What follows belongs to an exercise in optimizing a design on an open flow for small area; a production flow would make more cautious choices.
Only simulation tests tie the RTL to the original design; equivalence was not proved.
Some runs may be left out. An edit can pass the tests and still lose a function that they never use.

[flow/config.mk]
export PLATFORM = sky130hd
export DESIGN_NAME = whac_a_mole
export DESIGN_NICKNAME = whac_a_mole
export VERILOG_FILES = /design/flow/design.v
export SDC_FILE = /design/flow/constraint.sdc
export NUM_CORES = 4
export LEC_CHECK = 0
export CAP_MARGIN = 20
export CORE_MARGIN = 2
export CORE_UTILIZATION = 40
export SLEW_MARGIN = 20
[flow/constraint.sdc]
create_clock -name core_clock -period 10.0 [get_ports {CLOCK_50}]
set_input_delay 2.0000 -clock core_clock [delete_from_list [all_inputs] [get_ports {CLOCK_50}]]
set_output_delay 2.0000 -clock core_clock [all_outputs]
set_load 0.01 [all_outputs]
[flow/design.v]
module keyboard_inner_driver(keyboard_clk, keyboard_data, clock50, reset, read, scan_ready, scan_code);
input keyboard_clk;
input keyboard_data;
input clock50;  
input reset;
input read;
output scan_ready;
output [7:0] scan_code;
reg [7:0] scan_code;
reg scan_ready;
reg read_char;
reg clock;  
reg [3:0] incnt;
reg [8:0] shiftin;
reg [7:0] filter;
reg keyboard_clk_filtered;
reg keyboard_clk_filtered_d;
wire kclk_rise = keyboard_clk_filtered & ~keyboard_clk_filtered_d;
always @(posedge clock50)
    if (reset) clock <= 1'b0;
    else clock <= ~clock;
always @(posedge clock50)
begin
   if (reset)
   begin
      filter <= 8'hff;
      keyboard_clk_filtered <= 1'b1;
      keyboard_clk_filtered_d <= 1'b1;
   end
   else
   begin
      keyboard_clk_filtered_d <= keyboard_clk_filtered;
      if (clock)
      begin
         filter <= {keyboard_clk, filter[7:1]};
         if (filter==8'b1111_1111) keyboard_clk_filtered <= 1;
         else if (filter==8'b0000_0000) keyboard_clk_filtered <= 0;
      end
   end
end
always @(posedge clock50)
begin
   if (reset==1)
   begin
      incnt <= 4'b0000;
      read_char <= 0;
      scan_ready <= 0;
   end
   else
   begin
      if (read) scan_ready <= 0;
      if (kclk_rise)
      begin
         if (keyboard_data==0 && read_char==0)
         begin
            read_char <= 1;
         end
         else
         begin
            if (read_char == 1)
            begin
               if (incnt < 9)
               begin
                  incnt <= incnt + 1'b1;
                  shiftin <= { keyboard_data, shiftin[8:1]};
               end
               else
               begin
                  incnt <= 0;
                  scan_code <= shiftin[7:0];
                  read_char <= 0;
                  if (!read) scan_ready <= 1;
               end
            end
         end
      end
   end
end
endmodule
module keyboard_press_driver(
  input  CLOCK_50, 
  output reg valid, makeBreak,
  output reg [7:0] outCode,
  input    PS2DAT,  
  input    PS2CLK,  
  input reset
);
parameter FIRST = 1'b0, SEENF0 = 1'b1;
reg state;
reg [1:0] count;
wire [7:0] scan_code;
reg [7:0] filter_scan;
wire scan_ready;
reg read;
parameter NULL = 8'h00;
keyboard_inner_driver kbd(
  .keyboard_clk(PS2CLK),
  .keyboard_data(PS2DAT),
  .clock50(CLOCK_50),
  .reset(reset),
  .read(read),
  .scan_ready(scan_ready),
  .scan_code(scan_code)
);
always @(posedge CLOCK_50)
	if (reset)
	begin
		state <= FIRST;
		filter_scan <= NULL;
		read <= 1'b0;
		count <= 2'b00;
		valid <= 1'b0;
		makeBreak <= 1'b0;
		outCode <= NULL;
	end
	else
	case(count)
		2'b00:
			if(scan_ready)
				count <= 2'b01;
		2'b01:
			if(scan_ready)
				count <= 2'b10;
		2'b10:
			begin
				read <= 1'b1;
				count <= 2'b11;
				valid <= 0;
				outCode <= scan_code;
				case(state)
					FIRST:
						case(scan_code)
							8'hF0:
								begin
									state <= SEENF0;
								end
							8'hE0:
								begin
									state <= FIRST;
								end
							default:
								begin
									filter_scan <= scan_code;
									if(filter_scan != scan_code)
										begin
											valid <= 1'b1;
											makeBreak <= 1'b1;
										end
								end
						endcase
					SEENF0:
						begin
							state <= FIRST;
							if(filter_scan == scan_code)
								begin
									filter_scan <= NULL;
								end
							valid <= 1'b1;
							makeBreak <= 1'b0;
						end
				endcase
			end
		2'b11:
			begin
				read <= 1'b0;
				count <= 2'b00;
				valid <= 0;
			end
	endcase
endmodule 
module whac_a_mole(
	input        CLOCK_50,
	input        resetn,    
	input        restart,   
	input        PS2_DAT,
	input        PS2_CLK,
	output [6:0] HEX0,
	output [6:0] HEX1,
	output       plot,
	output [7:0] x,
	output [6:0] y,
	output [2:0] colour
	);
	wire go;
	wire [1:0]difficulty;
	wire writeEn;
	wire [2:0] rgb;
	assign plot = writeEn;
	assign colour = rgb;
	wire valid, makeBreak;
	wire [7:0]outCode;
	keyboard_press_driver KEYBOARD(
		.CLOCK_50(CLOCK_50),
		.valid(valid),  
		.makeBreak(makeBreak),
		.outCode(outCode[7:0]),  
		.PS2DAT(PS2_DAT),  
		.PS2CLK(PS2_CLK),  
		.reset(~resetn)
		);
	keyboard_converter k0(
	.clk(CLOCK_50),
	.resetn(resetn),
	.valid(valid),
	.outCode(outCode[7:0]),
	.difficulty(difficulty[1:0]),
	.go(go)
);
	wire  draw_mole, draw_hammer, draw_n, clear, erase, update, count, clear_end;
	wire m;			 
	wire f_en, f;  
	wire compare;
	wire finish;
	assign writeEn = draw_mole || draw_hammer || clear || erase || draw_n || clear_end;
	wire move;			 
	wire [1:0] mole_id;
	wire [5:0] current_state;
	wire [5:0] frame;
	wire [3:0] id;
	wire [7:0] score, highscore;
	wire [3:0] num_id;
	wire [19:0] segment_0,segment_1,segment_2,segment_3,segment_4, segment_5, segment_h1, segment_h2;
        datapath d0(
			.resetn(resetn),
			.restart(restart),
		   .clk(CLOCK_50),
			.h(4'b0000),     
			.update(update),
			.erase(erase),
			.clear(clear),
			.valid(valid),  
			.outCode(outCode[7:0]),  
			.clear_end(clear_end),
			.id(id),
			.draw_mole(draw_mole),
			.draw_hammer(draw_hammer),
			.draw_n(draw_n),     
			.mole_id(mole_id),
			.compare(compare),
			.segment_0(segment_0),
			.segment_1(segment_1),
			.segment_2(segment_2),
			.segment_3(segment_3),
			.segment_4(segment_4),
			.segment_5(segment_5),
			.segment_h1(segment_h1),
			.segment_h2(segment_h2),
			.num_id(num_id),
			.m(m),
			.x(x),
			.y(y),
			.move(move),
			.rgb(rgb),
			.score(score[7:0]),
			.highscore(highscore[7:0])
		);
    number_top n0(
	.CLOCK_50(CLOCK_50),
	.resetn(resetn),
	.go(go),
	.score(score),
	.highscore(highscore),
	.difficulty(difficulty),
	.restart(restart),
	.finish(finish),
	.segment_0(segment_0),
	.segment_1(segment_1),
	.segment_2(segment_2),
	.segment_3(segment_3),
	.segment_4(segment_4),
	.segment_5(segment_5),
	.segment_h1(segment_h1),
	.segment_h2(segment_h2)
);
        control c0(
			.resetn(resetn),
		   .clk(CLOCK_50),
			.go(go),
			.move(move),
			.count(count),
			.difficulty(difficulty),
			.id(id),
			.num_id(num_id),
			.frame(frame),
			.f(f),
			.m(m),
			.restart(restart),
			.finish(finish),
			.update(update),
			.compare(compare),
			.mole_id(mole_id),
			.erase(erase),
			.clear(clear),
			.clear_end(clear_end),
			.draw_mole(draw_mole),
			.draw_hammer(draw_hammer),
			.draw_n(draw_n),
			.current_state(current_state)
		);
  delaycounter u0(
    .clock(CLOCK_50),
    .resetn(count),
    .enable(1'b1),
    .en(f_en)
);
  framecounter u1(
    .clock(CLOCK_50),
    .resetn(count),
	 .frame(frame),
    .enable(f_en),
    .en(f)
);
hex_decoder h0(
	.hex_digit(score[3:0]),
	.segments(HEX0)
	);
hex_decoder h1(
	.hex_digit(score[7:4]),
	.segments(HEX1)
);
endmodule
module keyboard_converter(clk, resetn, valid, outCode, difficulty, go);
	 input clk;
	 input resetn;
	 input valid;
	 input [7:0]outCode;
	 output reg [1:0] difficulty;
	 output reg go;
	 always@(*) begin
		go = 1'b0;
		if(valid == 1) begin
		  if (outCode[7:0] == 8'h16 || outCode[7:0] == 8'h1e || outCode[7:0] == 8'h26)
		     go = 1'b1;
		end
	 end
	 always@(posedge clk) begin
	   if(resetn == 0)begin
		  difficulty <= 2'b00;
		end
		else begin
		  if(valid) begin
			if (outCode[7:0] == 8'h16)
		    difficulty <= 2'b01;
			else if(outCode[7:0] == 8'h1e)
			difficulty <= 2'b10;
			else if(outCode[7:0] == 8'h1e)
			difficulty <= 2'b11;
		  end
		end
	 end
endmodule
module control(
    input clk,
    input resetn,
    input go,
    input move, f,
	 input finish, restart,
	 input [1:0]difficulty,
    output reg  draw_mole,draw_hammer, clear, erase, update, count, m, draw_n, clear_end, compare,
	 output reg [5:0]frame,
	 output reg [3:0] id,
    output reg [1:0]mole_id,
	 output reg [3:0]num_id,
    output reg [5:0]current_state
    );
    reg [5:0]  next_state; 
    localparam  CLEAR = 6'd0,
		D_MOLE_1 = 6'd1,
		D_MOLE_2 = 6'd2,
		D_MOLE_3 = 6'd3,
		D_MOLE_4 = 6'd4,
		D_HAMMER_1 = 6'd5,
		D_HAMMER_2 = 6'd6,
		D_HAMMER_3 = 6'd7,
		D_HAMMER_4 = 6'd8,
		ERASE_1 = 6'd9,
		ERASE_2 = 6'd10,
		ERASE_3 = 6'd11,
		ERASE_4 = 6'd12,
		WAIT = 6'd13,
		UPDATE = 6'd14,
		COUNT_TIME = 6'd15,
		WAIT1 = 6'd16,
		WAIT2 = 6'd17,
		WAIT3 = 6'd18,
		WAIT4= 6'd19,
		EWAIT1= 6'd20,
		EWAIT2= 6'd21,
		EWAIT3= 6'd22,
		EWAIT4= 6'd23,
		HWAIT1= 6'd24,
		HWAIT2= 6'd25,
		HWAIT3= 6'd26,
		HWAIT4= 6'd27,
		COUNT_WAIT= 6'd28,
		D_NUM_1 = 6'd29,
		D_NUM_2 = 6'd30,
		D_NUM_3 = 6'd31,
		D_NUM_4 = 6'd32,
		D_NUM_5 = 6'd33,
		D_NUM_6 = 6'd34,
		WAIT1N = 6'd35,
		WAIT2N = 6'd36,
		WAIT3N = 6'd37,
		WAIT4N= 6'd38,
		WAIT5N= 6'd39,
		WAIT6N= 6'd40,
		ENDGAME = 6'd41,
		CLEAR_END = 6'd42,
		ENDWAIT = 6'd43,
		D_ENDNUM_1 = 6'd44,
		D_ENDNUM_2 = 6'd45,
		D_ENDNUM_3 = 6'd46,
		D_ENDNUM_4 = 6'd47,
		ENDWAIT1 = 6'd48,
		ENDWAIT2 = 6'd49,
		ENDWAIT3 = 6'd50,
		ENDWAIT4 = 6'd51,
		RESTART = 6'd52;
	always@(*)
	begin
	 case(difficulty)
	   2'd1: frame = 6'd14;
		2'd2: frame = 6'd9;
		2'd3: frame = 6'd4;
		default: frame = 6'd14;
	endcase
	end
    always@(*)
    begin: state_table 
            case (current_state)
		CLEAR: next_state = move ? WAIT : CLEAR; 
		WAIT: next_state = go ? D_NUM_1 : WAIT;
		D_NUM_1: next_state = move ? WAIT1N : D_NUM_1;
		WAIT1N:  next_state = D_NUM_2;
		D_NUM_2: next_state = move ? WAIT2N : D_NUM_2;
		WAIT2N:  next_state = D_NUM_3;
		D_NUM_3: next_state = move ? WAIT3N : D_NUM_3;
		WAIT3N:  next_state = D_NUM_4;
		D_NUM_4: next_state = move ? WAIT4N : D_NUM_4;
		WAIT4N:  next_state = D_NUM_5;
		D_NUM_5: next_state = move ? WAIT5N : D_NUM_5;
		WAIT5N:  next_state = D_NUM_6;
		D_NUM_6: next_state = move ? WAIT6N : D_NUM_6;
		WAIT6N:  next_state = D_MOLE_1;
		D_MOLE_1: next_state = move ? WAIT1 : D_MOLE_1;
		WAIT1: next_state = D_MOLE_2;
		D_MOLE_2: next_state = move ? WAIT2 : D_MOLE_2;
		WAIT2: next_state = D_MOLE_3;
		D_MOLE_3: next_state = move ? WAIT3 : D_MOLE_3;
		WAIT3: next_state = D_MOLE_4;
		D_MOLE_4: next_state = move ? WAIT4 : D_MOLE_4;
		WAIT4:next_state = COUNT_TIME;
		COUNT_TIME :  next_state = f ? COUNT_WAIT : COUNT_TIME;
		COUNT_WAIT: next_state = finish ? CLEAR_END : ERASE_1;
		ERASE_1: next_state = move? EWAIT1 : ERASE_1;
		EWAIT1: next_state = ERASE_2;
		ERASE_2: next_state = move? EWAIT2 : ERASE_2;
		EWAIT2: next_state = ERASE_3;
		ERASE_3: next_state = move? EWAIT3 : ERASE_3;
		EWAIT3: next_state = ERASE_4;
		ERASE_4: next_state = move? EWAIT4 : ERASE_4;
		EWAIT4: next_state = UPDATE;
		UPDATE: next_state = D_HAMMER_1;
		D_HAMMER_1 : next_state = move ? HWAIT1 : D_HAMMER_1;
		HWAIT1: next_state = D_HAMMER_2;
		D_HAMMER_2 : next_state = move ? HWAIT2 : D_HAMMER_2;
		HWAIT2: next_state = D_HAMMER_3;
		D_HAMMER_3 : next_state = move ? HWAIT3 : D_HAMMER_3;
		HWAIT3: next_state = D_HAMMER_4;
		D_HAMMER_4 : next_state = move ? HWAIT4 : D_HAMMER_4;
		HWAIT4: next_state = D_NUM_1;
		CLEAR_END: next_state = move ? ENDWAIT : CLEAR_END;
		ENDWAIT: next_state = D_ENDNUM_1;
		D_ENDNUM_1: next_state = move ? ENDWAIT1 : D_ENDNUM_1;
		ENDWAIT1:  next_state = D_ENDNUM_2;
		D_ENDNUM_2: next_state = move ? ENDWAIT2 : D_ENDNUM_2;
		ENDWAIT2:  next_state = D_ENDNUM_3;
		D_ENDNUM_3: next_state = move ? ENDWAIT3 : D_ENDNUM_3;
		ENDWAIT3:  next_state = D_ENDNUM_4;
		D_ENDNUM_4: next_state = move ? ENDWAIT4 : D_ENDNUM_4;
		ENDWAIT4:  next_state = restart ? ENDWAIT4 : RESTART;   
		RESTART: next_state = CLEAR;
      default:     next_state = CLEAR;
      endcase
    end  
    always @(*)
    begin: enable_signals
	clear_end = 1'b0;
	erase = 1'b0;
   draw_mole = 1'b0;
	draw_hammer = 1'b0;
	draw_n = 1'b0;
	clear = 1'b0;
	update = 1'b0;
	count = 1'b0;
	m = 1'b1;     
	num_id = 4'd1;
	mole_id = 2'd0;
	id = 4'd0;
	compare = 1'b0;
        case (current_state)
            CLEAR: begin
		clear = 1'b1;
		m = 1'b0;
                end
            D_MOLE_1: begin
		draw_mole = 1'b1;
				m = 1'b0;
                end
            D_MOLE_2: begin
		draw_mole = 1'b1;
		mole_id = 2'd1;
		id = 4'd1;
				m = 1'b0;
                end
            D_MOLE_3: begin
		draw_mole = 1'b1;
		mole_id = 2'd2;
				id = 4'd2;
				m = 1'b0;
                end
            D_MOLE_4: begin
		draw_mole = 1'b1;
		mole_id = 2'd3;
				id = 4'd3;
				m = 1'b0;
                end
	    D_HAMMER_1: begin
		draw_hammer = 1'b1;
				m = 1'b0;
                end
            D_HAMMER_2: begin
		draw_hammer = 1'b1;
		mole_id = 2'd1;
				id = 4'd1;
				m = 1'b0;
                end
            D_HAMMER_3: begin
		draw_hammer = 1'b1;
		mole_id = 2'd2;
				id = 4'd2;
				m = 1'b0;
                end
            D_HAMMER_4: begin
		draw_hammer = 1'b1;
		mole_id = 2'd3;
				id = 4'd3;
				m = 1'b0;
						end
	    ERASE_1: begin
		erase = 1'b1;
				m = 1'b0;
		end
	    ERASE_2: begin
		erase = 1'b1;
		mole_id = 2'd1;
				id = 4'd1;
				m = 1'b0;
                end
            ERASE_3: begin
		erase = 1'b1;
		mole_id = 2'd2;
				id = 4'd2;
				m = 1'b0;
                end
            ERASE_4: begin
		erase = 1'b1;
		mole_id = 2'd3;
				id = 4'd3;
				m = 1'b0;
                end
	    UPDATE: begin
		update = 1'b1;
		m = 1'b0;
		end
	    COUNT_TIME: begin
		count = 1'b1;
				m = 1'b0;
		end
	    D_NUM_1: begin
		draw_n = 1'b1;
		num_id = 4'd1;
				id = 4'd4;
				m = 1'b0;
                end
	    D_NUM_2: begin
		draw_n = 1'b1;
		num_id = 4'd2;
				id = 4'd5;
				m = 1'b0;
                end
	    D_NUM_3: begin
		draw_n = 1'b1;
		num_id = 4'd3;
				id = 4'd6;
				m = 1'b0;
                end
	    D_NUM_4: begin
		draw_n = 1'b1;
		num_id = 4'd4;
				id = 4'd7;
				m = 1'b0;
                end
	    D_NUM_5: begin
		draw_n = 1'b1;
		num_id = 4'd5;
				id = 4'd8;
				m = 1'b0;
                end
	    D_NUM_6: begin
		draw_n = 1'b1;
		num_id = 4'd6;
				id = 4'd9;
				m = 1'b0;
                end
		CLEAR_END: begin
			clear_end = 1'b1;
			m = 1'b0;
		end
		D_ENDNUM_1: begin
			draw_n = 1'b1;
			num_id = 4'd7;     
				id = 4'd10; 
			m = 1'b0;
		end
		D_ENDNUM_2: begin
			draw_n = 1'b1;
			num_id = 4'd8;
				id = 4'd11;
			m = 1'b0;
		end
		D_ENDNUM_3: begin
			draw_n = 1'b1;
			num_id = 4'd9;
				id = 4'd10;
			m = 1'b0;
		end
		D_ENDNUM_4: begin
			draw_n = 1'b1;
			num_id = 4'd10;
				id = 4'd11;
			m = 1'b0;
		end
		ENDWAIT: begin
			compare = 1'b1;
		end
        endcase
    end  
   always@(posedge clk)
    begin:state_FFs 
        if(resetn == 0)
            current_state <= CLEAR;
        else
            current_state <= next_state;
    end  
endmodule
module datapath(
    input clk,
    input resetn, restart,
	 input valid,
	 input [7:0]outCode,
    input draw_mole, draw_hammer, erase, clear, update, m, draw_n, clear_end, compare,
    input [1:0]mole_id,
    input [3:0] h,id,
	 input [3:0] num_id,
    input [19:0] segment_0,segment_1,segment_2,segment_3,segment_4, segment_5, segment_h1, segment_h2,
    output reg [7:0] x,  
    output reg [6:0] y,
    output reg move,
    output reg [2:0]rgb,
    output reg [7:0]score,
	 output reg [7:0]highscore
    );
    reg [7:0] x_counter;  
    reg [6:0] y_counter;
    reg [7:0] counter;   
    reg [19:0] seq_20;
    reg [7:0] x_posi;
    reg [6:0] y_posi;
    reg [7:0] mole_1, mole_2, mole_3, mole_4;  
    reg [3:0] score_reg;
    reg [3:0] hammer, hammer_to_draw, hammer_up, h_state;
    reg [31:0] sequence1, sequence2, sequence3, sequence4;
    reg [3:0] direction;
	 reg [4:0] i;
    localparam  M_X_1 = 8'd19,  
		M_X_2 = 8'd43,  
		M_X_3 = 8'd67,  
		M_X_4 = 8'd91,  
		M_Y_S = 7'd59,  
		M_Y_E = 7'd51,  
		M_Y_H = 7'd45,  
		M_Y_H_2 = 7'd48,  
 		S1 = 24'b110000111100101100110000,
		S2 = 24'b110011000110011110110011,
		S3 = 24'b000110011011000111001100,
		S4 = 24'b001101100110110011011011,
		NUM_Y = 7'd13,
		END_NUM_Y_1 = 7'd45,
		END_NUM_Y_2 = 7'd59,
		NUM_X_1 = 8'd32,
		NUM_X_2 = 8'd38,
		NUM_X_3 = 8'd74,
		NUM_X_4 = 8'd80,
		NUM_X_5 = 8'd86,
		NUM_X_6 = 8'd134,
		END_NUM_X_1 = 8'd95,
		END_NUM_X_2 = 8'd101;
   always @(*) begin
	case (id)
	  4'd0: x_posi = M_X_1;
	  4'd1: x_posi = M_X_2;
	  4'd2: x_posi = M_X_3;
	  4'd3: x_posi = M_X_4;
	  4'd4: x_posi = NUM_X_1;
	  4'd5: x_posi = NUM_X_2;
	  4'd6: x_posi = NUM_X_3;
	  4'd7: x_posi = NUM_X_4;
	  4'd8: x_posi = NUM_X_5;
	  4'd9: x_posi = NUM_X_6;
	  4'd10: x_posi = END_NUM_X_1;
	  4'd11: x_posi = END_NUM_X_2;
     default: x_posi = M_X_1;
	endcase
   end
	always @(*)begin
		case (num_id)
			4'd1: seq_20 = segment_0;
			4'd2: seq_20 = segment_1;
			4'd3: seq_20 = segment_2;
			4'd4: seq_20 = segment_3;
			4'd5: seq_20 = segment_4;
			4'd6: seq_20 = segment_5;
			4'd7: seq_20 = segment_0;
			4'd8: seq_20 = segment_1;
			4'd9: seq_20 = segment_h1;
			4'd10: seq_20 = segment_h2;
			default: seq_20 = segment_0;
	  endcase
	end
   always @(*) begin
	if(draw_hammer)begin
	   if (h_state[mole_id] ==0)begin
	   	y_posi = M_Y_H;		
	   end
	   else begin
	   	y_posi = M_Y_H_2;
	   end
	end
	else if (erase) begin
			y_posi = M_Y_H;
	end
	else if (draw_n) begin
		  case (num_id)
			4'd7:y_posi = END_NUM_Y_1;
			4'd8:y_posi = END_NUM_Y_1;
			4'd9: y_posi = END_NUM_Y_2;
			4'd10: y_posi = END_NUM_Y_2;
			default: y_posi = NUM_Y;
		  endcase
		  end
    else if(draw_mole) begin
			case (mole_id)
	  			2'd0: y_posi = mole_1;
	  			2'd1: y_posi = mole_2;
	  			2'd2: y_posi = mole_3;
	  			2'd3: y_posi = mole_4;
				default: y_posi = mole_1;
			endcase
		end
	else y_posi = mole_1;
	end 
    always @ (posedge clk) begin
        if (resetn == 0) begin
	    x <= 8'd0; 		 
	    y <= 7'd0;	 	 
       move <= 1'b0;  	 
	    rgb <= 3'd0;
	    score <= 8'd0;
		 highscore <= 8'd0;
	    x_counter <= 8'd0;  
 	    y_counter <= 7'd25;
    	   counter <= 8'd0;   
		 i <= 5'd0;
       mole_1 <= M_Y_S;
 	    mole_2 <= M_Y_S;
	    mole_3 <= M_Y_S;
	    mole_4 <= M_Y_S;
	    hammer <= 4'b0000;
	    hammer_to_draw <= 4'b0000;
		 hammer_up <= 4'b0000;
		 h_state <= 4'b0000;
	    score_reg <= 4'b0000;
	    sequence1 <= S1;
	    sequence2 <= S2;
	    sequence3 <= S3;
	    sequence4 <= S4;
	    direction <= 4'b0000;
        end
        else begin
		 if(restart == 0) begin
	    x <= 8'd0;		
	    y <= 7'd0;	
       move <= 1'b0; 
	    rgb <= 3'd0;
	    score <= 8'd0;  
	    x_counter <= 8'd0;  
 	    y_counter <= 7'd25;
    	   counter <= 8'd0;   
		 i <= 5'd0;
       mole_1 <= M_Y_S;
 	    mole_2 <= M_Y_S;
	    mole_3 <= M_Y_S;
	    mole_4 <= M_Y_S;
	    hammer <= 4'b0000;
	    hammer_to_draw <= 4'b0000;
		 hammer_up <= 4'b0000;
		 h_state <= 4'b0000;
	    score_reg <= 4'b0000;
	    sequence1 <= S1;
	    sequence2 <= S2;
	    sequence3 <= S3;
	    sequence4 <= S4;
	    direction <= 4'b0000;
		 end
		 if (m) begin
		     move<= 1'b0;
			  counter <= 8'd0;		
		 end
		 if(compare) begin
		     if(score > highscore) begin
					highscore <= score;
				end
			end
	    if (update)begin   
		   x_counter <= 8'd0; 
 	      y_counter <= 7'd25;
			move <= 1'b0;
	    	hammer_to_draw <= hammer;
			hammer <= 4'd0;
			hammer_up <= hammer_to_draw;
			score <= score + score_reg[0] + score_reg[1] + score_reg[2] + score_reg[3];
			score_reg <= 4'd0;
		if(mole_1 == M_Y_S)begin
			direction[0] <= sequence1[23];
			sequence1 <= {sequence1[22 : 0], sequence1[23]};
		end
		else begin
			if(mole_1 == M_Y_E)
			    direction[0] <= 1'b0;
		end
		if(mole_2 == M_Y_S)begin
			direction[1] <= sequence2[23];
			sequence2 <= {sequence2[22 : 0], sequence2[23]};
		end
		else begin
			if(mole_2 == M_Y_E)
			    direction[1] <= 1'b0;
		end
		if(mole_3 == M_Y_S)begin
			direction[2] <= sequence3[23];
			sequence3 <= {sequence3[22 : 0], sequence3[23]};
		end
		else begin
			if(mole_3 == M_Y_E)
			    direction[2] <= 1'b0;
		end
		if(mole_4 == M_Y_S)begin
			direction[3] <= sequence4[23];
			sequence4 <= {sequence4[22 : 0], sequence4[23]};
		end
		else begin
			if(mole_4 == M_Y_E)
			    direction[3] <= 1'b0;
		end
		if(direction[0] == 1) begin
			if(mole_1 > M_Y_E)
				mole_1 <= mole_1 -1'b1;
		end
		else if(direction[0] == 0)begin
			if(mole_1 < M_Y_S)
				mole_1 <= mole_1 + 1'b1;
		end
		if(direction[1] == 1) begin
			if(mole_2 > M_Y_E)
				mole_2 <= mole_2 -1'b1;
		end
		else if(direction[1] == 0)begin
			if(mole_2 < M_Y_S)
				mole_2 <= mole_2 + 1'b1;
		end
		if(direction[2] == 1) begin
			if(mole_3 > M_Y_E)
				mole_3 <= mole_3 -1'b1;
		end
		else if(direction[2] == 0) begin
			if(mole_3 < M_Y_S)
				mole_3 <= mole_3 + 1'b1;
		end
		if(direction[3] == 1) begin
			if(mole_4 > M_Y_E)
				mole_4 <= mole_4 - 1'b1;
		end
		else if(direction[3] == 0) begin
			if(mole_4 < M_Y_S)
				mole_4 <= mole_4 + 1'b1;
		end 
		if(hammer_up[0] == 1) begin
			h_state[0] <= 1'b1;
		end else h_state[0] <= 1'b0;
		if(hammer_up[1] == 1) begin
			h_state[1] <= 1'b1;
		end else h_state[1] <= 1'b0;
	   if(hammer_up[2] == 1) begin
			h_state[2] <= 1'b1;
		end else h_state[2] <= 1'b0;
		if(hammer_up[3] == 1) begin
			h_state[3] <= 1'b1;
		end else h_state[3] <= 1'b0;
		end
		if(update == 0)begin
			if(valid == 1 && outCode[7:0] == 8'h1b) begin
				hammer[0] <= 1'b1;
				if(mole_1 == 7'd51 || (mole_1 == 7'd52 && direction[0] == 1)) 
					score_reg[0] <= 1'b1;
	    	end
	    	if(valid == 1 && outCode[7:0] == 8'h23) begin
				hammer[1] <= 1'b1;
				if(mole_2 == 7'd51 || (mole_2 == 7'd52 && direction[1] == 1))
					score_reg[1] <= 1'b1;
	    	end
	    	if(valid == 1 && outCode[7:0] == 8'h2b) begin
				hammer[2] <= 1'b1;
				if(mole_3 == 7'd51 || (mole_3 == 7'd52 && direction[2] == 1))
					score_reg[2] <= 1'b1;
	    	end
	    	if(valid == 1 && outCode[7:0] == 8'h34) begin
				hammer[3] <= 1'b1;
				if(mole_4 == 7'd51 || (mole_4 == 7'd52 && direction[3] == 1))
					score_reg[3] <= 1'b1;
	    	end
		end
	    if (clear) begin  
		if (y_counter < 60) begin 
			rgb<= 3'b111;
		end 
		else begin
			rgb <= 3'b000;
		end
		x_counter <= x_counter + 8'd1;
		if (x_counter == 159)begin
			x_counter <= 0;
			y_counter <= y_counter+ 7'd1;
		end
		if (x_counter == 159 & y_counter == 119)begin
			y_counter <= 7'd25;
			move <= 1'b1;
		end
		x<= x_counter;
		y<= y_counter;
	    end
		if(clear_end) begin
		if (y_counter < 76) begin 
			rgb <= 3'b111;  
			if (y_counter == 28)begin
				rgb<= 3'b111;
				if ( x_counter >54 &&  x_counter <59)begin
					rgb <= 3'b000;
				end
				if ( x_counter ==61 || x_counter ==62 || x_counter ==69 || x_counter ==70|| x_counter ==74|| x_counter ==75|| x_counter ==87|| x_counter ==91)begin
					rgb <= 3'b000;
				end
				if ( x_counter ==65|| x_counter ==66 ||x_counter ==67 ||x_counter ==94 ||x_counter ==95 ||x_counter ==98 ||x_counter ==100 )begin
					rgb <= 3'b000;
				end
				if ( x_counter >81 &&  x_counter <85)begin
					rgb <= 3'b000;
				end
			end 
			if (y_counter == 29)begin
				if ( x_counter ==54 ||  x_counter ==58 ||  x_counter ==63)begin
					rgb <= 3'b000;
				end
				if ( x_counter ==71 || x_counter ==73 || x_counter ==76 || x_counter ==81|| x_counter ==85|| x_counter ==88|| x_counter ==90|| x_counter ==93)begin
					rgb <= 3'b000;
				end
				if ( x_counter ==65|| x_counter ==68 ||x_counter ==96 ||x_counter ==98 ||x_counter ==99 )begin
					rgb <= 3'b000;
				end
			end 
			if (y_counter == 30)begin
				if ( x_counter ==54 ||  x_counter ==58 ||  x_counter ==63 ||x_counter ==61 || x_counter ==62||x_counter ==74 || x_counter ==75)begin
					rgb <= 3'b000;
				end
				if ( x_counter ==71 || x_counter ==73 || x_counter ==76 || x_counter ==81|| x_counter ==85|| x_counter ==88|| x_counter ==90|| x_counter ==93)begin
					rgb <= 3'b000;
				end
				if ( x_counter ==65|| x_counter ==68  ||x_counter ==98 ||x_counter ==94 ||x_counter ==95)begin
					rgb <= 3'b000;
				end
			end 
			if (y_counter == 31)begin
				if ( x_counter ==54 ||  x_counter ==58 ||  x_counter ==63 ||x_counter ==60)begin
					rgb <= 3'b000;
				end
				if ( x_counter ==71 || x_counter ==73 || x_counter ==81|| x_counter ==85|| x_counter ==88|| x_counter ==90|| x_counter ==93)begin
					rgb <= 3'b000;
				end
				if ( x_counter ==65|| x_counter ==68 ||x_counter ==96 ||x_counter ==98  )begin
					rgb <= 3'b000;
				end
			end 
			if (y_counter == 32)begin
				if ( x_counter >54 &&  x_counter <59)begin
					rgb <= 3'b000;
				end
				if ( x_counter >60 &&  x_counter <64)begin
					rgb <= 3'b000;
				end
				if ( x_counter ==71 || x_counter ==74 || x_counter ==74|| x_counter ==75|| x_counter ==76|| x_counter ==89|| x_counter ==94)begin
					rgb <= 3'b000;
				end
				if ( x_counter ==65|| x_counter ==68 ||x_counter ==82 ||x_counter ==83|| x_counter ==84 ||x_counter ==96 ||x_counter ==98 ||x_counter ==95)begin
					rgb <= 3'b000;
				end
			end 
			if (y_counter == 33 && x_counter == 58)begin
					rgb <= 3'b000;
			end
			if (y_counter == 34)begin
				if ( x_counter >54 &&  x_counter <58)begin
					rgb <= 3'b000;
				end
			end  
			if (y_counter == 45)begin
				if ( x_counter >48 &&  x_counter <52)begin
					rgb <= 3'b000;
				end
				if ( x_counter ==42 || x_counter ==46 || x_counter ==54|| x_counter ==58|| x_counter ==60|| x_counter ==62)begin
					rgb <= 3'b000;
				end
				if ( x_counter >66 &&  x_counter <70)begin
					rgb <= 3'b000;
				end
				if ( x_counter >71 &&  x_counter <75)begin
					rgb <= 3'b000;
				end
				if ( x_counter >76 &&  x_counter <80)begin
					rgb <= 3'b000;
				end
				if ( x_counter ==82|| x_counter ==84 ||x_counter ==87 ||x_counter ==88|| x_counter ==92)begin
					rgb <= 3'b000;
				end
			end 
			if (y_counter == 46)begin
				if ( x_counter ==43 || x_counter ==45 || x_counter ==48|| x_counter ==52|| x_counter ==54|| x_counter ==58|| x_counter ==60|| x_counter ==61 )begin
					rgb <= 3'b000;
				end
				if ( x_counter ==86 ||  x_counter ==89 || x_counter ==92)begin
					rgb <= 3'b000;
				end
				if ( x_counter ==67|| x_counter ==71 ||x_counter ==76 ||x_counter ==80|| x_counter ==82|| x_counter ==83)begin
					rgb <= 3'b000;
				end
			end 	
			if (y_counter == 47)begin
				if ( x_counter ==43 || x_counter ==45 || x_counter ==48|| x_counter ==52|| x_counter ==54|| x_counter ==58|| x_counter ==60)begin
					rgb <= 3'b000;
				end
				if ( x_counter ==86 ||  x_counter ==89 || x_counter ==87 || x_counter ==88)begin
					rgb <= 3'b000;
				end
				if ( x_counter ==68|| x_counter ==71 ||x_counter ==76 ||x_counter ==80|| x_counter ==82)begin
					rgb <= 3'b000;
				end
			end 		
			if (y_counter == 48)begin
				if ( x_counter ==43 || x_counter ==45 || x_counter ==48|| x_counter ==52|| x_counter ==54|| x_counter ==58|| x_counter ==60)begin
					rgb <= 3'b000;
				end
				if ( x_counter ==86 ||  x_counter ==92)begin
					rgb <= 3'b000;
				end
				if ( x_counter ==69|| x_counter ==71 ||x_counter ==76 ||x_counter ==80|| x_counter ==82)begin
					rgb <= 3'b000;
				end
			end 		
			if (y_counter == 49)begin
				if ( x_counter >54 &&  x_counter <59)begin
					rgb <= 3'b000;
				end
				if ( x_counter ==44 || x_counter ==49 || x_counter ==50|| x_counter ==51|| x_counter ==60)begin
					rgb <= 3'b000;
				end
				if ( x_counter >71 &&  x_counter <75)begin
					rgb <= 3'b000;
				end
				if ( x_counter >66 &&  x_counter <70)begin
					rgb <= 3'b000;
				end
				if ( x_counter >76 &&  x_counter <80)begin
					rgb <= 3'b000;
				end
				if ( x_counter ==82 ||  x_counter ==87 ||  x_counter ==88||  x_counter ==89||  x_counter ==92)begin
					rgb <= 3'b000;
				end
			end 	
			if (y_counter == 50 && x_counter == 44)begin
					rgb <= 3'b000;
			end 	
			if (y_counter == 51 && x_counter == 43)begin
					rgb <= 3'b000;
			end 	
			if (y_counter == 56)begin
				if ( x_counter ==32 || x_counter ==46)begin
					rgb <= 3'b000;
				end
			end 	
			if (y_counter == 57)begin
				if ( x_counter ==32 || x_counter ==46 ||x_counter ==38 || x_counter ==61)begin
					rgb <= 3'b000;
				end
			end 	
			if (y_counter == 58)begin
				if ( x_counter ==32 || x_counter ==46 || x_counter ==61)begin
					rgb <= 3'b000;
				end
			end 
			if (y_counter == 59)begin
				if ( x_counter >31 &&  x_counter <36)begin
					rgb <= 3'b000;
				end
				if ( x_counter >40 &&  x_counter <45)begin
					rgb <= 3'b000;
				end
				if ( x_counter >45 &&  x_counter <50)begin
					rgb <= 3'b000;
				end
				if ( x_counter >56 &&  x_counter <60)begin
					rgb <= 3'b000;
				end
				if ( x_counter ==38 || x_counter ==53 || x_counter ==54|| x_counter ==61|| x_counter ==62)begin
					rgb <= 3'b000;
				end
				if ( x_counter >66 &&  x_counter <70)begin
					rgb <= 3'b000;
				end
				if ( x_counter >71 &&  x_counter <75)begin
					rgb <= 3'b000;
				end
				if ( x_counter >76 &&  x_counter <80)begin
					rgb <= 3'b000;
				end
				if ( x_counter ==82|| x_counter ==84 ||x_counter ==87 ||x_counter ==88|| x_counter ==92)begin
					rgb <= 3'b000;
				end
			end 
			if (y_counter == 60)begin
				if ( x_counter ==32 || x_counter ==36 || x_counter ==38|| x_counter ==40|| x_counter ==44)begin
					rgb <= 3'b000;
				end
				if ( x_counter ==46 || x_counter ==50 || x_counter ==52|| x_counter ==55|| x_counter ==57 || x_counter ==61)begin
					rgb <= 3'b000;
				end
				if ( x_counter ==86 ||  x_counter ==89 || x_counter ==92)begin
					rgb <= 3'b000;
				end
				if ( x_counter ==67|| x_counter ==71 ||x_counter ==76 ||x_counter ==80|| x_counter ==82|| x_counter ==83)begin
					rgb <= 3'b000;
				end
			end 	
			if (y_counter == 61)begin
				if ( x_counter ==32 || x_counter ==36 || x_counter ==38|| x_counter ==40|| x_counter ==44|| x_counter ==53|| x_counter ==54)begin
					rgb <= 3'b000;
				end
				if ( x_counter ==46 || x_counter ==50 || x_counter ==52|| x_counter ==55|| x_counter ==58 || x_counter ==61)begin
					rgb <= 3'b000;
				end
				if ( x_counter ==86 ||  x_counter ==89 || x_counter ==87 || x_counter ==88)begin
					rgb <= 3'b000;
				end
				if ( x_counter ==68|| x_counter ==71 ||x_counter ==76 ||x_counter ==80|| x_counter ==82)begin
					rgb <= 3'b000;
				end
			end 		
			if (y_counter == 62)begin
				if ( x_counter ==32 || x_counter ==36 || x_counter ==38|| x_counter ==40|| x_counter ==44)begin
					rgb <= 3'b000;
				end
				if ( x_counter ==46 || x_counter ==50 || x_counter ==52|| x_counter ==59 || x_counter ==61)begin
					rgb <= 3'b000;
				end
				if ( x_counter ==86 ||  x_counter ==92)begin
					rgb <= 3'b000;
				end
				if ( x_counter ==69|| x_counter ==71 ||x_counter ==76 ||x_counter ==80|| x_counter ==82)begin
					rgb <= 3'b000;
				end
			end 		
			if (y_counter == 63)begin
				if ( x_counter ==32 || x_counter ==36 || x_counter ==38|| x_counter ==41|| x_counter ==44|| x_counter ==42|| x_counter ==43)begin
					rgb <= 3'b000;
				end
				if ( x_counter >52 &&  x_counter <56)begin
					rgb <= 3'b000;
				end
				if ( x_counter >56 &&  x_counter <60)begin
					rgb <= 3'b000;
				end
				if ( x_counter ==46 || x_counter ==50 ||  x_counter ==59 || x_counter ==62)begin
					rgb <= 3'b000;
				end
				if ( x_counter >71 &&  x_counter <75)begin
					rgb <= 3'b000;
				end
				if ( x_counter >66 &&  x_counter <70)begin
					rgb <= 3'b000;
				end
				if ( x_counter >76 &&  x_counter <80)begin
					rgb <= 3'b000;
				end
				if ( x_counter ==82 ||  x_counter ==87 ||  x_counter ==88||  x_counter ==89||  x_counter ==92)begin
					rgb <= 3'b000;
				end
			end 	
			if (y_counter == 64 && x_counter == 44)begin
					rgb <= 3'b000;
			end
			if (y_counter == 65)begin
				if ( x_counter >40 &&  x_counter <44)begin
					rgb <= 3'b000;
				end
			end
		end 
		else begin
			rgb <= 3'b000;
		end
		x_counter <= x_counter + 8'd1;
		if (x_counter == 159)begin
			x_counter <= 0;
			y_counter <= y_counter+ 7'd1;
		end
		if (x_counter == 159 & y_counter == 119)begin
			y_counter <= 7'd25;
			move <= 1'b1;
		end
		x<= x_counter;
		y<= y_counter;
	    end
	    if (draw_n) begin   
	        if (counter[4:0] == 5'd19)begin
				move <= 1'b1;
				counter <= 8'd0;
				end
		i <= counter[4:0];
		if (i < 5'd20 && seq_20[i] == 1'b1) begin  
			rgb <= 3'b000;
		end else rgb<= 3'b111;
		counter <= counter +8'd1;
		x <= x_posi + counter[1:0];
		y <= y_posi + counter [4:2];	
	   end
	    if (draw_mole) begin   
	    if (counter[5:0] == 6'b111111)begin
			move <= 1'b1;
			counter <= 8'd0;
		 end
		 rgb <= 3'b110;  
		 if (counter[2:0] == 3'd0)begin  
			if (counter[5:3] == 3'd0 ||counter[5:3] == 3'd3 ||counter[5:3] == 3'd4 ||counter[5:3] == 3'd7)
				rgb <= 3'b111;   	
		 end
		 if (counter[2:0] == 3'd2 || counter[2:0] == 3'd3)begin  
			if (counter[5:3] == 3'd2 ||counter[5:3] == 3'd5)
				rgb <= 3'b000;   	
		 end
		 if (counter[2:0] == 3'd5)begin  
			if (counter[5:3] == 3'd3 ||counter[5:3] == 3'd4)
				rgb <= 3'b100;   	
		 end
		 if (counter[2:0] == 3'd6 ||counter[2:0] == 3'd7)begin  
				rgb <= 3'b000;   	
		 end
	    counter <= counter +8'd1;
		 x <= x_posi + counter[5:3];
		 y <= y_posi + counter [2:0];
	    end
		 if (draw_hammer) begin   
	        if (counter[4:0] == 5'b11111)begin
				move <= 1'b1;
				counter <= 8'd0;
			end
				if(hammer_to_draw[mole_id] == 1'b1 || hammer_up[mole_id] == 1'b1) begin
				 rgb <= 3'b011;  
				 if (counter[4:2] == 3'd4 || counter[4:2]==3'd5|| counter[4:2]==3'd6|| counter[4:2]==3'd7)begin
					if (counter[1:0] == 2'd0 || counter[1:0] == 2'd3)begin
						rgb <= 3'b111;
					end
					if (counter[1:0] == 2'd1 || counter[1:0] == 2'd2)begin
						rgb <= 3'b101;
					end
				end
				end else rgb <= 3'b111;
				counter <= counter +8'd1;
				x <= x_posi + counter[4:2];
				y <= y_posi + counter [1:0];
	    end
	    if(erase) begin
			if(counter[7:0] == 8'd159)begin
				move <= 1'b1;
				counter <= 8'd0;
			end
			if (counter[7:3] < 5'd16) begin 
				rgb<= 3'b111;
			end
			else begin
			rgb <= 3'b000;
			end
			counter <= counter + 8'd1;
			x <= x_posi + counter[2:0];
			y <= y_posi + counter[7:3];
			end
        end
      end
endmodule
module delaycounter(clock, resetn, enable, en);
input clock, resetn, enable;
output en;
reg [20:0]q;
localparam DELAY = 21'd99;
assign en = ((q == DELAY) && enable) ? 1:0;
always @(posedge clock)
begin
  if(resetn == 1'b0)
    q<= 0;
  else if(enable == 1'b1)
  begin
    if(q == DELAY)
      q<= 0;
    else
      q<= q + 1'b1;
  end
end
endmodule
module framecounter(clock, resetn, frame, enable, en);
input clock, resetn, enable;
input [5:0] frame;
output en;
reg [5:0]q;
assign en = ((q == frame) && enable) ? 1:0;  
always @(posedge clock)
begin
  if(resetn == 1'b0)
    q<= 0;
  else if(enable == 1'b1)
  begin
    if(q == frame)  
      q<= 0;
    else
      q<= q + 1'b1;
  end
end
endmodule
module number_display(digit, segments);
    input [3:0] digit;
    output reg [19:0] segments;
    always @(*)
        case (digit)
            4'd0: segments = 20'b0111_0101_0101_0101_0111;
            4'd1: segments = 20'b0100_0100_0100_0100_0100;
            4'd2: segments = 20'b0111_0001_0111_0100_0111;
            4'd3: segments = 20'b0111_0100_0111_0100_0111;
            4'd4: segments = 20'b0100_0100_0111_0101_0101;
            4'd5: segments = 20'b0111_0100_0111_0001_0111;
            4'd6: segments = 20'b0111_0101_0111_0001_0111;
            4'd7: segments = 20'b0100_0100_0100_0100_0111;
            4'd8: segments = 20'b0111_0101_0111_0101_0111;
            4'd9: segments = 20'b0111_0100_0111_0101_0111;
            default: segments = 20'b0111_0101_0101_0101_0111;
        endcase
endmodule
module number_top(CLOCK_50, resetn, restart, go, score, highscore, difficulty, finish, segment_0,segment_1,segment_2,segment_3,segment_4, segment_5, segment_h1, segment_h2);
	input CLOCK_50, resetn, restart, go;
	input [1:0] difficulty;
	input [7:0]score, highscore;
   output[19:0] segment_0,segment_1,segment_2,segment_3,segment_4, segment_5, segment_h1, segment_h2;
	output reg finish;
	reg [7:0] timer;
	reg watch;
	wire [3:0] decade, unit, minute, second1, second2, decade_h, unit_h;
	wire en, frame_en;
delaycounter t1(
	.clock(CLOCK_50), 
	.resetn(resetn), 
	.enable(watch), 
	.en(frame_en)
);
framecounter t2(
	.clock(CLOCK_50), 
	.resetn(resetn), 
	.frame(6'd59), 
	.enable(frame_en),
	.en(en)
);
number_display n0(
	.digit(decade),
	.segments(segment_0)
);
number_display n1(
	.digit(unit),
	.segments(segment_1)
);
number_display n2(
	.digit(minute),
	.segments(segment_2)
);
number_display n3(
	.digit(second1),
	.segments(segment_3)
);
number_display n4(
	.digit(second2),
	.segments(segment_4)
);
number_display n5(
	.digit({2'b00, difficulty[1:0]}),
	.segments(segment_5)
);
number_display h1(
	.digit(decade_h),
	.segments(segment_h1)
);
number_display h2(
	.digit(unit_h),
	.segments(segment_h2)
);
always @(posedge CLOCK_50) begin
	if(resetn == 0 || restart == 0) begin
		timer <= 30;
		finish <= 1'b0;
		watch <= 1'b0;
	end
	else begin
	   if(go == 1) begin
			watch <= 1'b1;
		end
		if(watch == 1)begin 
			if(timer == 0) begin
				timer <= 30;
				finish <= 1'b1;
				watch <= 1'b0;
			end
			else begin
				if(en == 1)
					timer <= timer - 1'b1;
			end
		end
	end
end
assign	 decade = score / 10;
assign	 unit = score % 10;
assign	 minute = timer / 60;
assign	 second1 = (timer % 60) / 10;
assign    second2 = (timer % 60) % 10;
assign	 decade_h = highscore / 10;
assign 	 unit_h = highscore % 10;
endmodule
module hex_decoder(hex_digit, segments);
    input [3:0] hex_digit;
    output reg [6:0] segments;
    always @(*)
        case (hex_digit)
            4'h0: segments = 7'b100_0000;
            4'h1: segments = 7'b111_1001;
            4'h2: segments = 7'b010_0100;
            4'h3: segments = 7'b011_0000;
            4'h4: segments = 7'b001_1001;
            4'h5: segments = 7'b001_0010;
            4'h6: segments = 7'b000_0010;
            4'h7: segments = 7'b111_1000;
            4'h8: segments = 7'b000_0000;
            4'h9: segments = 7'b001_1000;
            4'hA: segments = 7'b000_1000;
            4'hB: segments = 7'b000_0011;
            4'hC: segments = 7'b100_0110;
            4'hD: segments = 7'b010_0001;
            4'hE: segments = 7'b000_0110;
            4'hF: segments = 7'b000_1110;   
            default: segments = 7'h7f;
        endcase
endmodule
[flow/run.sh]
#!/bin/bash
# synth_recipe.tcl (not shown) runs the flow's synth.tcl, then flattens the netlist and writes it again
# the make line also repeats each setting of config.mk as NAME=value (left out here)
make -C /OpenROAD-flow-scripts/flow DESIGN_CONFIG=/design/flow/config.mk WORK_HOME=/design/flow/orfs CLKGATE_MAP_FILE= SYNTH_SCRIPT=/design/flow/synth_recipe.tcl finish
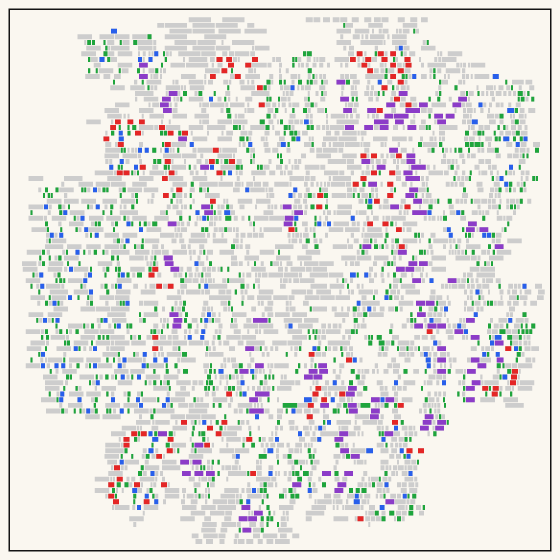
Run 1: gate families picked out
Purple shows fa/ha/maj cells, cells 137, most used ha_1. Red shows xor and xnor cells, cells 120, most used xor2_1. Blue shows and/or cells, cells 184, most used or3_1. Green shows nand cells, cells 723, most used nand2_1, where all over the die.
fin cells: 4268
commonest non-fill, non-tap cell in the layout: nand2_1

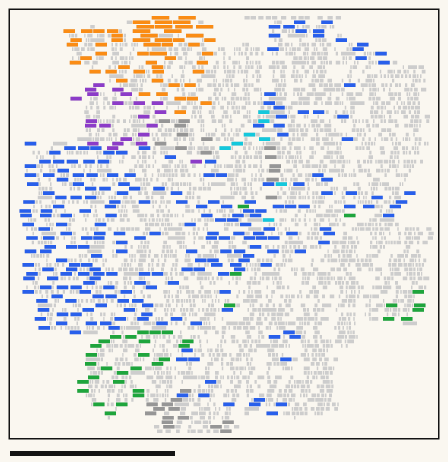
Run 1: sequential cells coloured by instance or generate block
Scale bar: 100 µm. Other sequential cells in the stronger grey, the rest of the logic in the fainter grey.
Green shows n0, sequential cells 37, where a horizontal strip, bottom. Cyan shows c0, sequential cells 8. Blue shows d0, sequential cells 231. Purple shows u0, sequential cells 22, where top left. Orange shows KEYBOARD, sequential cells 55.
die area: 0.06708 mm²
post-layout util: 43.94%

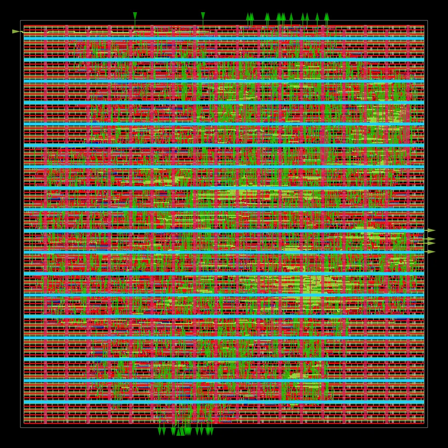
Run 1: finished layout with every layer on
WL final: 72870 µm
Die Y-Extent: 259 µm

==> impl_metrics.yaml, run 1 <==
sta:
  hold_viol_final: 0
  maxSlewHeadroom_pct: 22.49
  rsz0062_at_grt: "no"
  skew_ns: 0.01055
  fin_crit_ns: 6.296
  tns_ns: 0
synth:
  synth_cell_types: 102
  synth_cells: 3493
  avgSynthCellArea_um2: 7.446
  syn_area_mm2: 0.02601
drt:
  dr.first_iter.drc_count: 2523
place:
  gp_congestion: 0.9491
  io_buffers: 37
final_layout:
  syn_to_final_growth_pct: 8.716
  drive_above_1_share_pct: 4.807
critical_path:
  cp-startpoint: "d0.highscore[5]"
  crit_buf_inv: 2
  worstPathRequired_ns: 10.49
  cp_slowest_stage_delay_ns: 0.73
  arrival_ns: 6.78
  r2r-start: "d0.highscore[5]"
clock_network:
  clkTransAtPathRegs_ns: 0.06
  cts_setup_buffers: 0
  clock_latency_ns: 0.58
  cts_root_buffer: "clkbuf_16"
  cts_max_level: 2
  clockBufferDepth: 3
  hold_buffers: 0
  cts_tree: "built"
  cts_resized: 0
die:
  design.core.area_mm2: 0.06435
  initial_core_util_pct: 40.42
flow_run:
  max-cap-violations: 0
global_routing:
  grt_max_degree: 74
  grt_pass1_vias: 22928
outcome:
  status: "complete, no violations"
-- run 1: routing by layer --
layer  routed length (µm)  track usage, %
met5                    0               0
met4                 2175           6.936
met3                 4215           3.613
met2                32750           34.03
met1                33720           28.77
-- run 1: logic make-up after synthesis --
kind of cell             synth area share (%)
adder cells (fa/ha/maj)                 6.840
buffers and inverters                   5.118
XOR/XNOR                                4.041
AND/OR/NAND/NOR                         26.83
flip-flops                              29.98
AO/OA/AOI/OAI                           24.84
multiplexers                            2.352
-- run 1: cell type report --
class                   count  area [µm²]
fillers                  6554       36070
multi-input cells        2765       16910
flip-flops and latches    381        7799
clock buffers              53        1196
well taps                 855        1070
repair buffers             66       580.6
inverters                 119       449.2
clock inverters            28       272.8
diodes                      1       2.502
-- run 1: stage by stage --
stage | hold slack [ns] | utilization [%] | instances | area, µm²
after floorplan | 0.4003 | - | 3493 | 26010
after global placement | 0.4036 | 41.64 | 4186 | 26790
after detailed placement | 0.4127 | 41.64 | 4186 | 26790
after CTS | 0.4305 | 43.92 | 4267 | 28260
after global routing | 0.4371 | 43.94 | 4267 | 28270
final | 0.4257 | 43.94 | 4268 | 28280
-- run 1: cells in the final DEF (no fill, tap or decap), types with 33 or more instances in the layout --
master,count
a211oi_1,38
a21oi_1,266
a22oi_1,33
a31oi_1,59
clkbuf_16,45
clkdlybuf4s50_1,35
dfxtp_1,363
ha_1,127
inv_1,112
mux2i_1,51
nand2_1,419
nand2b_1,57
nand3_1,183
nand4_1,39
nor2_1,330
nor2b_1,48
nor3_1,94
o21ai_0,250
o22ai_1,40
or3_1,86
xnor2_1,55
xor2_1,65
-- run 1: path summary, 6_finish.rpt --
check | to | slack, ns | depth (start not counted)
worst max-delay path | d0.rgb[2] | 3.70 | 21
worst min-delay path | KEYBOARD.kbd.scan_code[0] | 0.43 | 0
worst max register to register | d0.rgb[2] | 3.70 | 21
worst min register to register | KEYBOARD.kbd.scan_code[0] | 0.43 | 0
Run 1, sizing map:
Scale bar: 100 µm.
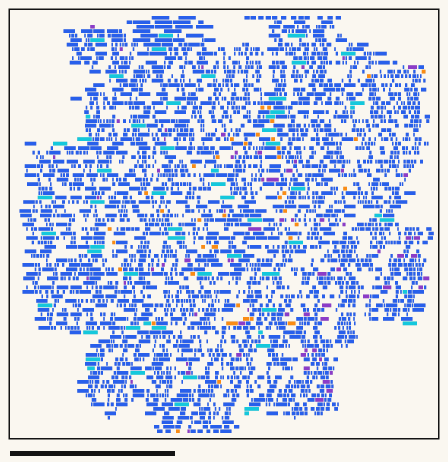

--- run 2 (changed files replaced; the others as in run 1) ---
==> flow/design.v <==
module keyboard_inner_driver(keyboard_clk, keyboard_data, clock50, reset, strobe, scan_code);
input keyboard_clk;
input keyboard_data;
input clock50;
input reset;
output strobe;        
output [7:0] scan_code;
reg clock;            
reg fb;               
reg [2:0] fc;         
reg kf, kfd;          
reg read_char;
reg [3:0] incnt;
reg [7:0] shiftin;
wire kclk_rise = kf & ~kfd;
wire full = (fc == 3'd7);
assign strobe = (incnt == 4'd12);
assign scan_code = shiftin;
always @(posedge clock50)
    if (reset) clock <= 1'b0;
    else clock <= ~clock;
always @(posedge clock50)
begin
   if (reset)
   begin
      fb <= 1'b1;
      fc <= 3'd7;
      kf <= 1'b1;
      kfd <= 1'b1;
   end
   else
   begin
      kfd <= kf;
      if (clock)
      begin
         if (full) kf <= fb;
         if (keyboard_clk == fb) begin
            if (!full) fc <= fc + 3'd1;
         end else begin
            fb <= keyboard_clk;
            fc <= 3'd0;
         end
      end
   end
end
always @(posedge clock50)
begin
   if (reset)
   begin
      incnt <= 4'd0;
      read_char <= 1'b0;
   end
   else if (incnt[3] & (incnt[2] | incnt[1]))
   begin
      incnt <= strobe ? 4'd0 : incnt + 4'd1;
   end
   else if (kclk_rise)
   begin
      if (keyboard_data == 1'b0 && read_char == 1'b0)
         read_char <= 1'b1;
      else if (read_char)
      begin
         if (incnt == 4'd9)
         begin
            incnt <= 4'd10;
            read_char <= 1'b0;
         end
         else
         begin
            incnt <= incnt + 4'd1;
            if (!incnt[3]) shiftin <= {keyboard_data, shiftin[7:1]};
         end
      end
   end
end
endmodule
module keyboard_press_driver(
  input  CLOCK_50,
  output reg [2:0] ev,
  input    PS2DAT,  
  input    PS2CLK,  
  input reset
);
reg state;            
reg [2:0] fs;         
wire strobe;
wire [7:0] scan_code;
reg [2:0] k;
keyboard_inner_driver kbd(
  .keyboard_clk(PS2CLK),
  .keyboard_data(PS2DAT),
  .clock50(CLOCK_50),
  .reset(reset),
  .strobe(strobe),
  .scan_code(scan_code)
);
always @(*)
  case (scan_code)
    8'h16: k = 3'd1;
    8'h1e: k = 3'd2;
    8'h26: k = 3'd3;
    8'h1b: k = 3'd4;
    8'h23: k = 3'd5;
    8'h2b: k = 3'd6;
    8'h34: k = 3'd7;
    default: k = 3'd0;
  endcase
always @(posedge CLOCK_50)
  if (reset)
  begin
    state <= 1'b0;
    fs <= 3'd0;
    ev <= 3'd0;
  end
  else
  begin
    ev <= 3'd0;
    if (strobe)
    begin
      if (!state)
      begin
        if (scan_code == 8'hF0)
          state <= 1'b1;
        else if (scan_code != 8'hE0)
        begin
          fs <= k;
          if (fs != k) ev <= k;
        end
      end
      else
      begin
        state <= 1'b0;
        if (fs == k) fs <= 3'd0;
        ev <= k;
      end
    end
  end
endmodule
module whac_a_mole(
	input        CLOCK_50,
	input        resetn,    
	input        restart,   
	input        PS2_DAT,
	input        PS2_CLK,
	output [6:0] HEX0,
	output [6:0] HEX1,
	output       plot,
	output [7:0] x,
	output [6:0] y,
	output [2:0] colour
	);
	wire [2:0] ev;
	keyboard_press_driver KEYBOARD(
		.CLOCK_50(CLOCK_50),
		.ev(ev),
		.PS2DAT(PS2_DAT),
		.PS2CLK(PS2_CLK),
		.reset(~resetn)
		);
	wire go = ~ev[2] & (ev[1] | ev[0]);
	reg [1:0] difficulty;
	always @(posedge CLOCK_50)
		if (!resetn) difficulty <= 2'b00;
		else if (ev == 3'd1) difficulty <= 2'b01;
		else if (ev == 3'd2) difficulty <= 2'b10;
	wire draw_mole, draw_hammer, draw_n, clear, erase, update, count, clear_end, m, compare;
	wire [3:0] id, num_id;
	wire [1:0] mole_id;
	wire move, f, finish;
	wire [7:0] score, highscore;
	wire [3:0] digit;
	assign plot = draw_mole | draw_hammer | clear | erase | draw_n | clear_end;
	control c0(
		.clk(CLOCK_50), .resetn(resetn), .go(go), .move(move), .f(f),
		.finish(finish), .restart(restart),
		.draw_mole(draw_mole), .draw_hammer(draw_hammer), .clear(clear), .erase(erase),
		.update(update), .count(count), .m(m), .draw_n(draw_n), .clear_end(clear_end),
		.compare(compare), .id(id), .mole_id(mole_id), .num_id(num_id));
	datapath d0(
		.clk(CLOCK_50), .resetn(resetn), .restart(restart), .ev(ev),
		.draw_mole(draw_mole), .draw_hammer(draw_hammer), .erase(erase), .clear(clear),
		.update(update), .m(m), .draw_n(draw_n), .clear_end(clear_end), .compare(compare),
		.mole_id(mole_id), .id(id), .num_id(num_id), .digit_in(digit),
		.x(x), .y(y), .move(move), .rgb(colour), .score(score), .highscore(highscore));
	number_top n0(
		.CLOCK_50(CLOCK_50), .resetn(resetn), .restart(restart), .go(go),
		.difficulty(difficulty), .num_id(num_id), .finish(finish),
		.score(score), .highscore(highscore), .digit(digit));
	reg [6:0] dq;
	reg [5:0] fq;
	wire f_en = (dq == 7'd99);
	wire [5:0] frame = (difficulty == 2'd2) ? 6'd9 : (difficulty == 2'd3) ? 6'd4 : 6'd14;
	assign f = f_en & (fq == frame);
	always @(posedge CLOCK_50) begin
		if (!count) begin
			dq <= 7'd0;
			fq <= 6'd0;
		end else begin
			dq <= f_en ? 7'd0 : dq + 7'd1;
			if (f_en) fq <= (fq == frame) ? 6'd0 : fq + 6'd1;
		end
	end
	hex_decoder h0(.hex_digit(score[3:0]), .segments(HEX0));
	hex_decoder h1(.hex_digit(score[7:4]), .segments(HEX1));
endmodule
module control(
	input clk,
	input resetn,
	input go,
	input move, f,
	input finish, restart,
	output reg draw_mole, draw_hammer, clear, erase, update, count, m, draw_n, clear_end, compare,
	output reg [3:0] id,
	output reg [1:0] mole_id,
	output reg [3:0] num_id
	);
	reg [5:0] current_state, next_state;
	localparam  CLEAR = 6'd0,
		D_MOLE_1 = 6'd1, D_MOLE_2 = 6'd2, D_MOLE_3 = 6'd3, D_MOLE_4 = 6'd4,
		D_HAMMER_1 = 6'd5, D_HAMMER_2 = 6'd6, D_HAMMER_3 = 6'd7, D_HAMMER_4 = 6'd8,
		ERASE_1 = 6'd9, ERASE_2 = 6'd10, ERASE_3 = 6'd11, ERASE_4 = 6'd12,
		WAIT = 6'd13, UPDATE = 6'd14, COUNT_TIME = 6'd15,
		WAIT1 = 6'd16, WAIT2 = 6'd17, WAIT3 = 6'd18, WAIT4= 6'd19,
		EWAIT1= 6'd20, EWAIT2= 6'd21, EWAIT3= 6'd22, EWAIT4= 6'd23,
		HWAIT1= 6'd24, HWAIT2= 6'd25, HWAIT3= 6'd26, HWAIT4= 6'd27,
		COUNT_WAIT= 6'd28,
		D_NUM_1 = 6'd29, D_NUM_2 = 6'd30, D_NUM_3 = 6'd31, D_NUM_4 = 6'd32, D_NUM_5 = 6'd33, D_NUM_6 = 6'd34,
		WAIT1N = 6'd35, WAIT2N = 6'd36, WAIT3N = 6'd37, WAIT4N= 6'd38, WAIT5N= 6'd39, WAIT6N= 6'd40,
		CLEAR_END = 6'd42, ENDWAIT = 6'd43,
		D_ENDNUM_1 = 6'd44, D_ENDNUM_2 = 6'd45, D_ENDNUM_3 = 6'd46, D_ENDNUM_4 = 6'd47,
		ENDWAIT1 = 6'd48, ENDWAIT2 = 6'd49, ENDWAIT3 = 6'd50, ENDWAIT4 = 6'd51,
		RESTART = 6'd52;
	always @(*) begin
		case (current_state)
		CLEAR: next_state = move ? WAIT : CLEAR;
		WAIT: next_state = go ? D_NUM_1 : WAIT;
		D_NUM_1: next_state = move ? WAIT1N : D_NUM_1;
		WAIT1N:  next_state = D_NUM_2;
		D_NUM_2: next_state = move ? WAIT2N : D_NUM_2;
		WAIT2N:  next_state = D_NUM_3;
		D_NUM_3: next_state = move ? WAIT3N : D_NUM_3;
		WAIT3N:  next_state = D_NUM_4;
		D_NUM_4: next_state = move ? WAIT4N : D_NUM_4;
		WAIT4N:  next_state = D_NUM_5;
		D_NUM_5: next_state = move ? WAIT5N : D_NUM_5;
		WAIT5N:  next_state = D_NUM_6;
		D_NUM_6: next_state = move ? WAIT6N : D_NUM_6;
		WAIT6N:  next_state = D_MOLE_1;
		D_MOLE_1: next_state = move ? WAIT1 : D_MOLE_1;
		WAIT1: next_state = D_MOLE_2;
		D_MOLE_2: next_state = move ? WAIT2 : D_MOLE_2;
		WAIT2: next_state = D_MOLE_3;
		D_MOLE_3: next_state = move ? WAIT3 : D_MOLE_3;
		WAIT3: next_state = D_MOLE_4;
		D_MOLE_4: next_state = move ? WAIT4 : D_MOLE_4;
		WAIT4: next_state = COUNT_TIME;
		COUNT_TIME: next_state = f ? COUNT_WAIT : COUNT_TIME;
		COUNT_WAIT: next_state = finish ? CLEAR_END : ERASE_1;
		ERASE_1: next_state = move ? EWAIT1 : ERASE_1;
		EWAIT1: next_state = ERASE_2;
		ERASE_2: next_state = move ? EWAIT2 : ERASE_2;
		EWAIT2: next_state = ERASE_3;
		ERASE_3: next_state = move ? EWAIT3 : ERASE_3;
		EWAIT3: next_state = ERASE_4;
		ERASE_4: next_state = move ? EWAIT4 : ERASE_4;
		EWAIT4: next_state = UPDATE;
		UPDATE: next_state = D_HAMMER_1;
		D_HAMMER_1: next_state = move ? HWAIT1 : D_HAMMER_1;
		HWAIT1: next_state = D_HAMMER_2;
		D_HAMMER_2: next_state = move ? HWAIT2 : D_HAMMER_2;
		HWAIT2: next_state = D_HAMMER_3;
		D_HAMMER_3: next_state = move ? HWAIT3 : D_HAMMER_3;
		HWAIT3: next_state = D_HAMMER_4;
		D_HAMMER_4: next_state = move ? HWAIT4 : D_HAMMER_4;
		HWAIT4: next_state = D_NUM_1;
		CLEAR_END: next_state = move ? ENDWAIT : CLEAR_END;
		ENDWAIT: next_state = D_ENDNUM_1;
		D_ENDNUM_1: next_state = move ? ENDWAIT1 : D_ENDNUM_1;
		ENDWAIT1:  next_state = D_ENDNUM_2;
		D_ENDNUM_2: next_state = move ? ENDWAIT2 : D_ENDNUM_2;
		ENDWAIT2:  next_state = D_ENDNUM_3;
		D_ENDNUM_3: next_state = move ? ENDWAIT3 : D_ENDNUM_3;
		ENDWAIT3:  next_state = D_ENDNUM_4;
		D_ENDNUM_4: next_state = move ? ENDWAIT4 : D_ENDNUM_4;
		ENDWAIT4:  next_state = restart ? ENDWAIT4 : RESTART;
		RESTART: next_state = CLEAR;
		default: next_state = CLEAR;
		endcase
	end
	always @(*) begin
		clear_end = 1'b0; erase = 1'b0; draw_mole = 1'b0; draw_hammer = 1'b0;
		draw_n = 1'b0; clear = 1'b0; update = 1'b0; count = 1'b0; m = 1'b1;
		num_id = 4'd1; mole_id = 2'd0; id = 4'd0; compare = 1'b0;
		case (current_state)
		CLEAR:      begin clear = 1'b1; m = 1'b0; end
		D_MOLE_1:   begin draw_mole = 1'b1; m = 1'b0; end
		D_MOLE_2:   begin draw_mole = 1'b1; mole_id = 2'd1; id = 4'd1; m = 1'b0; end
		D_MOLE_3:   begin draw_mole = 1'b1; mole_id = 2'd2; id = 4'd2; m = 1'b0; end
		D_MOLE_4:   begin draw_mole = 1'b1; mole_id = 2'd3; id = 4'd3; m = 1'b0; end
		D_HAMMER_1: begin draw_hammer = 1'b1; m = 1'b0; end
		D_HAMMER_2: begin draw_hammer = 1'b1; mole_id = 2'd1; id = 4'd1; m = 1'b0; end
		D_HAMMER_3: begin draw_hammer = 1'b1; mole_id = 2'd2; id = 4'd2; m = 1'b0; end
		D_HAMMER_4: begin draw_hammer = 1'b1; mole_id = 2'd3; id = 4'd3; m = 1'b0; end
		ERASE_1:    begin erase = 1'b1; m = 1'b0; end
		ERASE_2:    begin erase = 1'b1; mole_id = 2'd1; id = 4'd1; m = 1'b0; end
		ERASE_3:    begin erase = 1'b1; mole_id = 2'd2; id = 4'd2; m = 1'b0; end
		ERASE_4:    begin erase = 1'b1; mole_id = 2'd3; id = 4'd3; m = 1'b0; end
		UPDATE:     begin update = 1'b1; m = 1'b0; end
		COUNT_TIME: begin count = 1'b1; m = 1'b0; end
		D_NUM_1:    begin draw_n = 1'b1; num_id = 4'd1; id = 4'd4; m = 1'b0; end
		D_NUM_2:    begin draw_n = 1'b1; num_id = 4'd2; id = 4'd5; m = 1'b0; end
		D_NUM_3:    begin draw_n = 1'b1; num_id = 4'd3; id = 4'd6; m = 1'b0; end
		D_NUM_4:    begin draw_n = 1'b1; num_id = 4'd4; id = 4'd7; m = 1'b0; end
		D_NUM_5:    begin draw_n = 1'b1; num_id = 4'd5; id = 4'd8; m = 1'b0; end
		D_NUM_6:    begin draw_n = 1'b1; num_id = 4'd6; id = 4'd9; m = 1'b0; end
		CLEAR_END:  begin clear_end = 1'b1; m = 1'b0; end
		D_ENDNUM_1: begin draw_n = 1'b1; num_id = 4'd7; id = 4'd10; m = 1'b0; end
		D_ENDNUM_2: begin draw_n = 1'b1; num_id = 4'd8; id = 4'd11; m = 1'b0; end
		D_ENDNUM_3: begin draw_n = 1'b1; num_id = 4'd9; id = 4'd10; m = 1'b0; end
		D_ENDNUM_4: begin draw_n = 1'b1; num_id = 4'd10; id = 4'd11; m = 1'b0; end
		ENDWAIT:    begin compare = 1'b1; end
		default: ;
		endcase
	end
	always @(posedge clk)
		if (!resetn) current_state <= CLEAR;
		else current_state <= next_state;
endmodule
module datapath(
	input clk,
	input resetn, restart,
	input [2:0] ev,
	input draw_mole, draw_hammer, erase, clear, update, m, draw_n, clear_end, compare,
	input [1:0] mole_id,
	input [3:0] id, num_id,
	input [3:0] digit_in,
	output reg [7:0] x,
	output reg [6:0] y,
	output reg move,
	output reg [2:0] rgb,
	output reg [7:0] score,
	output reg [7:0] highscore
	);
	reg [7:0] x_counter;
	reg [6:0] y_counter;
	reg [7:0] counter;
	reg [4:0] i;
	reg [15:0] mole;
	reg [19:0] sp;
	reg [3:0] direction;
	reg [3:0] score_reg, hammer, hammer_to_draw, hammer_up, h_state;
	reg [7:0] x_posi;
	reg [6:0] y_posi;
	reg [3:0] seqbit;
	integer k;
	localparam [23:0] S1 = 24'b110000111100101100110000,
		S2 = 24'b110011000110011110110011,
		S3 = 24'b000110011011000111001100,
		S4 = 24'b001101100110110011011011;
	always @(*) begin
		for (k = 0; k < 4; k = k + 1) begin
			case (k)
			0: seqbit[k] = S1[5'd23 - sp[5*k +: 5]];
			1: seqbit[k] = S2[5'd23 - sp[5*k +: 5]];
			2: seqbit[k] = S3[5'd23 - sp[5*k +: 5]];
			default: seqbit[k] = S4[5'd23 - sp[5*k +: 5]];
			endcase
		end
	end
	always @(*) begin
		case (id)
		4'd0: x_posi = 8'd19;
		4'd1: x_posi = 8'd43;
		4'd2: x_posi = 8'd67;
		4'd3: x_posi = 8'd91;
		4'd4: x_posi = 8'd32;
		4'd5: x_posi = 8'd38;
		4'd6: x_posi = 8'd74;
		4'd7: x_posi = 8'd80;
		4'd8: x_posi = 8'd86;
		4'd9: x_posi = 8'd134;
		4'd10: x_posi = 8'd95;
		4'd11: x_posi = 8'd101;
		default: x_posi = 8'd19;
		endcase
	end
	always @(*) begin
		if (draw_hammer) y_posi = h_state[mole_id] ? 7'd48 : 7'd45;
		else if (erase) y_posi = 7'd45;
		else if (draw_n) begin
			case (num_id)
			4'd7, 4'd8: y_posi = 7'd45;
			4'd9, 4'd10: y_posi = 7'd59;
			default: y_posi = 7'd13;
			endcase
		end
		else y_posi = {3'b011, mole[4*mole_id +: 4]};
	end
	reg [19:0] seq_20;
	always @(*)
		case (digit_in)
		4'd1: seq_20 = 20'b0100_0100_0100_0100_0100;
		4'd2: seq_20 = 20'b0111_0001_0111_0100_0111;
		4'd3: seq_20 = 20'b0111_0100_0111_0100_0111;
		4'd4: seq_20 = 20'b0100_0100_0111_0101_0101;
		4'd5: seq_20 = 20'b0111_0100_0111_0001_0111;
		4'd6: seq_20 = 20'b0111_0101_0111_0001_0111;
		4'd7: seq_20 = 20'b0100_0100_0100_0100_0111;
		4'd8: seq_20 = 20'b0111_0101_0111_0101_0111;
		4'd9: seq_20 = 20'b0111_0100_0111_0101_0111;
		default: seq_20 = 20'b0111_0101_0101_0101_0111;
		endcase
	wire end_black;
	end_picture ep(.xc(x_counter), .yc(y_counter), .black(end_black));
	always @(posedge clk) begin
		if (resetn == 0) begin
			x <= 8'd0; y <= 7'd0; move <= 1'b0; rgb <= 3'd0;
			score <= 8'd0; highscore <= 8'd0;
			x_counter <= 8'd0; y_counter <= 7'd25; counter <= 8'd0; i <= 5'd0;
			for (k = 0; k < 4; k = k + 1) begin
				mole[4*k +: 4] <= 4'd11;
				sp[5*k +: 5] <= 5'd0;
			end
			hammer <= 4'b0; hammer_to_draw <= 4'b0; hammer_up <= 4'b0; h_state <= 4'b0;
			score_reg <= 4'b0; direction <= 4'b0;
		end
		else begin
			if (restart == 0) begin
				x <= 8'd0; y <= 7'd0; move <= 1'b0; rgb <= 3'd0;
				score <= 8'd0;
				x_counter <= 8'd0; y_counter <= 7'd25; counter <= 8'd0; i <= 5'd0;
				for (k = 0; k < 4; k = k + 1) begin
					mole[4*k +: 4] <= 4'd11;
					sp[5*k +: 5] <= 5'd0;
				end
				hammer <= 4'b0; hammer_to_draw <= 4'b0; hammer_up <= 4'b0; h_state <= 4'b0;
				score_reg <= 4'b0; direction <= 4'b0;
			end
			if (m) begin
				move <= 1'b0;
				counter <= 8'd0;
			end
			if (compare) begin
				if (score > highscore) highscore <= score;
			end
			if (update) begin
				x_counter <= 8'd0;
				y_counter <= 7'd25;
				move <= 1'b0;
				hammer_to_draw <= hammer;
				hammer <= 4'd0;
				hammer_up <= hammer_to_draw;
				score <= score + score_reg[0] + score_reg[1] + score_reg[2] + score_reg[3];
				score_reg <= 4'd0;
				for (k = 0; k < 4; k = k + 1) begin
					if (mole[4*k +: 4] == 4'd11) begin
						direction[k] <= seqbit[k];
						sp[5*k +: 5] <= (sp[5*k +: 5] == 5'd23) ? 5'd0 : sp[5*k +: 5] + 5'd1;
					end
					else if (mole[4*k +: 4] == 4'd3)
						direction[k] <= 1'b0;
					if (direction[k]) begin
						if (mole[4*k +: 4] != 4'd3) mole[4*k +: 4] <= mole[4*k +: 4] - 4'd1;
					end
					else begin
						if (mole[4*k +: 4] != 4'd11) mole[4*k +: 4] <= mole[4*k +: 4] + 4'd1;
					end
				end
				h_state <= hammer_up;
			end
			if (update == 0) begin
				for (k = 0; k < 4; k = k + 1)
					if (ev == 3'd4 + k) begin
						hammer[k] <= 1'b1;
						if (mole[4*k +: 4] == 4'd3 || (mole[4*k +: 4] == 4'd4 && direction[k]))
							score_reg[k] <= 1'b1;
					end
			end
			if (clear | clear_end) begin
				if (clear) rgb <= (y_counter < 7'd60) ? 3'b111 : 3'b000;
				else rgb <= end_black ? 3'b000 : 3'b111;
				x_counter <= x_counter + 8'd1;
				if (x_counter == 8'd159) begin
					x_counter <= 8'd0;
					y_counter <= y_counter + 7'd1;
				end
				if (x_counter == 8'd159 && y_counter == 7'd119) begin
					y_counter <= 7'd25;
					move <= 1'b1;
				end
				x <= x_counter;
				y <= y_counter;
			end
			if (draw_n) begin
				if (counter[4:0] == 5'd19) move <= 1'b1;
				i <= counter[4:0];
				if (i < 5'd20 && seq_20[i] == 1'b1) rgb <= 3'b000;
				else rgb <= 3'b111;
				counter <= counter + 8'd1;
				x <= x_posi + counter[1:0];
				y <= y_posi + counter[4:2];
			end
			if (draw_mole) begin
				if (counter[5:0] == 6'b111111) move <= 1'b1;
				rgb <= 3'b110;
				if (counter[2:0] == 3'd0) begin
					if (counter[5:3] == 3'd0 || counter[5:3] == 3'd3 || counter[5:3] == 3'd4 || counter[5:3] == 3'd7)
						rgb <= 3'b111;
				end
				if (counter[2:0] == 3'd2 || counter[2:0] == 3'd3) begin
					if (counter[5:3] == 3'd2 || counter[5:3] == 3'd5)
						rgb <= 3'b000;
				end
				if (counter[2:0] == 3'd5) begin
					if (counter[5:3] == 3'd3 || counter[5:3] == 3'd4)
						rgb <= 3'b100;
				end
				if (counter[2:0] == 3'd6 || counter[2:0] == 3'd7)
					rgb <= 3'b000;
				counter <= counter + 8'd1;
				x <= x_posi + counter[5:3];
				y <= y_posi + counter[2:0];
			end
			if (draw_hammer) begin
				if (counter[4:0] == 5'b11111) move <= 1'b1;
				if (hammer_to_draw[mole_id] == 1'b1 || hammer_up[mole_id] == 1'b1) begin
					rgb <= 3'b011;
					if (counter[4]) begin
						if (counter[1:0] == 2'd0 || counter[1:0] == 2'd3) rgb <= 3'b111;
						else rgb <= 3'b101;
					end
				end
				else rgb <= 3'b111;
				counter <= counter + 8'd1;
				x <= x_posi + counter[4:2];
				y <= y_posi + counter[1:0];
			end
			if (erase) begin
				if (counter == 8'd159) move <= 1'b1;
				rgb <= (counter[7:3] < 5'd16) ? 3'b111 : 3'b000;
				counter <= counter + 8'd1;
				x <= x_posi + counter[2:0];
				y <= y_posi + counter[7:3];
			end
		end
	end
endmodule
module end_picture(input [7:0] xc, input [6:0] yc, output reg black);
	always @(*) begin
		black = 1'b0;
		if (yc >= 7'd76) black = 1'b1;
		else begin
			case (yc)
			7'd28: black = (xc > 54 && xc < 59) || xc == 61 || xc == 62 || xc == 69 || xc == 70 || xc == 74 || xc == 75 || xc == 87 || xc == 91
				|| xc == 65 || xc == 66 || xc == 67 || xc == 94 || xc == 95 || xc == 98 || xc == 100 || (xc > 81 && xc < 85);
			7'd29: black = xc == 54 || xc == 58 || xc == 63 || xc == 71 || xc == 73 || xc == 76 || xc == 81 || xc == 85 || xc == 88 || xc == 90 || xc == 93
				|| xc == 65 || xc == 68 || xc == 96 || xc == 98 || xc == 99;
			7'd30: black = xc == 54 || xc == 58 || xc == 63 || xc == 61 || xc == 62 || xc == 74 || xc == 75
				|| xc == 71 || xc == 73 || xc == 76 || xc == 81 || xc == 85 || xc == 88 || xc == 90 || xc == 93
				|| xc == 65 || xc == 68 || xc == 98 || xc == 94 || xc == 95;
			7'd31: black = xc == 54 || xc == 58 || xc == 63 || xc == 60
				|| xc == 71 || xc == 73 || xc == 81 || xc == 85 || xc == 88 || xc == 90 || xc == 93
				|| xc == 65 || xc == 68 || xc == 96 || xc == 98;
			7'd32: black = (xc > 54 && xc < 59) || (xc > 60 && xc < 64)
				|| xc == 71 || xc == 74 || xc == 75 || xc == 76 || xc == 89 || xc == 94
				|| xc == 65 || xc == 68 || xc == 82 || xc == 83 || xc == 84 || xc == 96 || xc == 98 || xc == 95;
			7'd33: black = xc == 58;
			7'd34: black = xc > 54 && xc < 58;
			7'd45: black = (xc > 48 && xc < 52) || xc == 42 || xc == 46 || xc == 54 || xc == 58 || xc == 60 || xc == 62
				|| (xc > 66 && xc < 70) || (xc > 71 && xc < 75) || (xc > 76 && xc < 80)
				|| xc == 82 || xc == 84 || xc == 87 || xc == 88 || xc == 92;
			7'd46: black = xc == 43 || xc == 45 || xc == 48 || xc == 52 || xc == 54 || xc == 58 || xc == 60 || xc == 61
				|| xc == 86 || xc == 89 || xc == 92
				|| xc == 67 || xc == 71 || xc == 76 || xc == 80 || xc == 82 || xc == 83;
			7'd47: black = xc == 43 || xc == 45 || xc == 48 || xc == 52 || xc == 54 || xc == 58 || xc == 60
				|| xc == 86 || xc == 89 || xc == 87 || xc == 88
				|| xc == 68 || xc == 71 || xc == 76 || xc == 80 || xc == 82;
			7'd48: black = xc == 43 || xc == 45 || xc == 48 || xc == 52 || xc == 54 || xc == 58 || xc == 60
				|| xc == 86 || xc == 92
				|| xc == 69 || xc == 71 || xc == 76 || xc == 80 || xc == 82;
			7'd49: black = (xc > 54 && xc < 59) || xc == 44 || xc == 49 || xc == 50 || xc == 51 || xc == 60
				|| (xc > 71 && xc < 75) || (xc > 66 && xc < 70) || (xc > 76 && xc < 80)
				|| xc == 82 || xc == 87 || xc == 88 || xc == 89 || xc == 92;
			7'd50: black = xc == 44;
			7'd51: black = xc == 43;
			7'd56: black = xc == 32 || xc == 46;
			7'd57: black = xc == 32 || xc == 46 || xc == 38 || xc == 61;
			7'd58: black = xc == 32 || xc == 46 || xc == 61;
			7'd59: black = (xc > 31 && xc < 36) || (xc > 40 && xc < 45) || (xc > 45 && xc < 50) || (xc > 56 && xc < 60)
				|| xc == 38 || xc == 53 || xc == 54 || xc == 61 || xc == 62
				|| (xc > 66 && xc < 70) || (xc > 71 && xc < 75) || (xc > 76 && xc < 80)
				|| xc == 82 || xc == 84 || xc == 87 || xc == 88 || xc == 92;
			7'd60: black = xc == 32 || xc == 36 || xc == 38 || xc == 40 || xc == 44
				|| xc == 46 || xc == 50 || xc == 52 || xc == 55 || xc == 57 || xc == 61
				|| xc == 86 || xc == 89 || xc == 92
				|| xc == 67 || xc == 71 || xc == 76 || xc == 80 || xc == 82 || xc == 83;
			7'd61: black = xc == 32 || xc == 36 || xc == 38 || xc == 40 || xc == 44 || xc == 53 || xc == 54
				|| xc == 46 || xc == 50 || xc == 52 || xc == 55 || xc == 58 || xc == 61
				|| xc == 86 || xc == 89 || xc == 87 || xc == 88
				|| xc == 68 || xc == 71 || xc == 76 || xc == 80 || xc == 82;
			7'd62: black = xc == 32 || xc == 36 || xc == 38 || xc == 40 || xc == 44
				|| xc == 46 || xc == 50 || xc == 52 || xc == 59 || xc == 61
				|| xc == 86 || xc == 92
				|| xc == 69 || xc == 71 || xc == 76 || xc == 80 || xc == 82;
			7'd63: black = xc == 32 || xc == 36 || xc == 38 || xc == 41 || xc == 44 || xc == 42 || xc == 43
				|| (xc > 52 && xc < 56) || (xc > 56 && xc < 60)
				|| xc == 46 || xc == 50 || xc == 59 || xc == 62
				|| (xc > 71 && xc < 75) || (xc > 66 && xc < 70) || (xc > 76 && xc < 80)
				|| xc == 82 || xc == 87 || xc == 88 || xc == 89 || xc == 92;
			7'd64: black = xc == 44;
			7'd65: black = xc > 40 && xc < 44;
			default: black = 1'b0;
			endcase
		end
	end
endmodule
module number_top(
	input CLOCK_50, resetn, restart, go,
	input [1:0] difficulty,
	input [3:0] num_id,
	input [7:0] score, highscore,
	output reg finish,
	output reg [3:0] digit
	);
	reg [1:0] t_tens;
	reg [3:0] t_units;
	reg watch;
	reg [6:0] q1;
	reg [5:0] q2;
	wire frame_en = watch & (q1 == 7'd99);
	wire en = frame_en & (q2 == 6'd59);
	always @(posedge CLOCK_50) begin
		if (!resetn) begin
			q1 <= 7'd0;
			q2 <= 6'd0;
		end else begin
			if (watch) q1 <= (q1 == 7'd99) ? 7'd0 : q1 + 7'd1;
			if (frame_en) q2 <= (q2 == 6'd59) ? 6'd0 : q2 + 6'd1;
		end
	end
	always @(posedge CLOCK_50) begin
		if (resetn == 0 || restart == 0) begin
			t_tens <= 2'd3;
			t_units <= 4'd0;
			finish <= 1'b0;
			watch <= 1'b0;
		end
		else begin
			if (go) watch <= 1'b1;
			if (watch) begin
				if (t_tens == 2'd0 && t_units == 4'd0) begin
					t_tens <= 2'd3;
					t_units <= 4'd0;
					finish <= 1'b1;
					watch <= 1'b0;
				end
				else if (en) begin
					if (t_units == 4'd0) begin
						t_units <= 4'd9;
						t_tens <= t_tens - 2'd1;
					end
					else t_units <= t_units - 4'd1;
				end
			end
		end
	end
	wire hs = (num_id == 4'd9) || (num_id == 4'd10);
	wire [7:0] val = hs ? highscore : score;
	wire [7:0] tens = val / 8'd10;
	wire [7:0] units = val % 8'd10;
	always @(*)
		case (num_id)
		4'd2, 4'd8, 4'd10: digit = units[3:0];
		4'd3: digit = 4'd0;
		4'd4: digit = {2'b00, t_tens};
		4'd5: digit = t_units;
		4'd6: digit = {2'b00, difficulty};
		default: digit = tens[3:0];
		endcase
endmodule
module hex_decoder(hex_digit, segments);
	input [3:0] hex_digit;
	output reg [6:0] segments;
	always @(*)
		case (hex_digit)
		4'h0: segments = 7'b100_0000;
		4'h1: segments = 7'b111_1001;
		4'h2: segments = 7'b010_0100;
		4'h3: segments = 7'b011_0000;
		4'h4: segments = 7'b001_1001;
		4'h5: segments = 7'b001_0010;
		4'h6: segments = 7'b000_0010;
		4'h7: segments = 7'b111_1000;
		4'h8: segments = 7'b000_0000;
		4'h9: segments = 7'b001_1000;
		4'hA: segments = 7'b000_1000;
		4'hB: segments = 7'b000_0011;
		4'hC: segments = 7'b100_0110;
		4'hD: segments = 7'b010_0001;
		4'hE: segments = 7'b000_0110;
		default: segments = 7'b000_1110;
		endcase
endmodule
==> flow/config.mk <==
export PLATFORM = sky130hd
export DESIGN_NAME = whac_a_mole
export DESIGN_NICKNAME = whac_a_mole
export VERILOG_FILES = /design/flow/design.v
export SDC_FILE = /design/flow/constraint.sdc
export NUM_CORES = 4
export LEC_CHECK = 0
export ABC_AREA = 1
export CAP_MARGIN = 20
export CORE_MARGIN = 2
export CORE_UTILIZATION = 50
export SLEW_MARGIN = 20
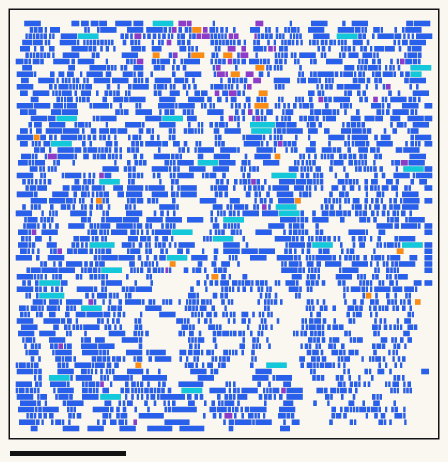
Run 2: sizing map
Scale bar: 50 µm.
Blue shows x1 and smaller, cells 2404, share 96%, most used inv_1. Cyan shows x6 and larger, cells 31, share 1.2%, most used clkbuf_16. Orange shows x3 and x4, cells 18, share 0.72%, most used buf_4. Purple shows x2, cells 50, share 2.0%, most used nand2_2.
Area Growth Syn to Fin: 9.842%
Final Instance Area: 0.01779 mm²
Non-clk bufs: 44

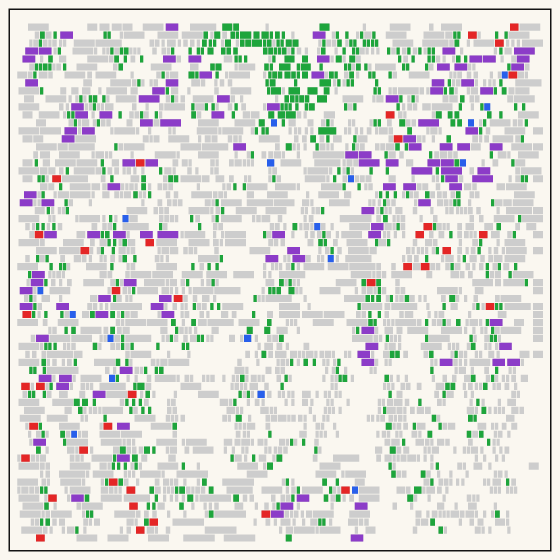
Run 2: gate families picked out
Purple shows fa/ha/maj cells, cells 115, most used ha_1. Green shows nand cells, cells 568, most used nand2_1, where all over the die. Red shows xor and xnor cells, cells 38, most used xor2_1, where all over the die. Blue shows and/or cells, cells 18, most used or2_2.

==> run 2 against run 1 <==
  * Still clean
  * Critical path depth decreased by 16
  * Synthesized area shrank 38%
  * Core utilization grew 12 points
  * Routed wire length down 34%
  * Synthesized cell count decreased by 30%
  * Cell count fell by 32%
  * Hold slack better by 0.025 ns
  * Via count is 33% lower
  * Cell area is 37% lower
  * Sequential cell count decreased by 155
  * Largest cell class unchanged
  * Highest routed layer unchanged
==> impl_metrics.yaml, run 2 <==
global_routing:
  grt_max_degree: 69
  grt_pass1_vias: 15702
  antenna_found_initial: 0
sta:
  hold_viol_final: 0
  tightest_slew_ns: 0.9609
  tns_ns: 0
  whs_ns: 0.4511
  maxSlewHeadroom_pct: 35.70
  fin_crit_ns: 5.135
  skew_ns: 0.02968
synth:
  synth.top_cells.by_count: "402 x inv_1, 382 x nand2_1, 341 x nor2_1"
  syn_area_mm2: 0.01620
  synth_cell_types: 63
  avgSynthCellArea_um2: 6.579
  ys_warn_count: 8
critical_path:
  worstPathRequired_ns: 8.00
  endpoint: "plot"
  rr_endpoint: "d0.rgb[0]"
  cp_slowest_stage_delay_ns: 0.67
  arrival_ns: 3.14
  crit_buf_inv: 3
  cp_num_cells: 5
  reg2reg_setup_slack_ns: 5.54
  cp-startpoint: "draw_mole"
  r2r-start: "d0.num_id[3]"
  end_kind: "primary output"
min_path:
  whs_path_depth: 1
place:
  dp_hpwl_um: 36400
  gp_congestion: 0.9696
  io_buffers: 37
final_layout:
  final_common_cell: "inv_1"
  mostFrequentLayoutCells: "401 x inv_1, 382 x nand2_1, 341 x nor2_1, 218 x dfxtp_1, 191 x o21ai_0"
  regArea_mm2: 0.004604
  multi_input_area_mm2: 0.009854
  fillers: 3139
  drive_above_1_share_pct: 3.955
  antenna_cells: 0
clock_network:
  cts_resized: 0
  clockBufferDepth: 3
  clock_latency_ns: 0.56
  cts_setup_buffers: 0
  cts_max_level: 1
  hold_buffers: 0
  cts_root_buffer: "clkbuf_16"
  cts_tree: "built"
  clkTransAtPathRegs_ns: 0.06
drt:
  dr.first_iter.drc_count: 1387
  wirelength_um: 47890
  drt_pass1_iterations: 6
die:
  die_h_um: 184.0
  dieArea_mm2: 0.03385
outcome:
  status: "complete, no violations"
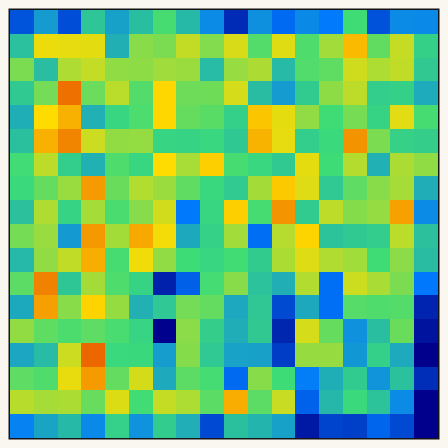
Run 2: local utilization
The die is cut into 18 by 18 equal tiles; dark blue is low, red is high, 0 to 100% covered.
1.2% of the tiles are nearly empty. The emptiest ninth of the die: bottom right. The mean over all tiles is 51%. The fullest tile reaches 88%.
core box area: 0.03172 mm²
initial core utilization: 51.07%
post-layout util: 56.09%

run 2: cell types whose count changed after synthesis, moves of 33 or more:
cell      previous run  this run
a21oi_1            266       185
a31oi_1             59        26
clkbuf_1           178        38
dfxtp_1            364       218
inv_1              114       402
mux2i_1             51         0
nand2_1            419       382
nand2b_1            57         0
nand3_1            183       125
nor2b_1             48         0
o21ai_0            250       191
or3_1               86         0
xnor2_1             55         9
xor2_1              65        29
run 2: worst register-to-register path, delay by kind of cell (launching register included):
family	cells	cell delay (ns)
AND/OR/NAND/NOR	40	3.44
adder cells (fa/ha/maj)	1	0.17
buffers and inverters	4	0.27
AO/OA/AOI/OAI	1	0.06
flip-flops	1	0.37
run 2: cell families (layout without fill, tap and decap cells):
group / Yosys count / after routing / synth area share, %
AND/OR/NAND/NOR: 1032 / 1032 / 27.73
AO/OA/AOI/OAI: 588 / 588 / 21.66
buffers and inverters: 462 / 503 / 10.76
flip-flops: 226 / 226 / 28.43
adder cells (fa/ha/maj): 115 / 115 / 9.301
XOR/XNOR: 38 / 38 / 2.055
multiplexers: 1 / 1 / 0.06952
run 2: final cells by class:
type / instances / area share, %
clock buffer: 32 / 3.840
clock inverter: 14 / 0.9987
inverter: 413 / 8.714
multi-input combinational: 1774 / 55.39
sequential: 226 / 25.88
tap: 402 / 2.827
timing repair buffer: 44 / 2.349
run 2: how the worst min path moves through the flow:
stage	start	to	slack [ns]
global placement	dq[0]	dq[0]	0.43
global route	dq[0]	dq[0]	0.46
floorplan	dq[0]	dq[0]	0.42
detailed placement	dq[0]	dq[0]	0.44
CTS	dq[0]	dq[0]	0.45
finish	dq[0]	dq[0]	0.45
run 2: per-stage QoR:
step	instances	util [%]	area, µm²	setup WS, ns
3_3_place_gp	2859	53.36	16930	4.581
6_report	2905	56.09	17790	4.865
5_1_grt	2905	56.09	17790	4.529
4_1_cts	2905	56.07	17790	4.861
3_5_place_dp	2859	53.36	16930	4.410
2_1_floorplan	2462	-	16200	6.170
run 2: metal layers:
metal  up-vias  wire length (µm)  track usage [%]
met5         -                 0                0
met4         0              1774            10.21
met3       106              2457            3.447
met2       592             22360            48.56
met1      7718             21300            36.21
li1       8320                 -                -
Run 2, finished layout with every layer on:
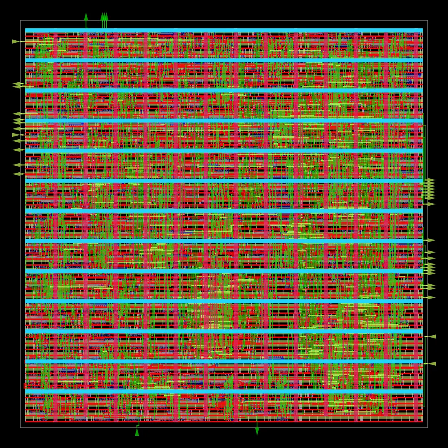

==> run 3: a larger rewrite; changed files in full <==
==> flow/design.v <==
module keyboard_inner_driver(keyboard_clk, keyboard_data, clock50, reset, strobe, scan_code);
input keyboard_clk;
input keyboard_data;
input clock50;
input reset;
output strobe;        
output [7:0] scan_code;
reg clock;            
reg fb;               
reg [2:0] fc;         
reg kf, kfd;          
reg read_char;
reg [3:0] incnt;
reg [7:0] shiftin;
wire kclk_rise = kf & ~kfd;
wire full = (fc == 3'd7);
assign strobe = (incnt == 4'd12);
assign scan_code = shiftin;
always @(posedge clock50)
    if (reset) clock <= 1'b0;
    else clock <= ~clock;
always @(posedge clock50)
begin
   if (reset)
   begin
      fb <= 1'b1;
      fc <= 3'd7;
      kf <= 1'b1;
      kfd <= 1'b1;
   end
   else
   begin
      kfd <= kf;
      if (clock)
      begin
         if (full) kf <= fb;
         if (keyboard_clk == fb) begin
            if (!full) fc <= fc + 3'd1;
         end else begin
            fb <= keyboard_clk;
            fc <= 3'd0;
         end
      end
   end
end
always @(posedge clock50)
begin
   if (reset)
   begin
      incnt <= 4'd0;
      read_char <= 1'b0;
   end
   else if (incnt[3] & (incnt[2] | incnt[1]))
   begin
      incnt <= strobe ? 4'd0 : incnt + 4'd1;
   end
   else if (kclk_rise)
   begin
      if (keyboard_data == 1'b0 && read_char == 1'b0)
         read_char <= 1'b1;
      else if (read_char)
      begin
         if (incnt == 4'd9)
         begin
            incnt <= 4'd10;
            read_char <= 1'b0;
         end
         else
         begin
            incnt <= incnt + 4'd1;
            if (!incnt[3]) shiftin <= {keyboard_data, shiftin[7:1]};
         end
      end
   end
end
endmodule
module keyboard_press_driver(
  input  CLOCK_50,
  output reg [2:0] ev,
  input    PS2DAT,  
  input    PS2CLK,  
  input reset
);
reg state;            
reg [2:0] fs;         
wire strobe;
wire [7:0] scan_code;
reg [2:0] k;
keyboard_inner_driver kbd(
  .keyboard_clk(PS2CLK),
  .keyboard_data(PS2DAT),
  .clock50(CLOCK_50),
  .reset(reset),
  .strobe(strobe),
  .scan_code(scan_code)
);
always @(*)
  case (scan_code)
    8'h16: k = 3'd1;
    8'h1e: k = 3'd2;
    8'h26: k = 3'd3;
    8'h1b: k = 3'd4;
    8'h23: k = 3'd5;
    8'h2b: k = 3'd6;
    8'h34: k = 3'd7;
    default: k = 3'd0;
  endcase
always @(posedge CLOCK_50)
  if (reset)
  begin
    state <= 1'b0;
    fs <= 3'd0;
    ev <= 3'd0;
  end
  else
  begin
    ev <= 3'd0;
    if (strobe)
    begin
      if (!state)
      begin
        if (scan_code == 8'hF0)
          state <= 1'b1;
        else if (scan_code != 8'hE0)
        begin
          fs <= k;
          if (fs != k) ev <= k;
        end
      end
      else
      begin
        state <= 1'b0;
        if (fs == k) fs <= 3'd0;
        ev <= k;
      end
    end
  end
endmodule
module whac_a_mole(
	input        CLOCK_50,
	input        resetn,    
	input        restart,   
	input        PS2_DAT,
	input        PS2_CLK,
	output [6:0] HEX0,
	output [6:0] HEX1,
	output       plot,
	output [7:0] x,
	output [6:0] y,
	output [2:0] colour
	);
	wire [2:0] ev;
	keyboard_press_driver KEYBOARD(
		.CLOCK_50(CLOCK_50),
		.ev(ev),
		.PS2DAT(PS2_DAT),
		.PS2CLK(PS2_CLK),
		.reset(~resetn)
		);
	wire go = ~ev[2] & (ev[1] | ev[0]);
	reg [1:0] difficulty;
	always @(posedge CLOCK_50)
		if (!resetn) difficulty <= 2'b00;
		else if (ev == 3'd1) difficulty <= 2'b01;
		else if (ev == 3'd2) difficulty <= 2'b10;
	wire draw_mole, draw_hammer, draw_n, clear, erase, update, count, clear_end, m, compare, end_screen;
	wire [2:0] idx;
	wire move, f, finish;
	wire [7:0] score;
	wire [1:0] t_tens;
	wire [3:0] t_units;
	assign plot = draw_mole | draw_hammer | clear | erase | draw_n | clear_end;
	control c0(
		.clk(CLOCK_50), .resetn(resetn), .go(go), .move(move), .f(f),
		.finish(finish), .restart(restart),
		.draw_mole(draw_mole), .draw_hammer(draw_hammer), .clear(clear), .erase(erase),
		.update(update), .count(count), .m(m), .draw_n(draw_n), .clear_end(clear_end),
		.compare(compare), .end_screen(end_screen), .idx(idx));
	datapath d0(
		.clk(CLOCK_50), .resetn(resetn), .restart(restart), .ev(ev),
		.draw_mole(draw_mole), .draw_hammer(draw_hammer), .erase(erase), .clear(clear),
		.update(update), .m(m), .draw_n(draw_n), .clear_end(clear_end), .compare(compare),
		.end_screen(end_screen), .idx(idx),
		.t_tens(t_tens), .t_units(t_units), .difficulty(difficulty),
		.x(x), .y(y), .move(move), .rgb(colour), .score(score));
	number_top n0(
		.CLOCK_50(CLOCK_50), .resetn(resetn), .restart(restart), .go(go),
		.finish(finish), .t_tens(t_tens), .t_units(t_units));
	reg [6:0] dq;
	reg [5:0] fq;
	wire f_en = (dq == 7'd99);
	wire [5:0] frame = (difficulty == 2'd2) ? 6'd9 : (difficulty == 2'd3) ? 6'd4 : 6'd14;
	assign f = f_en & (fq == frame);
	always @(posedge CLOCK_50) begin
		if (!count) begin
			dq <= 7'd0;
			fq <= 6'd0;
		end else begin
			dq <= f_en ? 7'd0 : dq + 7'd1;
			if (f_en) fq <= (fq == frame) ? 6'd0 : fq + 6'd1;
		end
	end
	hex_decoder h0(.hex_digit(score[3:0]), .segments(HEX0));
	hex_decoder h1(.hex_digit(score[7:4]), .segments(HEX1));
endmodule
module control(
	input clk,
	input resetn,
	input go,
	input move, f,
	input finish, restart,
	output draw_mole, draw_hammer, clear, erase, update, count, m, draw_n, clear_end, compare,
	output end_screen,
	output [2:0] idx
	);
	localparam [2:0] G_NUM = 3'd0, G_MOLE = 3'd1, G_ERASE = 3'd2, G_HAM = 3'd3, G_END = 3'd4, G_MISC = 3'd5;
	localparam [2:0] M_CLEAR = 3'd0, M_WAIT = 3'd1, M_COUNT = 3'd2, M_CWAIT = 3'd3,
		M_UPDATE = 3'd4, M_CLEAR_END = 3'd5, M_ENDWAIT = 3'd6, M_RESTART = 3'd7;
	reg [2:0] g, ng;
	reg [2:0] i, ni;
	reg w, nw;
	assign idx = i;
	wire misc = (g == G_MISC);
	wire step = ~w & ~g[2] | ~w & (g == G_END);    
	assign draw_n = ~w & (g == G_NUM || g == G_END);
	assign draw_mole = ~w & (g == G_MOLE);
	assign erase = ~w & (g == G_ERASE);
	assign draw_hammer = ~w & (g == G_HAM);
	assign end_screen = g[2];
	assign clear = misc & (i == M_CLEAR);
	assign clear_end = misc & (i == M_CLEAR_END);
	assign update = misc & (i == M_UPDATE);
	assign count = misc & (i == M_COUNT);
	assign compare = misc & (i == M_ENDWAIT);
	assign m = ~(step | clear | clear_end | update | count);
	wire last = (g == G_NUM) ? (i == 3'd5) : (i[1:0] == 2'd3);
	always @(*) begin
		ng = g; ni = i; nw = w;
		if (misc) begin
			case (i)
			M_CLEAR:     if (move) ni = M_WAIT;
			M_WAIT:      if (go) begin ng = G_NUM; ni = 3'd0; end
			M_COUNT:     if (f) ni = M_CWAIT;
			M_CWAIT:     if (finish) ni = M_CLEAR_END; else begin ng = G_ERASE; ni = 3'd0; end
			M_UPDATE:    begin ng = G_HAM; ni = 3'd0; end
			M_CLEAR_END: if (move) ni = M_ENDWAIT;
			M_ENDWAIT:   begin ng = G_END; ni = 3'd0; end
			default:     ni = M_CLEAR;
			endcase
		end
		else if (g[2] & (g[1] | g[0])) begin
			ng = G_MISC; ni = M_CLEAR; nw = 1'b0;
		end
		else if (!w) begin
			if (move) nw = 1'b1;
		end
		else if (!last) begin
			ni = i + 3'd1;
			nw = 1'b0;
		end
		else begin
			nw = 1'b0;
			ni = 3'd0;
			case (g)
			G_NUM:   ng = G_MOLE;
			G_MOLE:  begin ng = G_MISC; ni = M_COUNT; end
			G_ERASE: begin ng = G_MISC; ni = M_UPDATE; end
			G_HAM:   ng = G_NUM;
			default: if (restart) begin ni = i; nw = 1'b1; end else begin ng = G_MISC; ni = M_RESTART; end
			endcase
		end
	end
	always @(posedge clk)
		if (!resetn) begin
			g <= G_MISC; i <= M_CLEAR; w <= 1'b0;
		end else begin
			g <= ng; i <= ni; w <= nw;
		end
endmodule
module datapath(
	input clk,
	input resetn, restart,
	input [2:0] ev,
	input draw_mole, draw_hammer, erase, clear, update, m, draw_n, clear_end, compare,
	input end_screen,
	input [2:0] idx,
	input [1:0] t_tens,
	input [3:0] t_units,
	input [1:0] difficulty,
	output reg [7:0] x,
	output reg [6:0] y,
	output reg move,
	output reg [2:0] rgb,
	output reg [7:0] score
	);
	reg [7:0] highscore;
	reg [7:0] x_counter;
	reg [7:0] counter;
	reg i20;              
	reg [15:0] mole;
	reg [19:0] sp;
	reg [3:0] direction;
	reg [3:0] score_reg, hammer, hammer_to_draw, hammer_up, h_state;
	reg [3:0] seqbit;
	integer k;
	localparam [23:0] S1 = 24'b110000111100101100110000,
		S2 = 24'b110011000110011110110011,
		S3 = 24'b000110011011000111001100,
		S4 = 24'b001101100110110011011011;
	always @(*) begin
		for (k = 0; k < 4; k = k + 1) begin
			case (k)
			0: seqbit[k] = S1[5'd23 - sp[5*k +: 5]];
			1: seqbit[k] = S2[5'd23 - sp[5*k +: 5]];
			2: seqbit[k] = S3[5'd23 - sp[5*k +: 5]];
			default: seqbit[k] = S4[5'd23 - sp[5*k +: 5]];
			endcase
		end
	end
	wire [1:0] mid = idx[1:0];
	reg [7:0] x_posi;
	reg [6:0] y_posi;
	reg [2:0] xo;
	reg [6:0] yo;
	always @(*) begin
		if (draw_n) begin
			if (end_screen) x_posi = idx[0] ? 8'd101 : 8'd95;
			else case (idx)
				3'd0: x_posi = 8'd32;
				3'd1: x_posi = 8'd38;
				3'd2: x_posi = 8'd74;
				3'd3: x_posi = 8'd80;
				3'd4: x_posi = 8'd86;
				default: x_posi = 8'd134;
			endcase
		end else case (mid)
			2'd0: x_posi = 8'd19;
			2'd1: x_posi = 8'd43;
			2'd2: x_posi = 8'd67;
			default: x_posi = 8'd91;
		endcase
		if (draw_hammer) y_posi = h_state[mid] ? 7'd48 : 7'd45;
		else if (erase) y_posi = 7'd45;
		else if (draw_n) y_posi = end_screen ? (idx[1] ? 7'd59 : 7'd45) : 7'd13;
		else if (draw_mole) y_posi = {3'b011, mole[4*mid +: 4]};
		else y_posi = 7'd25;
		if (draw_n) begin xo = {1'b0, counter[1:0]}; yo = {4'b0, counter[4:2]}; end
		else if (draw_mole) begin xo = counter[5:3]; yo = {4'b0, counter[2:0]}; end
		else if (draw_hammer) begin xo = counter[4:2]; yo = {5'b0, counter[1:0]}; end
		else if (erase) begin xo = counter[2:0]; yo = {2'b0, counter[7:3]}; end
		else begin xo = 3'd0; yo = counter[6:0]; end
	end
	wire [7:0] x_next = x_posi + xo;
	wire [6:0] y_next = y_posi + yo;
	wire [7:0] val = (end_screen & idx[1]) ? highscore : score;
	wire [7:0] tens = val / 8'd10;
	wire [7:0] units = val % 8'd10;
	reg [3:0] digit;
	always @(*) begin
		if (end_screen) digit = idx[0] ? units[3:0] : tens[3:0];
		else case (idx)
			3'd0: digit = tens[3:0];
			3'd1: digit = units[3:0];
			3'd2: digit = 4'd0;
			3'd3: digit = {2'b00, t_tens};
			3'd4: digit = t_units;
			default: digit = {2'b00, difficulty};
		endcase
	end
	reg [19:0] seq_20;
	always @(*)
		case (digit)
		4'd1: seq_20 = 20'b0100_0100_0100_0100_0100;
		4'd2: seq_20 = 20'b0111_0001_0111_0100_0111;
		4'd3: seq_20 = 20'b0111_0100_0111_0100_0111;
		4'd4: seq_20 = 20'b0100_0100_0111_0101_0101;
		4'd5: seq_20 = 20'b0111_0100_0111_0001_0111;
		4'd6: seq_20 = 20'b0111_0101_0111_0001_0111;
		4'd7: seq_20 = 20'b0100_0100_0100_0100_0111;
		4'd8: seq_20 = 20'b0111_0101_0111_0101_0111;
		4'd9: seq_20 = 20'b0111_0100_0111_0101_0111;
		default: seq_20 = 20'b0111_0101_0101_0101_0111;
		endcase
	wire [20:0] seq_sh = {seq_20, ~i20 & seq_20[0]};
	wire digit_black = seq_sh[counter[4:0]];
	wire end_black;
	end_picture ep(.xc(x_counter), .yc(counter[6:0]), .black(end_black));
	always @(posedge clk) begin
		if (resetn == 0) begin
			x <= 8'd0; y <= 7'd0; move <= 1'b0; rgb <= 3'd0;
			score <= 8'd0; highscore <= 8'd0;
			x_counter <= 8'd0; counter <= 8'd0; i20 <= 1'b0;
			for (k = 0; k < 4; k = k + 1) begin
				mole[4*k +: 4] <= 4'd11;
				sp[5*k +: 5] <= 5'd0;
			end
			hammer <= 4'b0; hammer_to_draw <= 4'b0; hammer_up <= 4'b0; h_state <= 4'b0;
			score_reg <= 4'b0; direction <= 4'b0;
		end
		else begin
			if (restart == 0) begin
				x <= 8'd0; y <= 7'd0; move <= 1'b0; rgb <= 3'd0;
				score <= 8'd0;
				x_counter <= 8'd0; counter <= 8'd0; i20 <= 1'b0;
				for (k = 0; k < 4; k = k + 1) begin
					mole[4*k +: 4] <= 4'd11;
					sp[5*k +: 5] <= 5'd0;
				end
				hammer <= 4'b0; hammer_to_draw <= 4'b0; hammer_up <= 4'b0; h_state <= 4'b0;
				score_reg <= 4'b0; direction <= 4'b0;
			end
			if (m) begin
				move <= 1'b0;
				counter <= 8'd0;
			end
			if (compare) begin
				if (score > highscore) highscore <= score;
			end
			if (update) begin
				x_counter <= 8'd0;
				move <= 1'b0;
				hammer_to_draw <= hammer;
				hammer <= 4'd0;
				hammer_up <= hammer_to_draw;
				score <= score + score_reg[0] + score_reg[1] + score_reg[2] + score_reg[3];
				score_reg <= 4'd0;
				for (k = 0; k < 4; k = k + 1) begin
					if (mole[4*k +: 4] == 4'd11) begin
						direction[k] <= seqbit[k];
						sp[5*k +: 5] <= (sp[5*k +: 5] == 5'd23) ? 5'd0 : sp[5*k +: 5] + 5'd1;
					end
					else if (mole[4*k +: 4] == 4'd3)
						direction[k] <= 1'b0;
					if (direction[k]) begin
						if (mole[4*k +: 4] != 4'd3) mole[4*k +: 4] <= mole[4*k +: 4] - 4'd1;
					end
					else begin
						if (mole[4*k +: 4] != 4'd11) mole[4*k +: 4] <= mole[4*k +: 4] + 4'd1;
					end
				end
				h_state <= hammer_up;
			end
			if (update == 0) begin
				for (k = 0; k < 4; k = k + 1)
					if (ev == 3'd4 + k) begin
						hammer[k] <= 1'b1;
						if (mole[4*k +: 4] == 4'd3 || (mole[4*k +: 4] == 4'd4 && direction[k]))
							score_reg[k] <= 1'b1;
					end
			end
			if (clear | clear_end) begin
				if (clear) rgb <= (counter[6:0] < 7'd35) ? 3'b111 : 3'b000;
				else rgb <= end_black ? 3'b000 : 3'b111;
				x_counter <= x_counter + 8'd1;
				if (x_counter == 8'd159) begin
					x_counter <= 8'd0;
					counter <= counter + 8'd1;
					if (counter[6:0] == 7'd94) begin
						counter <= 8'd0;
						move <= 1'b1;
					end
				end
				x <= x_counter;
				y <= y_next;
			end
			if (draw_n | draw_mole | draw_hammer | erase) begin
				counter <= counter + 8'd1;
				x <= x_next;
				y <= y_next;
			end
			if (draw_n) begin
				if (counter[4:0] == 5'd19) move <= 1'b1;
				i20 <= (counter[4:0] == 5'd20);
				rgb <= digit_black ? 3'b000 : 3'b111;
			end
			if (draw_mole) begin
				if (counter[5:0] == 6'b111111) move <= 1'b1;
				rgb <= 3'b110;
				if (counter[2:0] == 3'd0) begin
					if (counter[5:3] == 3'd0 || counter[5:3] == 3'd3 || counter[5:3] == 3'd4 || counter[5:3] == 3'd7)
						rgb <= 3'b111;
				end
				if (counter[2:0] == 3'd2 || counter[2:0] == 3'd3) begin
					if (counter[5:3] == 3'd2 || counter[5:3] == 3'd5)
						rgb <= 3'b000;
				end
				if (counter[2:0] == 3'd5) begin
					if (counter[5:3] == 3'd3 || counter[5:3] == 3'd4)
						rgb <= 3'b100;
				end
				if (counter[2:0] == 3'd6 || counter[2:0] == 3'd7)
					rgb <= 3'b000;
			end
			if (draw_hammer) begin
				if (counter[4:0] == 5'b11111) move <= 1'b1;
				if (hammer_to_draw[mid] == 1'b1 || hammer_up[mid] == 1'b1) begin
					rgb <= 3'b011;
					if (counter[4]) begin
						if (counter[1:0] == 2'd0 || counter[1:0] == 2'd3) rgb <= 3'b111;
						else rgb <= 3'b101;
					end
				end
				else rgb <= 3'b111;
			end
			if (erase) begin
				if (counter == 8'd159) move <= 1'b1;
				rgb <= (counter[7:3] < 5'd16) ? 3'b111 : 3'b000;
			end
		end
	end
endmodule
module number_top(
	input CLOCK_50, resetn, restart, go,
	output reg finish,
	output reg [1:0] t_tens,
	output reg [3:0] t_units
	);
	reg watch;
	reg [6:0] q1;
	reg [5:0] q2;
	wire frame_en = watch & (q1 == 7'd99);
	wire en = frame_en & (q2 == 6'd59);
	always @(posedge CLOCK_50) begin
		if (!resetn) begin
			q1 <= 7'd0;
			q2 <= 6'd0;
		end else begin
			if (watch) q1 <= (q1 == 7'd99) ? 7'd0 : q1 + 7'd1;
			if (frame_en) q2 <= (q2 == 6'd59) ? 6'd0 : q2 + 6'd1;
		end
	end
	always @(posedge CLOCK_50) begin
		if (resetn == 0 || restart == 0) begin
			t_tens <= 2'd3;
			t_units <= 4'd0;
			finish <= 1'b0;
			watch <= 1'b0;
		end
		else begin
			if (go) watch <= 1'b1;
			if (watch) begin
				if (t_tens == 2'd0 && t_units == 4'd0) begin
					t_tens <= 2'd3;
					t_units <= 4'd0;
					finish <= 1'b1;
					watch <= 1'b0;
				end
				else if (en) begin
					if (t_units == 4'd0) begin
						t_units <= 4'd9;
						t_tens <= t_tens - 2'd1;
					end
					else t_units <= t_units - 4'd1;
				end
			end
		end
	end
endmodule
module end_picture(input [7:0] xc, input [6:0] yc, output reg black);
	always @(*) begin
		if (yc >= 7'd51) black = 1'b1;
		else case (yc)
		7'd3: black = xc == 55 || xc == 56 || xc == 57 || xc == 58 || xc == 61 || xc == 62 || xc == 65 || xc == 66 || xc == 67 || xc == 69 || xc == 70 || xc == 74 || xc == 75 || xc == 82 || xc == 83 || xc == 84 || xc == 87 || xc == 91 || xc == 94 || xc == 95 || xc == 98 || xc == 100;
		7'd4: black = xc == 54 || xc == 58 || xc == 63 || xc == 65 || xc == 68 || xc == 71 || xc == 73 || xc == 76 || xc == 81 || xc == 85 || xc == 88 || xc == 90 || xc == 93 || xc == 96 || xc == 98 || xc == 99;
		7'd5: black = xc == 54 || xc == 58 || xc == 61 || xc == 62 || xc == 63 || xc == 65 || xc == 68 || xc == 71 || xc == 73 || xc == 74 || xc == 75 || xc == 76 || xc == 81 || xc == 85 || xc == 88 || xc == 90 || xc == 93 || xc == 94 || xc == 95 || xc == 98;
		7'd6: black = xc == 54 || xc == 58 || xc == 60 || xc == 63 || xc == 65 || xc == 68 || xc == 71 || xc == 73 || xc == 81 || xc == 85 || xc == 88 || xc == 90 || xc == 93 || xc == 96 || xc == 98;
		7'd7: black = xc == 55 || xc == 56 || xc == 57 || xc == 58 || xc == 61 || xc == 62 || xc == 63 || xc == 65 || xc == 68 || xc == 71 || xc == 74 || xc == 75 || xc == 76 || xc == 82 || xc == 83 || xc == 84 || xc == 89 || xc == 94 || xc == 95 || xc == 96 || xc == 98;
		7'd8: black = xc == 58;
		7'd9: black = xc == 55 || xc == 56 || xc == 57;
		7'd20: black = xc == 42 || xc == 46 || xc == 49 || xc == 50 || xc == 51 || xc == 54 || xc == 58 || xc == 60 || xc == 62 || xc == 67 || xc == 68 || xc == 69 || xc == 72 || xc == 73 || xc == 74 || xc == 77 || xc == 78 || xc == 79 || xc == 82 || xc == 84 || xc == 87 || xc == 88 || xc == 92;
		7'd21: black = xc == 43 || xc == 45 || xc == 48 || xc == 52 || xc == 54 || xc == 58 || xc == 60 || xc == 61 || xc == 67 || xc == 71 || xc == 76 || xc == 80 || xc == 82 || xc == 83 || xc == 86 || xc == 89 || xc == 92;
		7'd22: black = xc == 43 || xc == 45 || xc == 48 || xc == 52 || xc == 54 || xc == 58 || xc == 60 || xc == 68 || xc == 71 || xc == 76 || xc == 80 || xc == 82 || xc == 86 || xc == 87 || xc == 88 || xc == 89;
		7'd23: black = xc == 43 || xc == 45 || xc == 48 || xc == 52 || xc == 54 || xc == 58 || xc == 60 || xc == 69 || xc == 71 || xc == 76 || xc == 80 || xc == 82 || xc == 86 || xc == 92;
		7'd24: black = xc == 44 || xc == 49 || xc == 50 || xc == 51 || xc == 55 || xc == 56 || xc == 57 || xc == 58 || xc == 60 || xc == 67 || xc == 68 || xc == 69 || xc == 72 || xc == 73 || xc == 74 || xc == 77 || xc == 78 || xc == 79 || xc == 82 || xc == 87 || xc == 88 || xc == 89 || xc == 92;
		7'd25: black = xc == 44;
		7'd26: black = xc == 43;
		7'd31: black = xc == 32 || xc == 46;
		7'd32: black = xc == 32 || xc == 38 || xc == 46 || xc == 61;
		7'd33: black = xc == 32 || xc == 46 || xc == 61;
		7'd34: black = xc == 32 || xc == 33 || xc == 34 || xc == 35 || xc == 38 || xc == 41 || xc == 42 || xc == 43 || xc == 44 || xc == 46 || xc == 47 || xc == 48 || xc == 49 || xc == 53 || xc == 54 || xc == 57 || xc == 58 || xc == 59 || xc == 61 || xc == 62 || xc == 67 || xc == 68 || xc == 69 || xc == 72 || xc == 73 || xc == 74 || xc == 77 || xc == 78 || xc == 79 || xc == 82 || xc == 84 || xc == 87 || xc == 88 || xc == 92;
		7'd35: black = xc == 32 || xc == 36 || xc == 38 || xc == 40 || xc == 44 || xc == 46 || xc == 50 || xc == 52 || xc == 55 || xc == 57 || xc == 61 || xc == 67 || xc == 71 || xc == 76 || xc == 80 || xc == 82 || xc == 83 || xc == 86 || xc == 89 || xc == 92;
		7'd36: black = xc == 32 || xc == 36 || xc == 38 || xc == 40 || xc == 44 || xc == 46 || xc == 50 || xc == 52 || xc == 53 || xc == 54 || xc == 55 || xc == 58 || xc == 61 || xc == 68 || xc == 71 || xc == 76 || xc == 80 || xc == 82 || xc == 86 || xc == 87 || xc == 88 || xc == 89;
		7'd37: black = xc == 32 || xc == 36 || xc == 38 || xc == 40 || xc == 44 || xc == 46 || xc == 50 || xc == 52 || xc == 59 || xc == 61 || xc == 69 || xc == 71 || xc == 76 || xc == 80 || xc == 82 || xc == 86 || xc == 92;
		7'd38: black = xc == 32 || xc == 36 || xc == 38 || xc == 41 || xc == 42 || xc == 43 || xc == 44 || xc == 46 || xc == 50 || xc == 53 || xc == 54 || xc == 55 || xc == 57 || xc == 58 || xc == 59 || xc == 62 || xc == 67 || xc == 68 || xc == 69 || xc == 72 || xc == 73 || xc == 74 || xc == 77 || xc == 78 || xc == 79 || xc == 82 || xc == 87 || xc == 88 || xc == 89 || xc == 92;
		7'd39: black = xc == 44;
		7'd40: black = xc == 41 || xc == 42 || xc == 43;
		default: black = 1'b0;
		endcase
	end
endmodule
module hex_decoder(hex_digit, segments);
	input [3:0] hex_digit;
	output reg [6:0] segments;
	always @(*)
		case (hex_digit)
		4'h0: segments = 7'b100_0000;
		4'h1: segments = 7'b111_1001;
		4'h2: segments = 7'b010_0100;
		4'h3: segments = 7'b011_0000;
		4'h4: segments = 7'b001_1001;
		4'h5: segments = 7'b001_0010;
		4'h6: segments = 7'b000_0010;
		4'h7: segments = 7'b111_1000;
		4'h8: segments = 7'b000_0000;
		4'h9: segments = 7'b001_1000;
		4'hA: segments = 7'b000_1000;
		4'hB: segments = 7'b000_0011;
		4'hC: segments = 7'b100_0110;
		4'hD: segments = 7'b010_0001;
		4'hE: segments = 7'b000_0110;
		default: segments = 7'b000_1110;
		endcase
endmodule
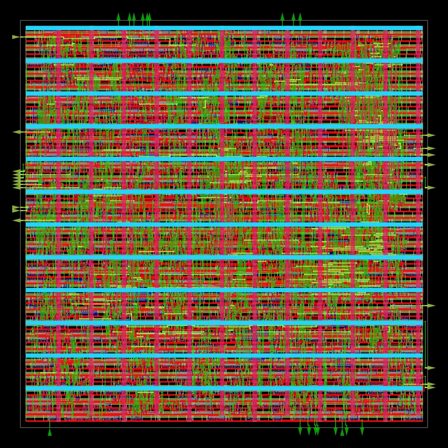
Run 3: finished layout with every layer on
# IOs: 38
post-layout util: 55.43%
Die W: 169.1 µm

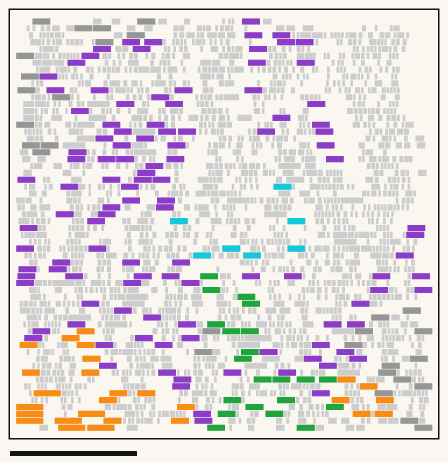
Run 3: sequential cells coloured by instance or generate block
Scale bar: 50 µm. Other sequential cells in the stronger grey, the rest of the logic in the fainter grey.
Orange shows KEYBOARD, sequential cells 27. Green shows n0, sequential cells 21, where bottom middle. Cyan shows c0, sequential cells 7, where middle. Purple shows d0, sequential cells 112, where all over the die.
Another 29 sequential cells are not coloured.
die area: 0.02859 mm²
fin cells: 2446

==> run 3 against run 2 <==
  * Still clean on timing, DRC and antenna
  * Fmax shrank 18%
  * Routed wire length decreased by 19%
  * First-iteration DRC count down 4.5%
  * Via count shrank 18%
  * Die area shrank 16%
  * Cell count shrank 16%
==> impl_metrics.yaml, run 3 <==
critical_path:
  rr_endpoint: "d0.rgb[1]"
  worstPathRequired_ns: 8.00
  r2r-start: "c0.g[2]"
  reg2reg_setup_slack_ns: 4.45
clock_network:
  cts_resized: 0
  cts_setup_buffers: 0
  hold_buffers: 0
  cts_root_buffer: "clkbuf_16"
  cts_max_level: 4
  clkTransAtPathRegs_ns: 0.07
global_routing:
  antenna_found_initial: 0
  use_met3_pct: 4.279
  grt_busiest_layer: "met2"
  met1_usage_pct: 34.61
die:
  initial_core_util_pct: 50.70
  design.core.area_mm2: 0.02688
final_layout:
  syn_to_final_growth_pct: 9.339
  drive_above_1_share_pct: 4.371
  antenna_cells: 0
  mostFrequentLayoutCells: "342 x nand2_1, 335 x inv_1, 302 x nor2_1, 188 x dfxtp_1, 150 x o21ai_0"
  final_cell_area_mm2: 0.01490
sta:
  tns_ns: 0
  hold_viol_final: 0
  skew_ns: 0.01183
  maxSlewHeadroom_pct: 32.69
  tightest_slew_ns: 0.9991
drt:
  dr.first_iter.drc_count: 1325
  drt_pass1_iterations: 6
place:
  gp_congestion: 0.9765
min_path:
  min_to: "dq[0]"
  whs_path_depth: 1
outcome:
  status: "complete, no violations"
synth:
  ys_warn_count: 8
  synth.top_cells.by_count: "342 x nand2_1, 336 x inv_1, 302 x nor2_1"
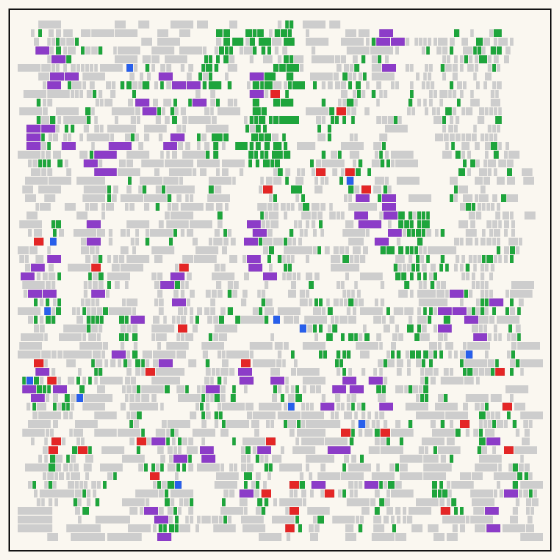
Run 3: gate families picked out
Green shows nand cells, cells 508, most used nand2_1, where all over the die. Purple shows fa/ha/maj cells, cells 93, most used ha_1, where all over the die. Blue shows and/or cells, cells 12, most used or2_2. Red shows xor and xnor cells, cells 32, most used xor2_1.

## run 3: changes by cell type in the layout (fill, tap and decap cells not counted), sizes merged, moves of 23 or more
cell   change
inv       -59
a21oi     -45
nand2     -43
nor2      -40
o21ai     -37
dfxtp     -30
nor3      -23
## run 3: layer usage
| layer | wire length [µm] | up-vias |
|---|---|---|
| met2 | 18030 | 373 |
| met5 | 0 | - |
| li1 | - | 6899 |
| met4 | 1238 | 0 |
| met3 | 1765 | 66 |
| met1 | 17530 | 6310 |
## run 3: worst max-delay path by stage
stage / from / endpoint / depth (start not counted)
floorplan: c0.i[0] / plot / 10
global route: c0.i[0] / plot / 9
finish: c0.i[0] / plot / 9
detailed placement: c0.i[1] / plot / 9
CTS: c0.i[1] / plot / 9
global placement: c0.i[0] / plot / 9
## run 3: area by class of cell
class                   instances  area, µm²
flip-flops and latches        196       4004
multi-input cells            1479       8114
fillers                      2762      11980
clock buffers                  25      506.7
well taps                     341      426.7
repair buffers                 47      440.4
inverters                     351       1318
clock inverters                 7      88.84
## run 3: worst register-to-register path, delay by kind of cell, from the launching register on
kind / cells / cell delay (ns)
buf+inv: 6 / 0.53
simple gates: 27 / 2.75
fa+ha+maj: 2 / 0.38
flops: 1 / 0.76
compound gates: 6 / 1.02
## run 3: logic make-up after synthesis
family | share of synthesized area (%)
XOR/XNOR | 2.057
flip-flops | 29.38
buffers and inverters | 11.10
AND/OR/NAND/NOR | 28.68
AO/OA/AOI/OAI | 19.89
multiplexers | 0.07346
adder cells (fa/ha/maj) | 8.815
## run 3: stage by stage
step                utilization (%)  std cells  hold slack, ns  worst slack, ns
global placement              53.20       2414          0.4360            4.374
detailed placement            53.20       2414          0.4436            4.205
global route                  55.43       2446          0.4747            3.418
floorplan                         -       2072          0.4175            5.638
CTS                           55.41       2446          0.4550            3.708
finish                        55.43       2446          0.4527            3.710
Run 3, sizing map:
Scale bar: 50 µm.
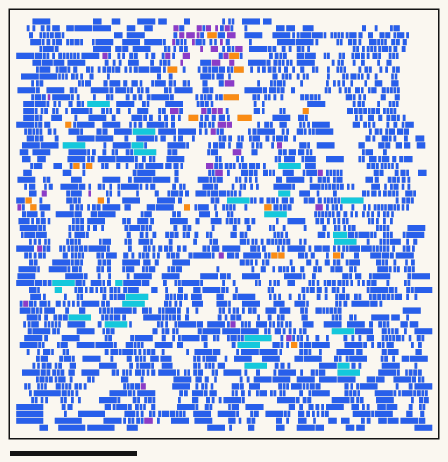

--- run 4 (diff from run 3) ---
==> flow/flow/run.sh (new file) <==
#!/bin/bash
# Layout flow: the standard synthesis, then the logic between the
# flip-flops is mapped again with a stronger ABC script (the flip-flops, their
# names and cell types are kept as the standard synthesis made them), then
# the standard layout steps from the floorplan on.
set -euo pipefail
HERE=$(pwd)
R=$HERE/orfs/results/${FLOW_PLATFORM:-sky130hd}/whac_a_mole/base
LIB=$FLOW_HOME/platforms/sky130hd/lib/sky130_fd_sc_hd__tt_025C_1v80.lib
YOSYS=yosys
[ -x "$FLOW_HOME/../tools/install/yosys/bin/yosys" ] && YOSYS=$FLOW_HOME/../tools/install/yosys/bin/yosys

# 1. standard synthesis
bash standard.sh synth > synth_standard.log 2>&1
cp $R/1_2_yosys.v $HERE/netlist_standard.v

# 2. map the combinational logic again
python3 flow/mkmap.py $LIB $HERE/cellmap.v > mkmap.log 2>&1
DONT_USE=$(grep -o "^abc -script.*" $HERE/orfs/logs/sky130hd/whac_a_mole/base/1_2_yosys.log | head -1 | grep -oE "\-dont_use [A-Za-z0-9_]+" | tr '\n' ' ')
cp flow/resyn.abc $HERE/resyn.abc
$YOSYS -l resyn_yosys.log -p "
read_liberty -lib $LIB
read_verilog $HERE/netlist_standard.v
hierarchy -top $FLOW_TOP
setattr -set keep 1 t:*__df* t:*__edf* t:*__sdf* t:*__dl* t:*__sedf*
techmap -map $HERE/cellmap.v
techmap
opt -purge
abc -script $HERE/resyn.abc -liberty $LIB $DONT_USE
opt_clean -purge
hilomap -singleton -hicell sky130_fd_sc_hd__conb_1 HI -locell sky130_fd_sc_hd__conb_1 LO
insbuf -buf sky130_fd_sc_hd__buf_4 A X
splitnets
opt_clean -purge
check -assert -mapped
tee -o $HERE/resyn_stat.txt stat -liberty $LIB
write_verilog -noattr -nohex -nodec $HERE/netlist_resyn.v
" > resyn_yosys.out 2>&1

ffs() { grep -oE "sky130_fd_sc_hd__(df|edf|sdf|sedf|dl)[a-z0-9_]* [^ (]+" "$1" | grep -v dlygate | sort; }
if [ "$(ffs $HERE/netlist_standard.v)" != "$(ffs $HERE/netlist_resyn.v)" ]; then
  echo "flip-flops differ; keeping the standard netlist" > resyn_check.log
else
  echo "flip-flops match" > resyn_check.log
  cp $HERE/netlist_resyn.v $R/1_2_yosys.v
  rm -f $R/1_synth.odb $R/1_synth.sdc
fi

# 3. the rest of the standard layout
bash standard.sh finish > layout_standard.log 2>&1
==> flow/flow/mkmap.py (new file) <==
# Writes a yosys techmap file that turns each combinational sky130hd cell
# into its logic function (from the liberty), so the logic between the
# flip-flops can be mapped again.
import re, sys
lib = open(sys.argv[1]).read()
out = []
pos = 0
for m in re.finditer(r'\n\s*cell\s*\(\s*"?([\w]+)"?\s*\)\s*\{', lib):
    pass
# split into cell blocks by brace matching
i = 0
cells = []
while True:
    m = re.compile(r'\bcell\s*\(\s*"?(\w+)"?\s*\)\s*\{').search(lib, i)
    if not m: break
    depth = 1; j = m.end()
    while depth:
        c = lib[j]
        if c == '{': depth += 1
        elif c == '}': depth -= 1
        j += 1
    cells.append((m.group(1), lib[m.end():j-1]))
    i = j
def conv(f):
    f = f.strip().strip('"')
    f = f.replace('!', '~').replace('*', '&').replace('+', '|')
    # juxtaposition (space) means AND in liberty: "A B" -> A & B
    f = re.sub(r'(\w|\))\s+(?=[\w(~])', r'\1 & ', f)
    return f
n = 0
for name, body in cells:
    if re.search(r'\b(ff|latch|statetable)\s*\(', body): continue
    pins = []
    for pm in re.finditer(r'\bpin\s*\(\s*"?(\w+)"?\s*\)\s*\{', body):
        depth = 1; j = pm.end()
        while depth:
            c = body[j]
            if c == '{': depth += 1
            elif c == '}': depth -= 1
            j += 1
        pb = body[pm.end():j-1]
        d = re.search(r'direction\s*:\s*"?(\w+)"?', pb)
        fn = re.search(r'\bfunction\s*:\s*("[^"]*"|[^;]*);', pb)
        pins.append((pm.group(1), d.group(1) if d else None, fn.group(1) if fn else None))
    outs = [p for p in pins if p[1] == 'output']
    ins = [p for p in pins if p[1] == 'input']
    if not outs or any(o[2] is None for o in outs): continue
    if any(p[1] not in ('input', 'output') for p in pins): continue
    out.append('module %s (%s);' % (name, ', '.join(p[0] for p in pins)))
    for p in ins: out.append('  input %s;' % p[0])
    for p in outs: out.append('  output %s;' % p[0])
    for p in outs: out.append('  assign %s = %s;' % (p[0], conv(p[2])))
    out.append('endmodule')
    n += 1
open(sys.argv[2], 'w').write('\n'.join(out) + '\n')
print(n, 'cells')
==> flow/flow/resyn.abc (new file) <==
strash
&get -n
&deepsyn -T 120
&put
dch -f
amap
==> flow/standard.sh (new file) <==
#!/bin/bash
# synth_recipe.tcl (not shown) runs the flow's synth.tcl, then flattens the netlist and writes it again
# the make line also repeats each setting of config.mk as NAME=value (left out here)
make -C /OpenROAD-flow-scripts/flow DESIGN_CONFIG=/design/flow/config.mk WORK_HOME=/design/flow/orfs CLKGATE_MAP_FILE= SYNTH_SCRIPT=/design/flow/synth_recipe.tcl "${@:-finish}"
removed: flow/run.sh
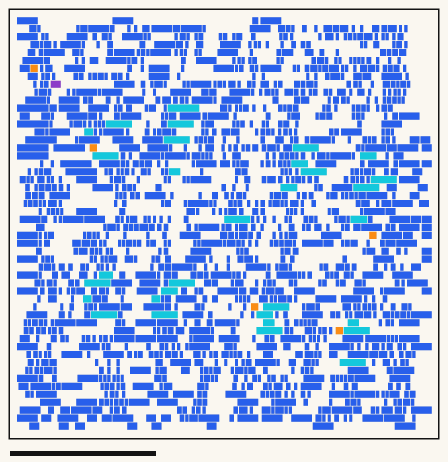
Run 4: sizing map
Scale bar: 50 µm.
Purple shows x2, cells 1, share 0.066%, most used nor3_2. Orange shows x3 and x4, cells 5, share 0.33%, most used buf_4. Cyan shows x6 and larger, cells 31, share 2.1%, most used clkbuf_16. Blue shows x1 and smaller, cells 1474, share 98%, most used nor2_1.
Area Growth Syn to Fin: 13.57%
Non-clk bufs: 41
Final Instance Area: 0.01153 mm²

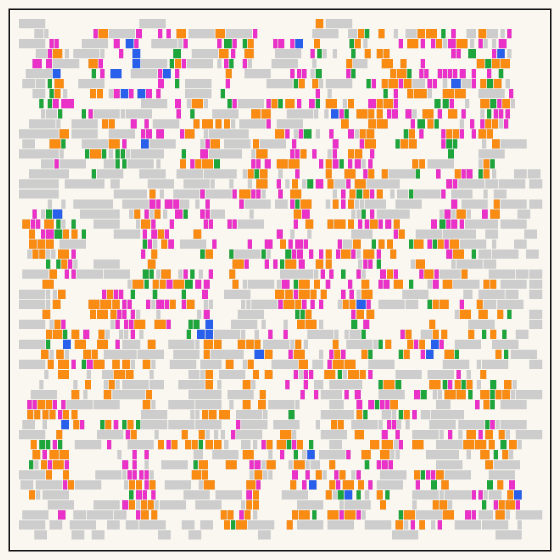
Run 4: gate families picked out
Magenta shows nor cells, cells 375, most used nor2_1, where all over the die. Orange shows aoi and oai cells, cells 424, most used o21ai_0, where all over the die. Green shows nand cells, cells 157, most used nand2_1, where all over the die. Blue shows and/or cells, cells 27, most used or2_0, where all over the die.

==> run 4 against run 3 <==
  * Still clean on timing, DRC and antenna
  * Count of clock-buffer cells in the layout is 7 lower
  * Sequential cell count stayed put
  * Setup slack better by 0.52 ns
  * Cell count is 27% lower
  * Critical endpoint is now HEX0[0]
==> impl_metrics.yaml, run 4 <==
place:
  gp_congestion: 0.9299
  place_ws_ns: 3.847
drt:
  dr.first_iter.drc_count: 918
  drtAntennaViolNets: 0
  wirelength_um: 28740
sta:
  rsz0062_at_grt: "no"
  tightest_slew_ns: 0.9104
  hold_viol_final: 0
  tns_ns: 0
  maxSlewHeadroom_pct: 38.84
  period_share_pct: 57.72
  skew_ns: 0.01743
  fin_ws_ns: 4.228
clock_network:
  cts_root_buffer: "clkbuf_16"
  hold_buffers: 0
  cts_setup_buffers: 0
  cts_resized: 0
  cts_max_level: 4
die:
  die_x_um: 146.5
  initial_core_util_pct: 50.48
  ios: 38
  design.core.area_mm2: 0.02010
synth:
  ys_warn_count: 8
global_routing:
  antenna_found_initial: 0
critical_path:
  worstPathRequired_ns: 10.32
outcome:
  status: "complete, no violations"
final_layout:
  mostFrequentLayoutCells: "297 x nor2_1, 227 x clkinv_1, 188 x dfxtp_1, 126 x o21ai_0, 124 x nand2_1"
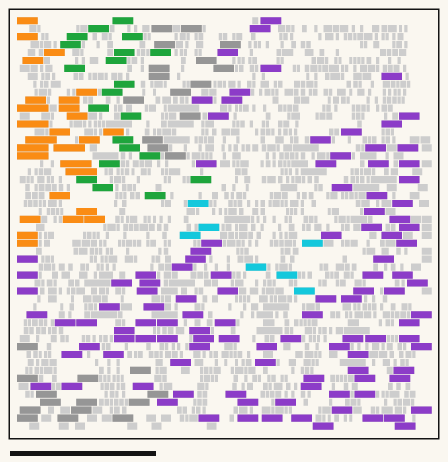
Run 4: sequential cells coloured by instance or generate block
Scale bar: 50 µm. Other sequential cells in the stronger grey, the rest of the logic in the fainter grey.
Purple shows d0, sequential cells 112, where all over the die. Orange shows KEYBOARD, sequential cells 27. Green shows n0, sequential cells 21, where top left. Cyan shows c0, sequential cells 7, where middle.
Another 29 sequential cells are not coloured.

run 4: through the flow:
stage	hold WS (ns)	std cells	utilization (%)
after global routing	0.4670	1781	57.33
after detailed placement	0.4393	1749	54.15
after floorplan	0.4095	1438	-
after CTS	0.4525	1781	57.31
after global placement	0.4241	1748	54.11
final	0.4515	1781	57.33
run 4: cell type report:
| type | instances | area (µm²) | share of cell area [%] |
|---|---|---|---|
| inverter | 227 | 852.1 | 7.393 |
| clock inverter | 14 | 195.2 | 1.693 |
| tap | 270 | 337.8 | 2.931 |
| timing repair buffer | 41 | 400.4 | 3.474 |
| sequential | 196 | 4004 | 34.74 |
| clock buffer | 18 | 439.2 | 3.810 |
| multi-input combinational | 1015 | 5298 | 45.96 |
run 4: final timing paths:
| check | start | to | slack, ns | depth (start not counted) |
|---|---|---|---|---|
| worst min-delay path | KEYBOARD.kbd.kf | KEYBOARD.kbd.kfd | 0.45 | 2 |
| worst max register to register | c0.g[2] | HEX1[1] | 4.83 | 20 |
| worst max-delay path | resetn | HEX0[0] | 4.23 | 16 |
| worst min register to register | KEYBOARD.kbd.kf | KEYBOARD.kbd.kfd | 0.45 | 2 |
run 4: critical path, stage by stage:
cell and delay (ns):
clkdlybuf4s50_1 0.45, buf_4 0.33, nand2_1 0.52, nor2_1 0.23, buf_4 0.24, clkinv_1 0.47, o21ai_0 0.68, clkinv_1 0.26
nor2_1 0.14, nor2_1 0.05, nor2_1 0.12, nor2_1 0.06, a21oi_1 0.17, clkinv_1 0.12, a21oi_1 0.14, o21ai_0 0.08
run 4: metal layers:
metal  wire, µm  global-route usage [%]  vias to the layer above  part of all wire, %
li1           -                       -                     5271                    -
met1      13060                   36.34                     4697                   45
met2      12760                   42.45                      398                   44
met3       2186                   4.906                       54                  7.6
met4        726                   9.029                        0                  2.5
met5          0                       0                        -                    0
Run 4, local utilization:
The die is cut into 15 by 15 equal tiles; dark blue is low, red is high, 0 to 100% covered.
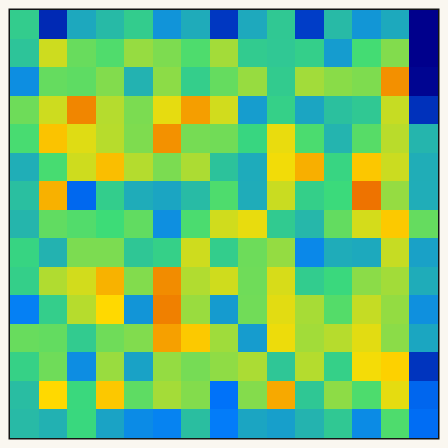

--- run 5 (diff from run 4) ---
--- a/flow/design.v
+++ b/flow/design.v
@@ -14,7 +14,7 @@
 reg [7:0] shiftin;
 wire kclk_rise = kf & ~kfd;
 wire full = (fc == 3'd7);
-assign strobe = (incnt == 4'd12);
+assign strobe = (incnt == 4'd13);
 assign scan_code = shiftin;
 always @(posedge clock50)
     if (reset) clock <= 1'b0;
@@ -110,31 +110,25 @@
   begin
     state <= 1'b0;
     fs <= 3'd0;
-    ev <= 3'd0;
   end
-  else
+  else if (strobe)
   begin
-    ev <= 3'd0;
-    if (strobe)
+    if (!state)
     begin
-      if (!state)
-      begin
-        if (scan_code == 8'hF0)
-          state <= 1'b1;
-        else if (scan_code != 8'hE0)
-        begin
-          fs <= k;
-          if (fs != k) ev <= k;
-        end
-      end
-      else
-      begin
-        state <= 1'b0;
-        if (fs == k) fs <= 3'd0;
-        ev <= k;
-      end
+      if (scan_code == 8'hF0)
+        state <= 1'b1;
+      else if (scan_code != 8'hE0)
+        fs <= k;
+    end
+    else
+    begin
+      state <= 1'b0;
+      if (fs == k) fs <= 3'd0;
     end
   end
+always @(*)
+  if (strobe && (state || fs != k)) ev = k;
+  else ev = 3'd0;
 endmodule
 module whac_a_mole(
 	input        CLOCK_50,
@@ -165,7 +159,7 @@
 		else if (ev == 3'd2) difficulty <= 2'b10;
 	wire draw_mole, draw_hammer, draw_n, clear, erase, update, count, clear_end, m, compare, end_screen;
 	wire [2:0] idx;
-	wire move, f, finish;
+	wire move, f, f_en, finish;
 	wire [7:0] score;
 	wire [1:0] t_tens;
 	wire [3:0] t_units;
@@ -182,23 +176,19 @@
 		.update(update), .m(m), .draw_n(draw_n), .clear_end(clear_end), .compare(compare),
 		.end_screen(end_screen), .idx(idx),
 		.t_tens(t_tens), .t_units(t_units), .difficulty(difficulty),
+		.count(count), .f_en(f_en),
 		.x(x), .y(y), .move(move), .rgb(colour), .score(score));
 	number_top n0(
 		.CLOCK_50(CLOCK_50), .resetn(resetn), .restart(restart), .go(go),
 		.finish(finish), .t_tens(t_tens), .t_units(t_units));
-	reg [6:0] dq;
 	reg [5:0] fq;
-	wire f_en = (dq == 7'd99);
 	wire [5:0] frame = (difficulty == 2'd2) ? 6'd9 : (difficulty == 2'd3) ? 6'd4 : 6'd14;
 	assign f = f_en & (fq == frame);
 	always @(posedge CLOCK_50) begin
-		if (!count) begin
-			dq <= 7'd0;
+		if (!count)
 			fq <= 6'd0;
-		end else begin
-			dq <= f_en ? 7'd0 : dq + 7'd1;
-			if (f_en) fq <= (fq == frame) ? 6'd0 : fq + 6'd1;
-		end
+		else if (f_en)
+			fq <= (fq == frame) ? 6'd0 : fq + 6'd1;
 	end
 	hex_decoder h0(.hex_digit(score[3:0]), .segments(HEX0));
 	hex_decoder h1(.hex_digit(score[7:4]), .segments(HEX1));
@@ -287,15 +277,20 @@
 	input [1:0] t_tens,
 	input [3:0] t_units,
 	input [1:0] difficulty,
+	input count,
+	output f_en,
 	output reg [7:0] x,
 	output reg [6:0] y,
-	output reg move,
+	output move,
 	output reg [2:0] rgb,
 	output reg [7:0] score
 	);
 	reg [7:0] highscore;
-	reg [7:0] x_counter;
 	reg [7:0] counter;
+	reg fc;               
+	reg x1;
+	wire [7:0] x_inc = (x == 8'd159) ? 8'd0 : x + 8'd1;
+	wire [7:0] x_counter = fc ? {7'd0, x1} : x_inc;
 	reg i20;              
 	reg [15:0] mole;
 	reg [19:0] sp;
@@ -385,11 +380,17 @@
 	wire digit_black = seq_sh[counter[4:0]];
 	wire end_black;
 	end_picture ep(.xc(x_counter), .yc(counter[6:0]), .black(end_black));
+	assign f_en = (counter[6:0] == 7'd99);
+	assign move = ((clear | clear_end) & ~fc & (x == 8'd159) & (counter[6:0] == 7'd0))
+		| (draw_n & (counter[4:0] == 5'd20))
+		| (draw_mole & counter[6])
+		| (draw_hammer & counter[5])
+		| (erase & (counter == 8'd160));
 	always @(posedge clk) begin
 		if (resetn == 0) begin
-			x <= 8'd0; y <= 7'd0; move <= 1'b0; rgb <= 3'd0;
+			x <= 8'd0; y <= 7'd0; rgb <= 3'd0;
 			score <= 8'd0; highscore <= 8'd0;
-			x_counter <= 8'd0; counter <= 8'd0; i20 <= 1'b0;
+			fc <= 1'b1; x1 <= 1'b0; counter <= 8'd0; i20 <= 1'b0;
 			for (k = 0; k < 4; k = k + 1) begin
 				mole[4*k +: 4] <= 4'd11;
 				sp[5*k +: 5] <= 5'd0;
@@ -399,9 +400,9 @@
 		end
 		else begin
 			if (restart == 0) begin
-				x <= 8'd0; y <= 7'd0; move <= 1'b0; rgb <= 3'd0;
+				x <= 8'd0; y <= 7'd0; rgb <= 3'd0;
 				score <= 8'd0;
-				x_counter <= 8'd0; counter <= 8'd0; i20 <= 1'b0;
+				x1 <= 1'b0; counter <= 8'd0; i20 <= 1'b0;
 				for (k = 0; k < 4; k = k + 1) begin
 					mole[4*k +: 4] <= 4'd11;
 					sp[5*k +: 5] <= 5'd0;
@@ -409,16 +410,14 @@
 				hammer <= 4'b0; hammer_to_draw <= 4'b0; hammer_up <= 4'b0; h_state <= 4'b0;
 				score_reg <= 4'b0; direction <= 4'b0;
 			end
-			if (m) begin
-				move <= 1'b0;
-				counter <= 8'd0;
-			end
+			fc <= ~(clear | clear_end);
+			if (m) counter <= 8'd0;
+			if (count) counter <= f_en ? 8'd0 : counter + 8'd1;
 			if (compare) begin
 				if (score > highscore) highscore <= score;
 			end
 			if (update) begin
-				x_counter <= 8'd0;
-				move <= 1'b0;
+				x1 <= 1'b0;
 				hammer_to_draw <= hammer;
 				hammer <= 4'd0;
 				hammer_up <= hammer_to_draw;
@@ -451,15 +450,9 @@
 			if (clear | clear_end) begin
 				if (clear) rgb <= (counter[6:0] < 7'd35) ? 3'b111 : 3'b000;
 				else rgb <= end_black ? 3'b000 : 3'b111;
-				x_counter <= x_counter + 8'd1;
-				if (x_counter == 8'd159) begin
-					x_counter <= 8'd0;
-					counter <= counter + 8'd1;
-					if (counter[6:0] == 7'd94) begin
-						counter <= 8'd0;
-						move <= 1'b1;
-					end
-				end
+				x1 <= (x_counter == 8'd0);
+				if (x_counter == 8'd159)
+					counter <= (counter[6:0] == 7'd94) ? 8'd0 : counter + 8'd1;
 				x <= x_counter;
 				y <= y_next;
 			end
@@ -469,12 +462,10 @@
 				y <= y_next;
 			end
 			if (draw_n) begin
-				if (counter[4:0] == 5'd19) move <= 1'b1;
 				i20 <= (counter[4:0] == 5'd20);
 				rgb <= digit_black ? 3'b000 : 3'b111;
 			end
 			if (draw_mole) begin
-				if (counter[5:0] == 6'b111111) move <= 1'b1;
 				rgb <= 3'b110;
 				if (counter[2:0] == 3'd0) begin
 					if (counter[5:3] == 3'd0 || counter[5:3] == 3'd3 || counter[5:3] == 3'd4 || counter[5:3] == 3'd7)
@@ -492,7 +483,6 @@
 					rgb <= 3'b000;
 			end
 			if (draw_hammer) begin
-				if (counter[4:0] == 5'b11111) move <= 1'b1;
 				if (hammer_to_draw[mid] == 1'b1 || hammer_up[mid] == 1'b1) begin
 					rgb <= 3'b011;
 					if (counter[4]) begin
@@ -503,7 +493,6 @@
 				else rgb <= 3'b111;
 			end
 			if (erase) begin
-				if (counter == 8'd159) move <= 1'b1;
 				rgb <= (counter[7:3] < 5'd16) ? 3'b111 : 3'b000;
 			end
 		end
@@ -590,24 +579,13 @@
 endmodule
 module hex_decoder(hex_digit, segments);
 	input [3:0] hex_digit;
-	output reg [6:0] segments;
-	always @(*)
-		case (hex_digit)
-		4'h0: segments = 7'b100_0000;
-		4'h1: segments = 7'b111_1001;
-		4'h2: segments = 7'b010_0100;
-		4'h3: segments = 7'b011_0000;
-		4'h4: segments = 7'b001_1001;
-		4'h5: segments = 7'b001_0010;
-		4'h6: segments = 7'b000_0010;
-		4'h7: segments = 7'b111_1000;
-		4'h8: segments = 7'b000_0000;
-		4'h9: segments = 7'b001_1000;
-		4'hA: segments = 7'b000_1000;
-		4'hB: segments = 7'b000_0011;
-		4'hC: segments = 7'b100_0110;
-		4'hD: segments = 7'b010_0001;
-		4'hE: segments = 7'b000_0110;
-		default: segments = 7'b000_1110;
-		endcase
+	output [6:0] segments;
+	wire [15:0] s0 = 16'b0010100000010010;
+	wire [15:0] s1 = 16'b1101100001100000;
+	wire [15:0] s2 = 16'b1101000000000100;
+	wire [15:0] s3 = 16'b1000011010010010;
+	wire [15:0] s4 = 16'b0000001010111010;
+	wire [15:0] s5 = 16'b0010000010001110;
+	wire [15:0] s6 = 16'b0001000010000011;
+	assign segments = {s6[hex_digit], s5[hex_digit], s4[hex_digit], s3[hex_digit], s2[hex_digit], s1[hex_digit], s0[hex_digit]};
 endmodule
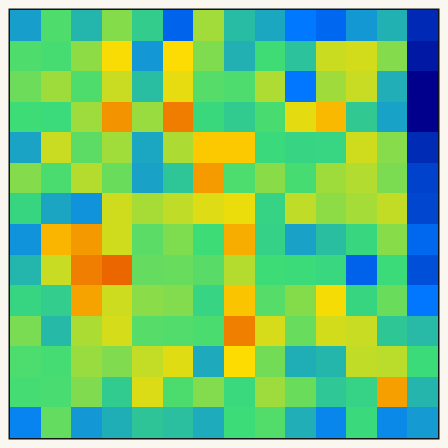
Run 5: local utilization
The die is cut into 14 by 14 equal tiles; dark blue is low, red is high, 0 to 100% covered.
The fullest tile reaches 88%. 1.0% of the tiles are nearly empty. 7.7% of the tiles are over 75% full.

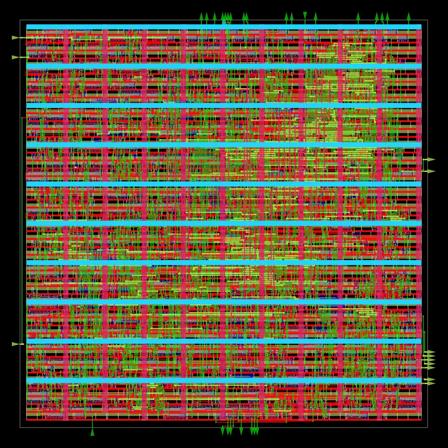
Run 5: finished layout with every layer on
row count: 50
Die Y-Extent: 141.1 µm
fin cells: 1662
Die W: 141.1 µm
WL final: 29510 µm

==> run 5 against run 4 <==
  * Setup slack worse by 0.24 ns
  * Still clean on timing, DRC and antenna
  * Synthesized cell count down 6.1%
  * Core utilization up 0.59 points
  * Global-route usage up 3.3 points
  * Cell count down 6.7%
  * Via count down 1.1%
  * Cell area down 6.6%
==> impl_metrics.yaml, run 5 <==
outcome:
  status: "complete, no violations"
final_layout:
  final_common_cell: "nor2_1"
  antenna_cells: 0
  finalNetCount: 1420
  mostFrequentLayoutCells: "266 x nor2_1, 195 x clkinv_1, 157 x dfxtp_1, 126 x nand2_1, 110 x o21ai_0"
  syn_to_final_growth_pct: 14.51
clock_network:
  cts_setup_buffers: 0
  hold_buffers: 0
  cts_root_buffer: "clkbuf_16"
  cts_buffers: 17
  clkTransAtPathRegs_ns: 0.08
  cts_max_level: 4
  cts_resized: 0
  clock_latency_ns: 0.45
global_routing:
  antenna_found_initial: 0
  grt_pass1_wl_um: 47660
  grt_pass1_vias: 9340
  grtUsageTotal_pct: 29.90
  grt_max_degree: 27
  grt_overflow: 0
place:
  dp_hpwl_um: 22010
  place_ws_ns: 4.178
  dp.cells: 1630
  io_buffers: 37
  gp_congestion: 0.9752
sta:
  rsz0062_at_grt: "no"
  tns_ns: 0
  skew_ns: 0.01556
  period_share_pct: 60.11
  tightest_slew_ns: 0.8788
  whs_ns: 0.4472
  fin_ws_ns: 3.989
  setup_viol: 0
  hold_viol_final: 0
  fmax_mhz: 166.4
  maxSlewHeadroom_pct: 40.96
critical_path:
  path_class: "reg -> reg"
  arrival_ns: 6.33
  startpoint_type: "flop"
  end_kind: "flop"
  worstPathRequired_ns: 10.32
drt:
  dr.first_iter.drc_count: 884
  drtAntennaViolNets: 0
  wire_per_inst_um: 17.75
  drt_pass1_iterations: 6
  via_count: 10305
die:
  initial_core_util_pct: 50.59
  design.core.area_mm2: 0.01858
  ios: 38
synth:
  synth_cells: 1350
  ys_warn_count: 7
min_path:
  hp-class: "reg -> reg"
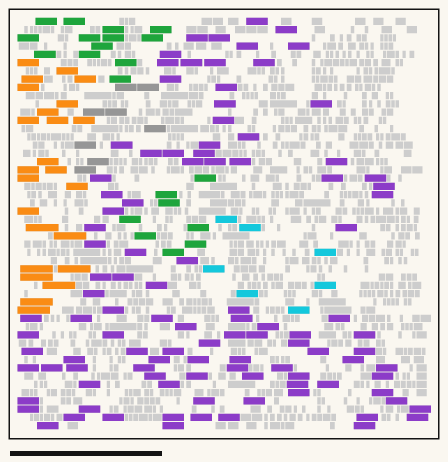
Run 5: sequential cells coloured by instance or generate block
Scale bar: 50 µm. Other sequential cells in the stronger grey, the rest of the logic in the fainter grey.
Orange shows KEYBOARD, sequential cells 24. Green shows n0, sequential cells 21. Purple shows d0, sequential cells 105, where all over the die. Cyan shows c0, sequential cells 7, where middle.
Another 8 sequential cells are not coloured.
post-layout util: 57.93%
die area: 0.01991 mm²

-- run 5: final timing paths --
path,endpoint,startpoint,cells after the start,slack [ns]
setup reg to reg,d0.rgb[1],c0.g[2],26,3.99
hold reg to reg,KEYBOARD.kbd.clock,KEYBOARD.kbd.clock,1,0.45
setup / recovery,d0.rgb[1],c0.g[2],26,3.99
hold / removal,KEYBOARD.kbd.clock,KEYBOARD.kbd.clock,1,0.45
-- run 5: area by class of cell --
| class | instances | area [µm²] | area share (%) |
|---|---|---|---|
| clock buffer | 17 | 425.4 | 3.953 |
| clock inverter | 15 | 207.7 | 1.930 |
| inverter | 195 | 732.0 | 6.801 |
| multi-input combinational | 990 | 5284 | 49.09 |
| sequential | 165 | 3383 | 31.43 |
| tap | 234 | 292.8 | 2.720 |
| timing repair buffer | 46 | 437.9 | 4.069 |
-- run 5: critical path, stage by stage (launching register included) --
cell      delay, ns
dfxtp_1        0.52
clkinv_1       0.38
nor2_1         0.55
clkinv_1       0.45
o32ai_1        0.51
clkinv_1       0.24
nor2_1         0.19
a21oi_1        0.06
o211ai_1       0.26
nand2_1        0.08
o21ai_0        0.12
nor2_1         0.11
nor2_1         0.16
nor2_1         0.08
or2_0          0.23
a31oi_1        0.42
o21ai_0        0.22
o211a_1        0.15
o311a_1        0.34
a311oi_1       0.21
nor2_1         0.07
clkinv_1       0.05
nor2b_1        0.03
nand2b_1       0.14
nor2_1         0.13
o21a_1         0.13
o21ai_0        0.07
-- run 5: metrics by stage --
step | instance area, µm² | util, %
2_1_floorplan | 9399 | -
3_3_place_gp | 10130 | 54.52
3_5_place_dp | 10130 | 54.52
4_1_cts | 10760 | 57.93
5_1_grt | 10760 | 57.93
6_report | 10760 | 57.93
-- run 5: per-layer routing --
layer | up-vias | share of wire, % | global-route usage [%]
met5 | - | 0 | 0
met4 | 0 | 3.4 | 12.89
met3 | 81 | 8.0 | 5.673
met2 | 476 | 45 | 47.37
met1 | 4704 | 43 | 39.94
li1 | 5044 | - | -
Run 5, gate families picked out:
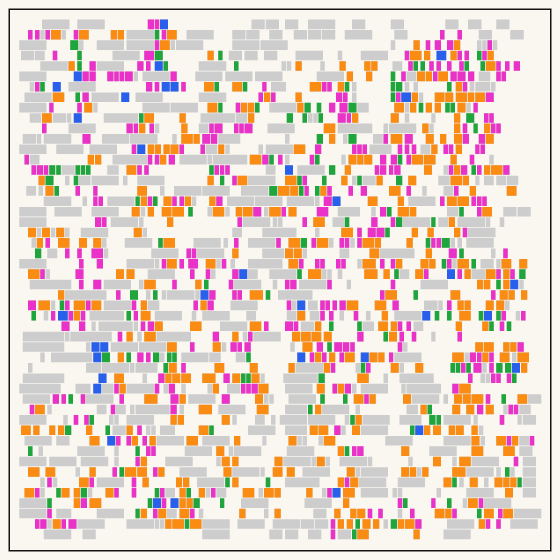

--- run 6 (diff from run 5) ---
--- a/flow/flow/run.sh
+++ b/flow/flow/run.sh
@@ -46,5 +46,7 @@
   rm -f $R/1_synth.odb $R/1_synth.sdc
 fi
 
-# 3. the rest of the standard layout
-bash standard.sh finish > layout_standard.log 2>&1
+# 3. the rest of the standard layout, with the smallest buffer on the ports
+# and a clock tree of small buffers without dummy loads
+CTS="-sink_clustering_enable -repair_clock_nets -dont_use_dummy_load -buf_list {$(cat flow/cts_bufs.txt)}"
+bash standard.sh "BUFFER_PORTS_ARGS=-buffer_cell sky130_fd_sc_hd__buf_1" "CTS_ARGS=$CTS" finish > layout_standard.log 2>&1
==> flow/flow/cts_bufs.txt (new file) <==
sky130_fd_sc_hd__clkbuf_4 sky130_fd_sc_hd__clkbuf_8
--- a/flow/config.mk
+++ b/flow/config.mk
@@ -6,7 +6,7 @@
 export NUM_CORES = 4
 export LEC_CHECK = 0
 export ABC_AREA = 1
-export CAP_MARGIN = 20
+export CAP_MARGIN = 10
 export CORE_MARGIN = 2
 export CORE_UTILIZATION = 50
-export SLEW_MARGIN = 20
+export SLEW_MARGIN = 10
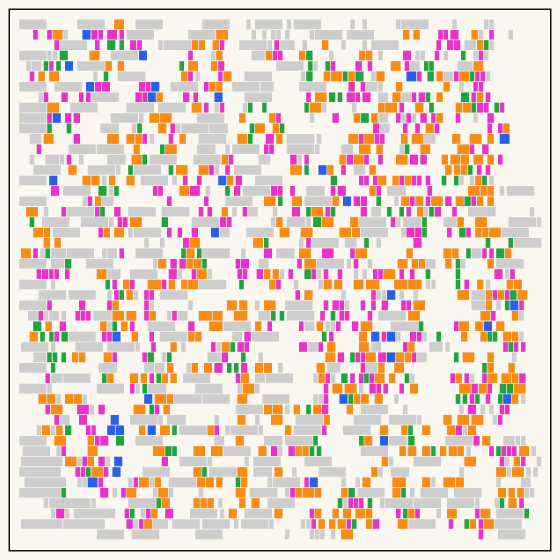
Run 6: gate families picked out
Orange shows aoi and oai cells, cells 387, most used o21ai_0, where all over the die. Magenta shows nor cells, cells 362, most used nor2_1, where all over the die. Green shows nand cells, cells 156, most used nand2_1, where all over the die. Blue shows and/or cells, cells 34, most used or3_1, where all over the die.

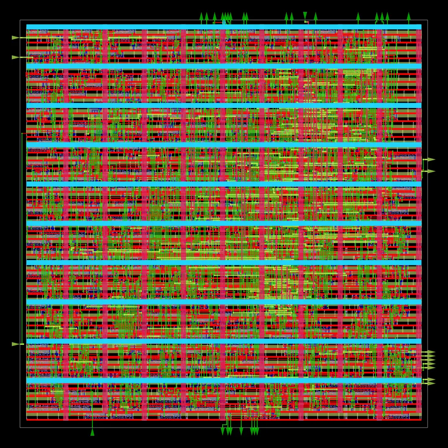
Run 6: finished layout with every layer on
WL final: 29430 µm
Final Instance Area: 0.01011 mm²
post-layout util: 54.42%
fin cells: 1645

==> run 6 against run 5 <==
  * Via count shrank 1.2%
  * Highest routed layer unchanged
  * Core utilization shrank 3.5 points
  * Critical endpoint unchanged
==> impl_metrics.yaml, run 6 <==
min_path:
  whs_path_depth: 1
  worstHoldStart: "KEYBOARD.kbd.clock"
clock_network:
  clock_latency_ns: 0.48
  clkTransAtPathRegs_ns: 0.11
  cts_root_buffer: "clkbuf_8"
  cts_buffers: 17
  hold_buffers: 0
outcome:
  status: "complete, no violations"
drt:
  wire_per_inst_um: 17.89
  via_count: 10181
  dr.first_iter.drc_count: 1059
place:
  placed_area_mm2: 0.009876
die:
  die_x_um: 141.1
  dieArea_mm2: 0.01991
final_layout:
  mostFrequentLayoutCells: "266 x nor2_1, 195 x clkinv_1, 157 x dfxtp_1, 126 x nand2_1, 110 x o21ai_0"
  finalNetCount: 1417
global_routing:
  grt_overflow: 0
  grt_max_degree: 31
  grt_pass1_vias: 9415
  grt_pass1_wl_um: 48010
sta:
  tightest_slew_ns: 1.080
  skew_ns: 0.04319
  setup_viol: 0
  rsz0062_at_grt: "no"
synth:
  synth_cells: 1350
critical_path:
  rr_endpoint: "d0.rgb[1]"
  reg2reg_setup_slack_ns: 4.05
  worstPathRequired_ns: 10.31
  r2r_cells: 26
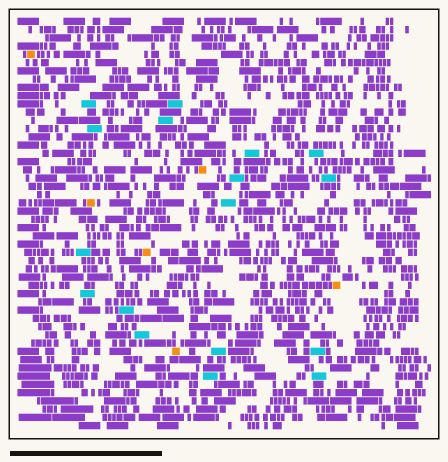
Run 6: sizing map
Scale bar: 50 µm.
Purple shows x1 and smaller, cells 1387, share 98%, most used nor2_1. Orange shows x3 and x4, cells 6, share 0.43%, most used buf_4. Cyan shows x6 and larger, cells 17, share 1.2%, most used clkbuf_8.
Non-clk bufs: 43
Area Growth Syn to Fin: 7.588%
post-route setup slack: 4.046 ns

run 6: final cells by class:
| class | count | share of cell area (%) |
|---|---|---|
| Multi-Input combinational cell | 990 | 52.25 |
| Sequential cell | 165 | 33.46 |
| Inverter | 195 | 7.238 |
| Tap cell | 234 | 2.895 |
| Clock buffer | 17 | 2.314 |
| Timing Repair Buffer | 43 | 1.819 |
| Antenna cell | 1 | 0.02475 |
run 6: critical path: stages, from the launching register on:
cell	delay [ns]
dfxtp_1	0.51
clkinv_1	0.36
nor2_1	0.52
clkinv_1	0.44
o32ai_1	0.48
clkinv_1	0.24
nor2_1	0.20
a21oi_1	0.06
o211ai_1	0.26
nand2_1	0.08
o21ai_0	0.13
nor2_1	0.11
nor2_1	0.15
nor2_1	0.08
or2_0	0.24
a31oi_1	0.43
o21ai_0	0.20
o211a_1	0.14
o311a_1	0.34
a311oi_1	0.21
nor2_1	0.07
clkinv_1	0.05
nor2b_1	0.03
nand2b_1	0.15
nor2_1	0.12
o21a_1	0.14
o21ai_0	0.07
run 6: metrics by stage:
stage | utilization, % | cells | worst slack [ns]
after floorplan | - | 1350 | 5.063
after global placement | 53.15 | 1627 | 4.410
after detailed placement | 53.15 | 1627 | 4.181
after CTS | 54.41 | 1644 | 4.156
after global routing | 54.42 | 1645 | 3.301
final | 54.42 | 1645 | 4.046
run 6: layer usage:
layer | GRT usage, % | part of all wire, % | up-vias
met3 | 4.688 | 6.5 | 82
met5 | 0 | 0 | -
met2 | 48.39 | 46 | 403
met4 | 12.16 | 3.6 | 0
met1 | 40.15 | 44 | 4669
li1 | - | - | 5027
run 6: worst max-delay path by stage:
stage	from	end	cells past startpoint
final	c0.g[2]	d0.rgb[1]	26
after global routing	c0.g[2]	d0.rgb[1]	26
after CTS	c0.g[2]	d0.rgb[1]	26
after detailed placement	c0.g[2]	d0.rgb[1]	26
after global placement	c0.g[2]	d0.rgb[1]	26
after floorplan	c0.g[2]	d0.rgb[1]	26
Run 6, sequential cells coloured by instance or generate block:
Scale bar: 50 µm. Other sequential cells in the stronger grey, the rest of the logic in the fainter grey.
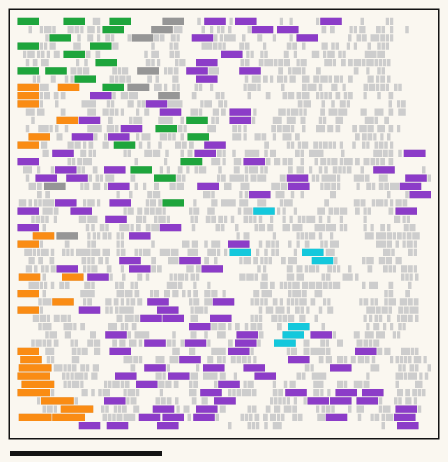

--- run 7 (diff from run 6) ---
--- a/flow/design.v
+++ b/flow/design.v
@@ -379,7 +379,7 @@
 	wire [20:0] seq_sh = {seq_20, ~i20 & seq_20[0]};
 	wire digit_black = seq_sh[counter[4:0]];
 	wire end_black;
-	end_picture ep(.xc(x_counter), .yc(counter[6:0]), .black(end_black));
+	end_picture ep(.x(x), .yc(counter[6:0]), .black(end_black));
 	assign f_en = (counter[6:0] == 7'd99);
 	assign move = ((clear | clear_end) & ~fc & (x == 8'd159) & (counter[6:0] == 7'd0))
 		| (draw_n & (counter[4:0] == 5'd20))
@@ -449,7 +449,7 @@
 			end
 			if (clear | clear_end) begin
 				if (clear) rgb <= (counter[6:0] < 7'd35) ? 3'b111 : 3'b000;
-				else rgb <= end_black ? 3'b000 : 3'b111;
+				else rgb <= (end_black & ~fc) ? 3'b000 : 3'b111;
 				x1 <= (x_counter == 8'd0);
 				if (x_counter == 8'd159)
 					counter <= (counter[6:0] == 7'd94) ? 8'd0 : counter + 8'd1;
@@ -545,34 +545,34 @@
 		end
 	end
 endmodule
-module end_picture(input [7:0] xc, input [6:0] yc, output reg black);
+module end_picture(input [7:0] x, input [6:0] yc, output reg black);
 	always @(*) begin
 		if (yc >= 7'd51) black = 1'b1;
 		else case (yc)
-		7'd3: black = xc == 55 || xc == 56 || xc == 57 || xc == 58 || xc == 61 || xc == 62 || xc == 65 || xc == 66 || xc == 67 || xc == 69 || xc == 70 || xc == 74 || xc == 75 || xc == 82 || xc == 83 || xc == 84 || xc == 87 || xc == 91 || xc == 94 || xc == 95 || xc == 98 || xc == 100;
-		7'd4: black = xc == 54 || xc == 58 || xc == 63 || xc == 65 || xc == 68 || xc == 71 || xc == 73 || xc == 76 || xc == 81 || xc == 85 || xc == 88 || xc == 90 || xc == 93 || xc == 96 || xc == 98 || xc == 99;
-		7'd5: black = xc == 54 || xc == 58 || xc == 61 || xc == 62 || xc == 63 || xc == 65 || xc == 68 || xc == 71 || xc == 73 || xc == 74 || xc == 75 || xc == 76 || xc == 81 || xc == 85 || xc == 88 || xc == 90 || xc == 93 || xc == 94 || xc == 95 || xc == 98;
-		7'd6: black = xc == 54 || xc == 58 || xc == 60 || xc == 63 || xc == 65 || xc == 68 || xc == 71 || xc == 73 || xc == 81 || xc == 85 || xc == 88 || xc == 90 || xc == 93 || xc == 96 || xc == 98;
-		7'd7: black = xc == 55 || xc == 56 || xc == 57 || xc == 58 || xc == 61 || xc == 62 || xc == 63 || xc == 65 || xc == 68 || xc == 71 || xc == 74 || xc == 75 || xc == 76 || xc == 82 || xc == 83 || xc == 84 || xc == 89 || xc == 94 || xc == 95 || xc == 96 || xc == 98;
-		7'd8: black = xc == 58;
-		7'd9: black = xc == 55 || xc == 56 || xc == 57;
-		7'd20: black = xc == 42 || xc == 46 || xc == 49 || xc == 50 || xc == 51 || xc == 54 || xc == 58 || xc == 60 || xc == 62 || xc == 67 || xc == 68 || xc == 69 || xc == 72 || xc == 73 || xc == 74 || xc == 77 || xc == 78 || xc == 79 || xc == 82 || xc == 84 || xc == 87 || xc == 88 || xc == 92;
-		7'd21: black = xc == 43 || xc == 45 || xc == 48 || xc == 52 || xc == 54 || xc == 58 || xc == 60 || xc == 61 || xc == 67 || xc == 71 || xc == 76 || xc == 80 || xc == 82 || xc == 83 || xc == 86 || xc == 89 || xc == 92;
-		7'd22: black = xc == 43 || xc == 45 || xc == 48 || xc == 52 || xc == 54 || xc == 58 || xc == 60 || xc == 68 || xc == 71 || xc == 76 || xc == 80 || xc == 82 || xc == 86 || xc == 87 || xc == 88 || xc == 89;
-		7'd23: black = xc == 43 || xc == 45 || xc == 48 || xc == 52 || xc == 54 || xc == 58 || xc == 60 || xc == 69 || xc == 71 || xc == 76 || xc == 80 || xc == 82 || xc == 86 || xc == 92;
-		7'd24: black = xc == 44 || xc == 49 || xc == 50 || xc == 51 || xc == 55 || xc == 56 || xc == 57 || xc == 58 || xc == 60 || xc == 67 || xc == 68 || xc == 69 || xc == 72 || xc == 73 || xc == 74 || xc == 77 || xc == 78 || xc == 79 || xc == 82 || xc == 87 || xc == 88 || xc == 89 || xc == 92;
-		7'd25: black = xc == 44;
-		7'd26: black = xc == 43;
-		7'd31: black = xc == 32 || xc == 46;
-		7'd32: black = xc == 32 || xc == 38 || xc == 46 || xc == 61;
-		7'd33: black = xc == 32 || xc == 46 || xc == 61;
-		7'd34: black = xc == 32 || xc == 33 || xc == 34 || xc == 35 || xc == 38 || xc == 41 || xc == 42 || xc == 43 || xc == 44 || xc == 46 || xc == 47 || xc == 48 || xc == 49 || xc == 53 || xc == 54 || xc == 57 || xc == 58 || xc == 59 || xc == 61 || xc == 62 || xc == 67 || xc == 68 || xc == 69 || xc == 72 || xc == 73 || xc == 74 || xc == 77 || xc == 78 || xc == 79 || xc == 82 || xc == 84 || xc == 87 || xc == 88 || xc == 92;
-		7'd35: black = xc == 32 || xc == 36 || xc == 38 || xc == 40 || xc == 44 || xc == 46 || xc == 50 || xc == 52 || xc == 55 || xc == 57 || xc == 61 || xc == 67 || xc == 71 || xc == 76 || xc == 80 || xc == 82 || xc == 83 || xc == 86 || xc == 89 || xc == 92;
-		7'd36: black = xc == 32 || xc == 36 || xc == 38 || xc == 40 || xc == 44 || xc == 46 || xc == 50 || xc == 52 || xc == 53 || xc == 54 || xc == 55 || xc == 58 || xc == 61 || xc == 68 || xc == 71 || xc == 76 || xc == 80 || xc == 82 || xc == 86 || xc == 87 || xc == 88 || xc == 89;
-		7'd37: black = xc == 32 || xc == 36 || xc == 38 || xc == 40 || xc == 44 || xc == 46 || xc == 50 || xc == 52 || xc == 59 || xc == 61 || xc == 69 || xc == 71 || xc == 76 || xc == 80 || xc == 82 || xc == 86 || xc == 92;
-		7'd38: black = xc == 32 || xc == 36 || xc == 38 || xc == 41 || xc == 42 || xc == 43 || xc == 44 || xc == 46 || xc == 50 || xc == 53 || xc == 54 || xc == 55 || xc == 57 || xc == 58 || xc == 59 || xc == 62 || xc == 67 || xc == 68 || xc == 69 || xc == 72 || xc == 73 || xc == 74 || xc == 77 || xc == 78 || xc == 79 || xc == 82 || xc == 87 || xc == 88 || xc == 89 || xc == 92;
-		7'd39: black = xc == 44;
-		7'd40: black = xc == 41 || xc == 42 || xc == 43;
+		7'd3: black = x == 54 || x == 55 || x == 56 || x == 57 || x == 60 || x == 61 || x == 64 || x == 65 || x == 66 || x == 68 || x == 69 || x == 73 || x == 74 || x == 81 || x == 82 || x == 83 || x == 86 || x == 90 || x == 93 || x == 94 || x == 97 || x == 99;
+		7'd4: black = x == 53 || x == 57 || x == 62 || x == 64 || x == 67 || x == 70 || x == 72 || x == 75 || x == 80 || x == 84 || x == 87 || x == 89 || x == 92 || x == 95 || x == 97 || x == 98;
+		7'd5: black = x == 53 || x == 57 || x == 60 || x == 61 || x == 62 || x == 64 || x == 67 || x == 70 || x == 72 || x == 73 || x == 74 || x == 75 || x == 80 || x == 84 || x == 87 || x == 89 || x == 92 || x == 93 || x == 94 || x == 97;
+		7'd6: black = x == 53 || x == 57 || x == 59 || x == 62 || x == 64 || x == 67 || x == 70 || x == 72 || x == 80 || x == 84 || x == 87 || x == 89 || x == 92 || x == 95 || x == 97;
+		7'd7: black = x == 54 || x == 55 || x == 56 || x == 57 || x == 60 || x == 61 || x == 62 || x == 64 || x == 67 || x == 70 || x == 73 || x == 74 || x == 75 || x == 81 || x == 82 || x == 83 || x == 88 || x == 93 || x == 94 || x == 95 || x == 97;
+		7'd8: black = x == 57;
+		7'd9: black = x == 54 || x == 55 || x == 56;
+		7'd20: black = x == 41 || x == 45 || x == 48 || x == 49 || x == 50 || x == 53 || x == 57 || x == 59 || x == 61 || x == 66 || x == 67 || x == 68 || x == 71 || x == 72 || x == 73 || x == 76 || x == 77 || x == 78 || x == 81 || x == 83 || x == 86 || x == 87 || x == 91;
+		7'd21: black = x == 42 || x == 44 || x == 47 || x == 51 || x == 53 || x == 57 || x == 59 || x == 60 || x == 66 || x == 70 || x == 75 || x == 79 || x == 81 || x == 82 || x == 85 || x == 88 || x == 91;
+		7'd22: black = x == 42 || x == 44 || x == 47 || x == 51 || x == 53 || x == 57 || x == 59 || x == 67 || x == 70 || x == 75 || x == 79 || x == 81 || x == 85 || x == 86 || x == 87 || x == 88;
+		7'd23: black = x == 42 || x == 44 || x == 47 || x == 51 || x == 53 || x == 57 || x == 59 || x == 68 || x == 70 || x == 75 || x == 79 || x == 81 || x == 85 || x == 91;
+		7'd24: black = x == 43 || x == 48 || x == 49 || x == 50 || x == 54 || x == 55 || x == 56 || x == 57 || x == 59 || x == 66 || x == 67 || x == 68 || x == 71 || x == 72 || x == 73 || x == 76 || x == 77 || x == 78 || x == 81 || x == 86 || x == 87 || x == 88 || x == 91;
+		7'd25: black = x == 43;
+		7'd26: black = x == 42;
+		7'd31: black = x == 31 || x == 45;
+		7'd32: black = x == 31 || x == 37 || x == 45 || x == 60;
+		7'd33: black = x == 31 || x == 45 || x == 60;
+		7'd34: black = x == 31 || x == 32 || x == 33 || x == 34 || x == 37 || x == 40 || x == 41 || x == 42 || x == 43 || x == 45 || x == 46 || x == 47 || x == 48 || x == 52 || x == 53 || x == 56 || x == 57 || x == 58 || x == 60 || x == 61 || x == 66 || x == 67 || x == 68 || x == 71 || x == 72 || x == 73 || x == 76 || x == 77 || x == 78 || x == 81 || x == 83 || x == 86 || x == 87 || x == 91;
+		7'd35: black = x == 31 || x == 35 || x == 37 || x == 39 || x == 43 || x == 45 || x == 49 || x == 51 || x == 54 || x == 56 || x == 60 || x == 66 || x == 70 || x == 75 || x == 79 || x == 81 || x == 82 || x == 85 || x == 88 || x == 91;
+		7'd36: black = x == 31 || x == 35 || x == 37 || x == 39 || x == 43 || x == 45 || x == 49 || x == 51 || x == 52 || x == 53 || x == 54 || x == 57 || x == 60 || x == 67 || x == 70 || x == 75 || x == 79 || x == 81 || x == 85 || x == 86 || x == 87 || x == 88;
+		7'd37: black = x == 31 || x == 35 || x == 37 || x == 39 || x == 43 || x == 45 || x == 49 || x == 51 || x == 58 || x == 60 || x == 68 || x == 70 || x == 75 || x == 79 || x == 81 || x == 85 || x == 91;
+		7'd38: black = x == 31 || x == 35 || x == 37 || x == 40 || x == 41 || x == 42 || x == 43 || x == 45 || x == 49 || x == 52 || x == 53 || x == 54 || x == 56 || x == 57 || x == 58 || x == 61 || x == 66 || x == 67 || x == 68 || x == 71 || x == 72 || x == 73 || x == 76 || x == 77 || x == 78 || x == 81 || x == 86 || x == 87 || x == 88 || x == 91;
+		7'd39: black = x == 43;
+		7'd40: black = x == 40 || x == 41 || x == 42;
 		default: black = 1'b0;
 		endcase
 	end
==> flow/flow/resyn.abc (replaced) <==
strash
&get -n
&deepsyn -T 300
&put
dch -f
amap
--- a/flow/config.mk
+++ b/flow/config.mk
@@ -8,5 +8,5 @@
 export ABC_AREA = 1
 export CAP_MARGIN = 10
 export CORE_MARGIN = 2
-export CORE_UTILIZATION = 50
+export CORE_UTILIZATION = 60
 export SLEW_MARGIN = 10
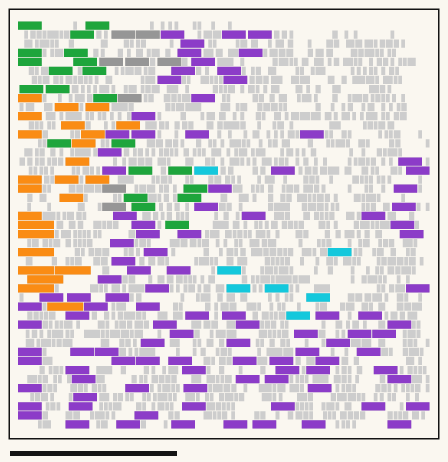
Run 7: sequential cells coloured by instance or generate block
Scale bar: 50 µm. Other sequential cells in the stronger grey, the rest of the logic in the fainter grey.
Purple shows d0, sequential cells 105, where all over the die. Green shows n0, sequential cells 21, where top left. Orange shows KEYBOARD, sequential cells 24. Cyan shows c0, sequential cells 7.
Another 8 sequential cells are not coloured.
post-layout util: 65.50%
die area: 0.01650 mm²
fin cells: 1585

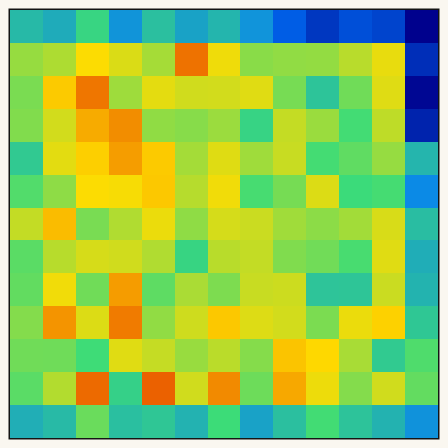
Run 7: local utilization
The die is cut into 13 by 13 equal tiles; dark blue is low, red is high, 0 to 100% covered.
The mean over all tiles is 59%. The emptiest ninth of the die: top right. 12% of the tiles are over 75% full. 1.2% of the tiles are nearly empty. The fullest tile reaches 89%.

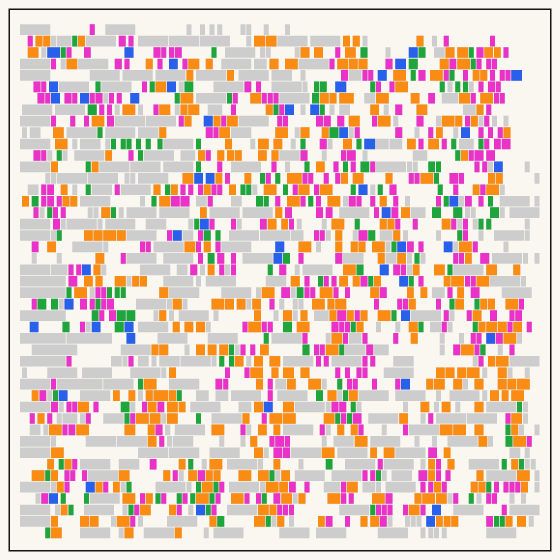
Run 7: gate families picked out
Magenta shows nor cells, cells 377, most used nor2_1, where all over the die. Green shows nand cells, cells 161, most used nand2_1, where all over the die. Orange shows aoi and oai cells, cells 361, most used o21ai_0, where all over the die. Blue shows and/or cells, cells 49, most used or3_1, where all over the die.
commonest non-fill, non-tap cell in the layout: nor2_1
fraction of area in multi-input gates: 52.31%

==> run 7 against run 6 <==
  * Hold slack worse by 0.0067 ns
  * Synthesized cell count down 0.74%
  * Sequential cell count unchanged
  * Cell count down 3.6%
  * Synthesized area down 1.2%
  * Global-route usage up 2.6 points
  * First-iteration DRC count up 4.1%
==> impl_metrics.yaml, run 7 <==
outcome:
  status: "complete, no violations"
global_routing:
  grt_pass1_vias: 8984
  grt_max_degree: 29
  grt_overflow: 0
clock_network:
  clkTransAtPathRegs_ns: 0.10
  cts_root_buffer: "clkbuf_8"
  cts_buffers: 17
  hold_buffers: 0
  clock_latency_ns: 0.47
critical_path:
  r2r_cells: 22
  rr_endpoint: "d0.rgb[2]"
final_layout:
  finalNetCount: 1404
  mostFrequentLayoutCells: "283 x nor2_1, 189 x clkinv_1, 157 x dfxtp_1, 126 x nand2_1, 80 x o21ai_0"
synth:
  synth_cells: 1340
die:
  die_x_um: 128.4
drt:
  via_count: 10067
  dr.first_iter.drc_count: 1102
  wire_per_inst_um: 16.75
  wirelength_um: 26550
sta:
  tightest_slew_ns: 1.151
  setup_viol: 0
  fin_ws_ns: 4.362
  skew_ns: 0.03165
place:
  dp.cells: 1568
min_path:
  whs_path_depth: 1
==> run 7: worst max-delay path: stages (launching register included) <==
cell and delay [ns]:
dfxtp_1 0.59, clkinv_1 0.50, o32ai_1 0.73, clkinv_1 0.29, nand2_1 0.18, nor2_1 0.06, or3_1 0.34, o21ai_0 0.24
clkinv_1 0.13, nor2_1 0.19, xnor2_1 0.09, o21ai_0 0.32, nand2_1 0.14, and3_1 0.22, o22ai_1 0.19, nand2_1 0.11
or3_1 0.33, a31o_1 0.22, nand3_1 0.07, nor2b_1 0.16, nand2b_1 0.21, o22ai_1 0.12, o211ai_1 0.12
==> run 7: stage by stage <==
| stage | hold WS (ns) |
|---|---|
| after floorplan | 0.4143 |
| after global placement | 0.4335 |
| after detailed placement | 0.4359 |
| after CTS | 0.4483 |
| after global routing | 0.4626 |
| final | 0.4516 |
==> run 7: worst max-delay path by stage <==
stage / startpoint / to / slack [ns] / depth (start not counted)
final: c0.i[1] / d0.rgb[2] / 4.36 / 22
after global routing: c0.i[1] / d0.rgb[2] / 3.81 / 24
after CTS: c0.i[1] / d0.rgb[2] / 4.48 / 24
after detailed placement: resetn / d0.counter[7] / 4.18 / 14
after global placement: resetn / d0.counter[7] / 4.38 / 14
after floorplan: c0.i[1] / d0.rgb[1] / 5.42 / 24
==> run 7: final cells by class <==
| class | instances | area share (%) |
|---|---|---|
| Multi-Input combinational cell | 985 | 52.31 |
| Timing Repair Buffer | 41 | 1.703 |
| Clock buffer | 17 | 2.358 |
| Tap cell | 188 | 2.371 |
| Inverter | 189 | 7.151 |
| Sequential cell | 165 | 34.10 |
==> run 7: per-layer routing <==
metal	global-route usage (%)	routed length, µm
met1	44.82	11800
met3	5.073	2308
met4	10.41	610
met2	52.63	11840
met5	0	0
Run 7, finished layout with every layer on:
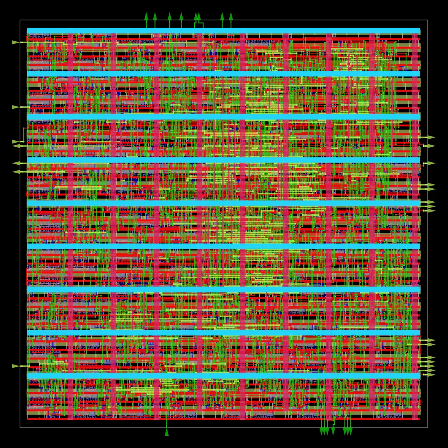

--- run 8 (diff from run 7) ---
--- a/flow/design.v
+++ b/flow/design.v
@@ -161,8 +161,7 @@
 	wire [2:0] idx;
 	wire move, f, f_en, finish;
 	wire [7:0] score;
-	wire [1:0] t_tens;
-	wire [3:0] t_units;
+	wire [4:0] timer;
 	assign plot = draw_mole | draw_hammer | clear | erase | draw_n | clear_end;
 	control c0(
 		.clk(CLOCK_50), .resetn(resetn), .go(go), .move(move), .f(f),
@@ -175,12 +174,12 @@
 		.draw_mole(draw_mole), .draw_hammer(draw_hammer), .erase(erase), .clear(clear),
 		.update(update), .m(m), .draw_n(draw_n), .clear_end(clear_end), .compare(compare),
 		.end_screen(end_screen), .idx(idx),
-		.t_tens(t_tens), .t_units(t_units), .difficulty(difficulty),
+		.timer(timer), .difficulty(difficulty),
 		.count(count), .f_en(f_en),
 		.x(x), .y(y), .move(move), .rgb(colour), .score(score));
 	number_top n0(
 		.CLOCK_50(CLOCK_50), .resetn(resetn), .restart(restart), .go(go),
-		.finish(finish), .t_tens(t_tens), .t_units(t_units));
+		.finish(finish), .timer(timer));
 	reg [5:0] fq;
 	wire [5:0] frame = (difficulty == 2'd2) ? 6'd9 : (difficulty == 2'd3) ? 6'd4 : 6'd14;
 	assign f = f_en & (fq == frame);
@@ -274,8 +273,7 @@
 	input draw_mole, draw_hammer, erase, clear, update, m, draw_n, clear_end, compare,
 	input end_screen,
 	input [2:0] idx,
-	input [1:0] t_tens,
-	input [3:0] t_units,
+	input [4:0] timer,
 	input [1:0] difficulty,
 	input count,
 	output f_en,
@@ -315,7 +313,7 @@
 	wire [1:0] mid = idx[1:0];
 	reg [7:0] x_posi;
 	reg [6:0] y_posi;
-	reg [2:0] xo;
+	reg xb, xi;
 	reg [6:0] yo;
 	always @(*) begin
 		if (draw_n) begin
@@ -339,29 +337,37 @@
 		else if (draw_n) y_posi = end_screen ? (idx[1] ? 7'd59 : 7'd45) : 7'd13;
 		else if (draw_mole) y_posi = {3'b011, mole[4*mid +: 4]};
 		else y_posi = 7'd25;
-		if (draw_n) begin xo = {1'b0, counter[1:0]}; yo = {4'b0, counter[4:2]}; end
-		else if (draw_mole) begin xo = counter[5:3]; yo = {4'b0, counter[2:0]}; end
-		else if (draw_hammer) begin xo = counter[4:2]; yo = {5'b0, counter[1:0]}; end
-		else if (erase) begin xo = counter[2:0]; yo = {2'b0, counter[7:3]}; end
-		else begin xo = 3'd0; yo = counter[6:0]; end
+		if (draw_n) begin
+			xb = (counter[1:0] == 2'd0); xi = 1'b1;
+			yo = {4'b0, counter[4:2]};
+		end
+		else if (draw_mole) begin
+			xb = (counter[5:0] == 6'd0); xi = (counter[2:0] == 3'd0);
+			yo = {4'b0, counter[2:0]};
+		end
+		else if (draw_hammer) begin
+			xb = (counter[4:0] == 5'd0); xi = (counter[1:0] == 2'd0);
+			yo = {5'b0, counter[1:0]};
+		end
+		else if (erase) begin
+			xb = (counter[2:0] == 3'd0); xi = 1'b1;
+			yo = {2'b0, counter[7:3]};
+		end
+		else begin
+			xb = 1'b0; xi = 1'b0;
+			yo = counter[6:0];
+		end
 	end
-	wire [7:0] x_next = x_posi + xo;
+	wire [7:0] x_next = xb ? x_posi : xi ? x_inc : x;
 	wire [6:0] y_next = y_posi + yo;
-	wire [7:0] val = (end_screen & idx[1]) ? highscore : score;
+	wire tsel = ~end_screen & (idx == 3'd3 || idx == 3'd4);
+	wire dsel = ~end_screen & (idx == 3'd2 || idx == 3'd5);
+	wire [7:0] val = (end_screen & idx[1]) ? highscore : tsel ? {3'b000, timer} :
+		dsel ? {6'd0, difficulty} : score;
 	wire [7:0] tens = val / 8'd10;
 	wire [7:0] units = val % 8'd10;
-	reg [3:0] digit;
-	always @(*) begin
-		if (end_screen) digit = idx[0] ? units[3:0] : tens[3:0];
-		else case (idx)
-			3'd0: digit = tens[3:0];
-			3'd1: digit = units[3:0];
-			3'd2: digit = 4'd0;
-			3'd3: digit = {2'b00, t_tens};
-			3'd4: digit = t_units;
-			default: digit = {2'b00, difficulty};
-		endcase
-	end
+	wire usel = end_screen ? idx[0] : (idx == 3'd1 || idx == 3'd4 || idx == 3'd5);
+	wire [3:0] digit = usel ? units[3:0] : tens[3:0];
 	reg [19:0] seq_20;
 	always @(*)
 		case (digit)
@@ -501,8 +507,7 @@
 module number_top(
 	input CLOCK_50, resetn, restart, go,
 	output reg finish,
-	output reg [1:0] t_tens,
-	output reg [3:0] t_units
+	output reg [4:0] timer
 	);
 	reg watch;
 	reg [6:0] q1;
@@ -520,27 +525,20 @@
 	end
 	always @(posedge CLOCK_50) begin
 		if (resetn == 0 || restart == 0) begin
-			t_tens <= 2'd3;
-			t_units <= 4'd0;
+			timer <= 5'd30;
 			finish <= 1'b0;
 			watch <= 1'b0;
 		end
 		else begin
 			if (go) watch <= 1'b1;
 			if (watch) begin
-				if (t_tens == 2'd0 && t_units == 4'd0) begin
-					t_tens <= 2'd3;
-					t_units <= 4'd0;
+				if (timer == 5'd0) begin
+					timer <= 5'd30;
 					finish <= 1'b1;
 					watch <= 1'b0;
 				end
-				else if (en) begin
-					if (t_units == 4'd0) begin
-						t_units <= 4'd9;
-						t_tens <= t_tens - 2'd1;
-					end
-					else t_units <= t_units - 4'd1;
-				end
+				else if (en)
+					timer <= timer - 5'd1;
 			end
 		end
 	end
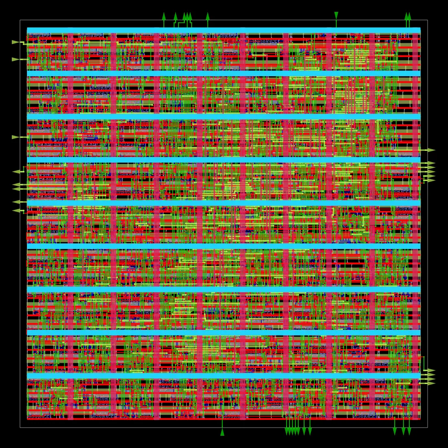
Run 8: finished layout with every layer on
fin cells: 1580
die area: 0.01647 mm²

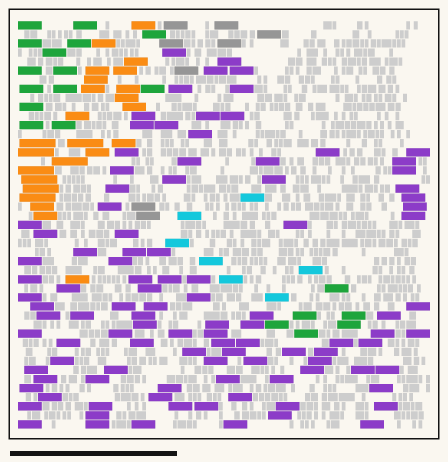
Run 8: sequential cells coloured by instance or generate block
Scale bar: 50 µm. Other sequential cells in the stronger grey, the rest of the logic in the fainter grey.
Green shows n0, sequential cells 20, where all over the die. Cyan shows c0, sequential cells 7, where middle. Orange shows KEYBOARD, sequential cells 24. Purple shows d0, sequential cells 105, where all over the die.

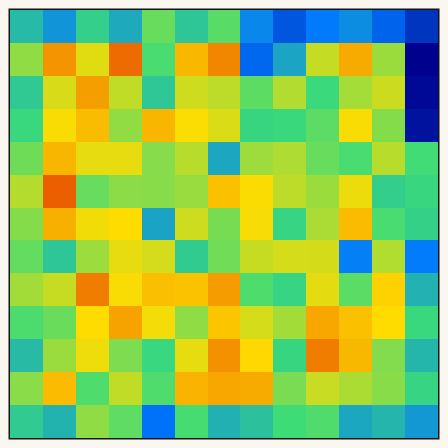
Run 8: local utilization
The die is cut into 13 by 13 equal tiles; dark blue is low, red is high, 0 to 100% covered.
18% of the tiles are over 75% full. 1.2% of the tiles are nearly empty. The emptiest ninth of the die: top right. The fullest tile reaches 89%.
core box area: 0.01515 mm²
post-layout util: 65.52%
initial core utilization: 61.26%

==> run 8 against run 7 <==
  * Setup slack lost 0.56 ns
  * Cell area is essentially flat
  * Global-route usage grew 1.2 points
  * Sequential cell count shrank 1
  * First-iteration DRC count shrank 3.0%
  * Highest routed layer unchanged
  * Cell count shrank 0.32%
  * Non-clock buffer count grew 2
  * Die area shrank 0.13%
==> impl_metrics.yaml, run 8 <==
clock_network:
  cts_max_level: 4
  clock_latency_ns: 0.47
  hold_buffers: 0
  clkTransAtPathRegs_ns: 0.09
  cts_root_buffer: "clkbuf_8"
  cts_buffers: 17
drt:
  wirelength_um: 27350
  wire_per_inst_um: 17.31
  via_count: 10179
critical_path:
  r2r_cells: 24
  rr_endpoint: "d0.rgb[0]"
  crit_path_top_delay_cell: "dfxtp_1"
  cp-startpoint: "c0.g[2]"
  endpoint: "d0.rgb[0]"
  crit_path_max_fanout: 13
  cp_slowest_stage_delay_ns: 0.63
final_layout:
  mostFrequentLayoutCells: "257 x nor2_1, 204 x clkinv_1, 156 x dfxtp_1, 112 x nand2_1, 98 x o21ai_0"
  finalNetCount: 1399
  final_common_cell: "nor2_1"
  antenna_cells: 0
sta:
  tightest_slew_ns: 0.9839
  skew_ns: 0.04607
  whs_ns: 0.4271
synth:
  synth_cells: 1333
global_routing:
  grt_max_degree: 29
  grt_pass1_vias: 9078
  grt_overflow: 0
outcome:
  status: "complete, no violations"
die:
  die_x_um: 128.4
run 8: area by class of cell:
| class | count | area share (%) |
|---|---|---|
| Sequential cell | 164 | 33.89 |
| Clock buffer | 17 | 2.358 |
| Timing Repair Buffer | 43 | 1.853 |
| Tap cell | 188 | 2.370 |
| Multi-Input combinational cell | 964 | 51.81 |
| Inverter | 204 | 7.717 |
run 8: stage by stage:
| stage | setup WS [ns] | cell area (µm²) | cells |
|---|---|---|---|
| 4_1_cts | 4.000 | 9923 | 1580 |
| 5_1_grt | 3.277 | 9923 | 1580 |
| 2_1_floorplan | 4.311 | 9278 | 1333 |
| 3_3_place_gp | 4.347 | 9689 | 1563 |
| 3_5_place_dp | 4.033 | 9689 | 1563 |
| 6_report | 3.807 | 9923 | 1580 |
run 8: worst max-delay path: cells and delay by family, from the launching register on:
kind                   cells  cell delay, ns
and+or+nand+nor            9            1.43
AOI/OAI and AO/OA         11            3.03
DFF                        1            0.63
buffers and inverters      4            1.02
run 8: layer usage:
| layer | global-route usage [%] | up-vias | wire, µm |
|---|---|---|---|
| met5 | 0 | - | 0 |
| met4 | 13.70 | 0 | 957 |
| met3 | 5.613 | 84 | 2424 |
| met2 | 54.04 | 514 | 12050 |
| met1 | 45.64 | 4637 | 11920 |
| li1 | - | 4944 | - |
run 8: how the worst min path moves through the flow:
stage / start / endpoint / slack (ns) / cells past startpoint
finish: d0.hammer[1] / d0.hammer_to_draw[1] / 0.43 / 2
global route: d0.hammer[1] / d0.hammer_to_draw[1] / 0.44 / 2
CTS: d0.hammer[1] / d0.hammer_to_draw[1] / 0.43 / 2
detailed placement: fq[5] / fq[5] / 0.44 / 1
global placement: fq[5] / fq[5] / 0.44 / 1
floorplan: fq[5] / fq[5] / 0.42 / 1
Run 8, sizing map:
Scale bar: 50 µm.
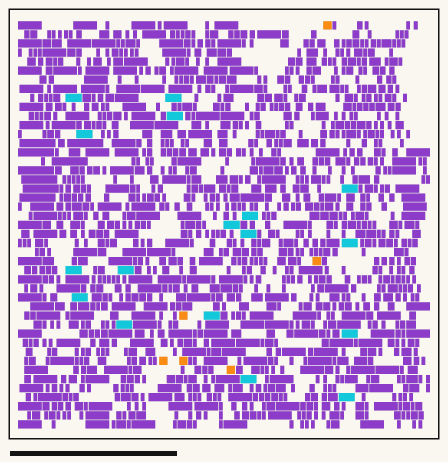

--- run 9 (diff from run 8) ---
--- a/flow/flow/run.sh
+++ b/flow/flow/run.sh
@@ -48,5 +48,5 @@
 
 # 3. the rest of the standard layout, with the smallest buffer on the ports
 # and a clock tree of small buffers without dummy loads
-CTS="-sink_clustering_enable -repair_clock_nets -dont_use_dummy_load -buf_list {$(cat flow/cts_bufs.txt)}"
+CTS="-sink_clustering_enable -repair_clock_nets -dont_use_dummy_load $(cat flow/cts_extra.txt) -buf_list {$(cat flow/cts_bufs.txt)}"
 bash standard.sh "BUFFER_PORTS_ARGS=-buffer_cell sky130_fd_sc_hd__buf_1" "CTS_ARGS=$CTS" finish > layout_standard.log 2>&1
==> flow/flow/cts_bufs.txt (replaced) <==
sky130_fd_sc_hd__clkbuf_8
==> flow/flow/cts_extra.txt (new file) <==
-sink_clustering_size 30
--- a/flow/config.mk
+++ b/flow/config.mk
@@ -8,5 +8,5 @@
 export ABC_AREA = 1
 export CAP_MARGIN = 10
 export CORE_MARGIN = 2
-export CORE_UTILIZATION = 60
+export CORE_UTILIZATION = 70
 export SLEW_MARGIN = 10
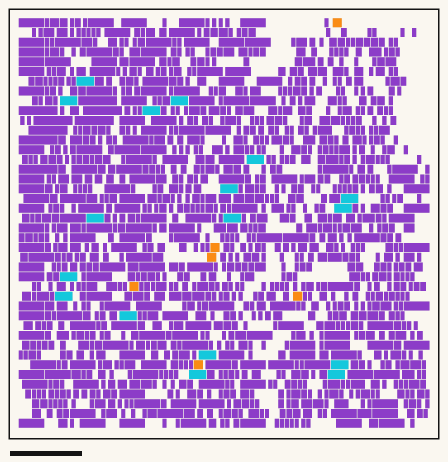
Run 9: sizing map
Scale bar: 20 µm.
Purple shows x1 and smaller, cells 1369, share 98%, most used nor2_1. Orange shows x3 and x4, cells 6, share 0.43%, most used buf_4. Cyan shows x6 and larger, cells 17, share 1.2%, most used clkbuf_8.

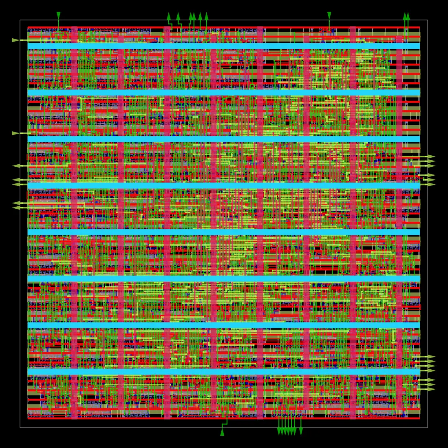
Run 9: finished layout with every layer on
Die Y-Extent: 119.1 µm
post-layout util: 75.72%
die area: 0.01419 mm²
Die W: 119.1 µm

==> run 9 against run 8 <==
  * Hold slack improved by 0.027 ns
  * Count of clock-buffer cells in the layout stayed put
  * Still clean
  * Critical endpoint unchanged
  * Sequential cell count unchanged
==> impl_metrics.yaml, run 9 <==
min_path:
  min_to: "fq[5]"
  whs_path_depth: 1
  worstHoldStart: "fq[5]"
outcome:
  status: "complete, no violations"
die:
  design.core.area_mm2: 0.01309
critical_path:
  crit_path_max_fanout: 13
  cp_slowest_stage_delay_ns: 0.60
  crit_path_top_delay_cell: "dfxtp_1"
  r2r_cells: 24
  rr_endpoint: "d0.rgb[0]"
sta:
  maxSlewHeadroom_pct: 30.40
  skew_ns: 0.03546
clock_network:
  clkTransAtPathRegs_ns: 0.08
  hold_buffers: 0
  clock_latency_ns: 0.47
  cts_max_level: 4
final_layout:
  final_common_cell: "nor2_1"
  mostFrequentLayoutCells: "257 x nor2_1, 204 x clkinv_1, 156 x dfxtp_1, 112 x nand2_1, 98 x o21ai_0"
  finalNetCount: 1399
  antenna_cells: 0
global_routing:
  grt_pass1_vias: 9652
  grt_overflow: 0
  grt_max_degree: 33
drt:
  wirelength_um: 27330
  via_count: 10468
synth:
  synth_cells: 1333
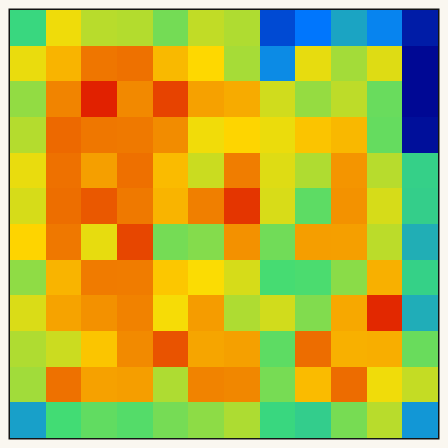
Run 9: local utilization
The die is cut into 12 by 12 equal tiles; dark blue is low, red is high, 0 to 100% covered.
The mean over all tiles is 68%. The emptiest ninth of the die: top right. 44% of the tiles are over 75% full. The fullest tile reaches 96%. 1.4% of the tiles are nearly empty.

## run 9: stage by stage
stage               utilization (%)  hold slack (ns)  cell area, µm²  std cells  setup WS, ns
global route                  75.72           0.4765            9908       1568         3.146
finish                        75.72           0.4539            9908       1568         3.710
global placement              73.93           0.4348            9674       1551         4.487
floorplan                         -           0.4227            9278       1333         4.311
CTS                           75.72           0.4549            9908       1568         3.980
detailed placement            73.93           0.4403            9674       1551         4.153
## run 9: how the worst max path moves through the flow
stage / end / slack (ns) / startpoint / depth (start not counted)
after global routing: d0.rgb[0] / 3.15 / c0.g[2] / 26
after detailed placement: d0.rgb[1] / 4.15 / c0.g[2] / 24
after CTS: d0.rgb[0] / 3.98 / c0.g[2] / 24
after floorplan: d0.counter[7] / 4.31 / resetn / 10
final: d0.rgb[0] / 3.71 / c0.g[2] / 24
after global placement: d0.rgb[0] / 4.49 / c0.g[2] / 24
## run 9: area by class of cell
| cell class | instances | share of cell area [%] |
|---|---|---|
| Multi-Input combinational cell | 964 | 51.89 |
| Inverter | 204 | 7.728 |
| Timing Repair Buffer | 43 | 1.856 |
| Clock buffer | 17 | 2.361 |
| Tap cell | 176 | 2.223 |
| Sequential cell | 164 | 33.94 |
## run 9: per-layer routing
| layer | vias up | part of all wire [%] | global-route usage, % |
|---|---|---|---|
| li1 | 4946 | - | - |
| met1 | 4675 | 39 | 48.56 |
| met2 | 699 | 45 | 62.00 |
| met3 | 148 | 11 | 9.626 |
| met4 | 0 | 4.7 | 18.08 |
| met5 | - | 0 | 0 |
## run 9: worst max-delay path: cells and delay by family (launching register included)
kind | cells | cell delay, ns
and+or+nand+nor | 9 | 1.42
buffers and inverters | 4 | 1.00
AOI/OAI and AO/OA | 11 | 3.17
DFF | 1 | 0.60
Run 9, sequential cells coloured by instance or generate block:
Scale bar: 20 µm. Other sequential cells in the stronger grey, the rest of the logic in the fainter grey.
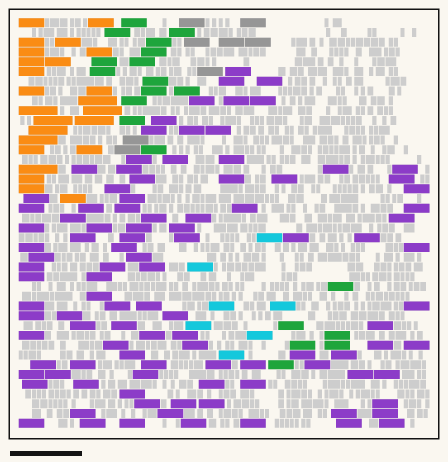

--- run 10 (diff from run 9) ---
--- a/flow/design.v
+++ b/flow/design.v
@@ -9,12 +9,11 @@
 reg fb;               
 reg [2:0] fc;         
 reg kf, kfd;          
-reg read_char;
-reg [3:0] incnt;
+reg [3:0] st;
 reg [7:0] shiftin;
 wire kclk_rise = kf & ~kfd;
 wire full = (fc == 3'd7);
-assign strobe = (incnt == 4'd13);
+assign strobe = (st == 4'd13);
 assign scan_code = shiftin;
 always @(posedge clock50)
     if (reset) clock <= 1'b0;
@@ -46,30 +45,23 @@
 always @(posedge clock50)
 begin
    if (reset)
+      st <= 4'd14;
+   else if (st[3] & (st[2] | st[1]))
    begin
-      incnt <= 4'd0;
-      read_char <= 1'b0;
-   end
-   else if (incnt[3] & (incnt[2] | incnt[1]))
-   begin
-      incnt <= strobe ? 4'd0 : incnt + 4'd1;
+      if (st[3] & st[2] & st[1])
+      begin
+         if (kclk_rise && keyboard_data == 1'b0) st <= 4'd0;
+      end
+      else st <= strobe ? 4'd14 : st + 4'd1;
    end
    else if (kclk_rise)
    begin
-      if (keyboard_data == 1'b0 && read_char == 1'b0)
-         read_char <= 1'b1;
-      else if (read_char)
+      if (st == 4'd9)
+         st <= 4'd10;
+      else
       begin
-         if (incnt == 4'd9)
-         begin
-            incnt <= 4'd10;
-            read_char <= 1'b0;
-         end
-         else
-         begin
-            incnt <= incnt + 4'd1;
-            if (!incnt[3]) shiftin <= {keyboard_data, shiftin[7:1]};
-         end
+         st <= st + 4'd1;
+         if (!st[3]) shiftin <= {keyboard_data, shiftin[7:1]};
       end
    end
 end
--- a/flow/flow/run.sh
+++ b/flow/flow/run.sh
@@ -48,5 +48,5 @@
 
 # 3. the rest of the standard layout, with the smallest buffer on the ports
 # and a clock tree of small buffers without dummy loads
-CTS="-sink_clustering_enable -repair_clock_nets -dont_use_dummy_load $(cat flow/cts_extra.txt) -buf_list {$(cat flow/cts_bufs.txt)}"
+CTS="-sink_clustering_enable -repair_clock_nets -dont_use_dummy_load -buf_list {$(cat flow/cts_bufs.txt)}"
 bash standard.sh "BUFFER_PORTS_ARGS=-buffer_cell sky130_fd_sc_hd__buf_1" "CTS_ARGS=$CTS" finish > layout_standard.log 2>&1
==> flow/flow/cts_bufs.txt (replaced) <==
sky130_fd_sc_hd__clkbuf_4 sky130_fd_sc_hd__clkbuf_8
--- a/flow/config.mk
+++ b/flow/config.mk
@@ -8,5 +8,5 @@
 export ABC_AREA = 1
 export CAP_MARGIN = 10
 export CORE_MARGIN = 2
-export CORE_UTILIZATION = 70
+export CORE_UTILIZATION = 60
 export SLEW_MARGIN = 10
removed: flow/flow/cts_extra.txt
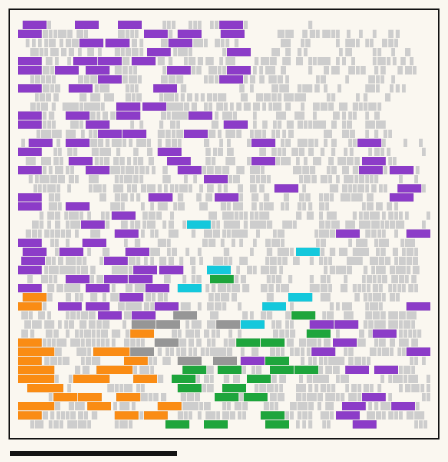
Run 10: sequential cells coloured by instance or generate block
Scale bar: 50 µm. Other sequential cells in the stronger grey, the rest of the logic in the fainter grey.
Orange shows KEYBOARD, sequential cells 23, where bottom left. Cyan shows c0, sequential cells 7. Green shows n0, sequential cells 20, where bottom middle. Purple shows d0, sequential cells 105, where all over the die.
Another 8 sequential cells are not coloured.

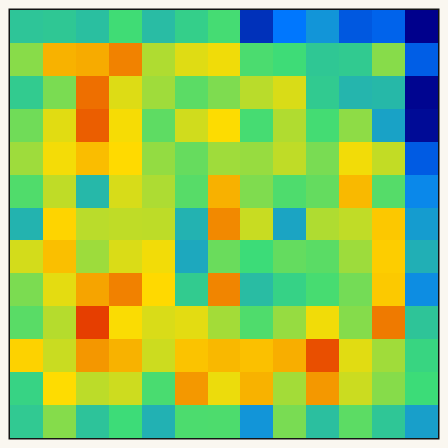
Run 10: local utilization
The die is cut into 13 by 13 equal tiles; dark blue is low, red is high, 0 to 100% covered.
The fullest tile reaches 93%. 19% of the tiles are over 75% full. 1.2% of the tiles are nearly empty. The emptiest ninth of the die: top right.

==> run 10 against run 9 <==
  * Still clean on timing, DRC and antenna
  * Cell count grew 1.2%
  * First-iteration DRC count is 31% lower
  * Die area increased by 16%
  * Count of clock-buffer cells in the layout stayed put
  * Critical path depth increased by 7
==> impl_metrics.yaml, run 10 <==
final_layout:
  antenna_cells: 0
  final_common_cell: "nor2_1"
  finalNetCount: 1406
  mostFrequentLayoutCells: "272 x nor2_1, 228 x clkinv_1, 155 x dfxtp_1, 103 x o21ai_0, 95 x nand2_1"
  stdcell_count: 1587
  drive_above_1_share_pct: 1.501
sta:
  setup_viol: 0
  fmax_mhz: 153.3
  slew_viol_final: 0
  maxSlewHeadroom_pct: 28.31
  period_share_pct: 65.24
  fin_crit_ns: 6.524
  skew_ns: 0.03262
drt:
  viasPerCell: 6.351
  dr.first_iter.drc_count: 972
  via_count: 10079
clock_network:
  clock_latency_ns: 0.46
  cts_tree: "built"
  clockBufferDepth: 2
  cts_root_buffer: "clkbuf_8"
  clkTransAtPathRegs_ns: 0.07
  hold_buffers: 0
  cts_max_level: 4
  cts_setup_buffers: 0
  cts.sinks: 163
place:
  io_buffers: 37
  dp.cells: 1570
die:
  die_h_um: 128.2
  ios: 38
  die_x_um: 128.2
  design.core.area_mm2: 0.01515
global_routing:
  grt_pass1_vias: 9062
  grt_overflow: 0
  grt_max_degree: 26
critical_path:
  end_kind: "flop"
  cp_slowest_stage_delay_ns: 0.65
  crit_path_top_delay_cell: "dfxtp_1"
  crit_path_max_fanout: 15
outcome:
  status: "complete, no violations"
synth:
  synth_nets: 1347
  synth_cells: 1342
flow_run:
  max-cap-violations: 0
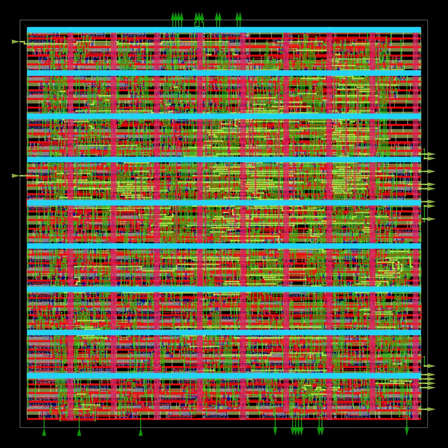
Run 10: finished layout with every layer on
post-layout util: 65.28%
die area: 0.01644 mm²
WL final: 27090 µm

[run 10: changes by cell type in the layout (fill, tap and decap cells not counted), moves of 9 or more]
| cell | change |
|---|---|
| a22oi_1 | -9 |
| clkinv_1 | +24 |
| nand2_1 | -17 |
| nor2_1 | +15 |
| nor3_1 | -12 |
| o22ai_1 | +10 |
| o32ai_1 | +9 |
[run 10: critical path, delay by kind of cell, from the launching register on]
| kind | cells | cell delay [ns] |
|---|---|---|
| DFF | 1 | 0.65 |
| buffers and inverters | 5 | 1.12 |
| and+or+nand+nor | 11 | 1.42 |
| AOI/OAI and AO/OA | 15 | 3.26 |
[run 10: through the flow]
stage	instance area (µm²)	setup WS [ns]	hold slack, ns	utilization [%]
after floorplan	9256	4.931	0.4201	-
final	9887	3.476	0.4568	65.28
after detailed placement	9653	3.709	0.4477	63.73
after global placement	9653	4.029	0.4351	63.73
after CTS	9887	3.686	0.4582	65.28
after global routing	9887	2.852	0.4768	65.28
[run 10: path summary, 6_finish.rpt]
check | startpoint | end | slack, ns | cells after the start
max | c0.g[2] | d0.rgb[1] | 3.48 | 31
max reg2reg | c0.g[2] | d0.rgb[1] | 3.48 | 31
min | d0.mole[2] | d0.mole[2] | 0.46 | 1
min reg2reg | d0.mole[2] | d0.mole[2] | 0.46 | 1
[run 10: area by class of cell]
class                   count  area, µm²
well taps                 188      235.2
fillers                  1416       5259
flip-flops and latches    163       3343
inverters                 228      855.8
multi-input cells         950       5050
clock buffers              17      234.0
repair buffers             41      168.9
[run 10: layer usage]
| metal | vias up | part of all wire [%] | track usage, % |
|---|---|---|---|
| li1 | 4930 | - | - |
| met1 | 4560 | 43 | 44.29 |
| met2 | 512 | 45 | 53.10 |
| met3 | 77 | 8.8 | 6.761 |
| met4 | 0 | 2.8 | 13.12 |
| met5 | - | 0 | 0 |
Run 10, sizing map:
Scale bar: 50 µm.
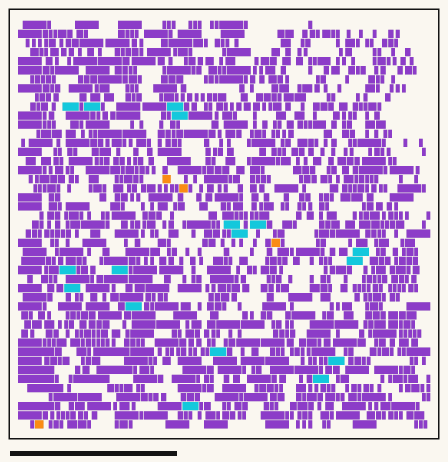

--- run 11 (diff from run 10) ---
--- a/flow/flow/run.sh
+++ b/flow/flow/run.sh
@@ -17,8 +17,10 @@
 # 2. map the combinational logic again
 python3 flow/mkmap.py $LIB $HERE/cellmap.v > mkmap.log 2>&1
 DONT_USE=$(grep -o "^abc -script.*" $HERE/orfs/logs/sky130hd/whac_a_mole/base/1_2_yosys.log | head -1 | grep -oE "\-dont_use [A-Za-z0-9_]+" | tr '\n' ' ')
-cp flow/resyn.abc $HERE/resyn.abc
-$YOSYS -l resyn_yosys.log -p "
+# three runs of the ABC script with different seeds; the smallest is kept
+resyn() {
+  sed "s/@SEED@/$1/" flow/resyn.abc > $HERE/resyn$1.abc
+  $YOSYS -l resyn_yosys$1.log -p "
 read_liberty -lib $LIB
 read_verilog $HERE/netlist_standard.v
 hierarchy -top $FLOW_TOP
@@ -26,16 +28,26 @@
 techmap -map $HERE/cellmap.v
 techmap
 opt -purge
-abc -script $HERE/resyn.abc -liberty $LIB $DONT_USE
+abc -script $HERE/resyn$1.abc -liberty $LIB $DONT_USE
 opt_clean -purge
 hilomap -singleton -hicell sky130_fd_sc_hd__conb_1 HI -locell sky130_fd_sc_hd__conb_1 LO
 insbuf -buf sky130_fd_sc_hd__buf_4 A X
 splitnets
 opt_clean -purge
 check -assert -mapped
-tee -o $HERE/resyn_stat.txt stat -liberty $LIB
-write_verilog -noattr -nohex -nodec $HERE/netlist_resyn.v
-" > resyn_yosys.out 2>&1
+tee -o $HERE/resyn_stat$1.txt stat -liberty $LIB
+write_verilog -noattr -nohex -nodec $HERE/netlist_resyn$1.v
+" > resyn_yosys$1.out 2>&1
+}
+resyn 1 & resyn 2 & resyn 3 & wait
+best=""; besta=""
+for k in 1 2 3; do
+  a=$(grep -o "Chip area for module .*: [0-9.]*" $HERE/resyn_stat$k.txt 2>/dev/null | awk '{print $NF}' || true)
+  [ -z "$a" ] && continue
+  if [ -z "$besta" ] || awk "BEGIN{exit !($a < $besta)}"; then best=$k; besta=$a; fi
+done
+echo "areas: $(grep -ho 'Chip area for module .*: [0-9.]*' $HERE/resyn_stat?.txt | awk '{print $NF}' | tr '\n' ' ' || true) kept run $best" > resyn_pick.log
+cp $HERE/netlist_resyn$best.v $HERE/netlist_resyn.v
 
 ffs() { grep -oE "sky130_fd_sc_hd__(df|edf|sdf|sedf|dl)[a-z0-9_]* [^ (]+" "$1" | grep -v dlygate | sort; }
 if [ "$(ffs $HERE/netlist_standard.v)" != "$(ffs $HERE/netlist_resyn.v)" ]; then
==> flow/flow/resyn.abc (replaced) <==
strash
&get -n
&deepsyn -T 300 -S @SEED@
&put
dch -f
amap
--- a/flow/config.mk
+++ b/flow/config.mk
@@ -6,7 +6,7 @@
 export NUM_CORES = 4
 export LEC_CHECK = 0
 export ABC_AREA = 1
-export CAP_MARGIN = 10
+export CAP_MARGIN = 5
 export CORE_MARGIN = 2
 export CORE_UTILIZATION = 60
-export SLEW_MARGIN = 10
+export SLEW_MARGIN = 5
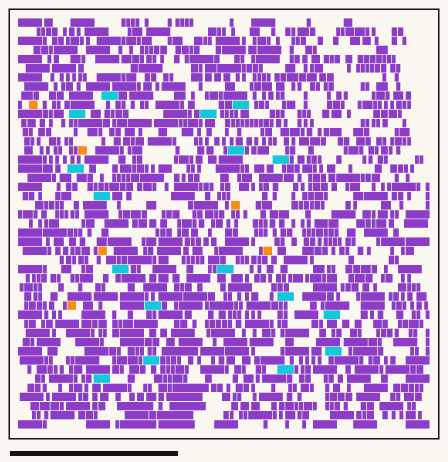
Run 11: sizing map
Scale bar: 50 µm.
Purple shows x1 and smaller, cells 1351, share 98%, most used nor2_1. Cyan shows x6 and larger, cells 17, share 1.2%, most used clkbuf_8. Orange shows x3 and x4, cells 6, share 0.44%, most used buf_4.
post-route setup slack: 3.396 ns
Final Instance Area: 0.009801 mm²
Area Growth Syn to Fin: 7.052%

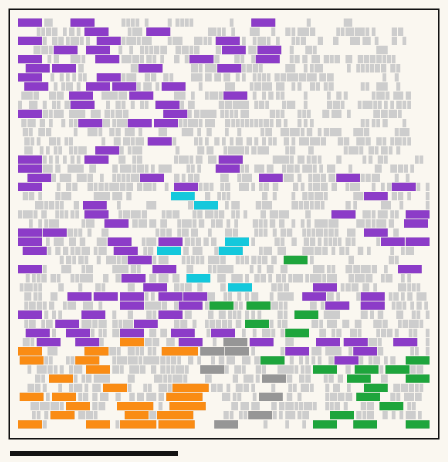
Run 11: sequential cells coloured by instance or generate block
Scale bar: 50 µm. Other sequential cells in the stronger grey, the rest of the logic in the fainter grey.
Purple shows d0, sequential cells 105, where all over the die. Green shows n0, sequential cells 20, where bottom right. Cyan shows c0, sequential cells 7, where middle. Orange shows KEYBOARD, sequential cells 23, where bottom left.
Another 8 sequential cells are not coloured.
post-layout util: 65.19%
die area: 0.01626 mm²

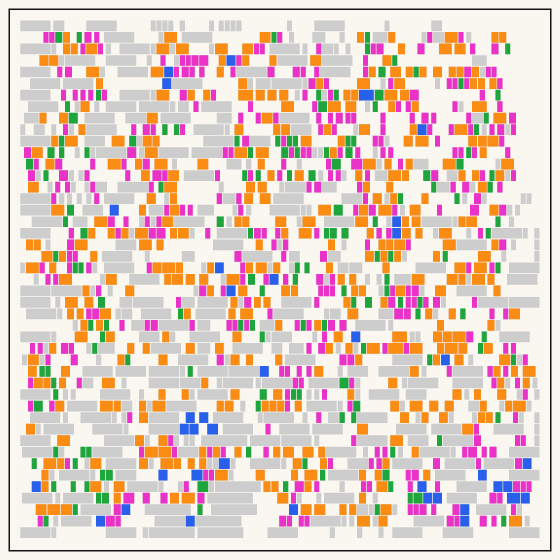
Run 11: gate families picked out
Magenta shows nor cells, cells 346, most used nor2_1, where all over the die. Orange shows aoi and oai cells, cells 379, most used o21ai_0, where all over the die. Blue shows and/or cells, cells 38, where all over the die. Green shows nand cells, cells 148, most used nand2_1, where all over the die.

==> run 11 against run 10 <==
  * Still clean on timing, DRC and antenna
  * Clock skew is 0.0022 ns lower
  * Die area is 1.1% lower
  * Cell count is 1.6% lower
  * Global-route usage is 0.43 points lower
  * Sequential share of layout area is 0.30 points higher
  * Core utilization is 0.085 points lower
  * Critical path type unchanged
==> impl_metrics.yaml, run 11 <==
drt:
  wirelength_um: 26780
  viasPerCell: 6.391
  dr.first_iter.drc_count: 996
synth:
  synth_nets: 1320
  synth_cells: 1315
die:
  ios: 38
  design.core.area_mm2: 0.01503
  die_x_um: 127.5
final_layout:
  fillers: 1396
  mostFrequentLayoutCells: "264 x nor2_1, 199 x clkinv_1, 155 x dfxtp_1, 121 x o21ai_0, 116 x nand2_1"
  drive_above_1_share_pct: 1.674
  final_common_cell: "nor2_1"
  antenna_cells: 0
  stdcell_count: 1562
  finalNetCount: 1381
clock_network:
  cts_root_buffer: "clkbuf_8"
  cts_setup_buffers: 0
  clkTransAtPathRegs_ns: 0.09
  hold_buffers: 0
  cts_tree: "built"
  clock_latency_ns: 0.47
  cts.sinks: 163
  cts_max_level: 4
global_routing:
  grt_max_degree: 29
  grt_overflow: 0
  grt_pass1_vias: 8872
place:
  place_ws_ns: 3.661
  io_buffers: 37
  dp.cells: 1545
sta:
  maxSlewHeadroom_pct: 23.15
  fmax_mhz: 151.4
  slew_viol_final: 0
critical_path:
  reg2reg_setup_slack_ns: 3.40
  crit_path_max_fanout: 9
  end_kind: "flop"
flow_run:
  max-cap-violations: 0
outcome:
  status: "complete, no violations"
## run 11: layout make-up
cell class	instances	area, µm²	share of cell area (%)
timing repair buffer	43	183.9	1.877
inverter	199	747.0	7.622
clock buffer	17	234.0	2.387
multi-input combinational	952	5057	51.60
sequential	163	3343	34.11
tap	188	235.2	2.400
## run 11: worst paths after layout
check / cells past startpoint / end / startpoint
worst max-delay path: 24 / d0.rgb[2] / c0.i[2]
worst min-delay path: 2 / KEYBOARD.kbd.kfd / KEYBOARD.kbd.kf
worst max register to register: 24 / d0.rgb[2] / c0.i[2]
worst min register to register: 2 / KEYBOARD.kbd.kfd / KEYBOARD.kbd.kf
## run 11: metrics by stage
step	instance area [µm²]	hold WS (ns)
final	9801	0.4591
after global routing	9801	0.4775
after floorplan	9155	0.4201
after detailed placement	9567	0.4500
after CTS	9801	0.4629
after global placement	9567	0.4390
## run 11: critical path: stages, from the launching register on
cell	delay, ns
dfxtp_1	0.51
clkinv_1	0.20
nor2_1	0.33
clkinv_1	0.15
o22ai_1	0.48
clkinv_1	0.30
a222oi_1	0.66
nor2b_1	0.26
nor3_1	0.06
a2111oi_0	0.55
clkinv_1	0.27
or2_0	0.28
o22ai_1	0.12
a22oi_1	0.10
o21ai_0	0.17
clkinv_1	0.20
o21ai_0	0.37
nor2_1	0.08
a221oi_1	0.33
o221ai_1	0.14
nor3b_1	0.15
nand2b_1	0.20
o32a_1	0.31
a211oi_1	0.18
nor2_1	0.06
## run 11: layer usage
| layer | wire, µm | track usage [%] | up-vias |
|---|---|---|---|
| met5 | 0 | 0 | - |
| met4 | 870 | 14.67 | 0 |
| met3 | 2134 | 5.235 | 100 |
| met2 | 12210 | 54.20 | 504 |
| met1 | 11570 | 42.54 | 4513 |
| li1 | - | - | 4866 |
Run 11, local utilization:
The die is cut into 13 by 13 equal tiles; dark blue is low, red is high, 0 to 100% covered.
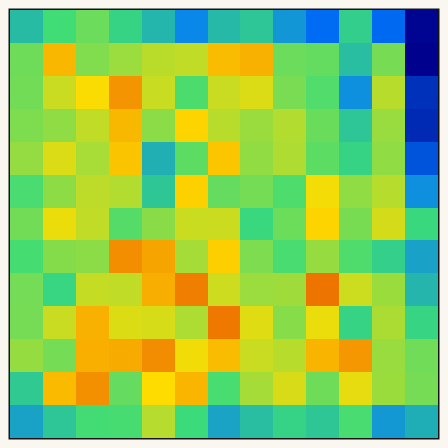

--- run 12 (diff from run 11) ---
--- a/flow/flow/run.sh
+++ b/flow/flow/run.sh
@@ -17,7 +17,7 @@
 # 2. map the combinational logic again
 python3 flow/mkmap.py $LIB $HERE/cellmap.v > mkmap.log 2>&1
 DONT_USE=$(grep -o "^abc -script.*" $HERE/orfs/logs/sky130hd/whac_a_mole/base/1_2_yosys.log | head -1 | grep -oE "\-dont_use [A-Za-z0-9_]+" | tr '\n' ' ')
-# three runs of the ABC script with different seeds; the smallest is kept
+# four runs of the ABC script with different seeds; the smallest is kept
 resyn() {
   sed "s/@SEED@/$1/" flow/resyn.abc > $HERE/resyn$1.abc
   $YOSYS -l resyn_yosys$1.log -p "
@@ -39,9 +39,9 @@
 write_verilog -noattr -nohex -nodec $HERE/netlist_resyn$1.v
 " > resyn_yosys$1.out 2>&1
 }
-resyn 1 & resyn 2 & resyn 3 & wait
+resyn 1 & resyn 2 & resyn 3 & resyn 4 & wait
 best=""; besta=""
-for k in 1 2 3; do
+for k in 1 2 3 4; do
   a=$(grep -o "Chip area for module .*: [0-9.]*" $HERE/resyn_stat$k.txt 2>/dev/null | awk '{print $NF}' || true)
   [ -z "$a" ] && continue
   if [ -z "$besta" ] || awk "BEGIN{exit !($a < $besta)}"; then best=$k; besta=$a; fi
==> flow/flow/resyn.abc (replaced) <==
strash
&get -n
&deepsyn -T 420 -S @SEED@
&put
dch -f
amap
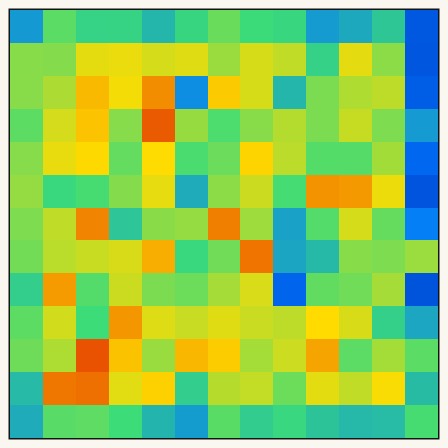
Run 12: local utilization
The die is cut into 13 by 13 equal tiles; dark blue is low, red is high, 0 to 100% covered.
The mean over all tiles is 59%. The fullest tile reaches 91%. 14% of the tiles are over 75% full.
core box area: 0.01509 mm²
initial core utilization: 60.76%
post-layout util: 64.99%

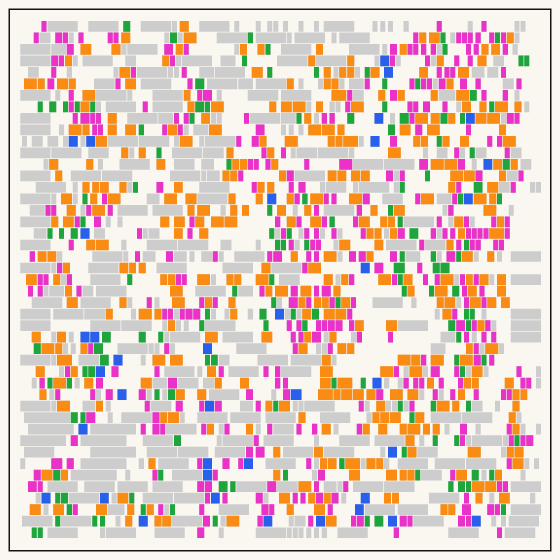
Run 12: gate families picked out
Orange shows aoi and oai cells, cells 366, most used o21ai_0, where all over the die. Green shows nand cells, cells 147, most used nand2_1, where all over the die. Blue shows and/or cells, cells 37, where all over the die. Magenta shows nor cells, cells 354, most used nor2_1, where all over the die.
fin cells: 1561
fraction of area in multi-input gates: 51.67%

==> run 12 against run 11 <==
  * Critical path depth is 3 higher
  * Via count is 0.73% higher
  * Cell area hardly changed
  * Synthesized cell count stayed put
  * Hold slack worse by 0.028 ns
  * Clock skew is 0.0035 ns higher
  * Non-clock buffer count is 1 lower
  * Still clean on timing, DRC and antenna
  * Fmax is 9.4% higher
  * Global-route usage is 0.93 points higher
  * Sequential share of layout area hardly changed
  * Synthesized area is 0.15% higher
==> impl_metrics.yaml, run 12 <==
place:
  dp_hpwl_um: 20270
  io_buffers: 37
  placed_area_mm2: 0.009573
synth:
  synth_nets: 1320
  synth_cells: 1315
drt:
  via_count: 10056
  dr_wl_met2_um: 12130
  drt_pass1_iterations: 6
  dr.first_iter.drc_count: 1234
  routed-wl-met3_um: 2301
  met1_length_um: 11520
  top_layer_used: "met4"
  drtAntennaViolNets: 0
  viasPerCell: 6.442
  wirelength_um: 27000
global_routing:
  grt_pass1_wl_um: 44400
  grtUsageTotal_pct: 33.77
  grt_max_degree: 27
  grt_overflow: 0
  grt_pass1_vias: 9143
die:
  die_x_um: 127.6
  ios: 38
  dieArea_mm2: 0.01629
flow_run:
  max-cap-violations: 0
min_path:
  whs_path_depth: 2
  hp-class: "reg -> reg"
sta:
  setup_viol: 0
  fmax_mhz: 165.7
  slew_viol_final: 0
  fin_crit_ns: 6.036
  maxSlewHeadroom_pct: 32.04
final_layout:
  mostFrequentLayoutCells: "270 x nor2_1, 200 x clkinv_1, 155 x dfxtp_1, 110 x nand2_1, 94 x o21ai_0"
  final_cell_area_mm2: 0.009807
  largest_register_ffs: 20
  final_common_cell: "nor2_1"
  finalNetCount: 1380
  syn_to_final_growth_pct: 6.960
  drive_above_1_share_pct: 1.602
  antenna_cells: 0
clock_network:
  cts.sinks: 163
  cts_root_buffer: "clkbuf_8"
  cts_max_level: 4
  cts_setup_buffers: 0
  clock_latency_ns: 0.47
  hold_buffers: 0
  clkTransAtPathRegs_ns: 0.10
  cts_tree: "built"
critical_path:
  path_class: "reg -> reg"
  r2r_cells: 27
  crit_path_max_fanout: 11
  end_kind: "flop"
outcome:
  status: "complete, no violations"
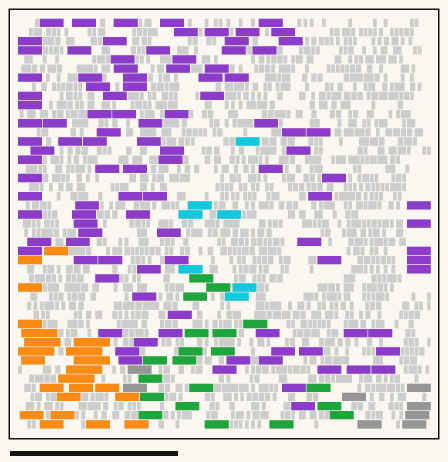
Run 12: sequential cells coloured by instance or generate block
Scale bar: 50 µm. Other sequential cells in the stronger grey, the rest of the logic in the fainter grey.
Orange shows KEYBOARD, sequential cells 23, where bottom left. Purple shows d0, sequential cells 105, where all over the die. Green shows n0, sequential cells 20. Cyan shows c0, sequential cells 7, where middle.
Another 8 sequential cells are not coloured.

==> run 12: path summary, 6_finish.rpt <==
kind	start	end	slack (ns)
setup / recovery	c0.i[0]	d0.rgb[1]	3.96
hold / removal	KEYBOARD.kbd.kf	KEYBOARD.kbd.kfd	0.43
setup reg to reg	c0.i[0]	d0.rgb[1]	3.96
hold reg to reg	KEYBOARD.kbd.kf	KEYBOARD.kbd.kfd	0.43
==> run 12: critical path, stage by stage, from the launching register on <==
cell and delay, ns:
dfxtp_1 0.51, clkinv_1 0.32, nor2_1 0.46, clkinv_1 0.27
nor2_1 0.23, nor2_1 0.07, nor2_1 0.22, a222oi_1 0.17
clkinv_1 0.10, nor2_1 0.07, nor2_1 0.13, o21ai_0 0.13
o211a_1 0.13, a2111oi_0 0.85, nand2_1 0.11, a311oi_1 0.38
clkinv_1 0.14, nor2_1 0.18, nor2_1 0.09, o311a_1 0.33
o22ai_1 0.20, o21bai_1 0.10, nand3_1 0.08, nand2b_1 0.11
nor2b_1 0.17, o21ai_0 0.13, a21oi_1 0.15, o31ai_1 0.08
==> run 12: metal layers <==
metal	vias up	track usage [%]
li1	4884	-
met1	4535	44.52
met2	524	54.45
met3	113	7.580
met4	0	12.54
met5	-	0
==> run 12: cell type report <==
type / instances / area [µm²]
inverter: 200 / 750.7
sequential: 163 / 3343
tap: 188 / 235.2
multi-input combinational: 951 / 5067
timing repair buffer: 42 / 176.4
fill: 1395 / 5283
clock buffer: 17 / 234.0
==> run 12: metrics by stage <==
stage,worst slack [ns],hold slack [ns],util [%],std cells
5_1_grt,3.288,0.4655,64.99,1561
6_report,3.964,0.4312,64.99,1561
3_5_place_dp,4.175,0.4409,63.44,1544
4_1_cts,4.133,0.4338,64.99,1561
2_1_floorplan,5.095,0.4201,-,1315
3_3_place_gp,4.363,0.4365,63.44,1544

## Gallery

Gate families picked out.
picture 1
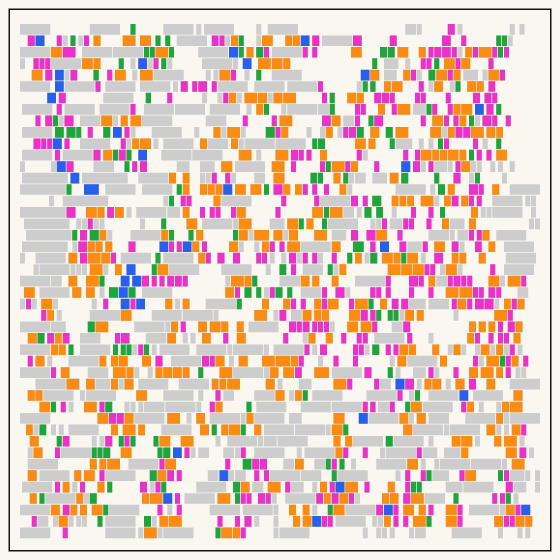
picture 2
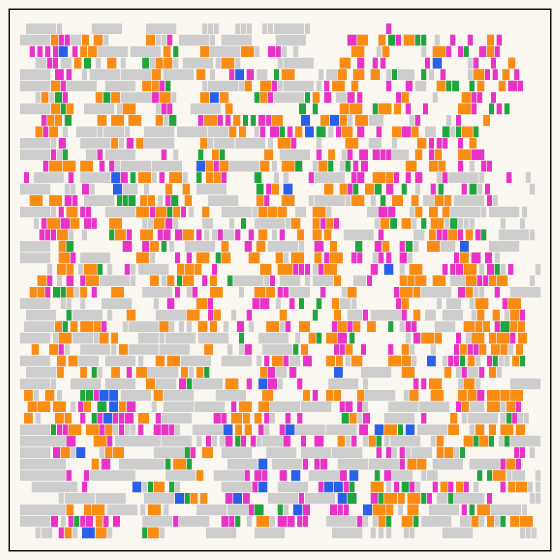
picture 1: run 8
picture 2: run 10

Key to picture 2:
Blue shows and/or cells, cells 38, most used or2_0. Orange shows aoi and oai cells, cells 392, most used o21ai_0, where all over the die. Magenta shows nor cells, cells 362, most used nor2_1, where all over the die. Green shows nand cells, cells 126, most used nand2_1, where all over the die.

## separate check: timing with driven ports
How much do the figures lean on ideal ports? The routed layouts below were timed once more, with nothing changed but the port constraints.
Step 1 (the two cells are an assumption about what drives the block):
set clk [get_ports {CLOCK_50}]
set_driving_cell -lib_cell sky130_fd_sc_hd__clkbuf_16 $clk
set_driving_cell -lib_cell sky130_fd_sc_hd__buf_2 [delete_from_list [all_inputs] $clk]
Step 2 times the ports against the registers' clock, not the clock port: input delays grow and output delays shrink by t, the midpoint of the rising clock arrivals with the driver on.
Three values: ideal ports, drivers, drivers and shift; two values: the first two.
run	t (ns)	setup WS [ns]	slew at the worst register clock pin (ns)
run 1	0.635	3.704 / 3.704 / 3.704	0.06 / 0.06
run 2	0.597	4.865 / 4.813 / 4.340	0.07 / 0.07
run 3	0.489	3.710 / 3.660 / 4.150	0.07 / 0.07
run 4	0.483	4.228 / 4.254 / 3.771	0.09 / 0.09
run 5	0.491	3.989 / 3.989 / 3.989	0.08 / 0.08
run 6	0.494	4.046 / 4.046 / 4.046	0.12 / 0.12
run 7	0.494	4.362 / 4.362 / 4.080	0.10 / 0.10
run 8	0.492	3.807 / 3.807 / 3.807	0.10 / 0.10
run 9	0.491	3.710 / 3.710 / 3.710	0.10 / 0.10
run 10	0.489	3.476 / 3.476 / 3.476	0.10 / 0.10
run 11	0.494	3.396 / 3.396 / 3.396	0.09 / 0.09
run 12	0.498	3.964 / 3.964 / 3.964	0.10 / 0.10
After both steps every run listed still meets setup and hold. The setup slack of run 2, which loses most, moves by -0.052 ns with the drivers and by -0.525 ns with both steps.
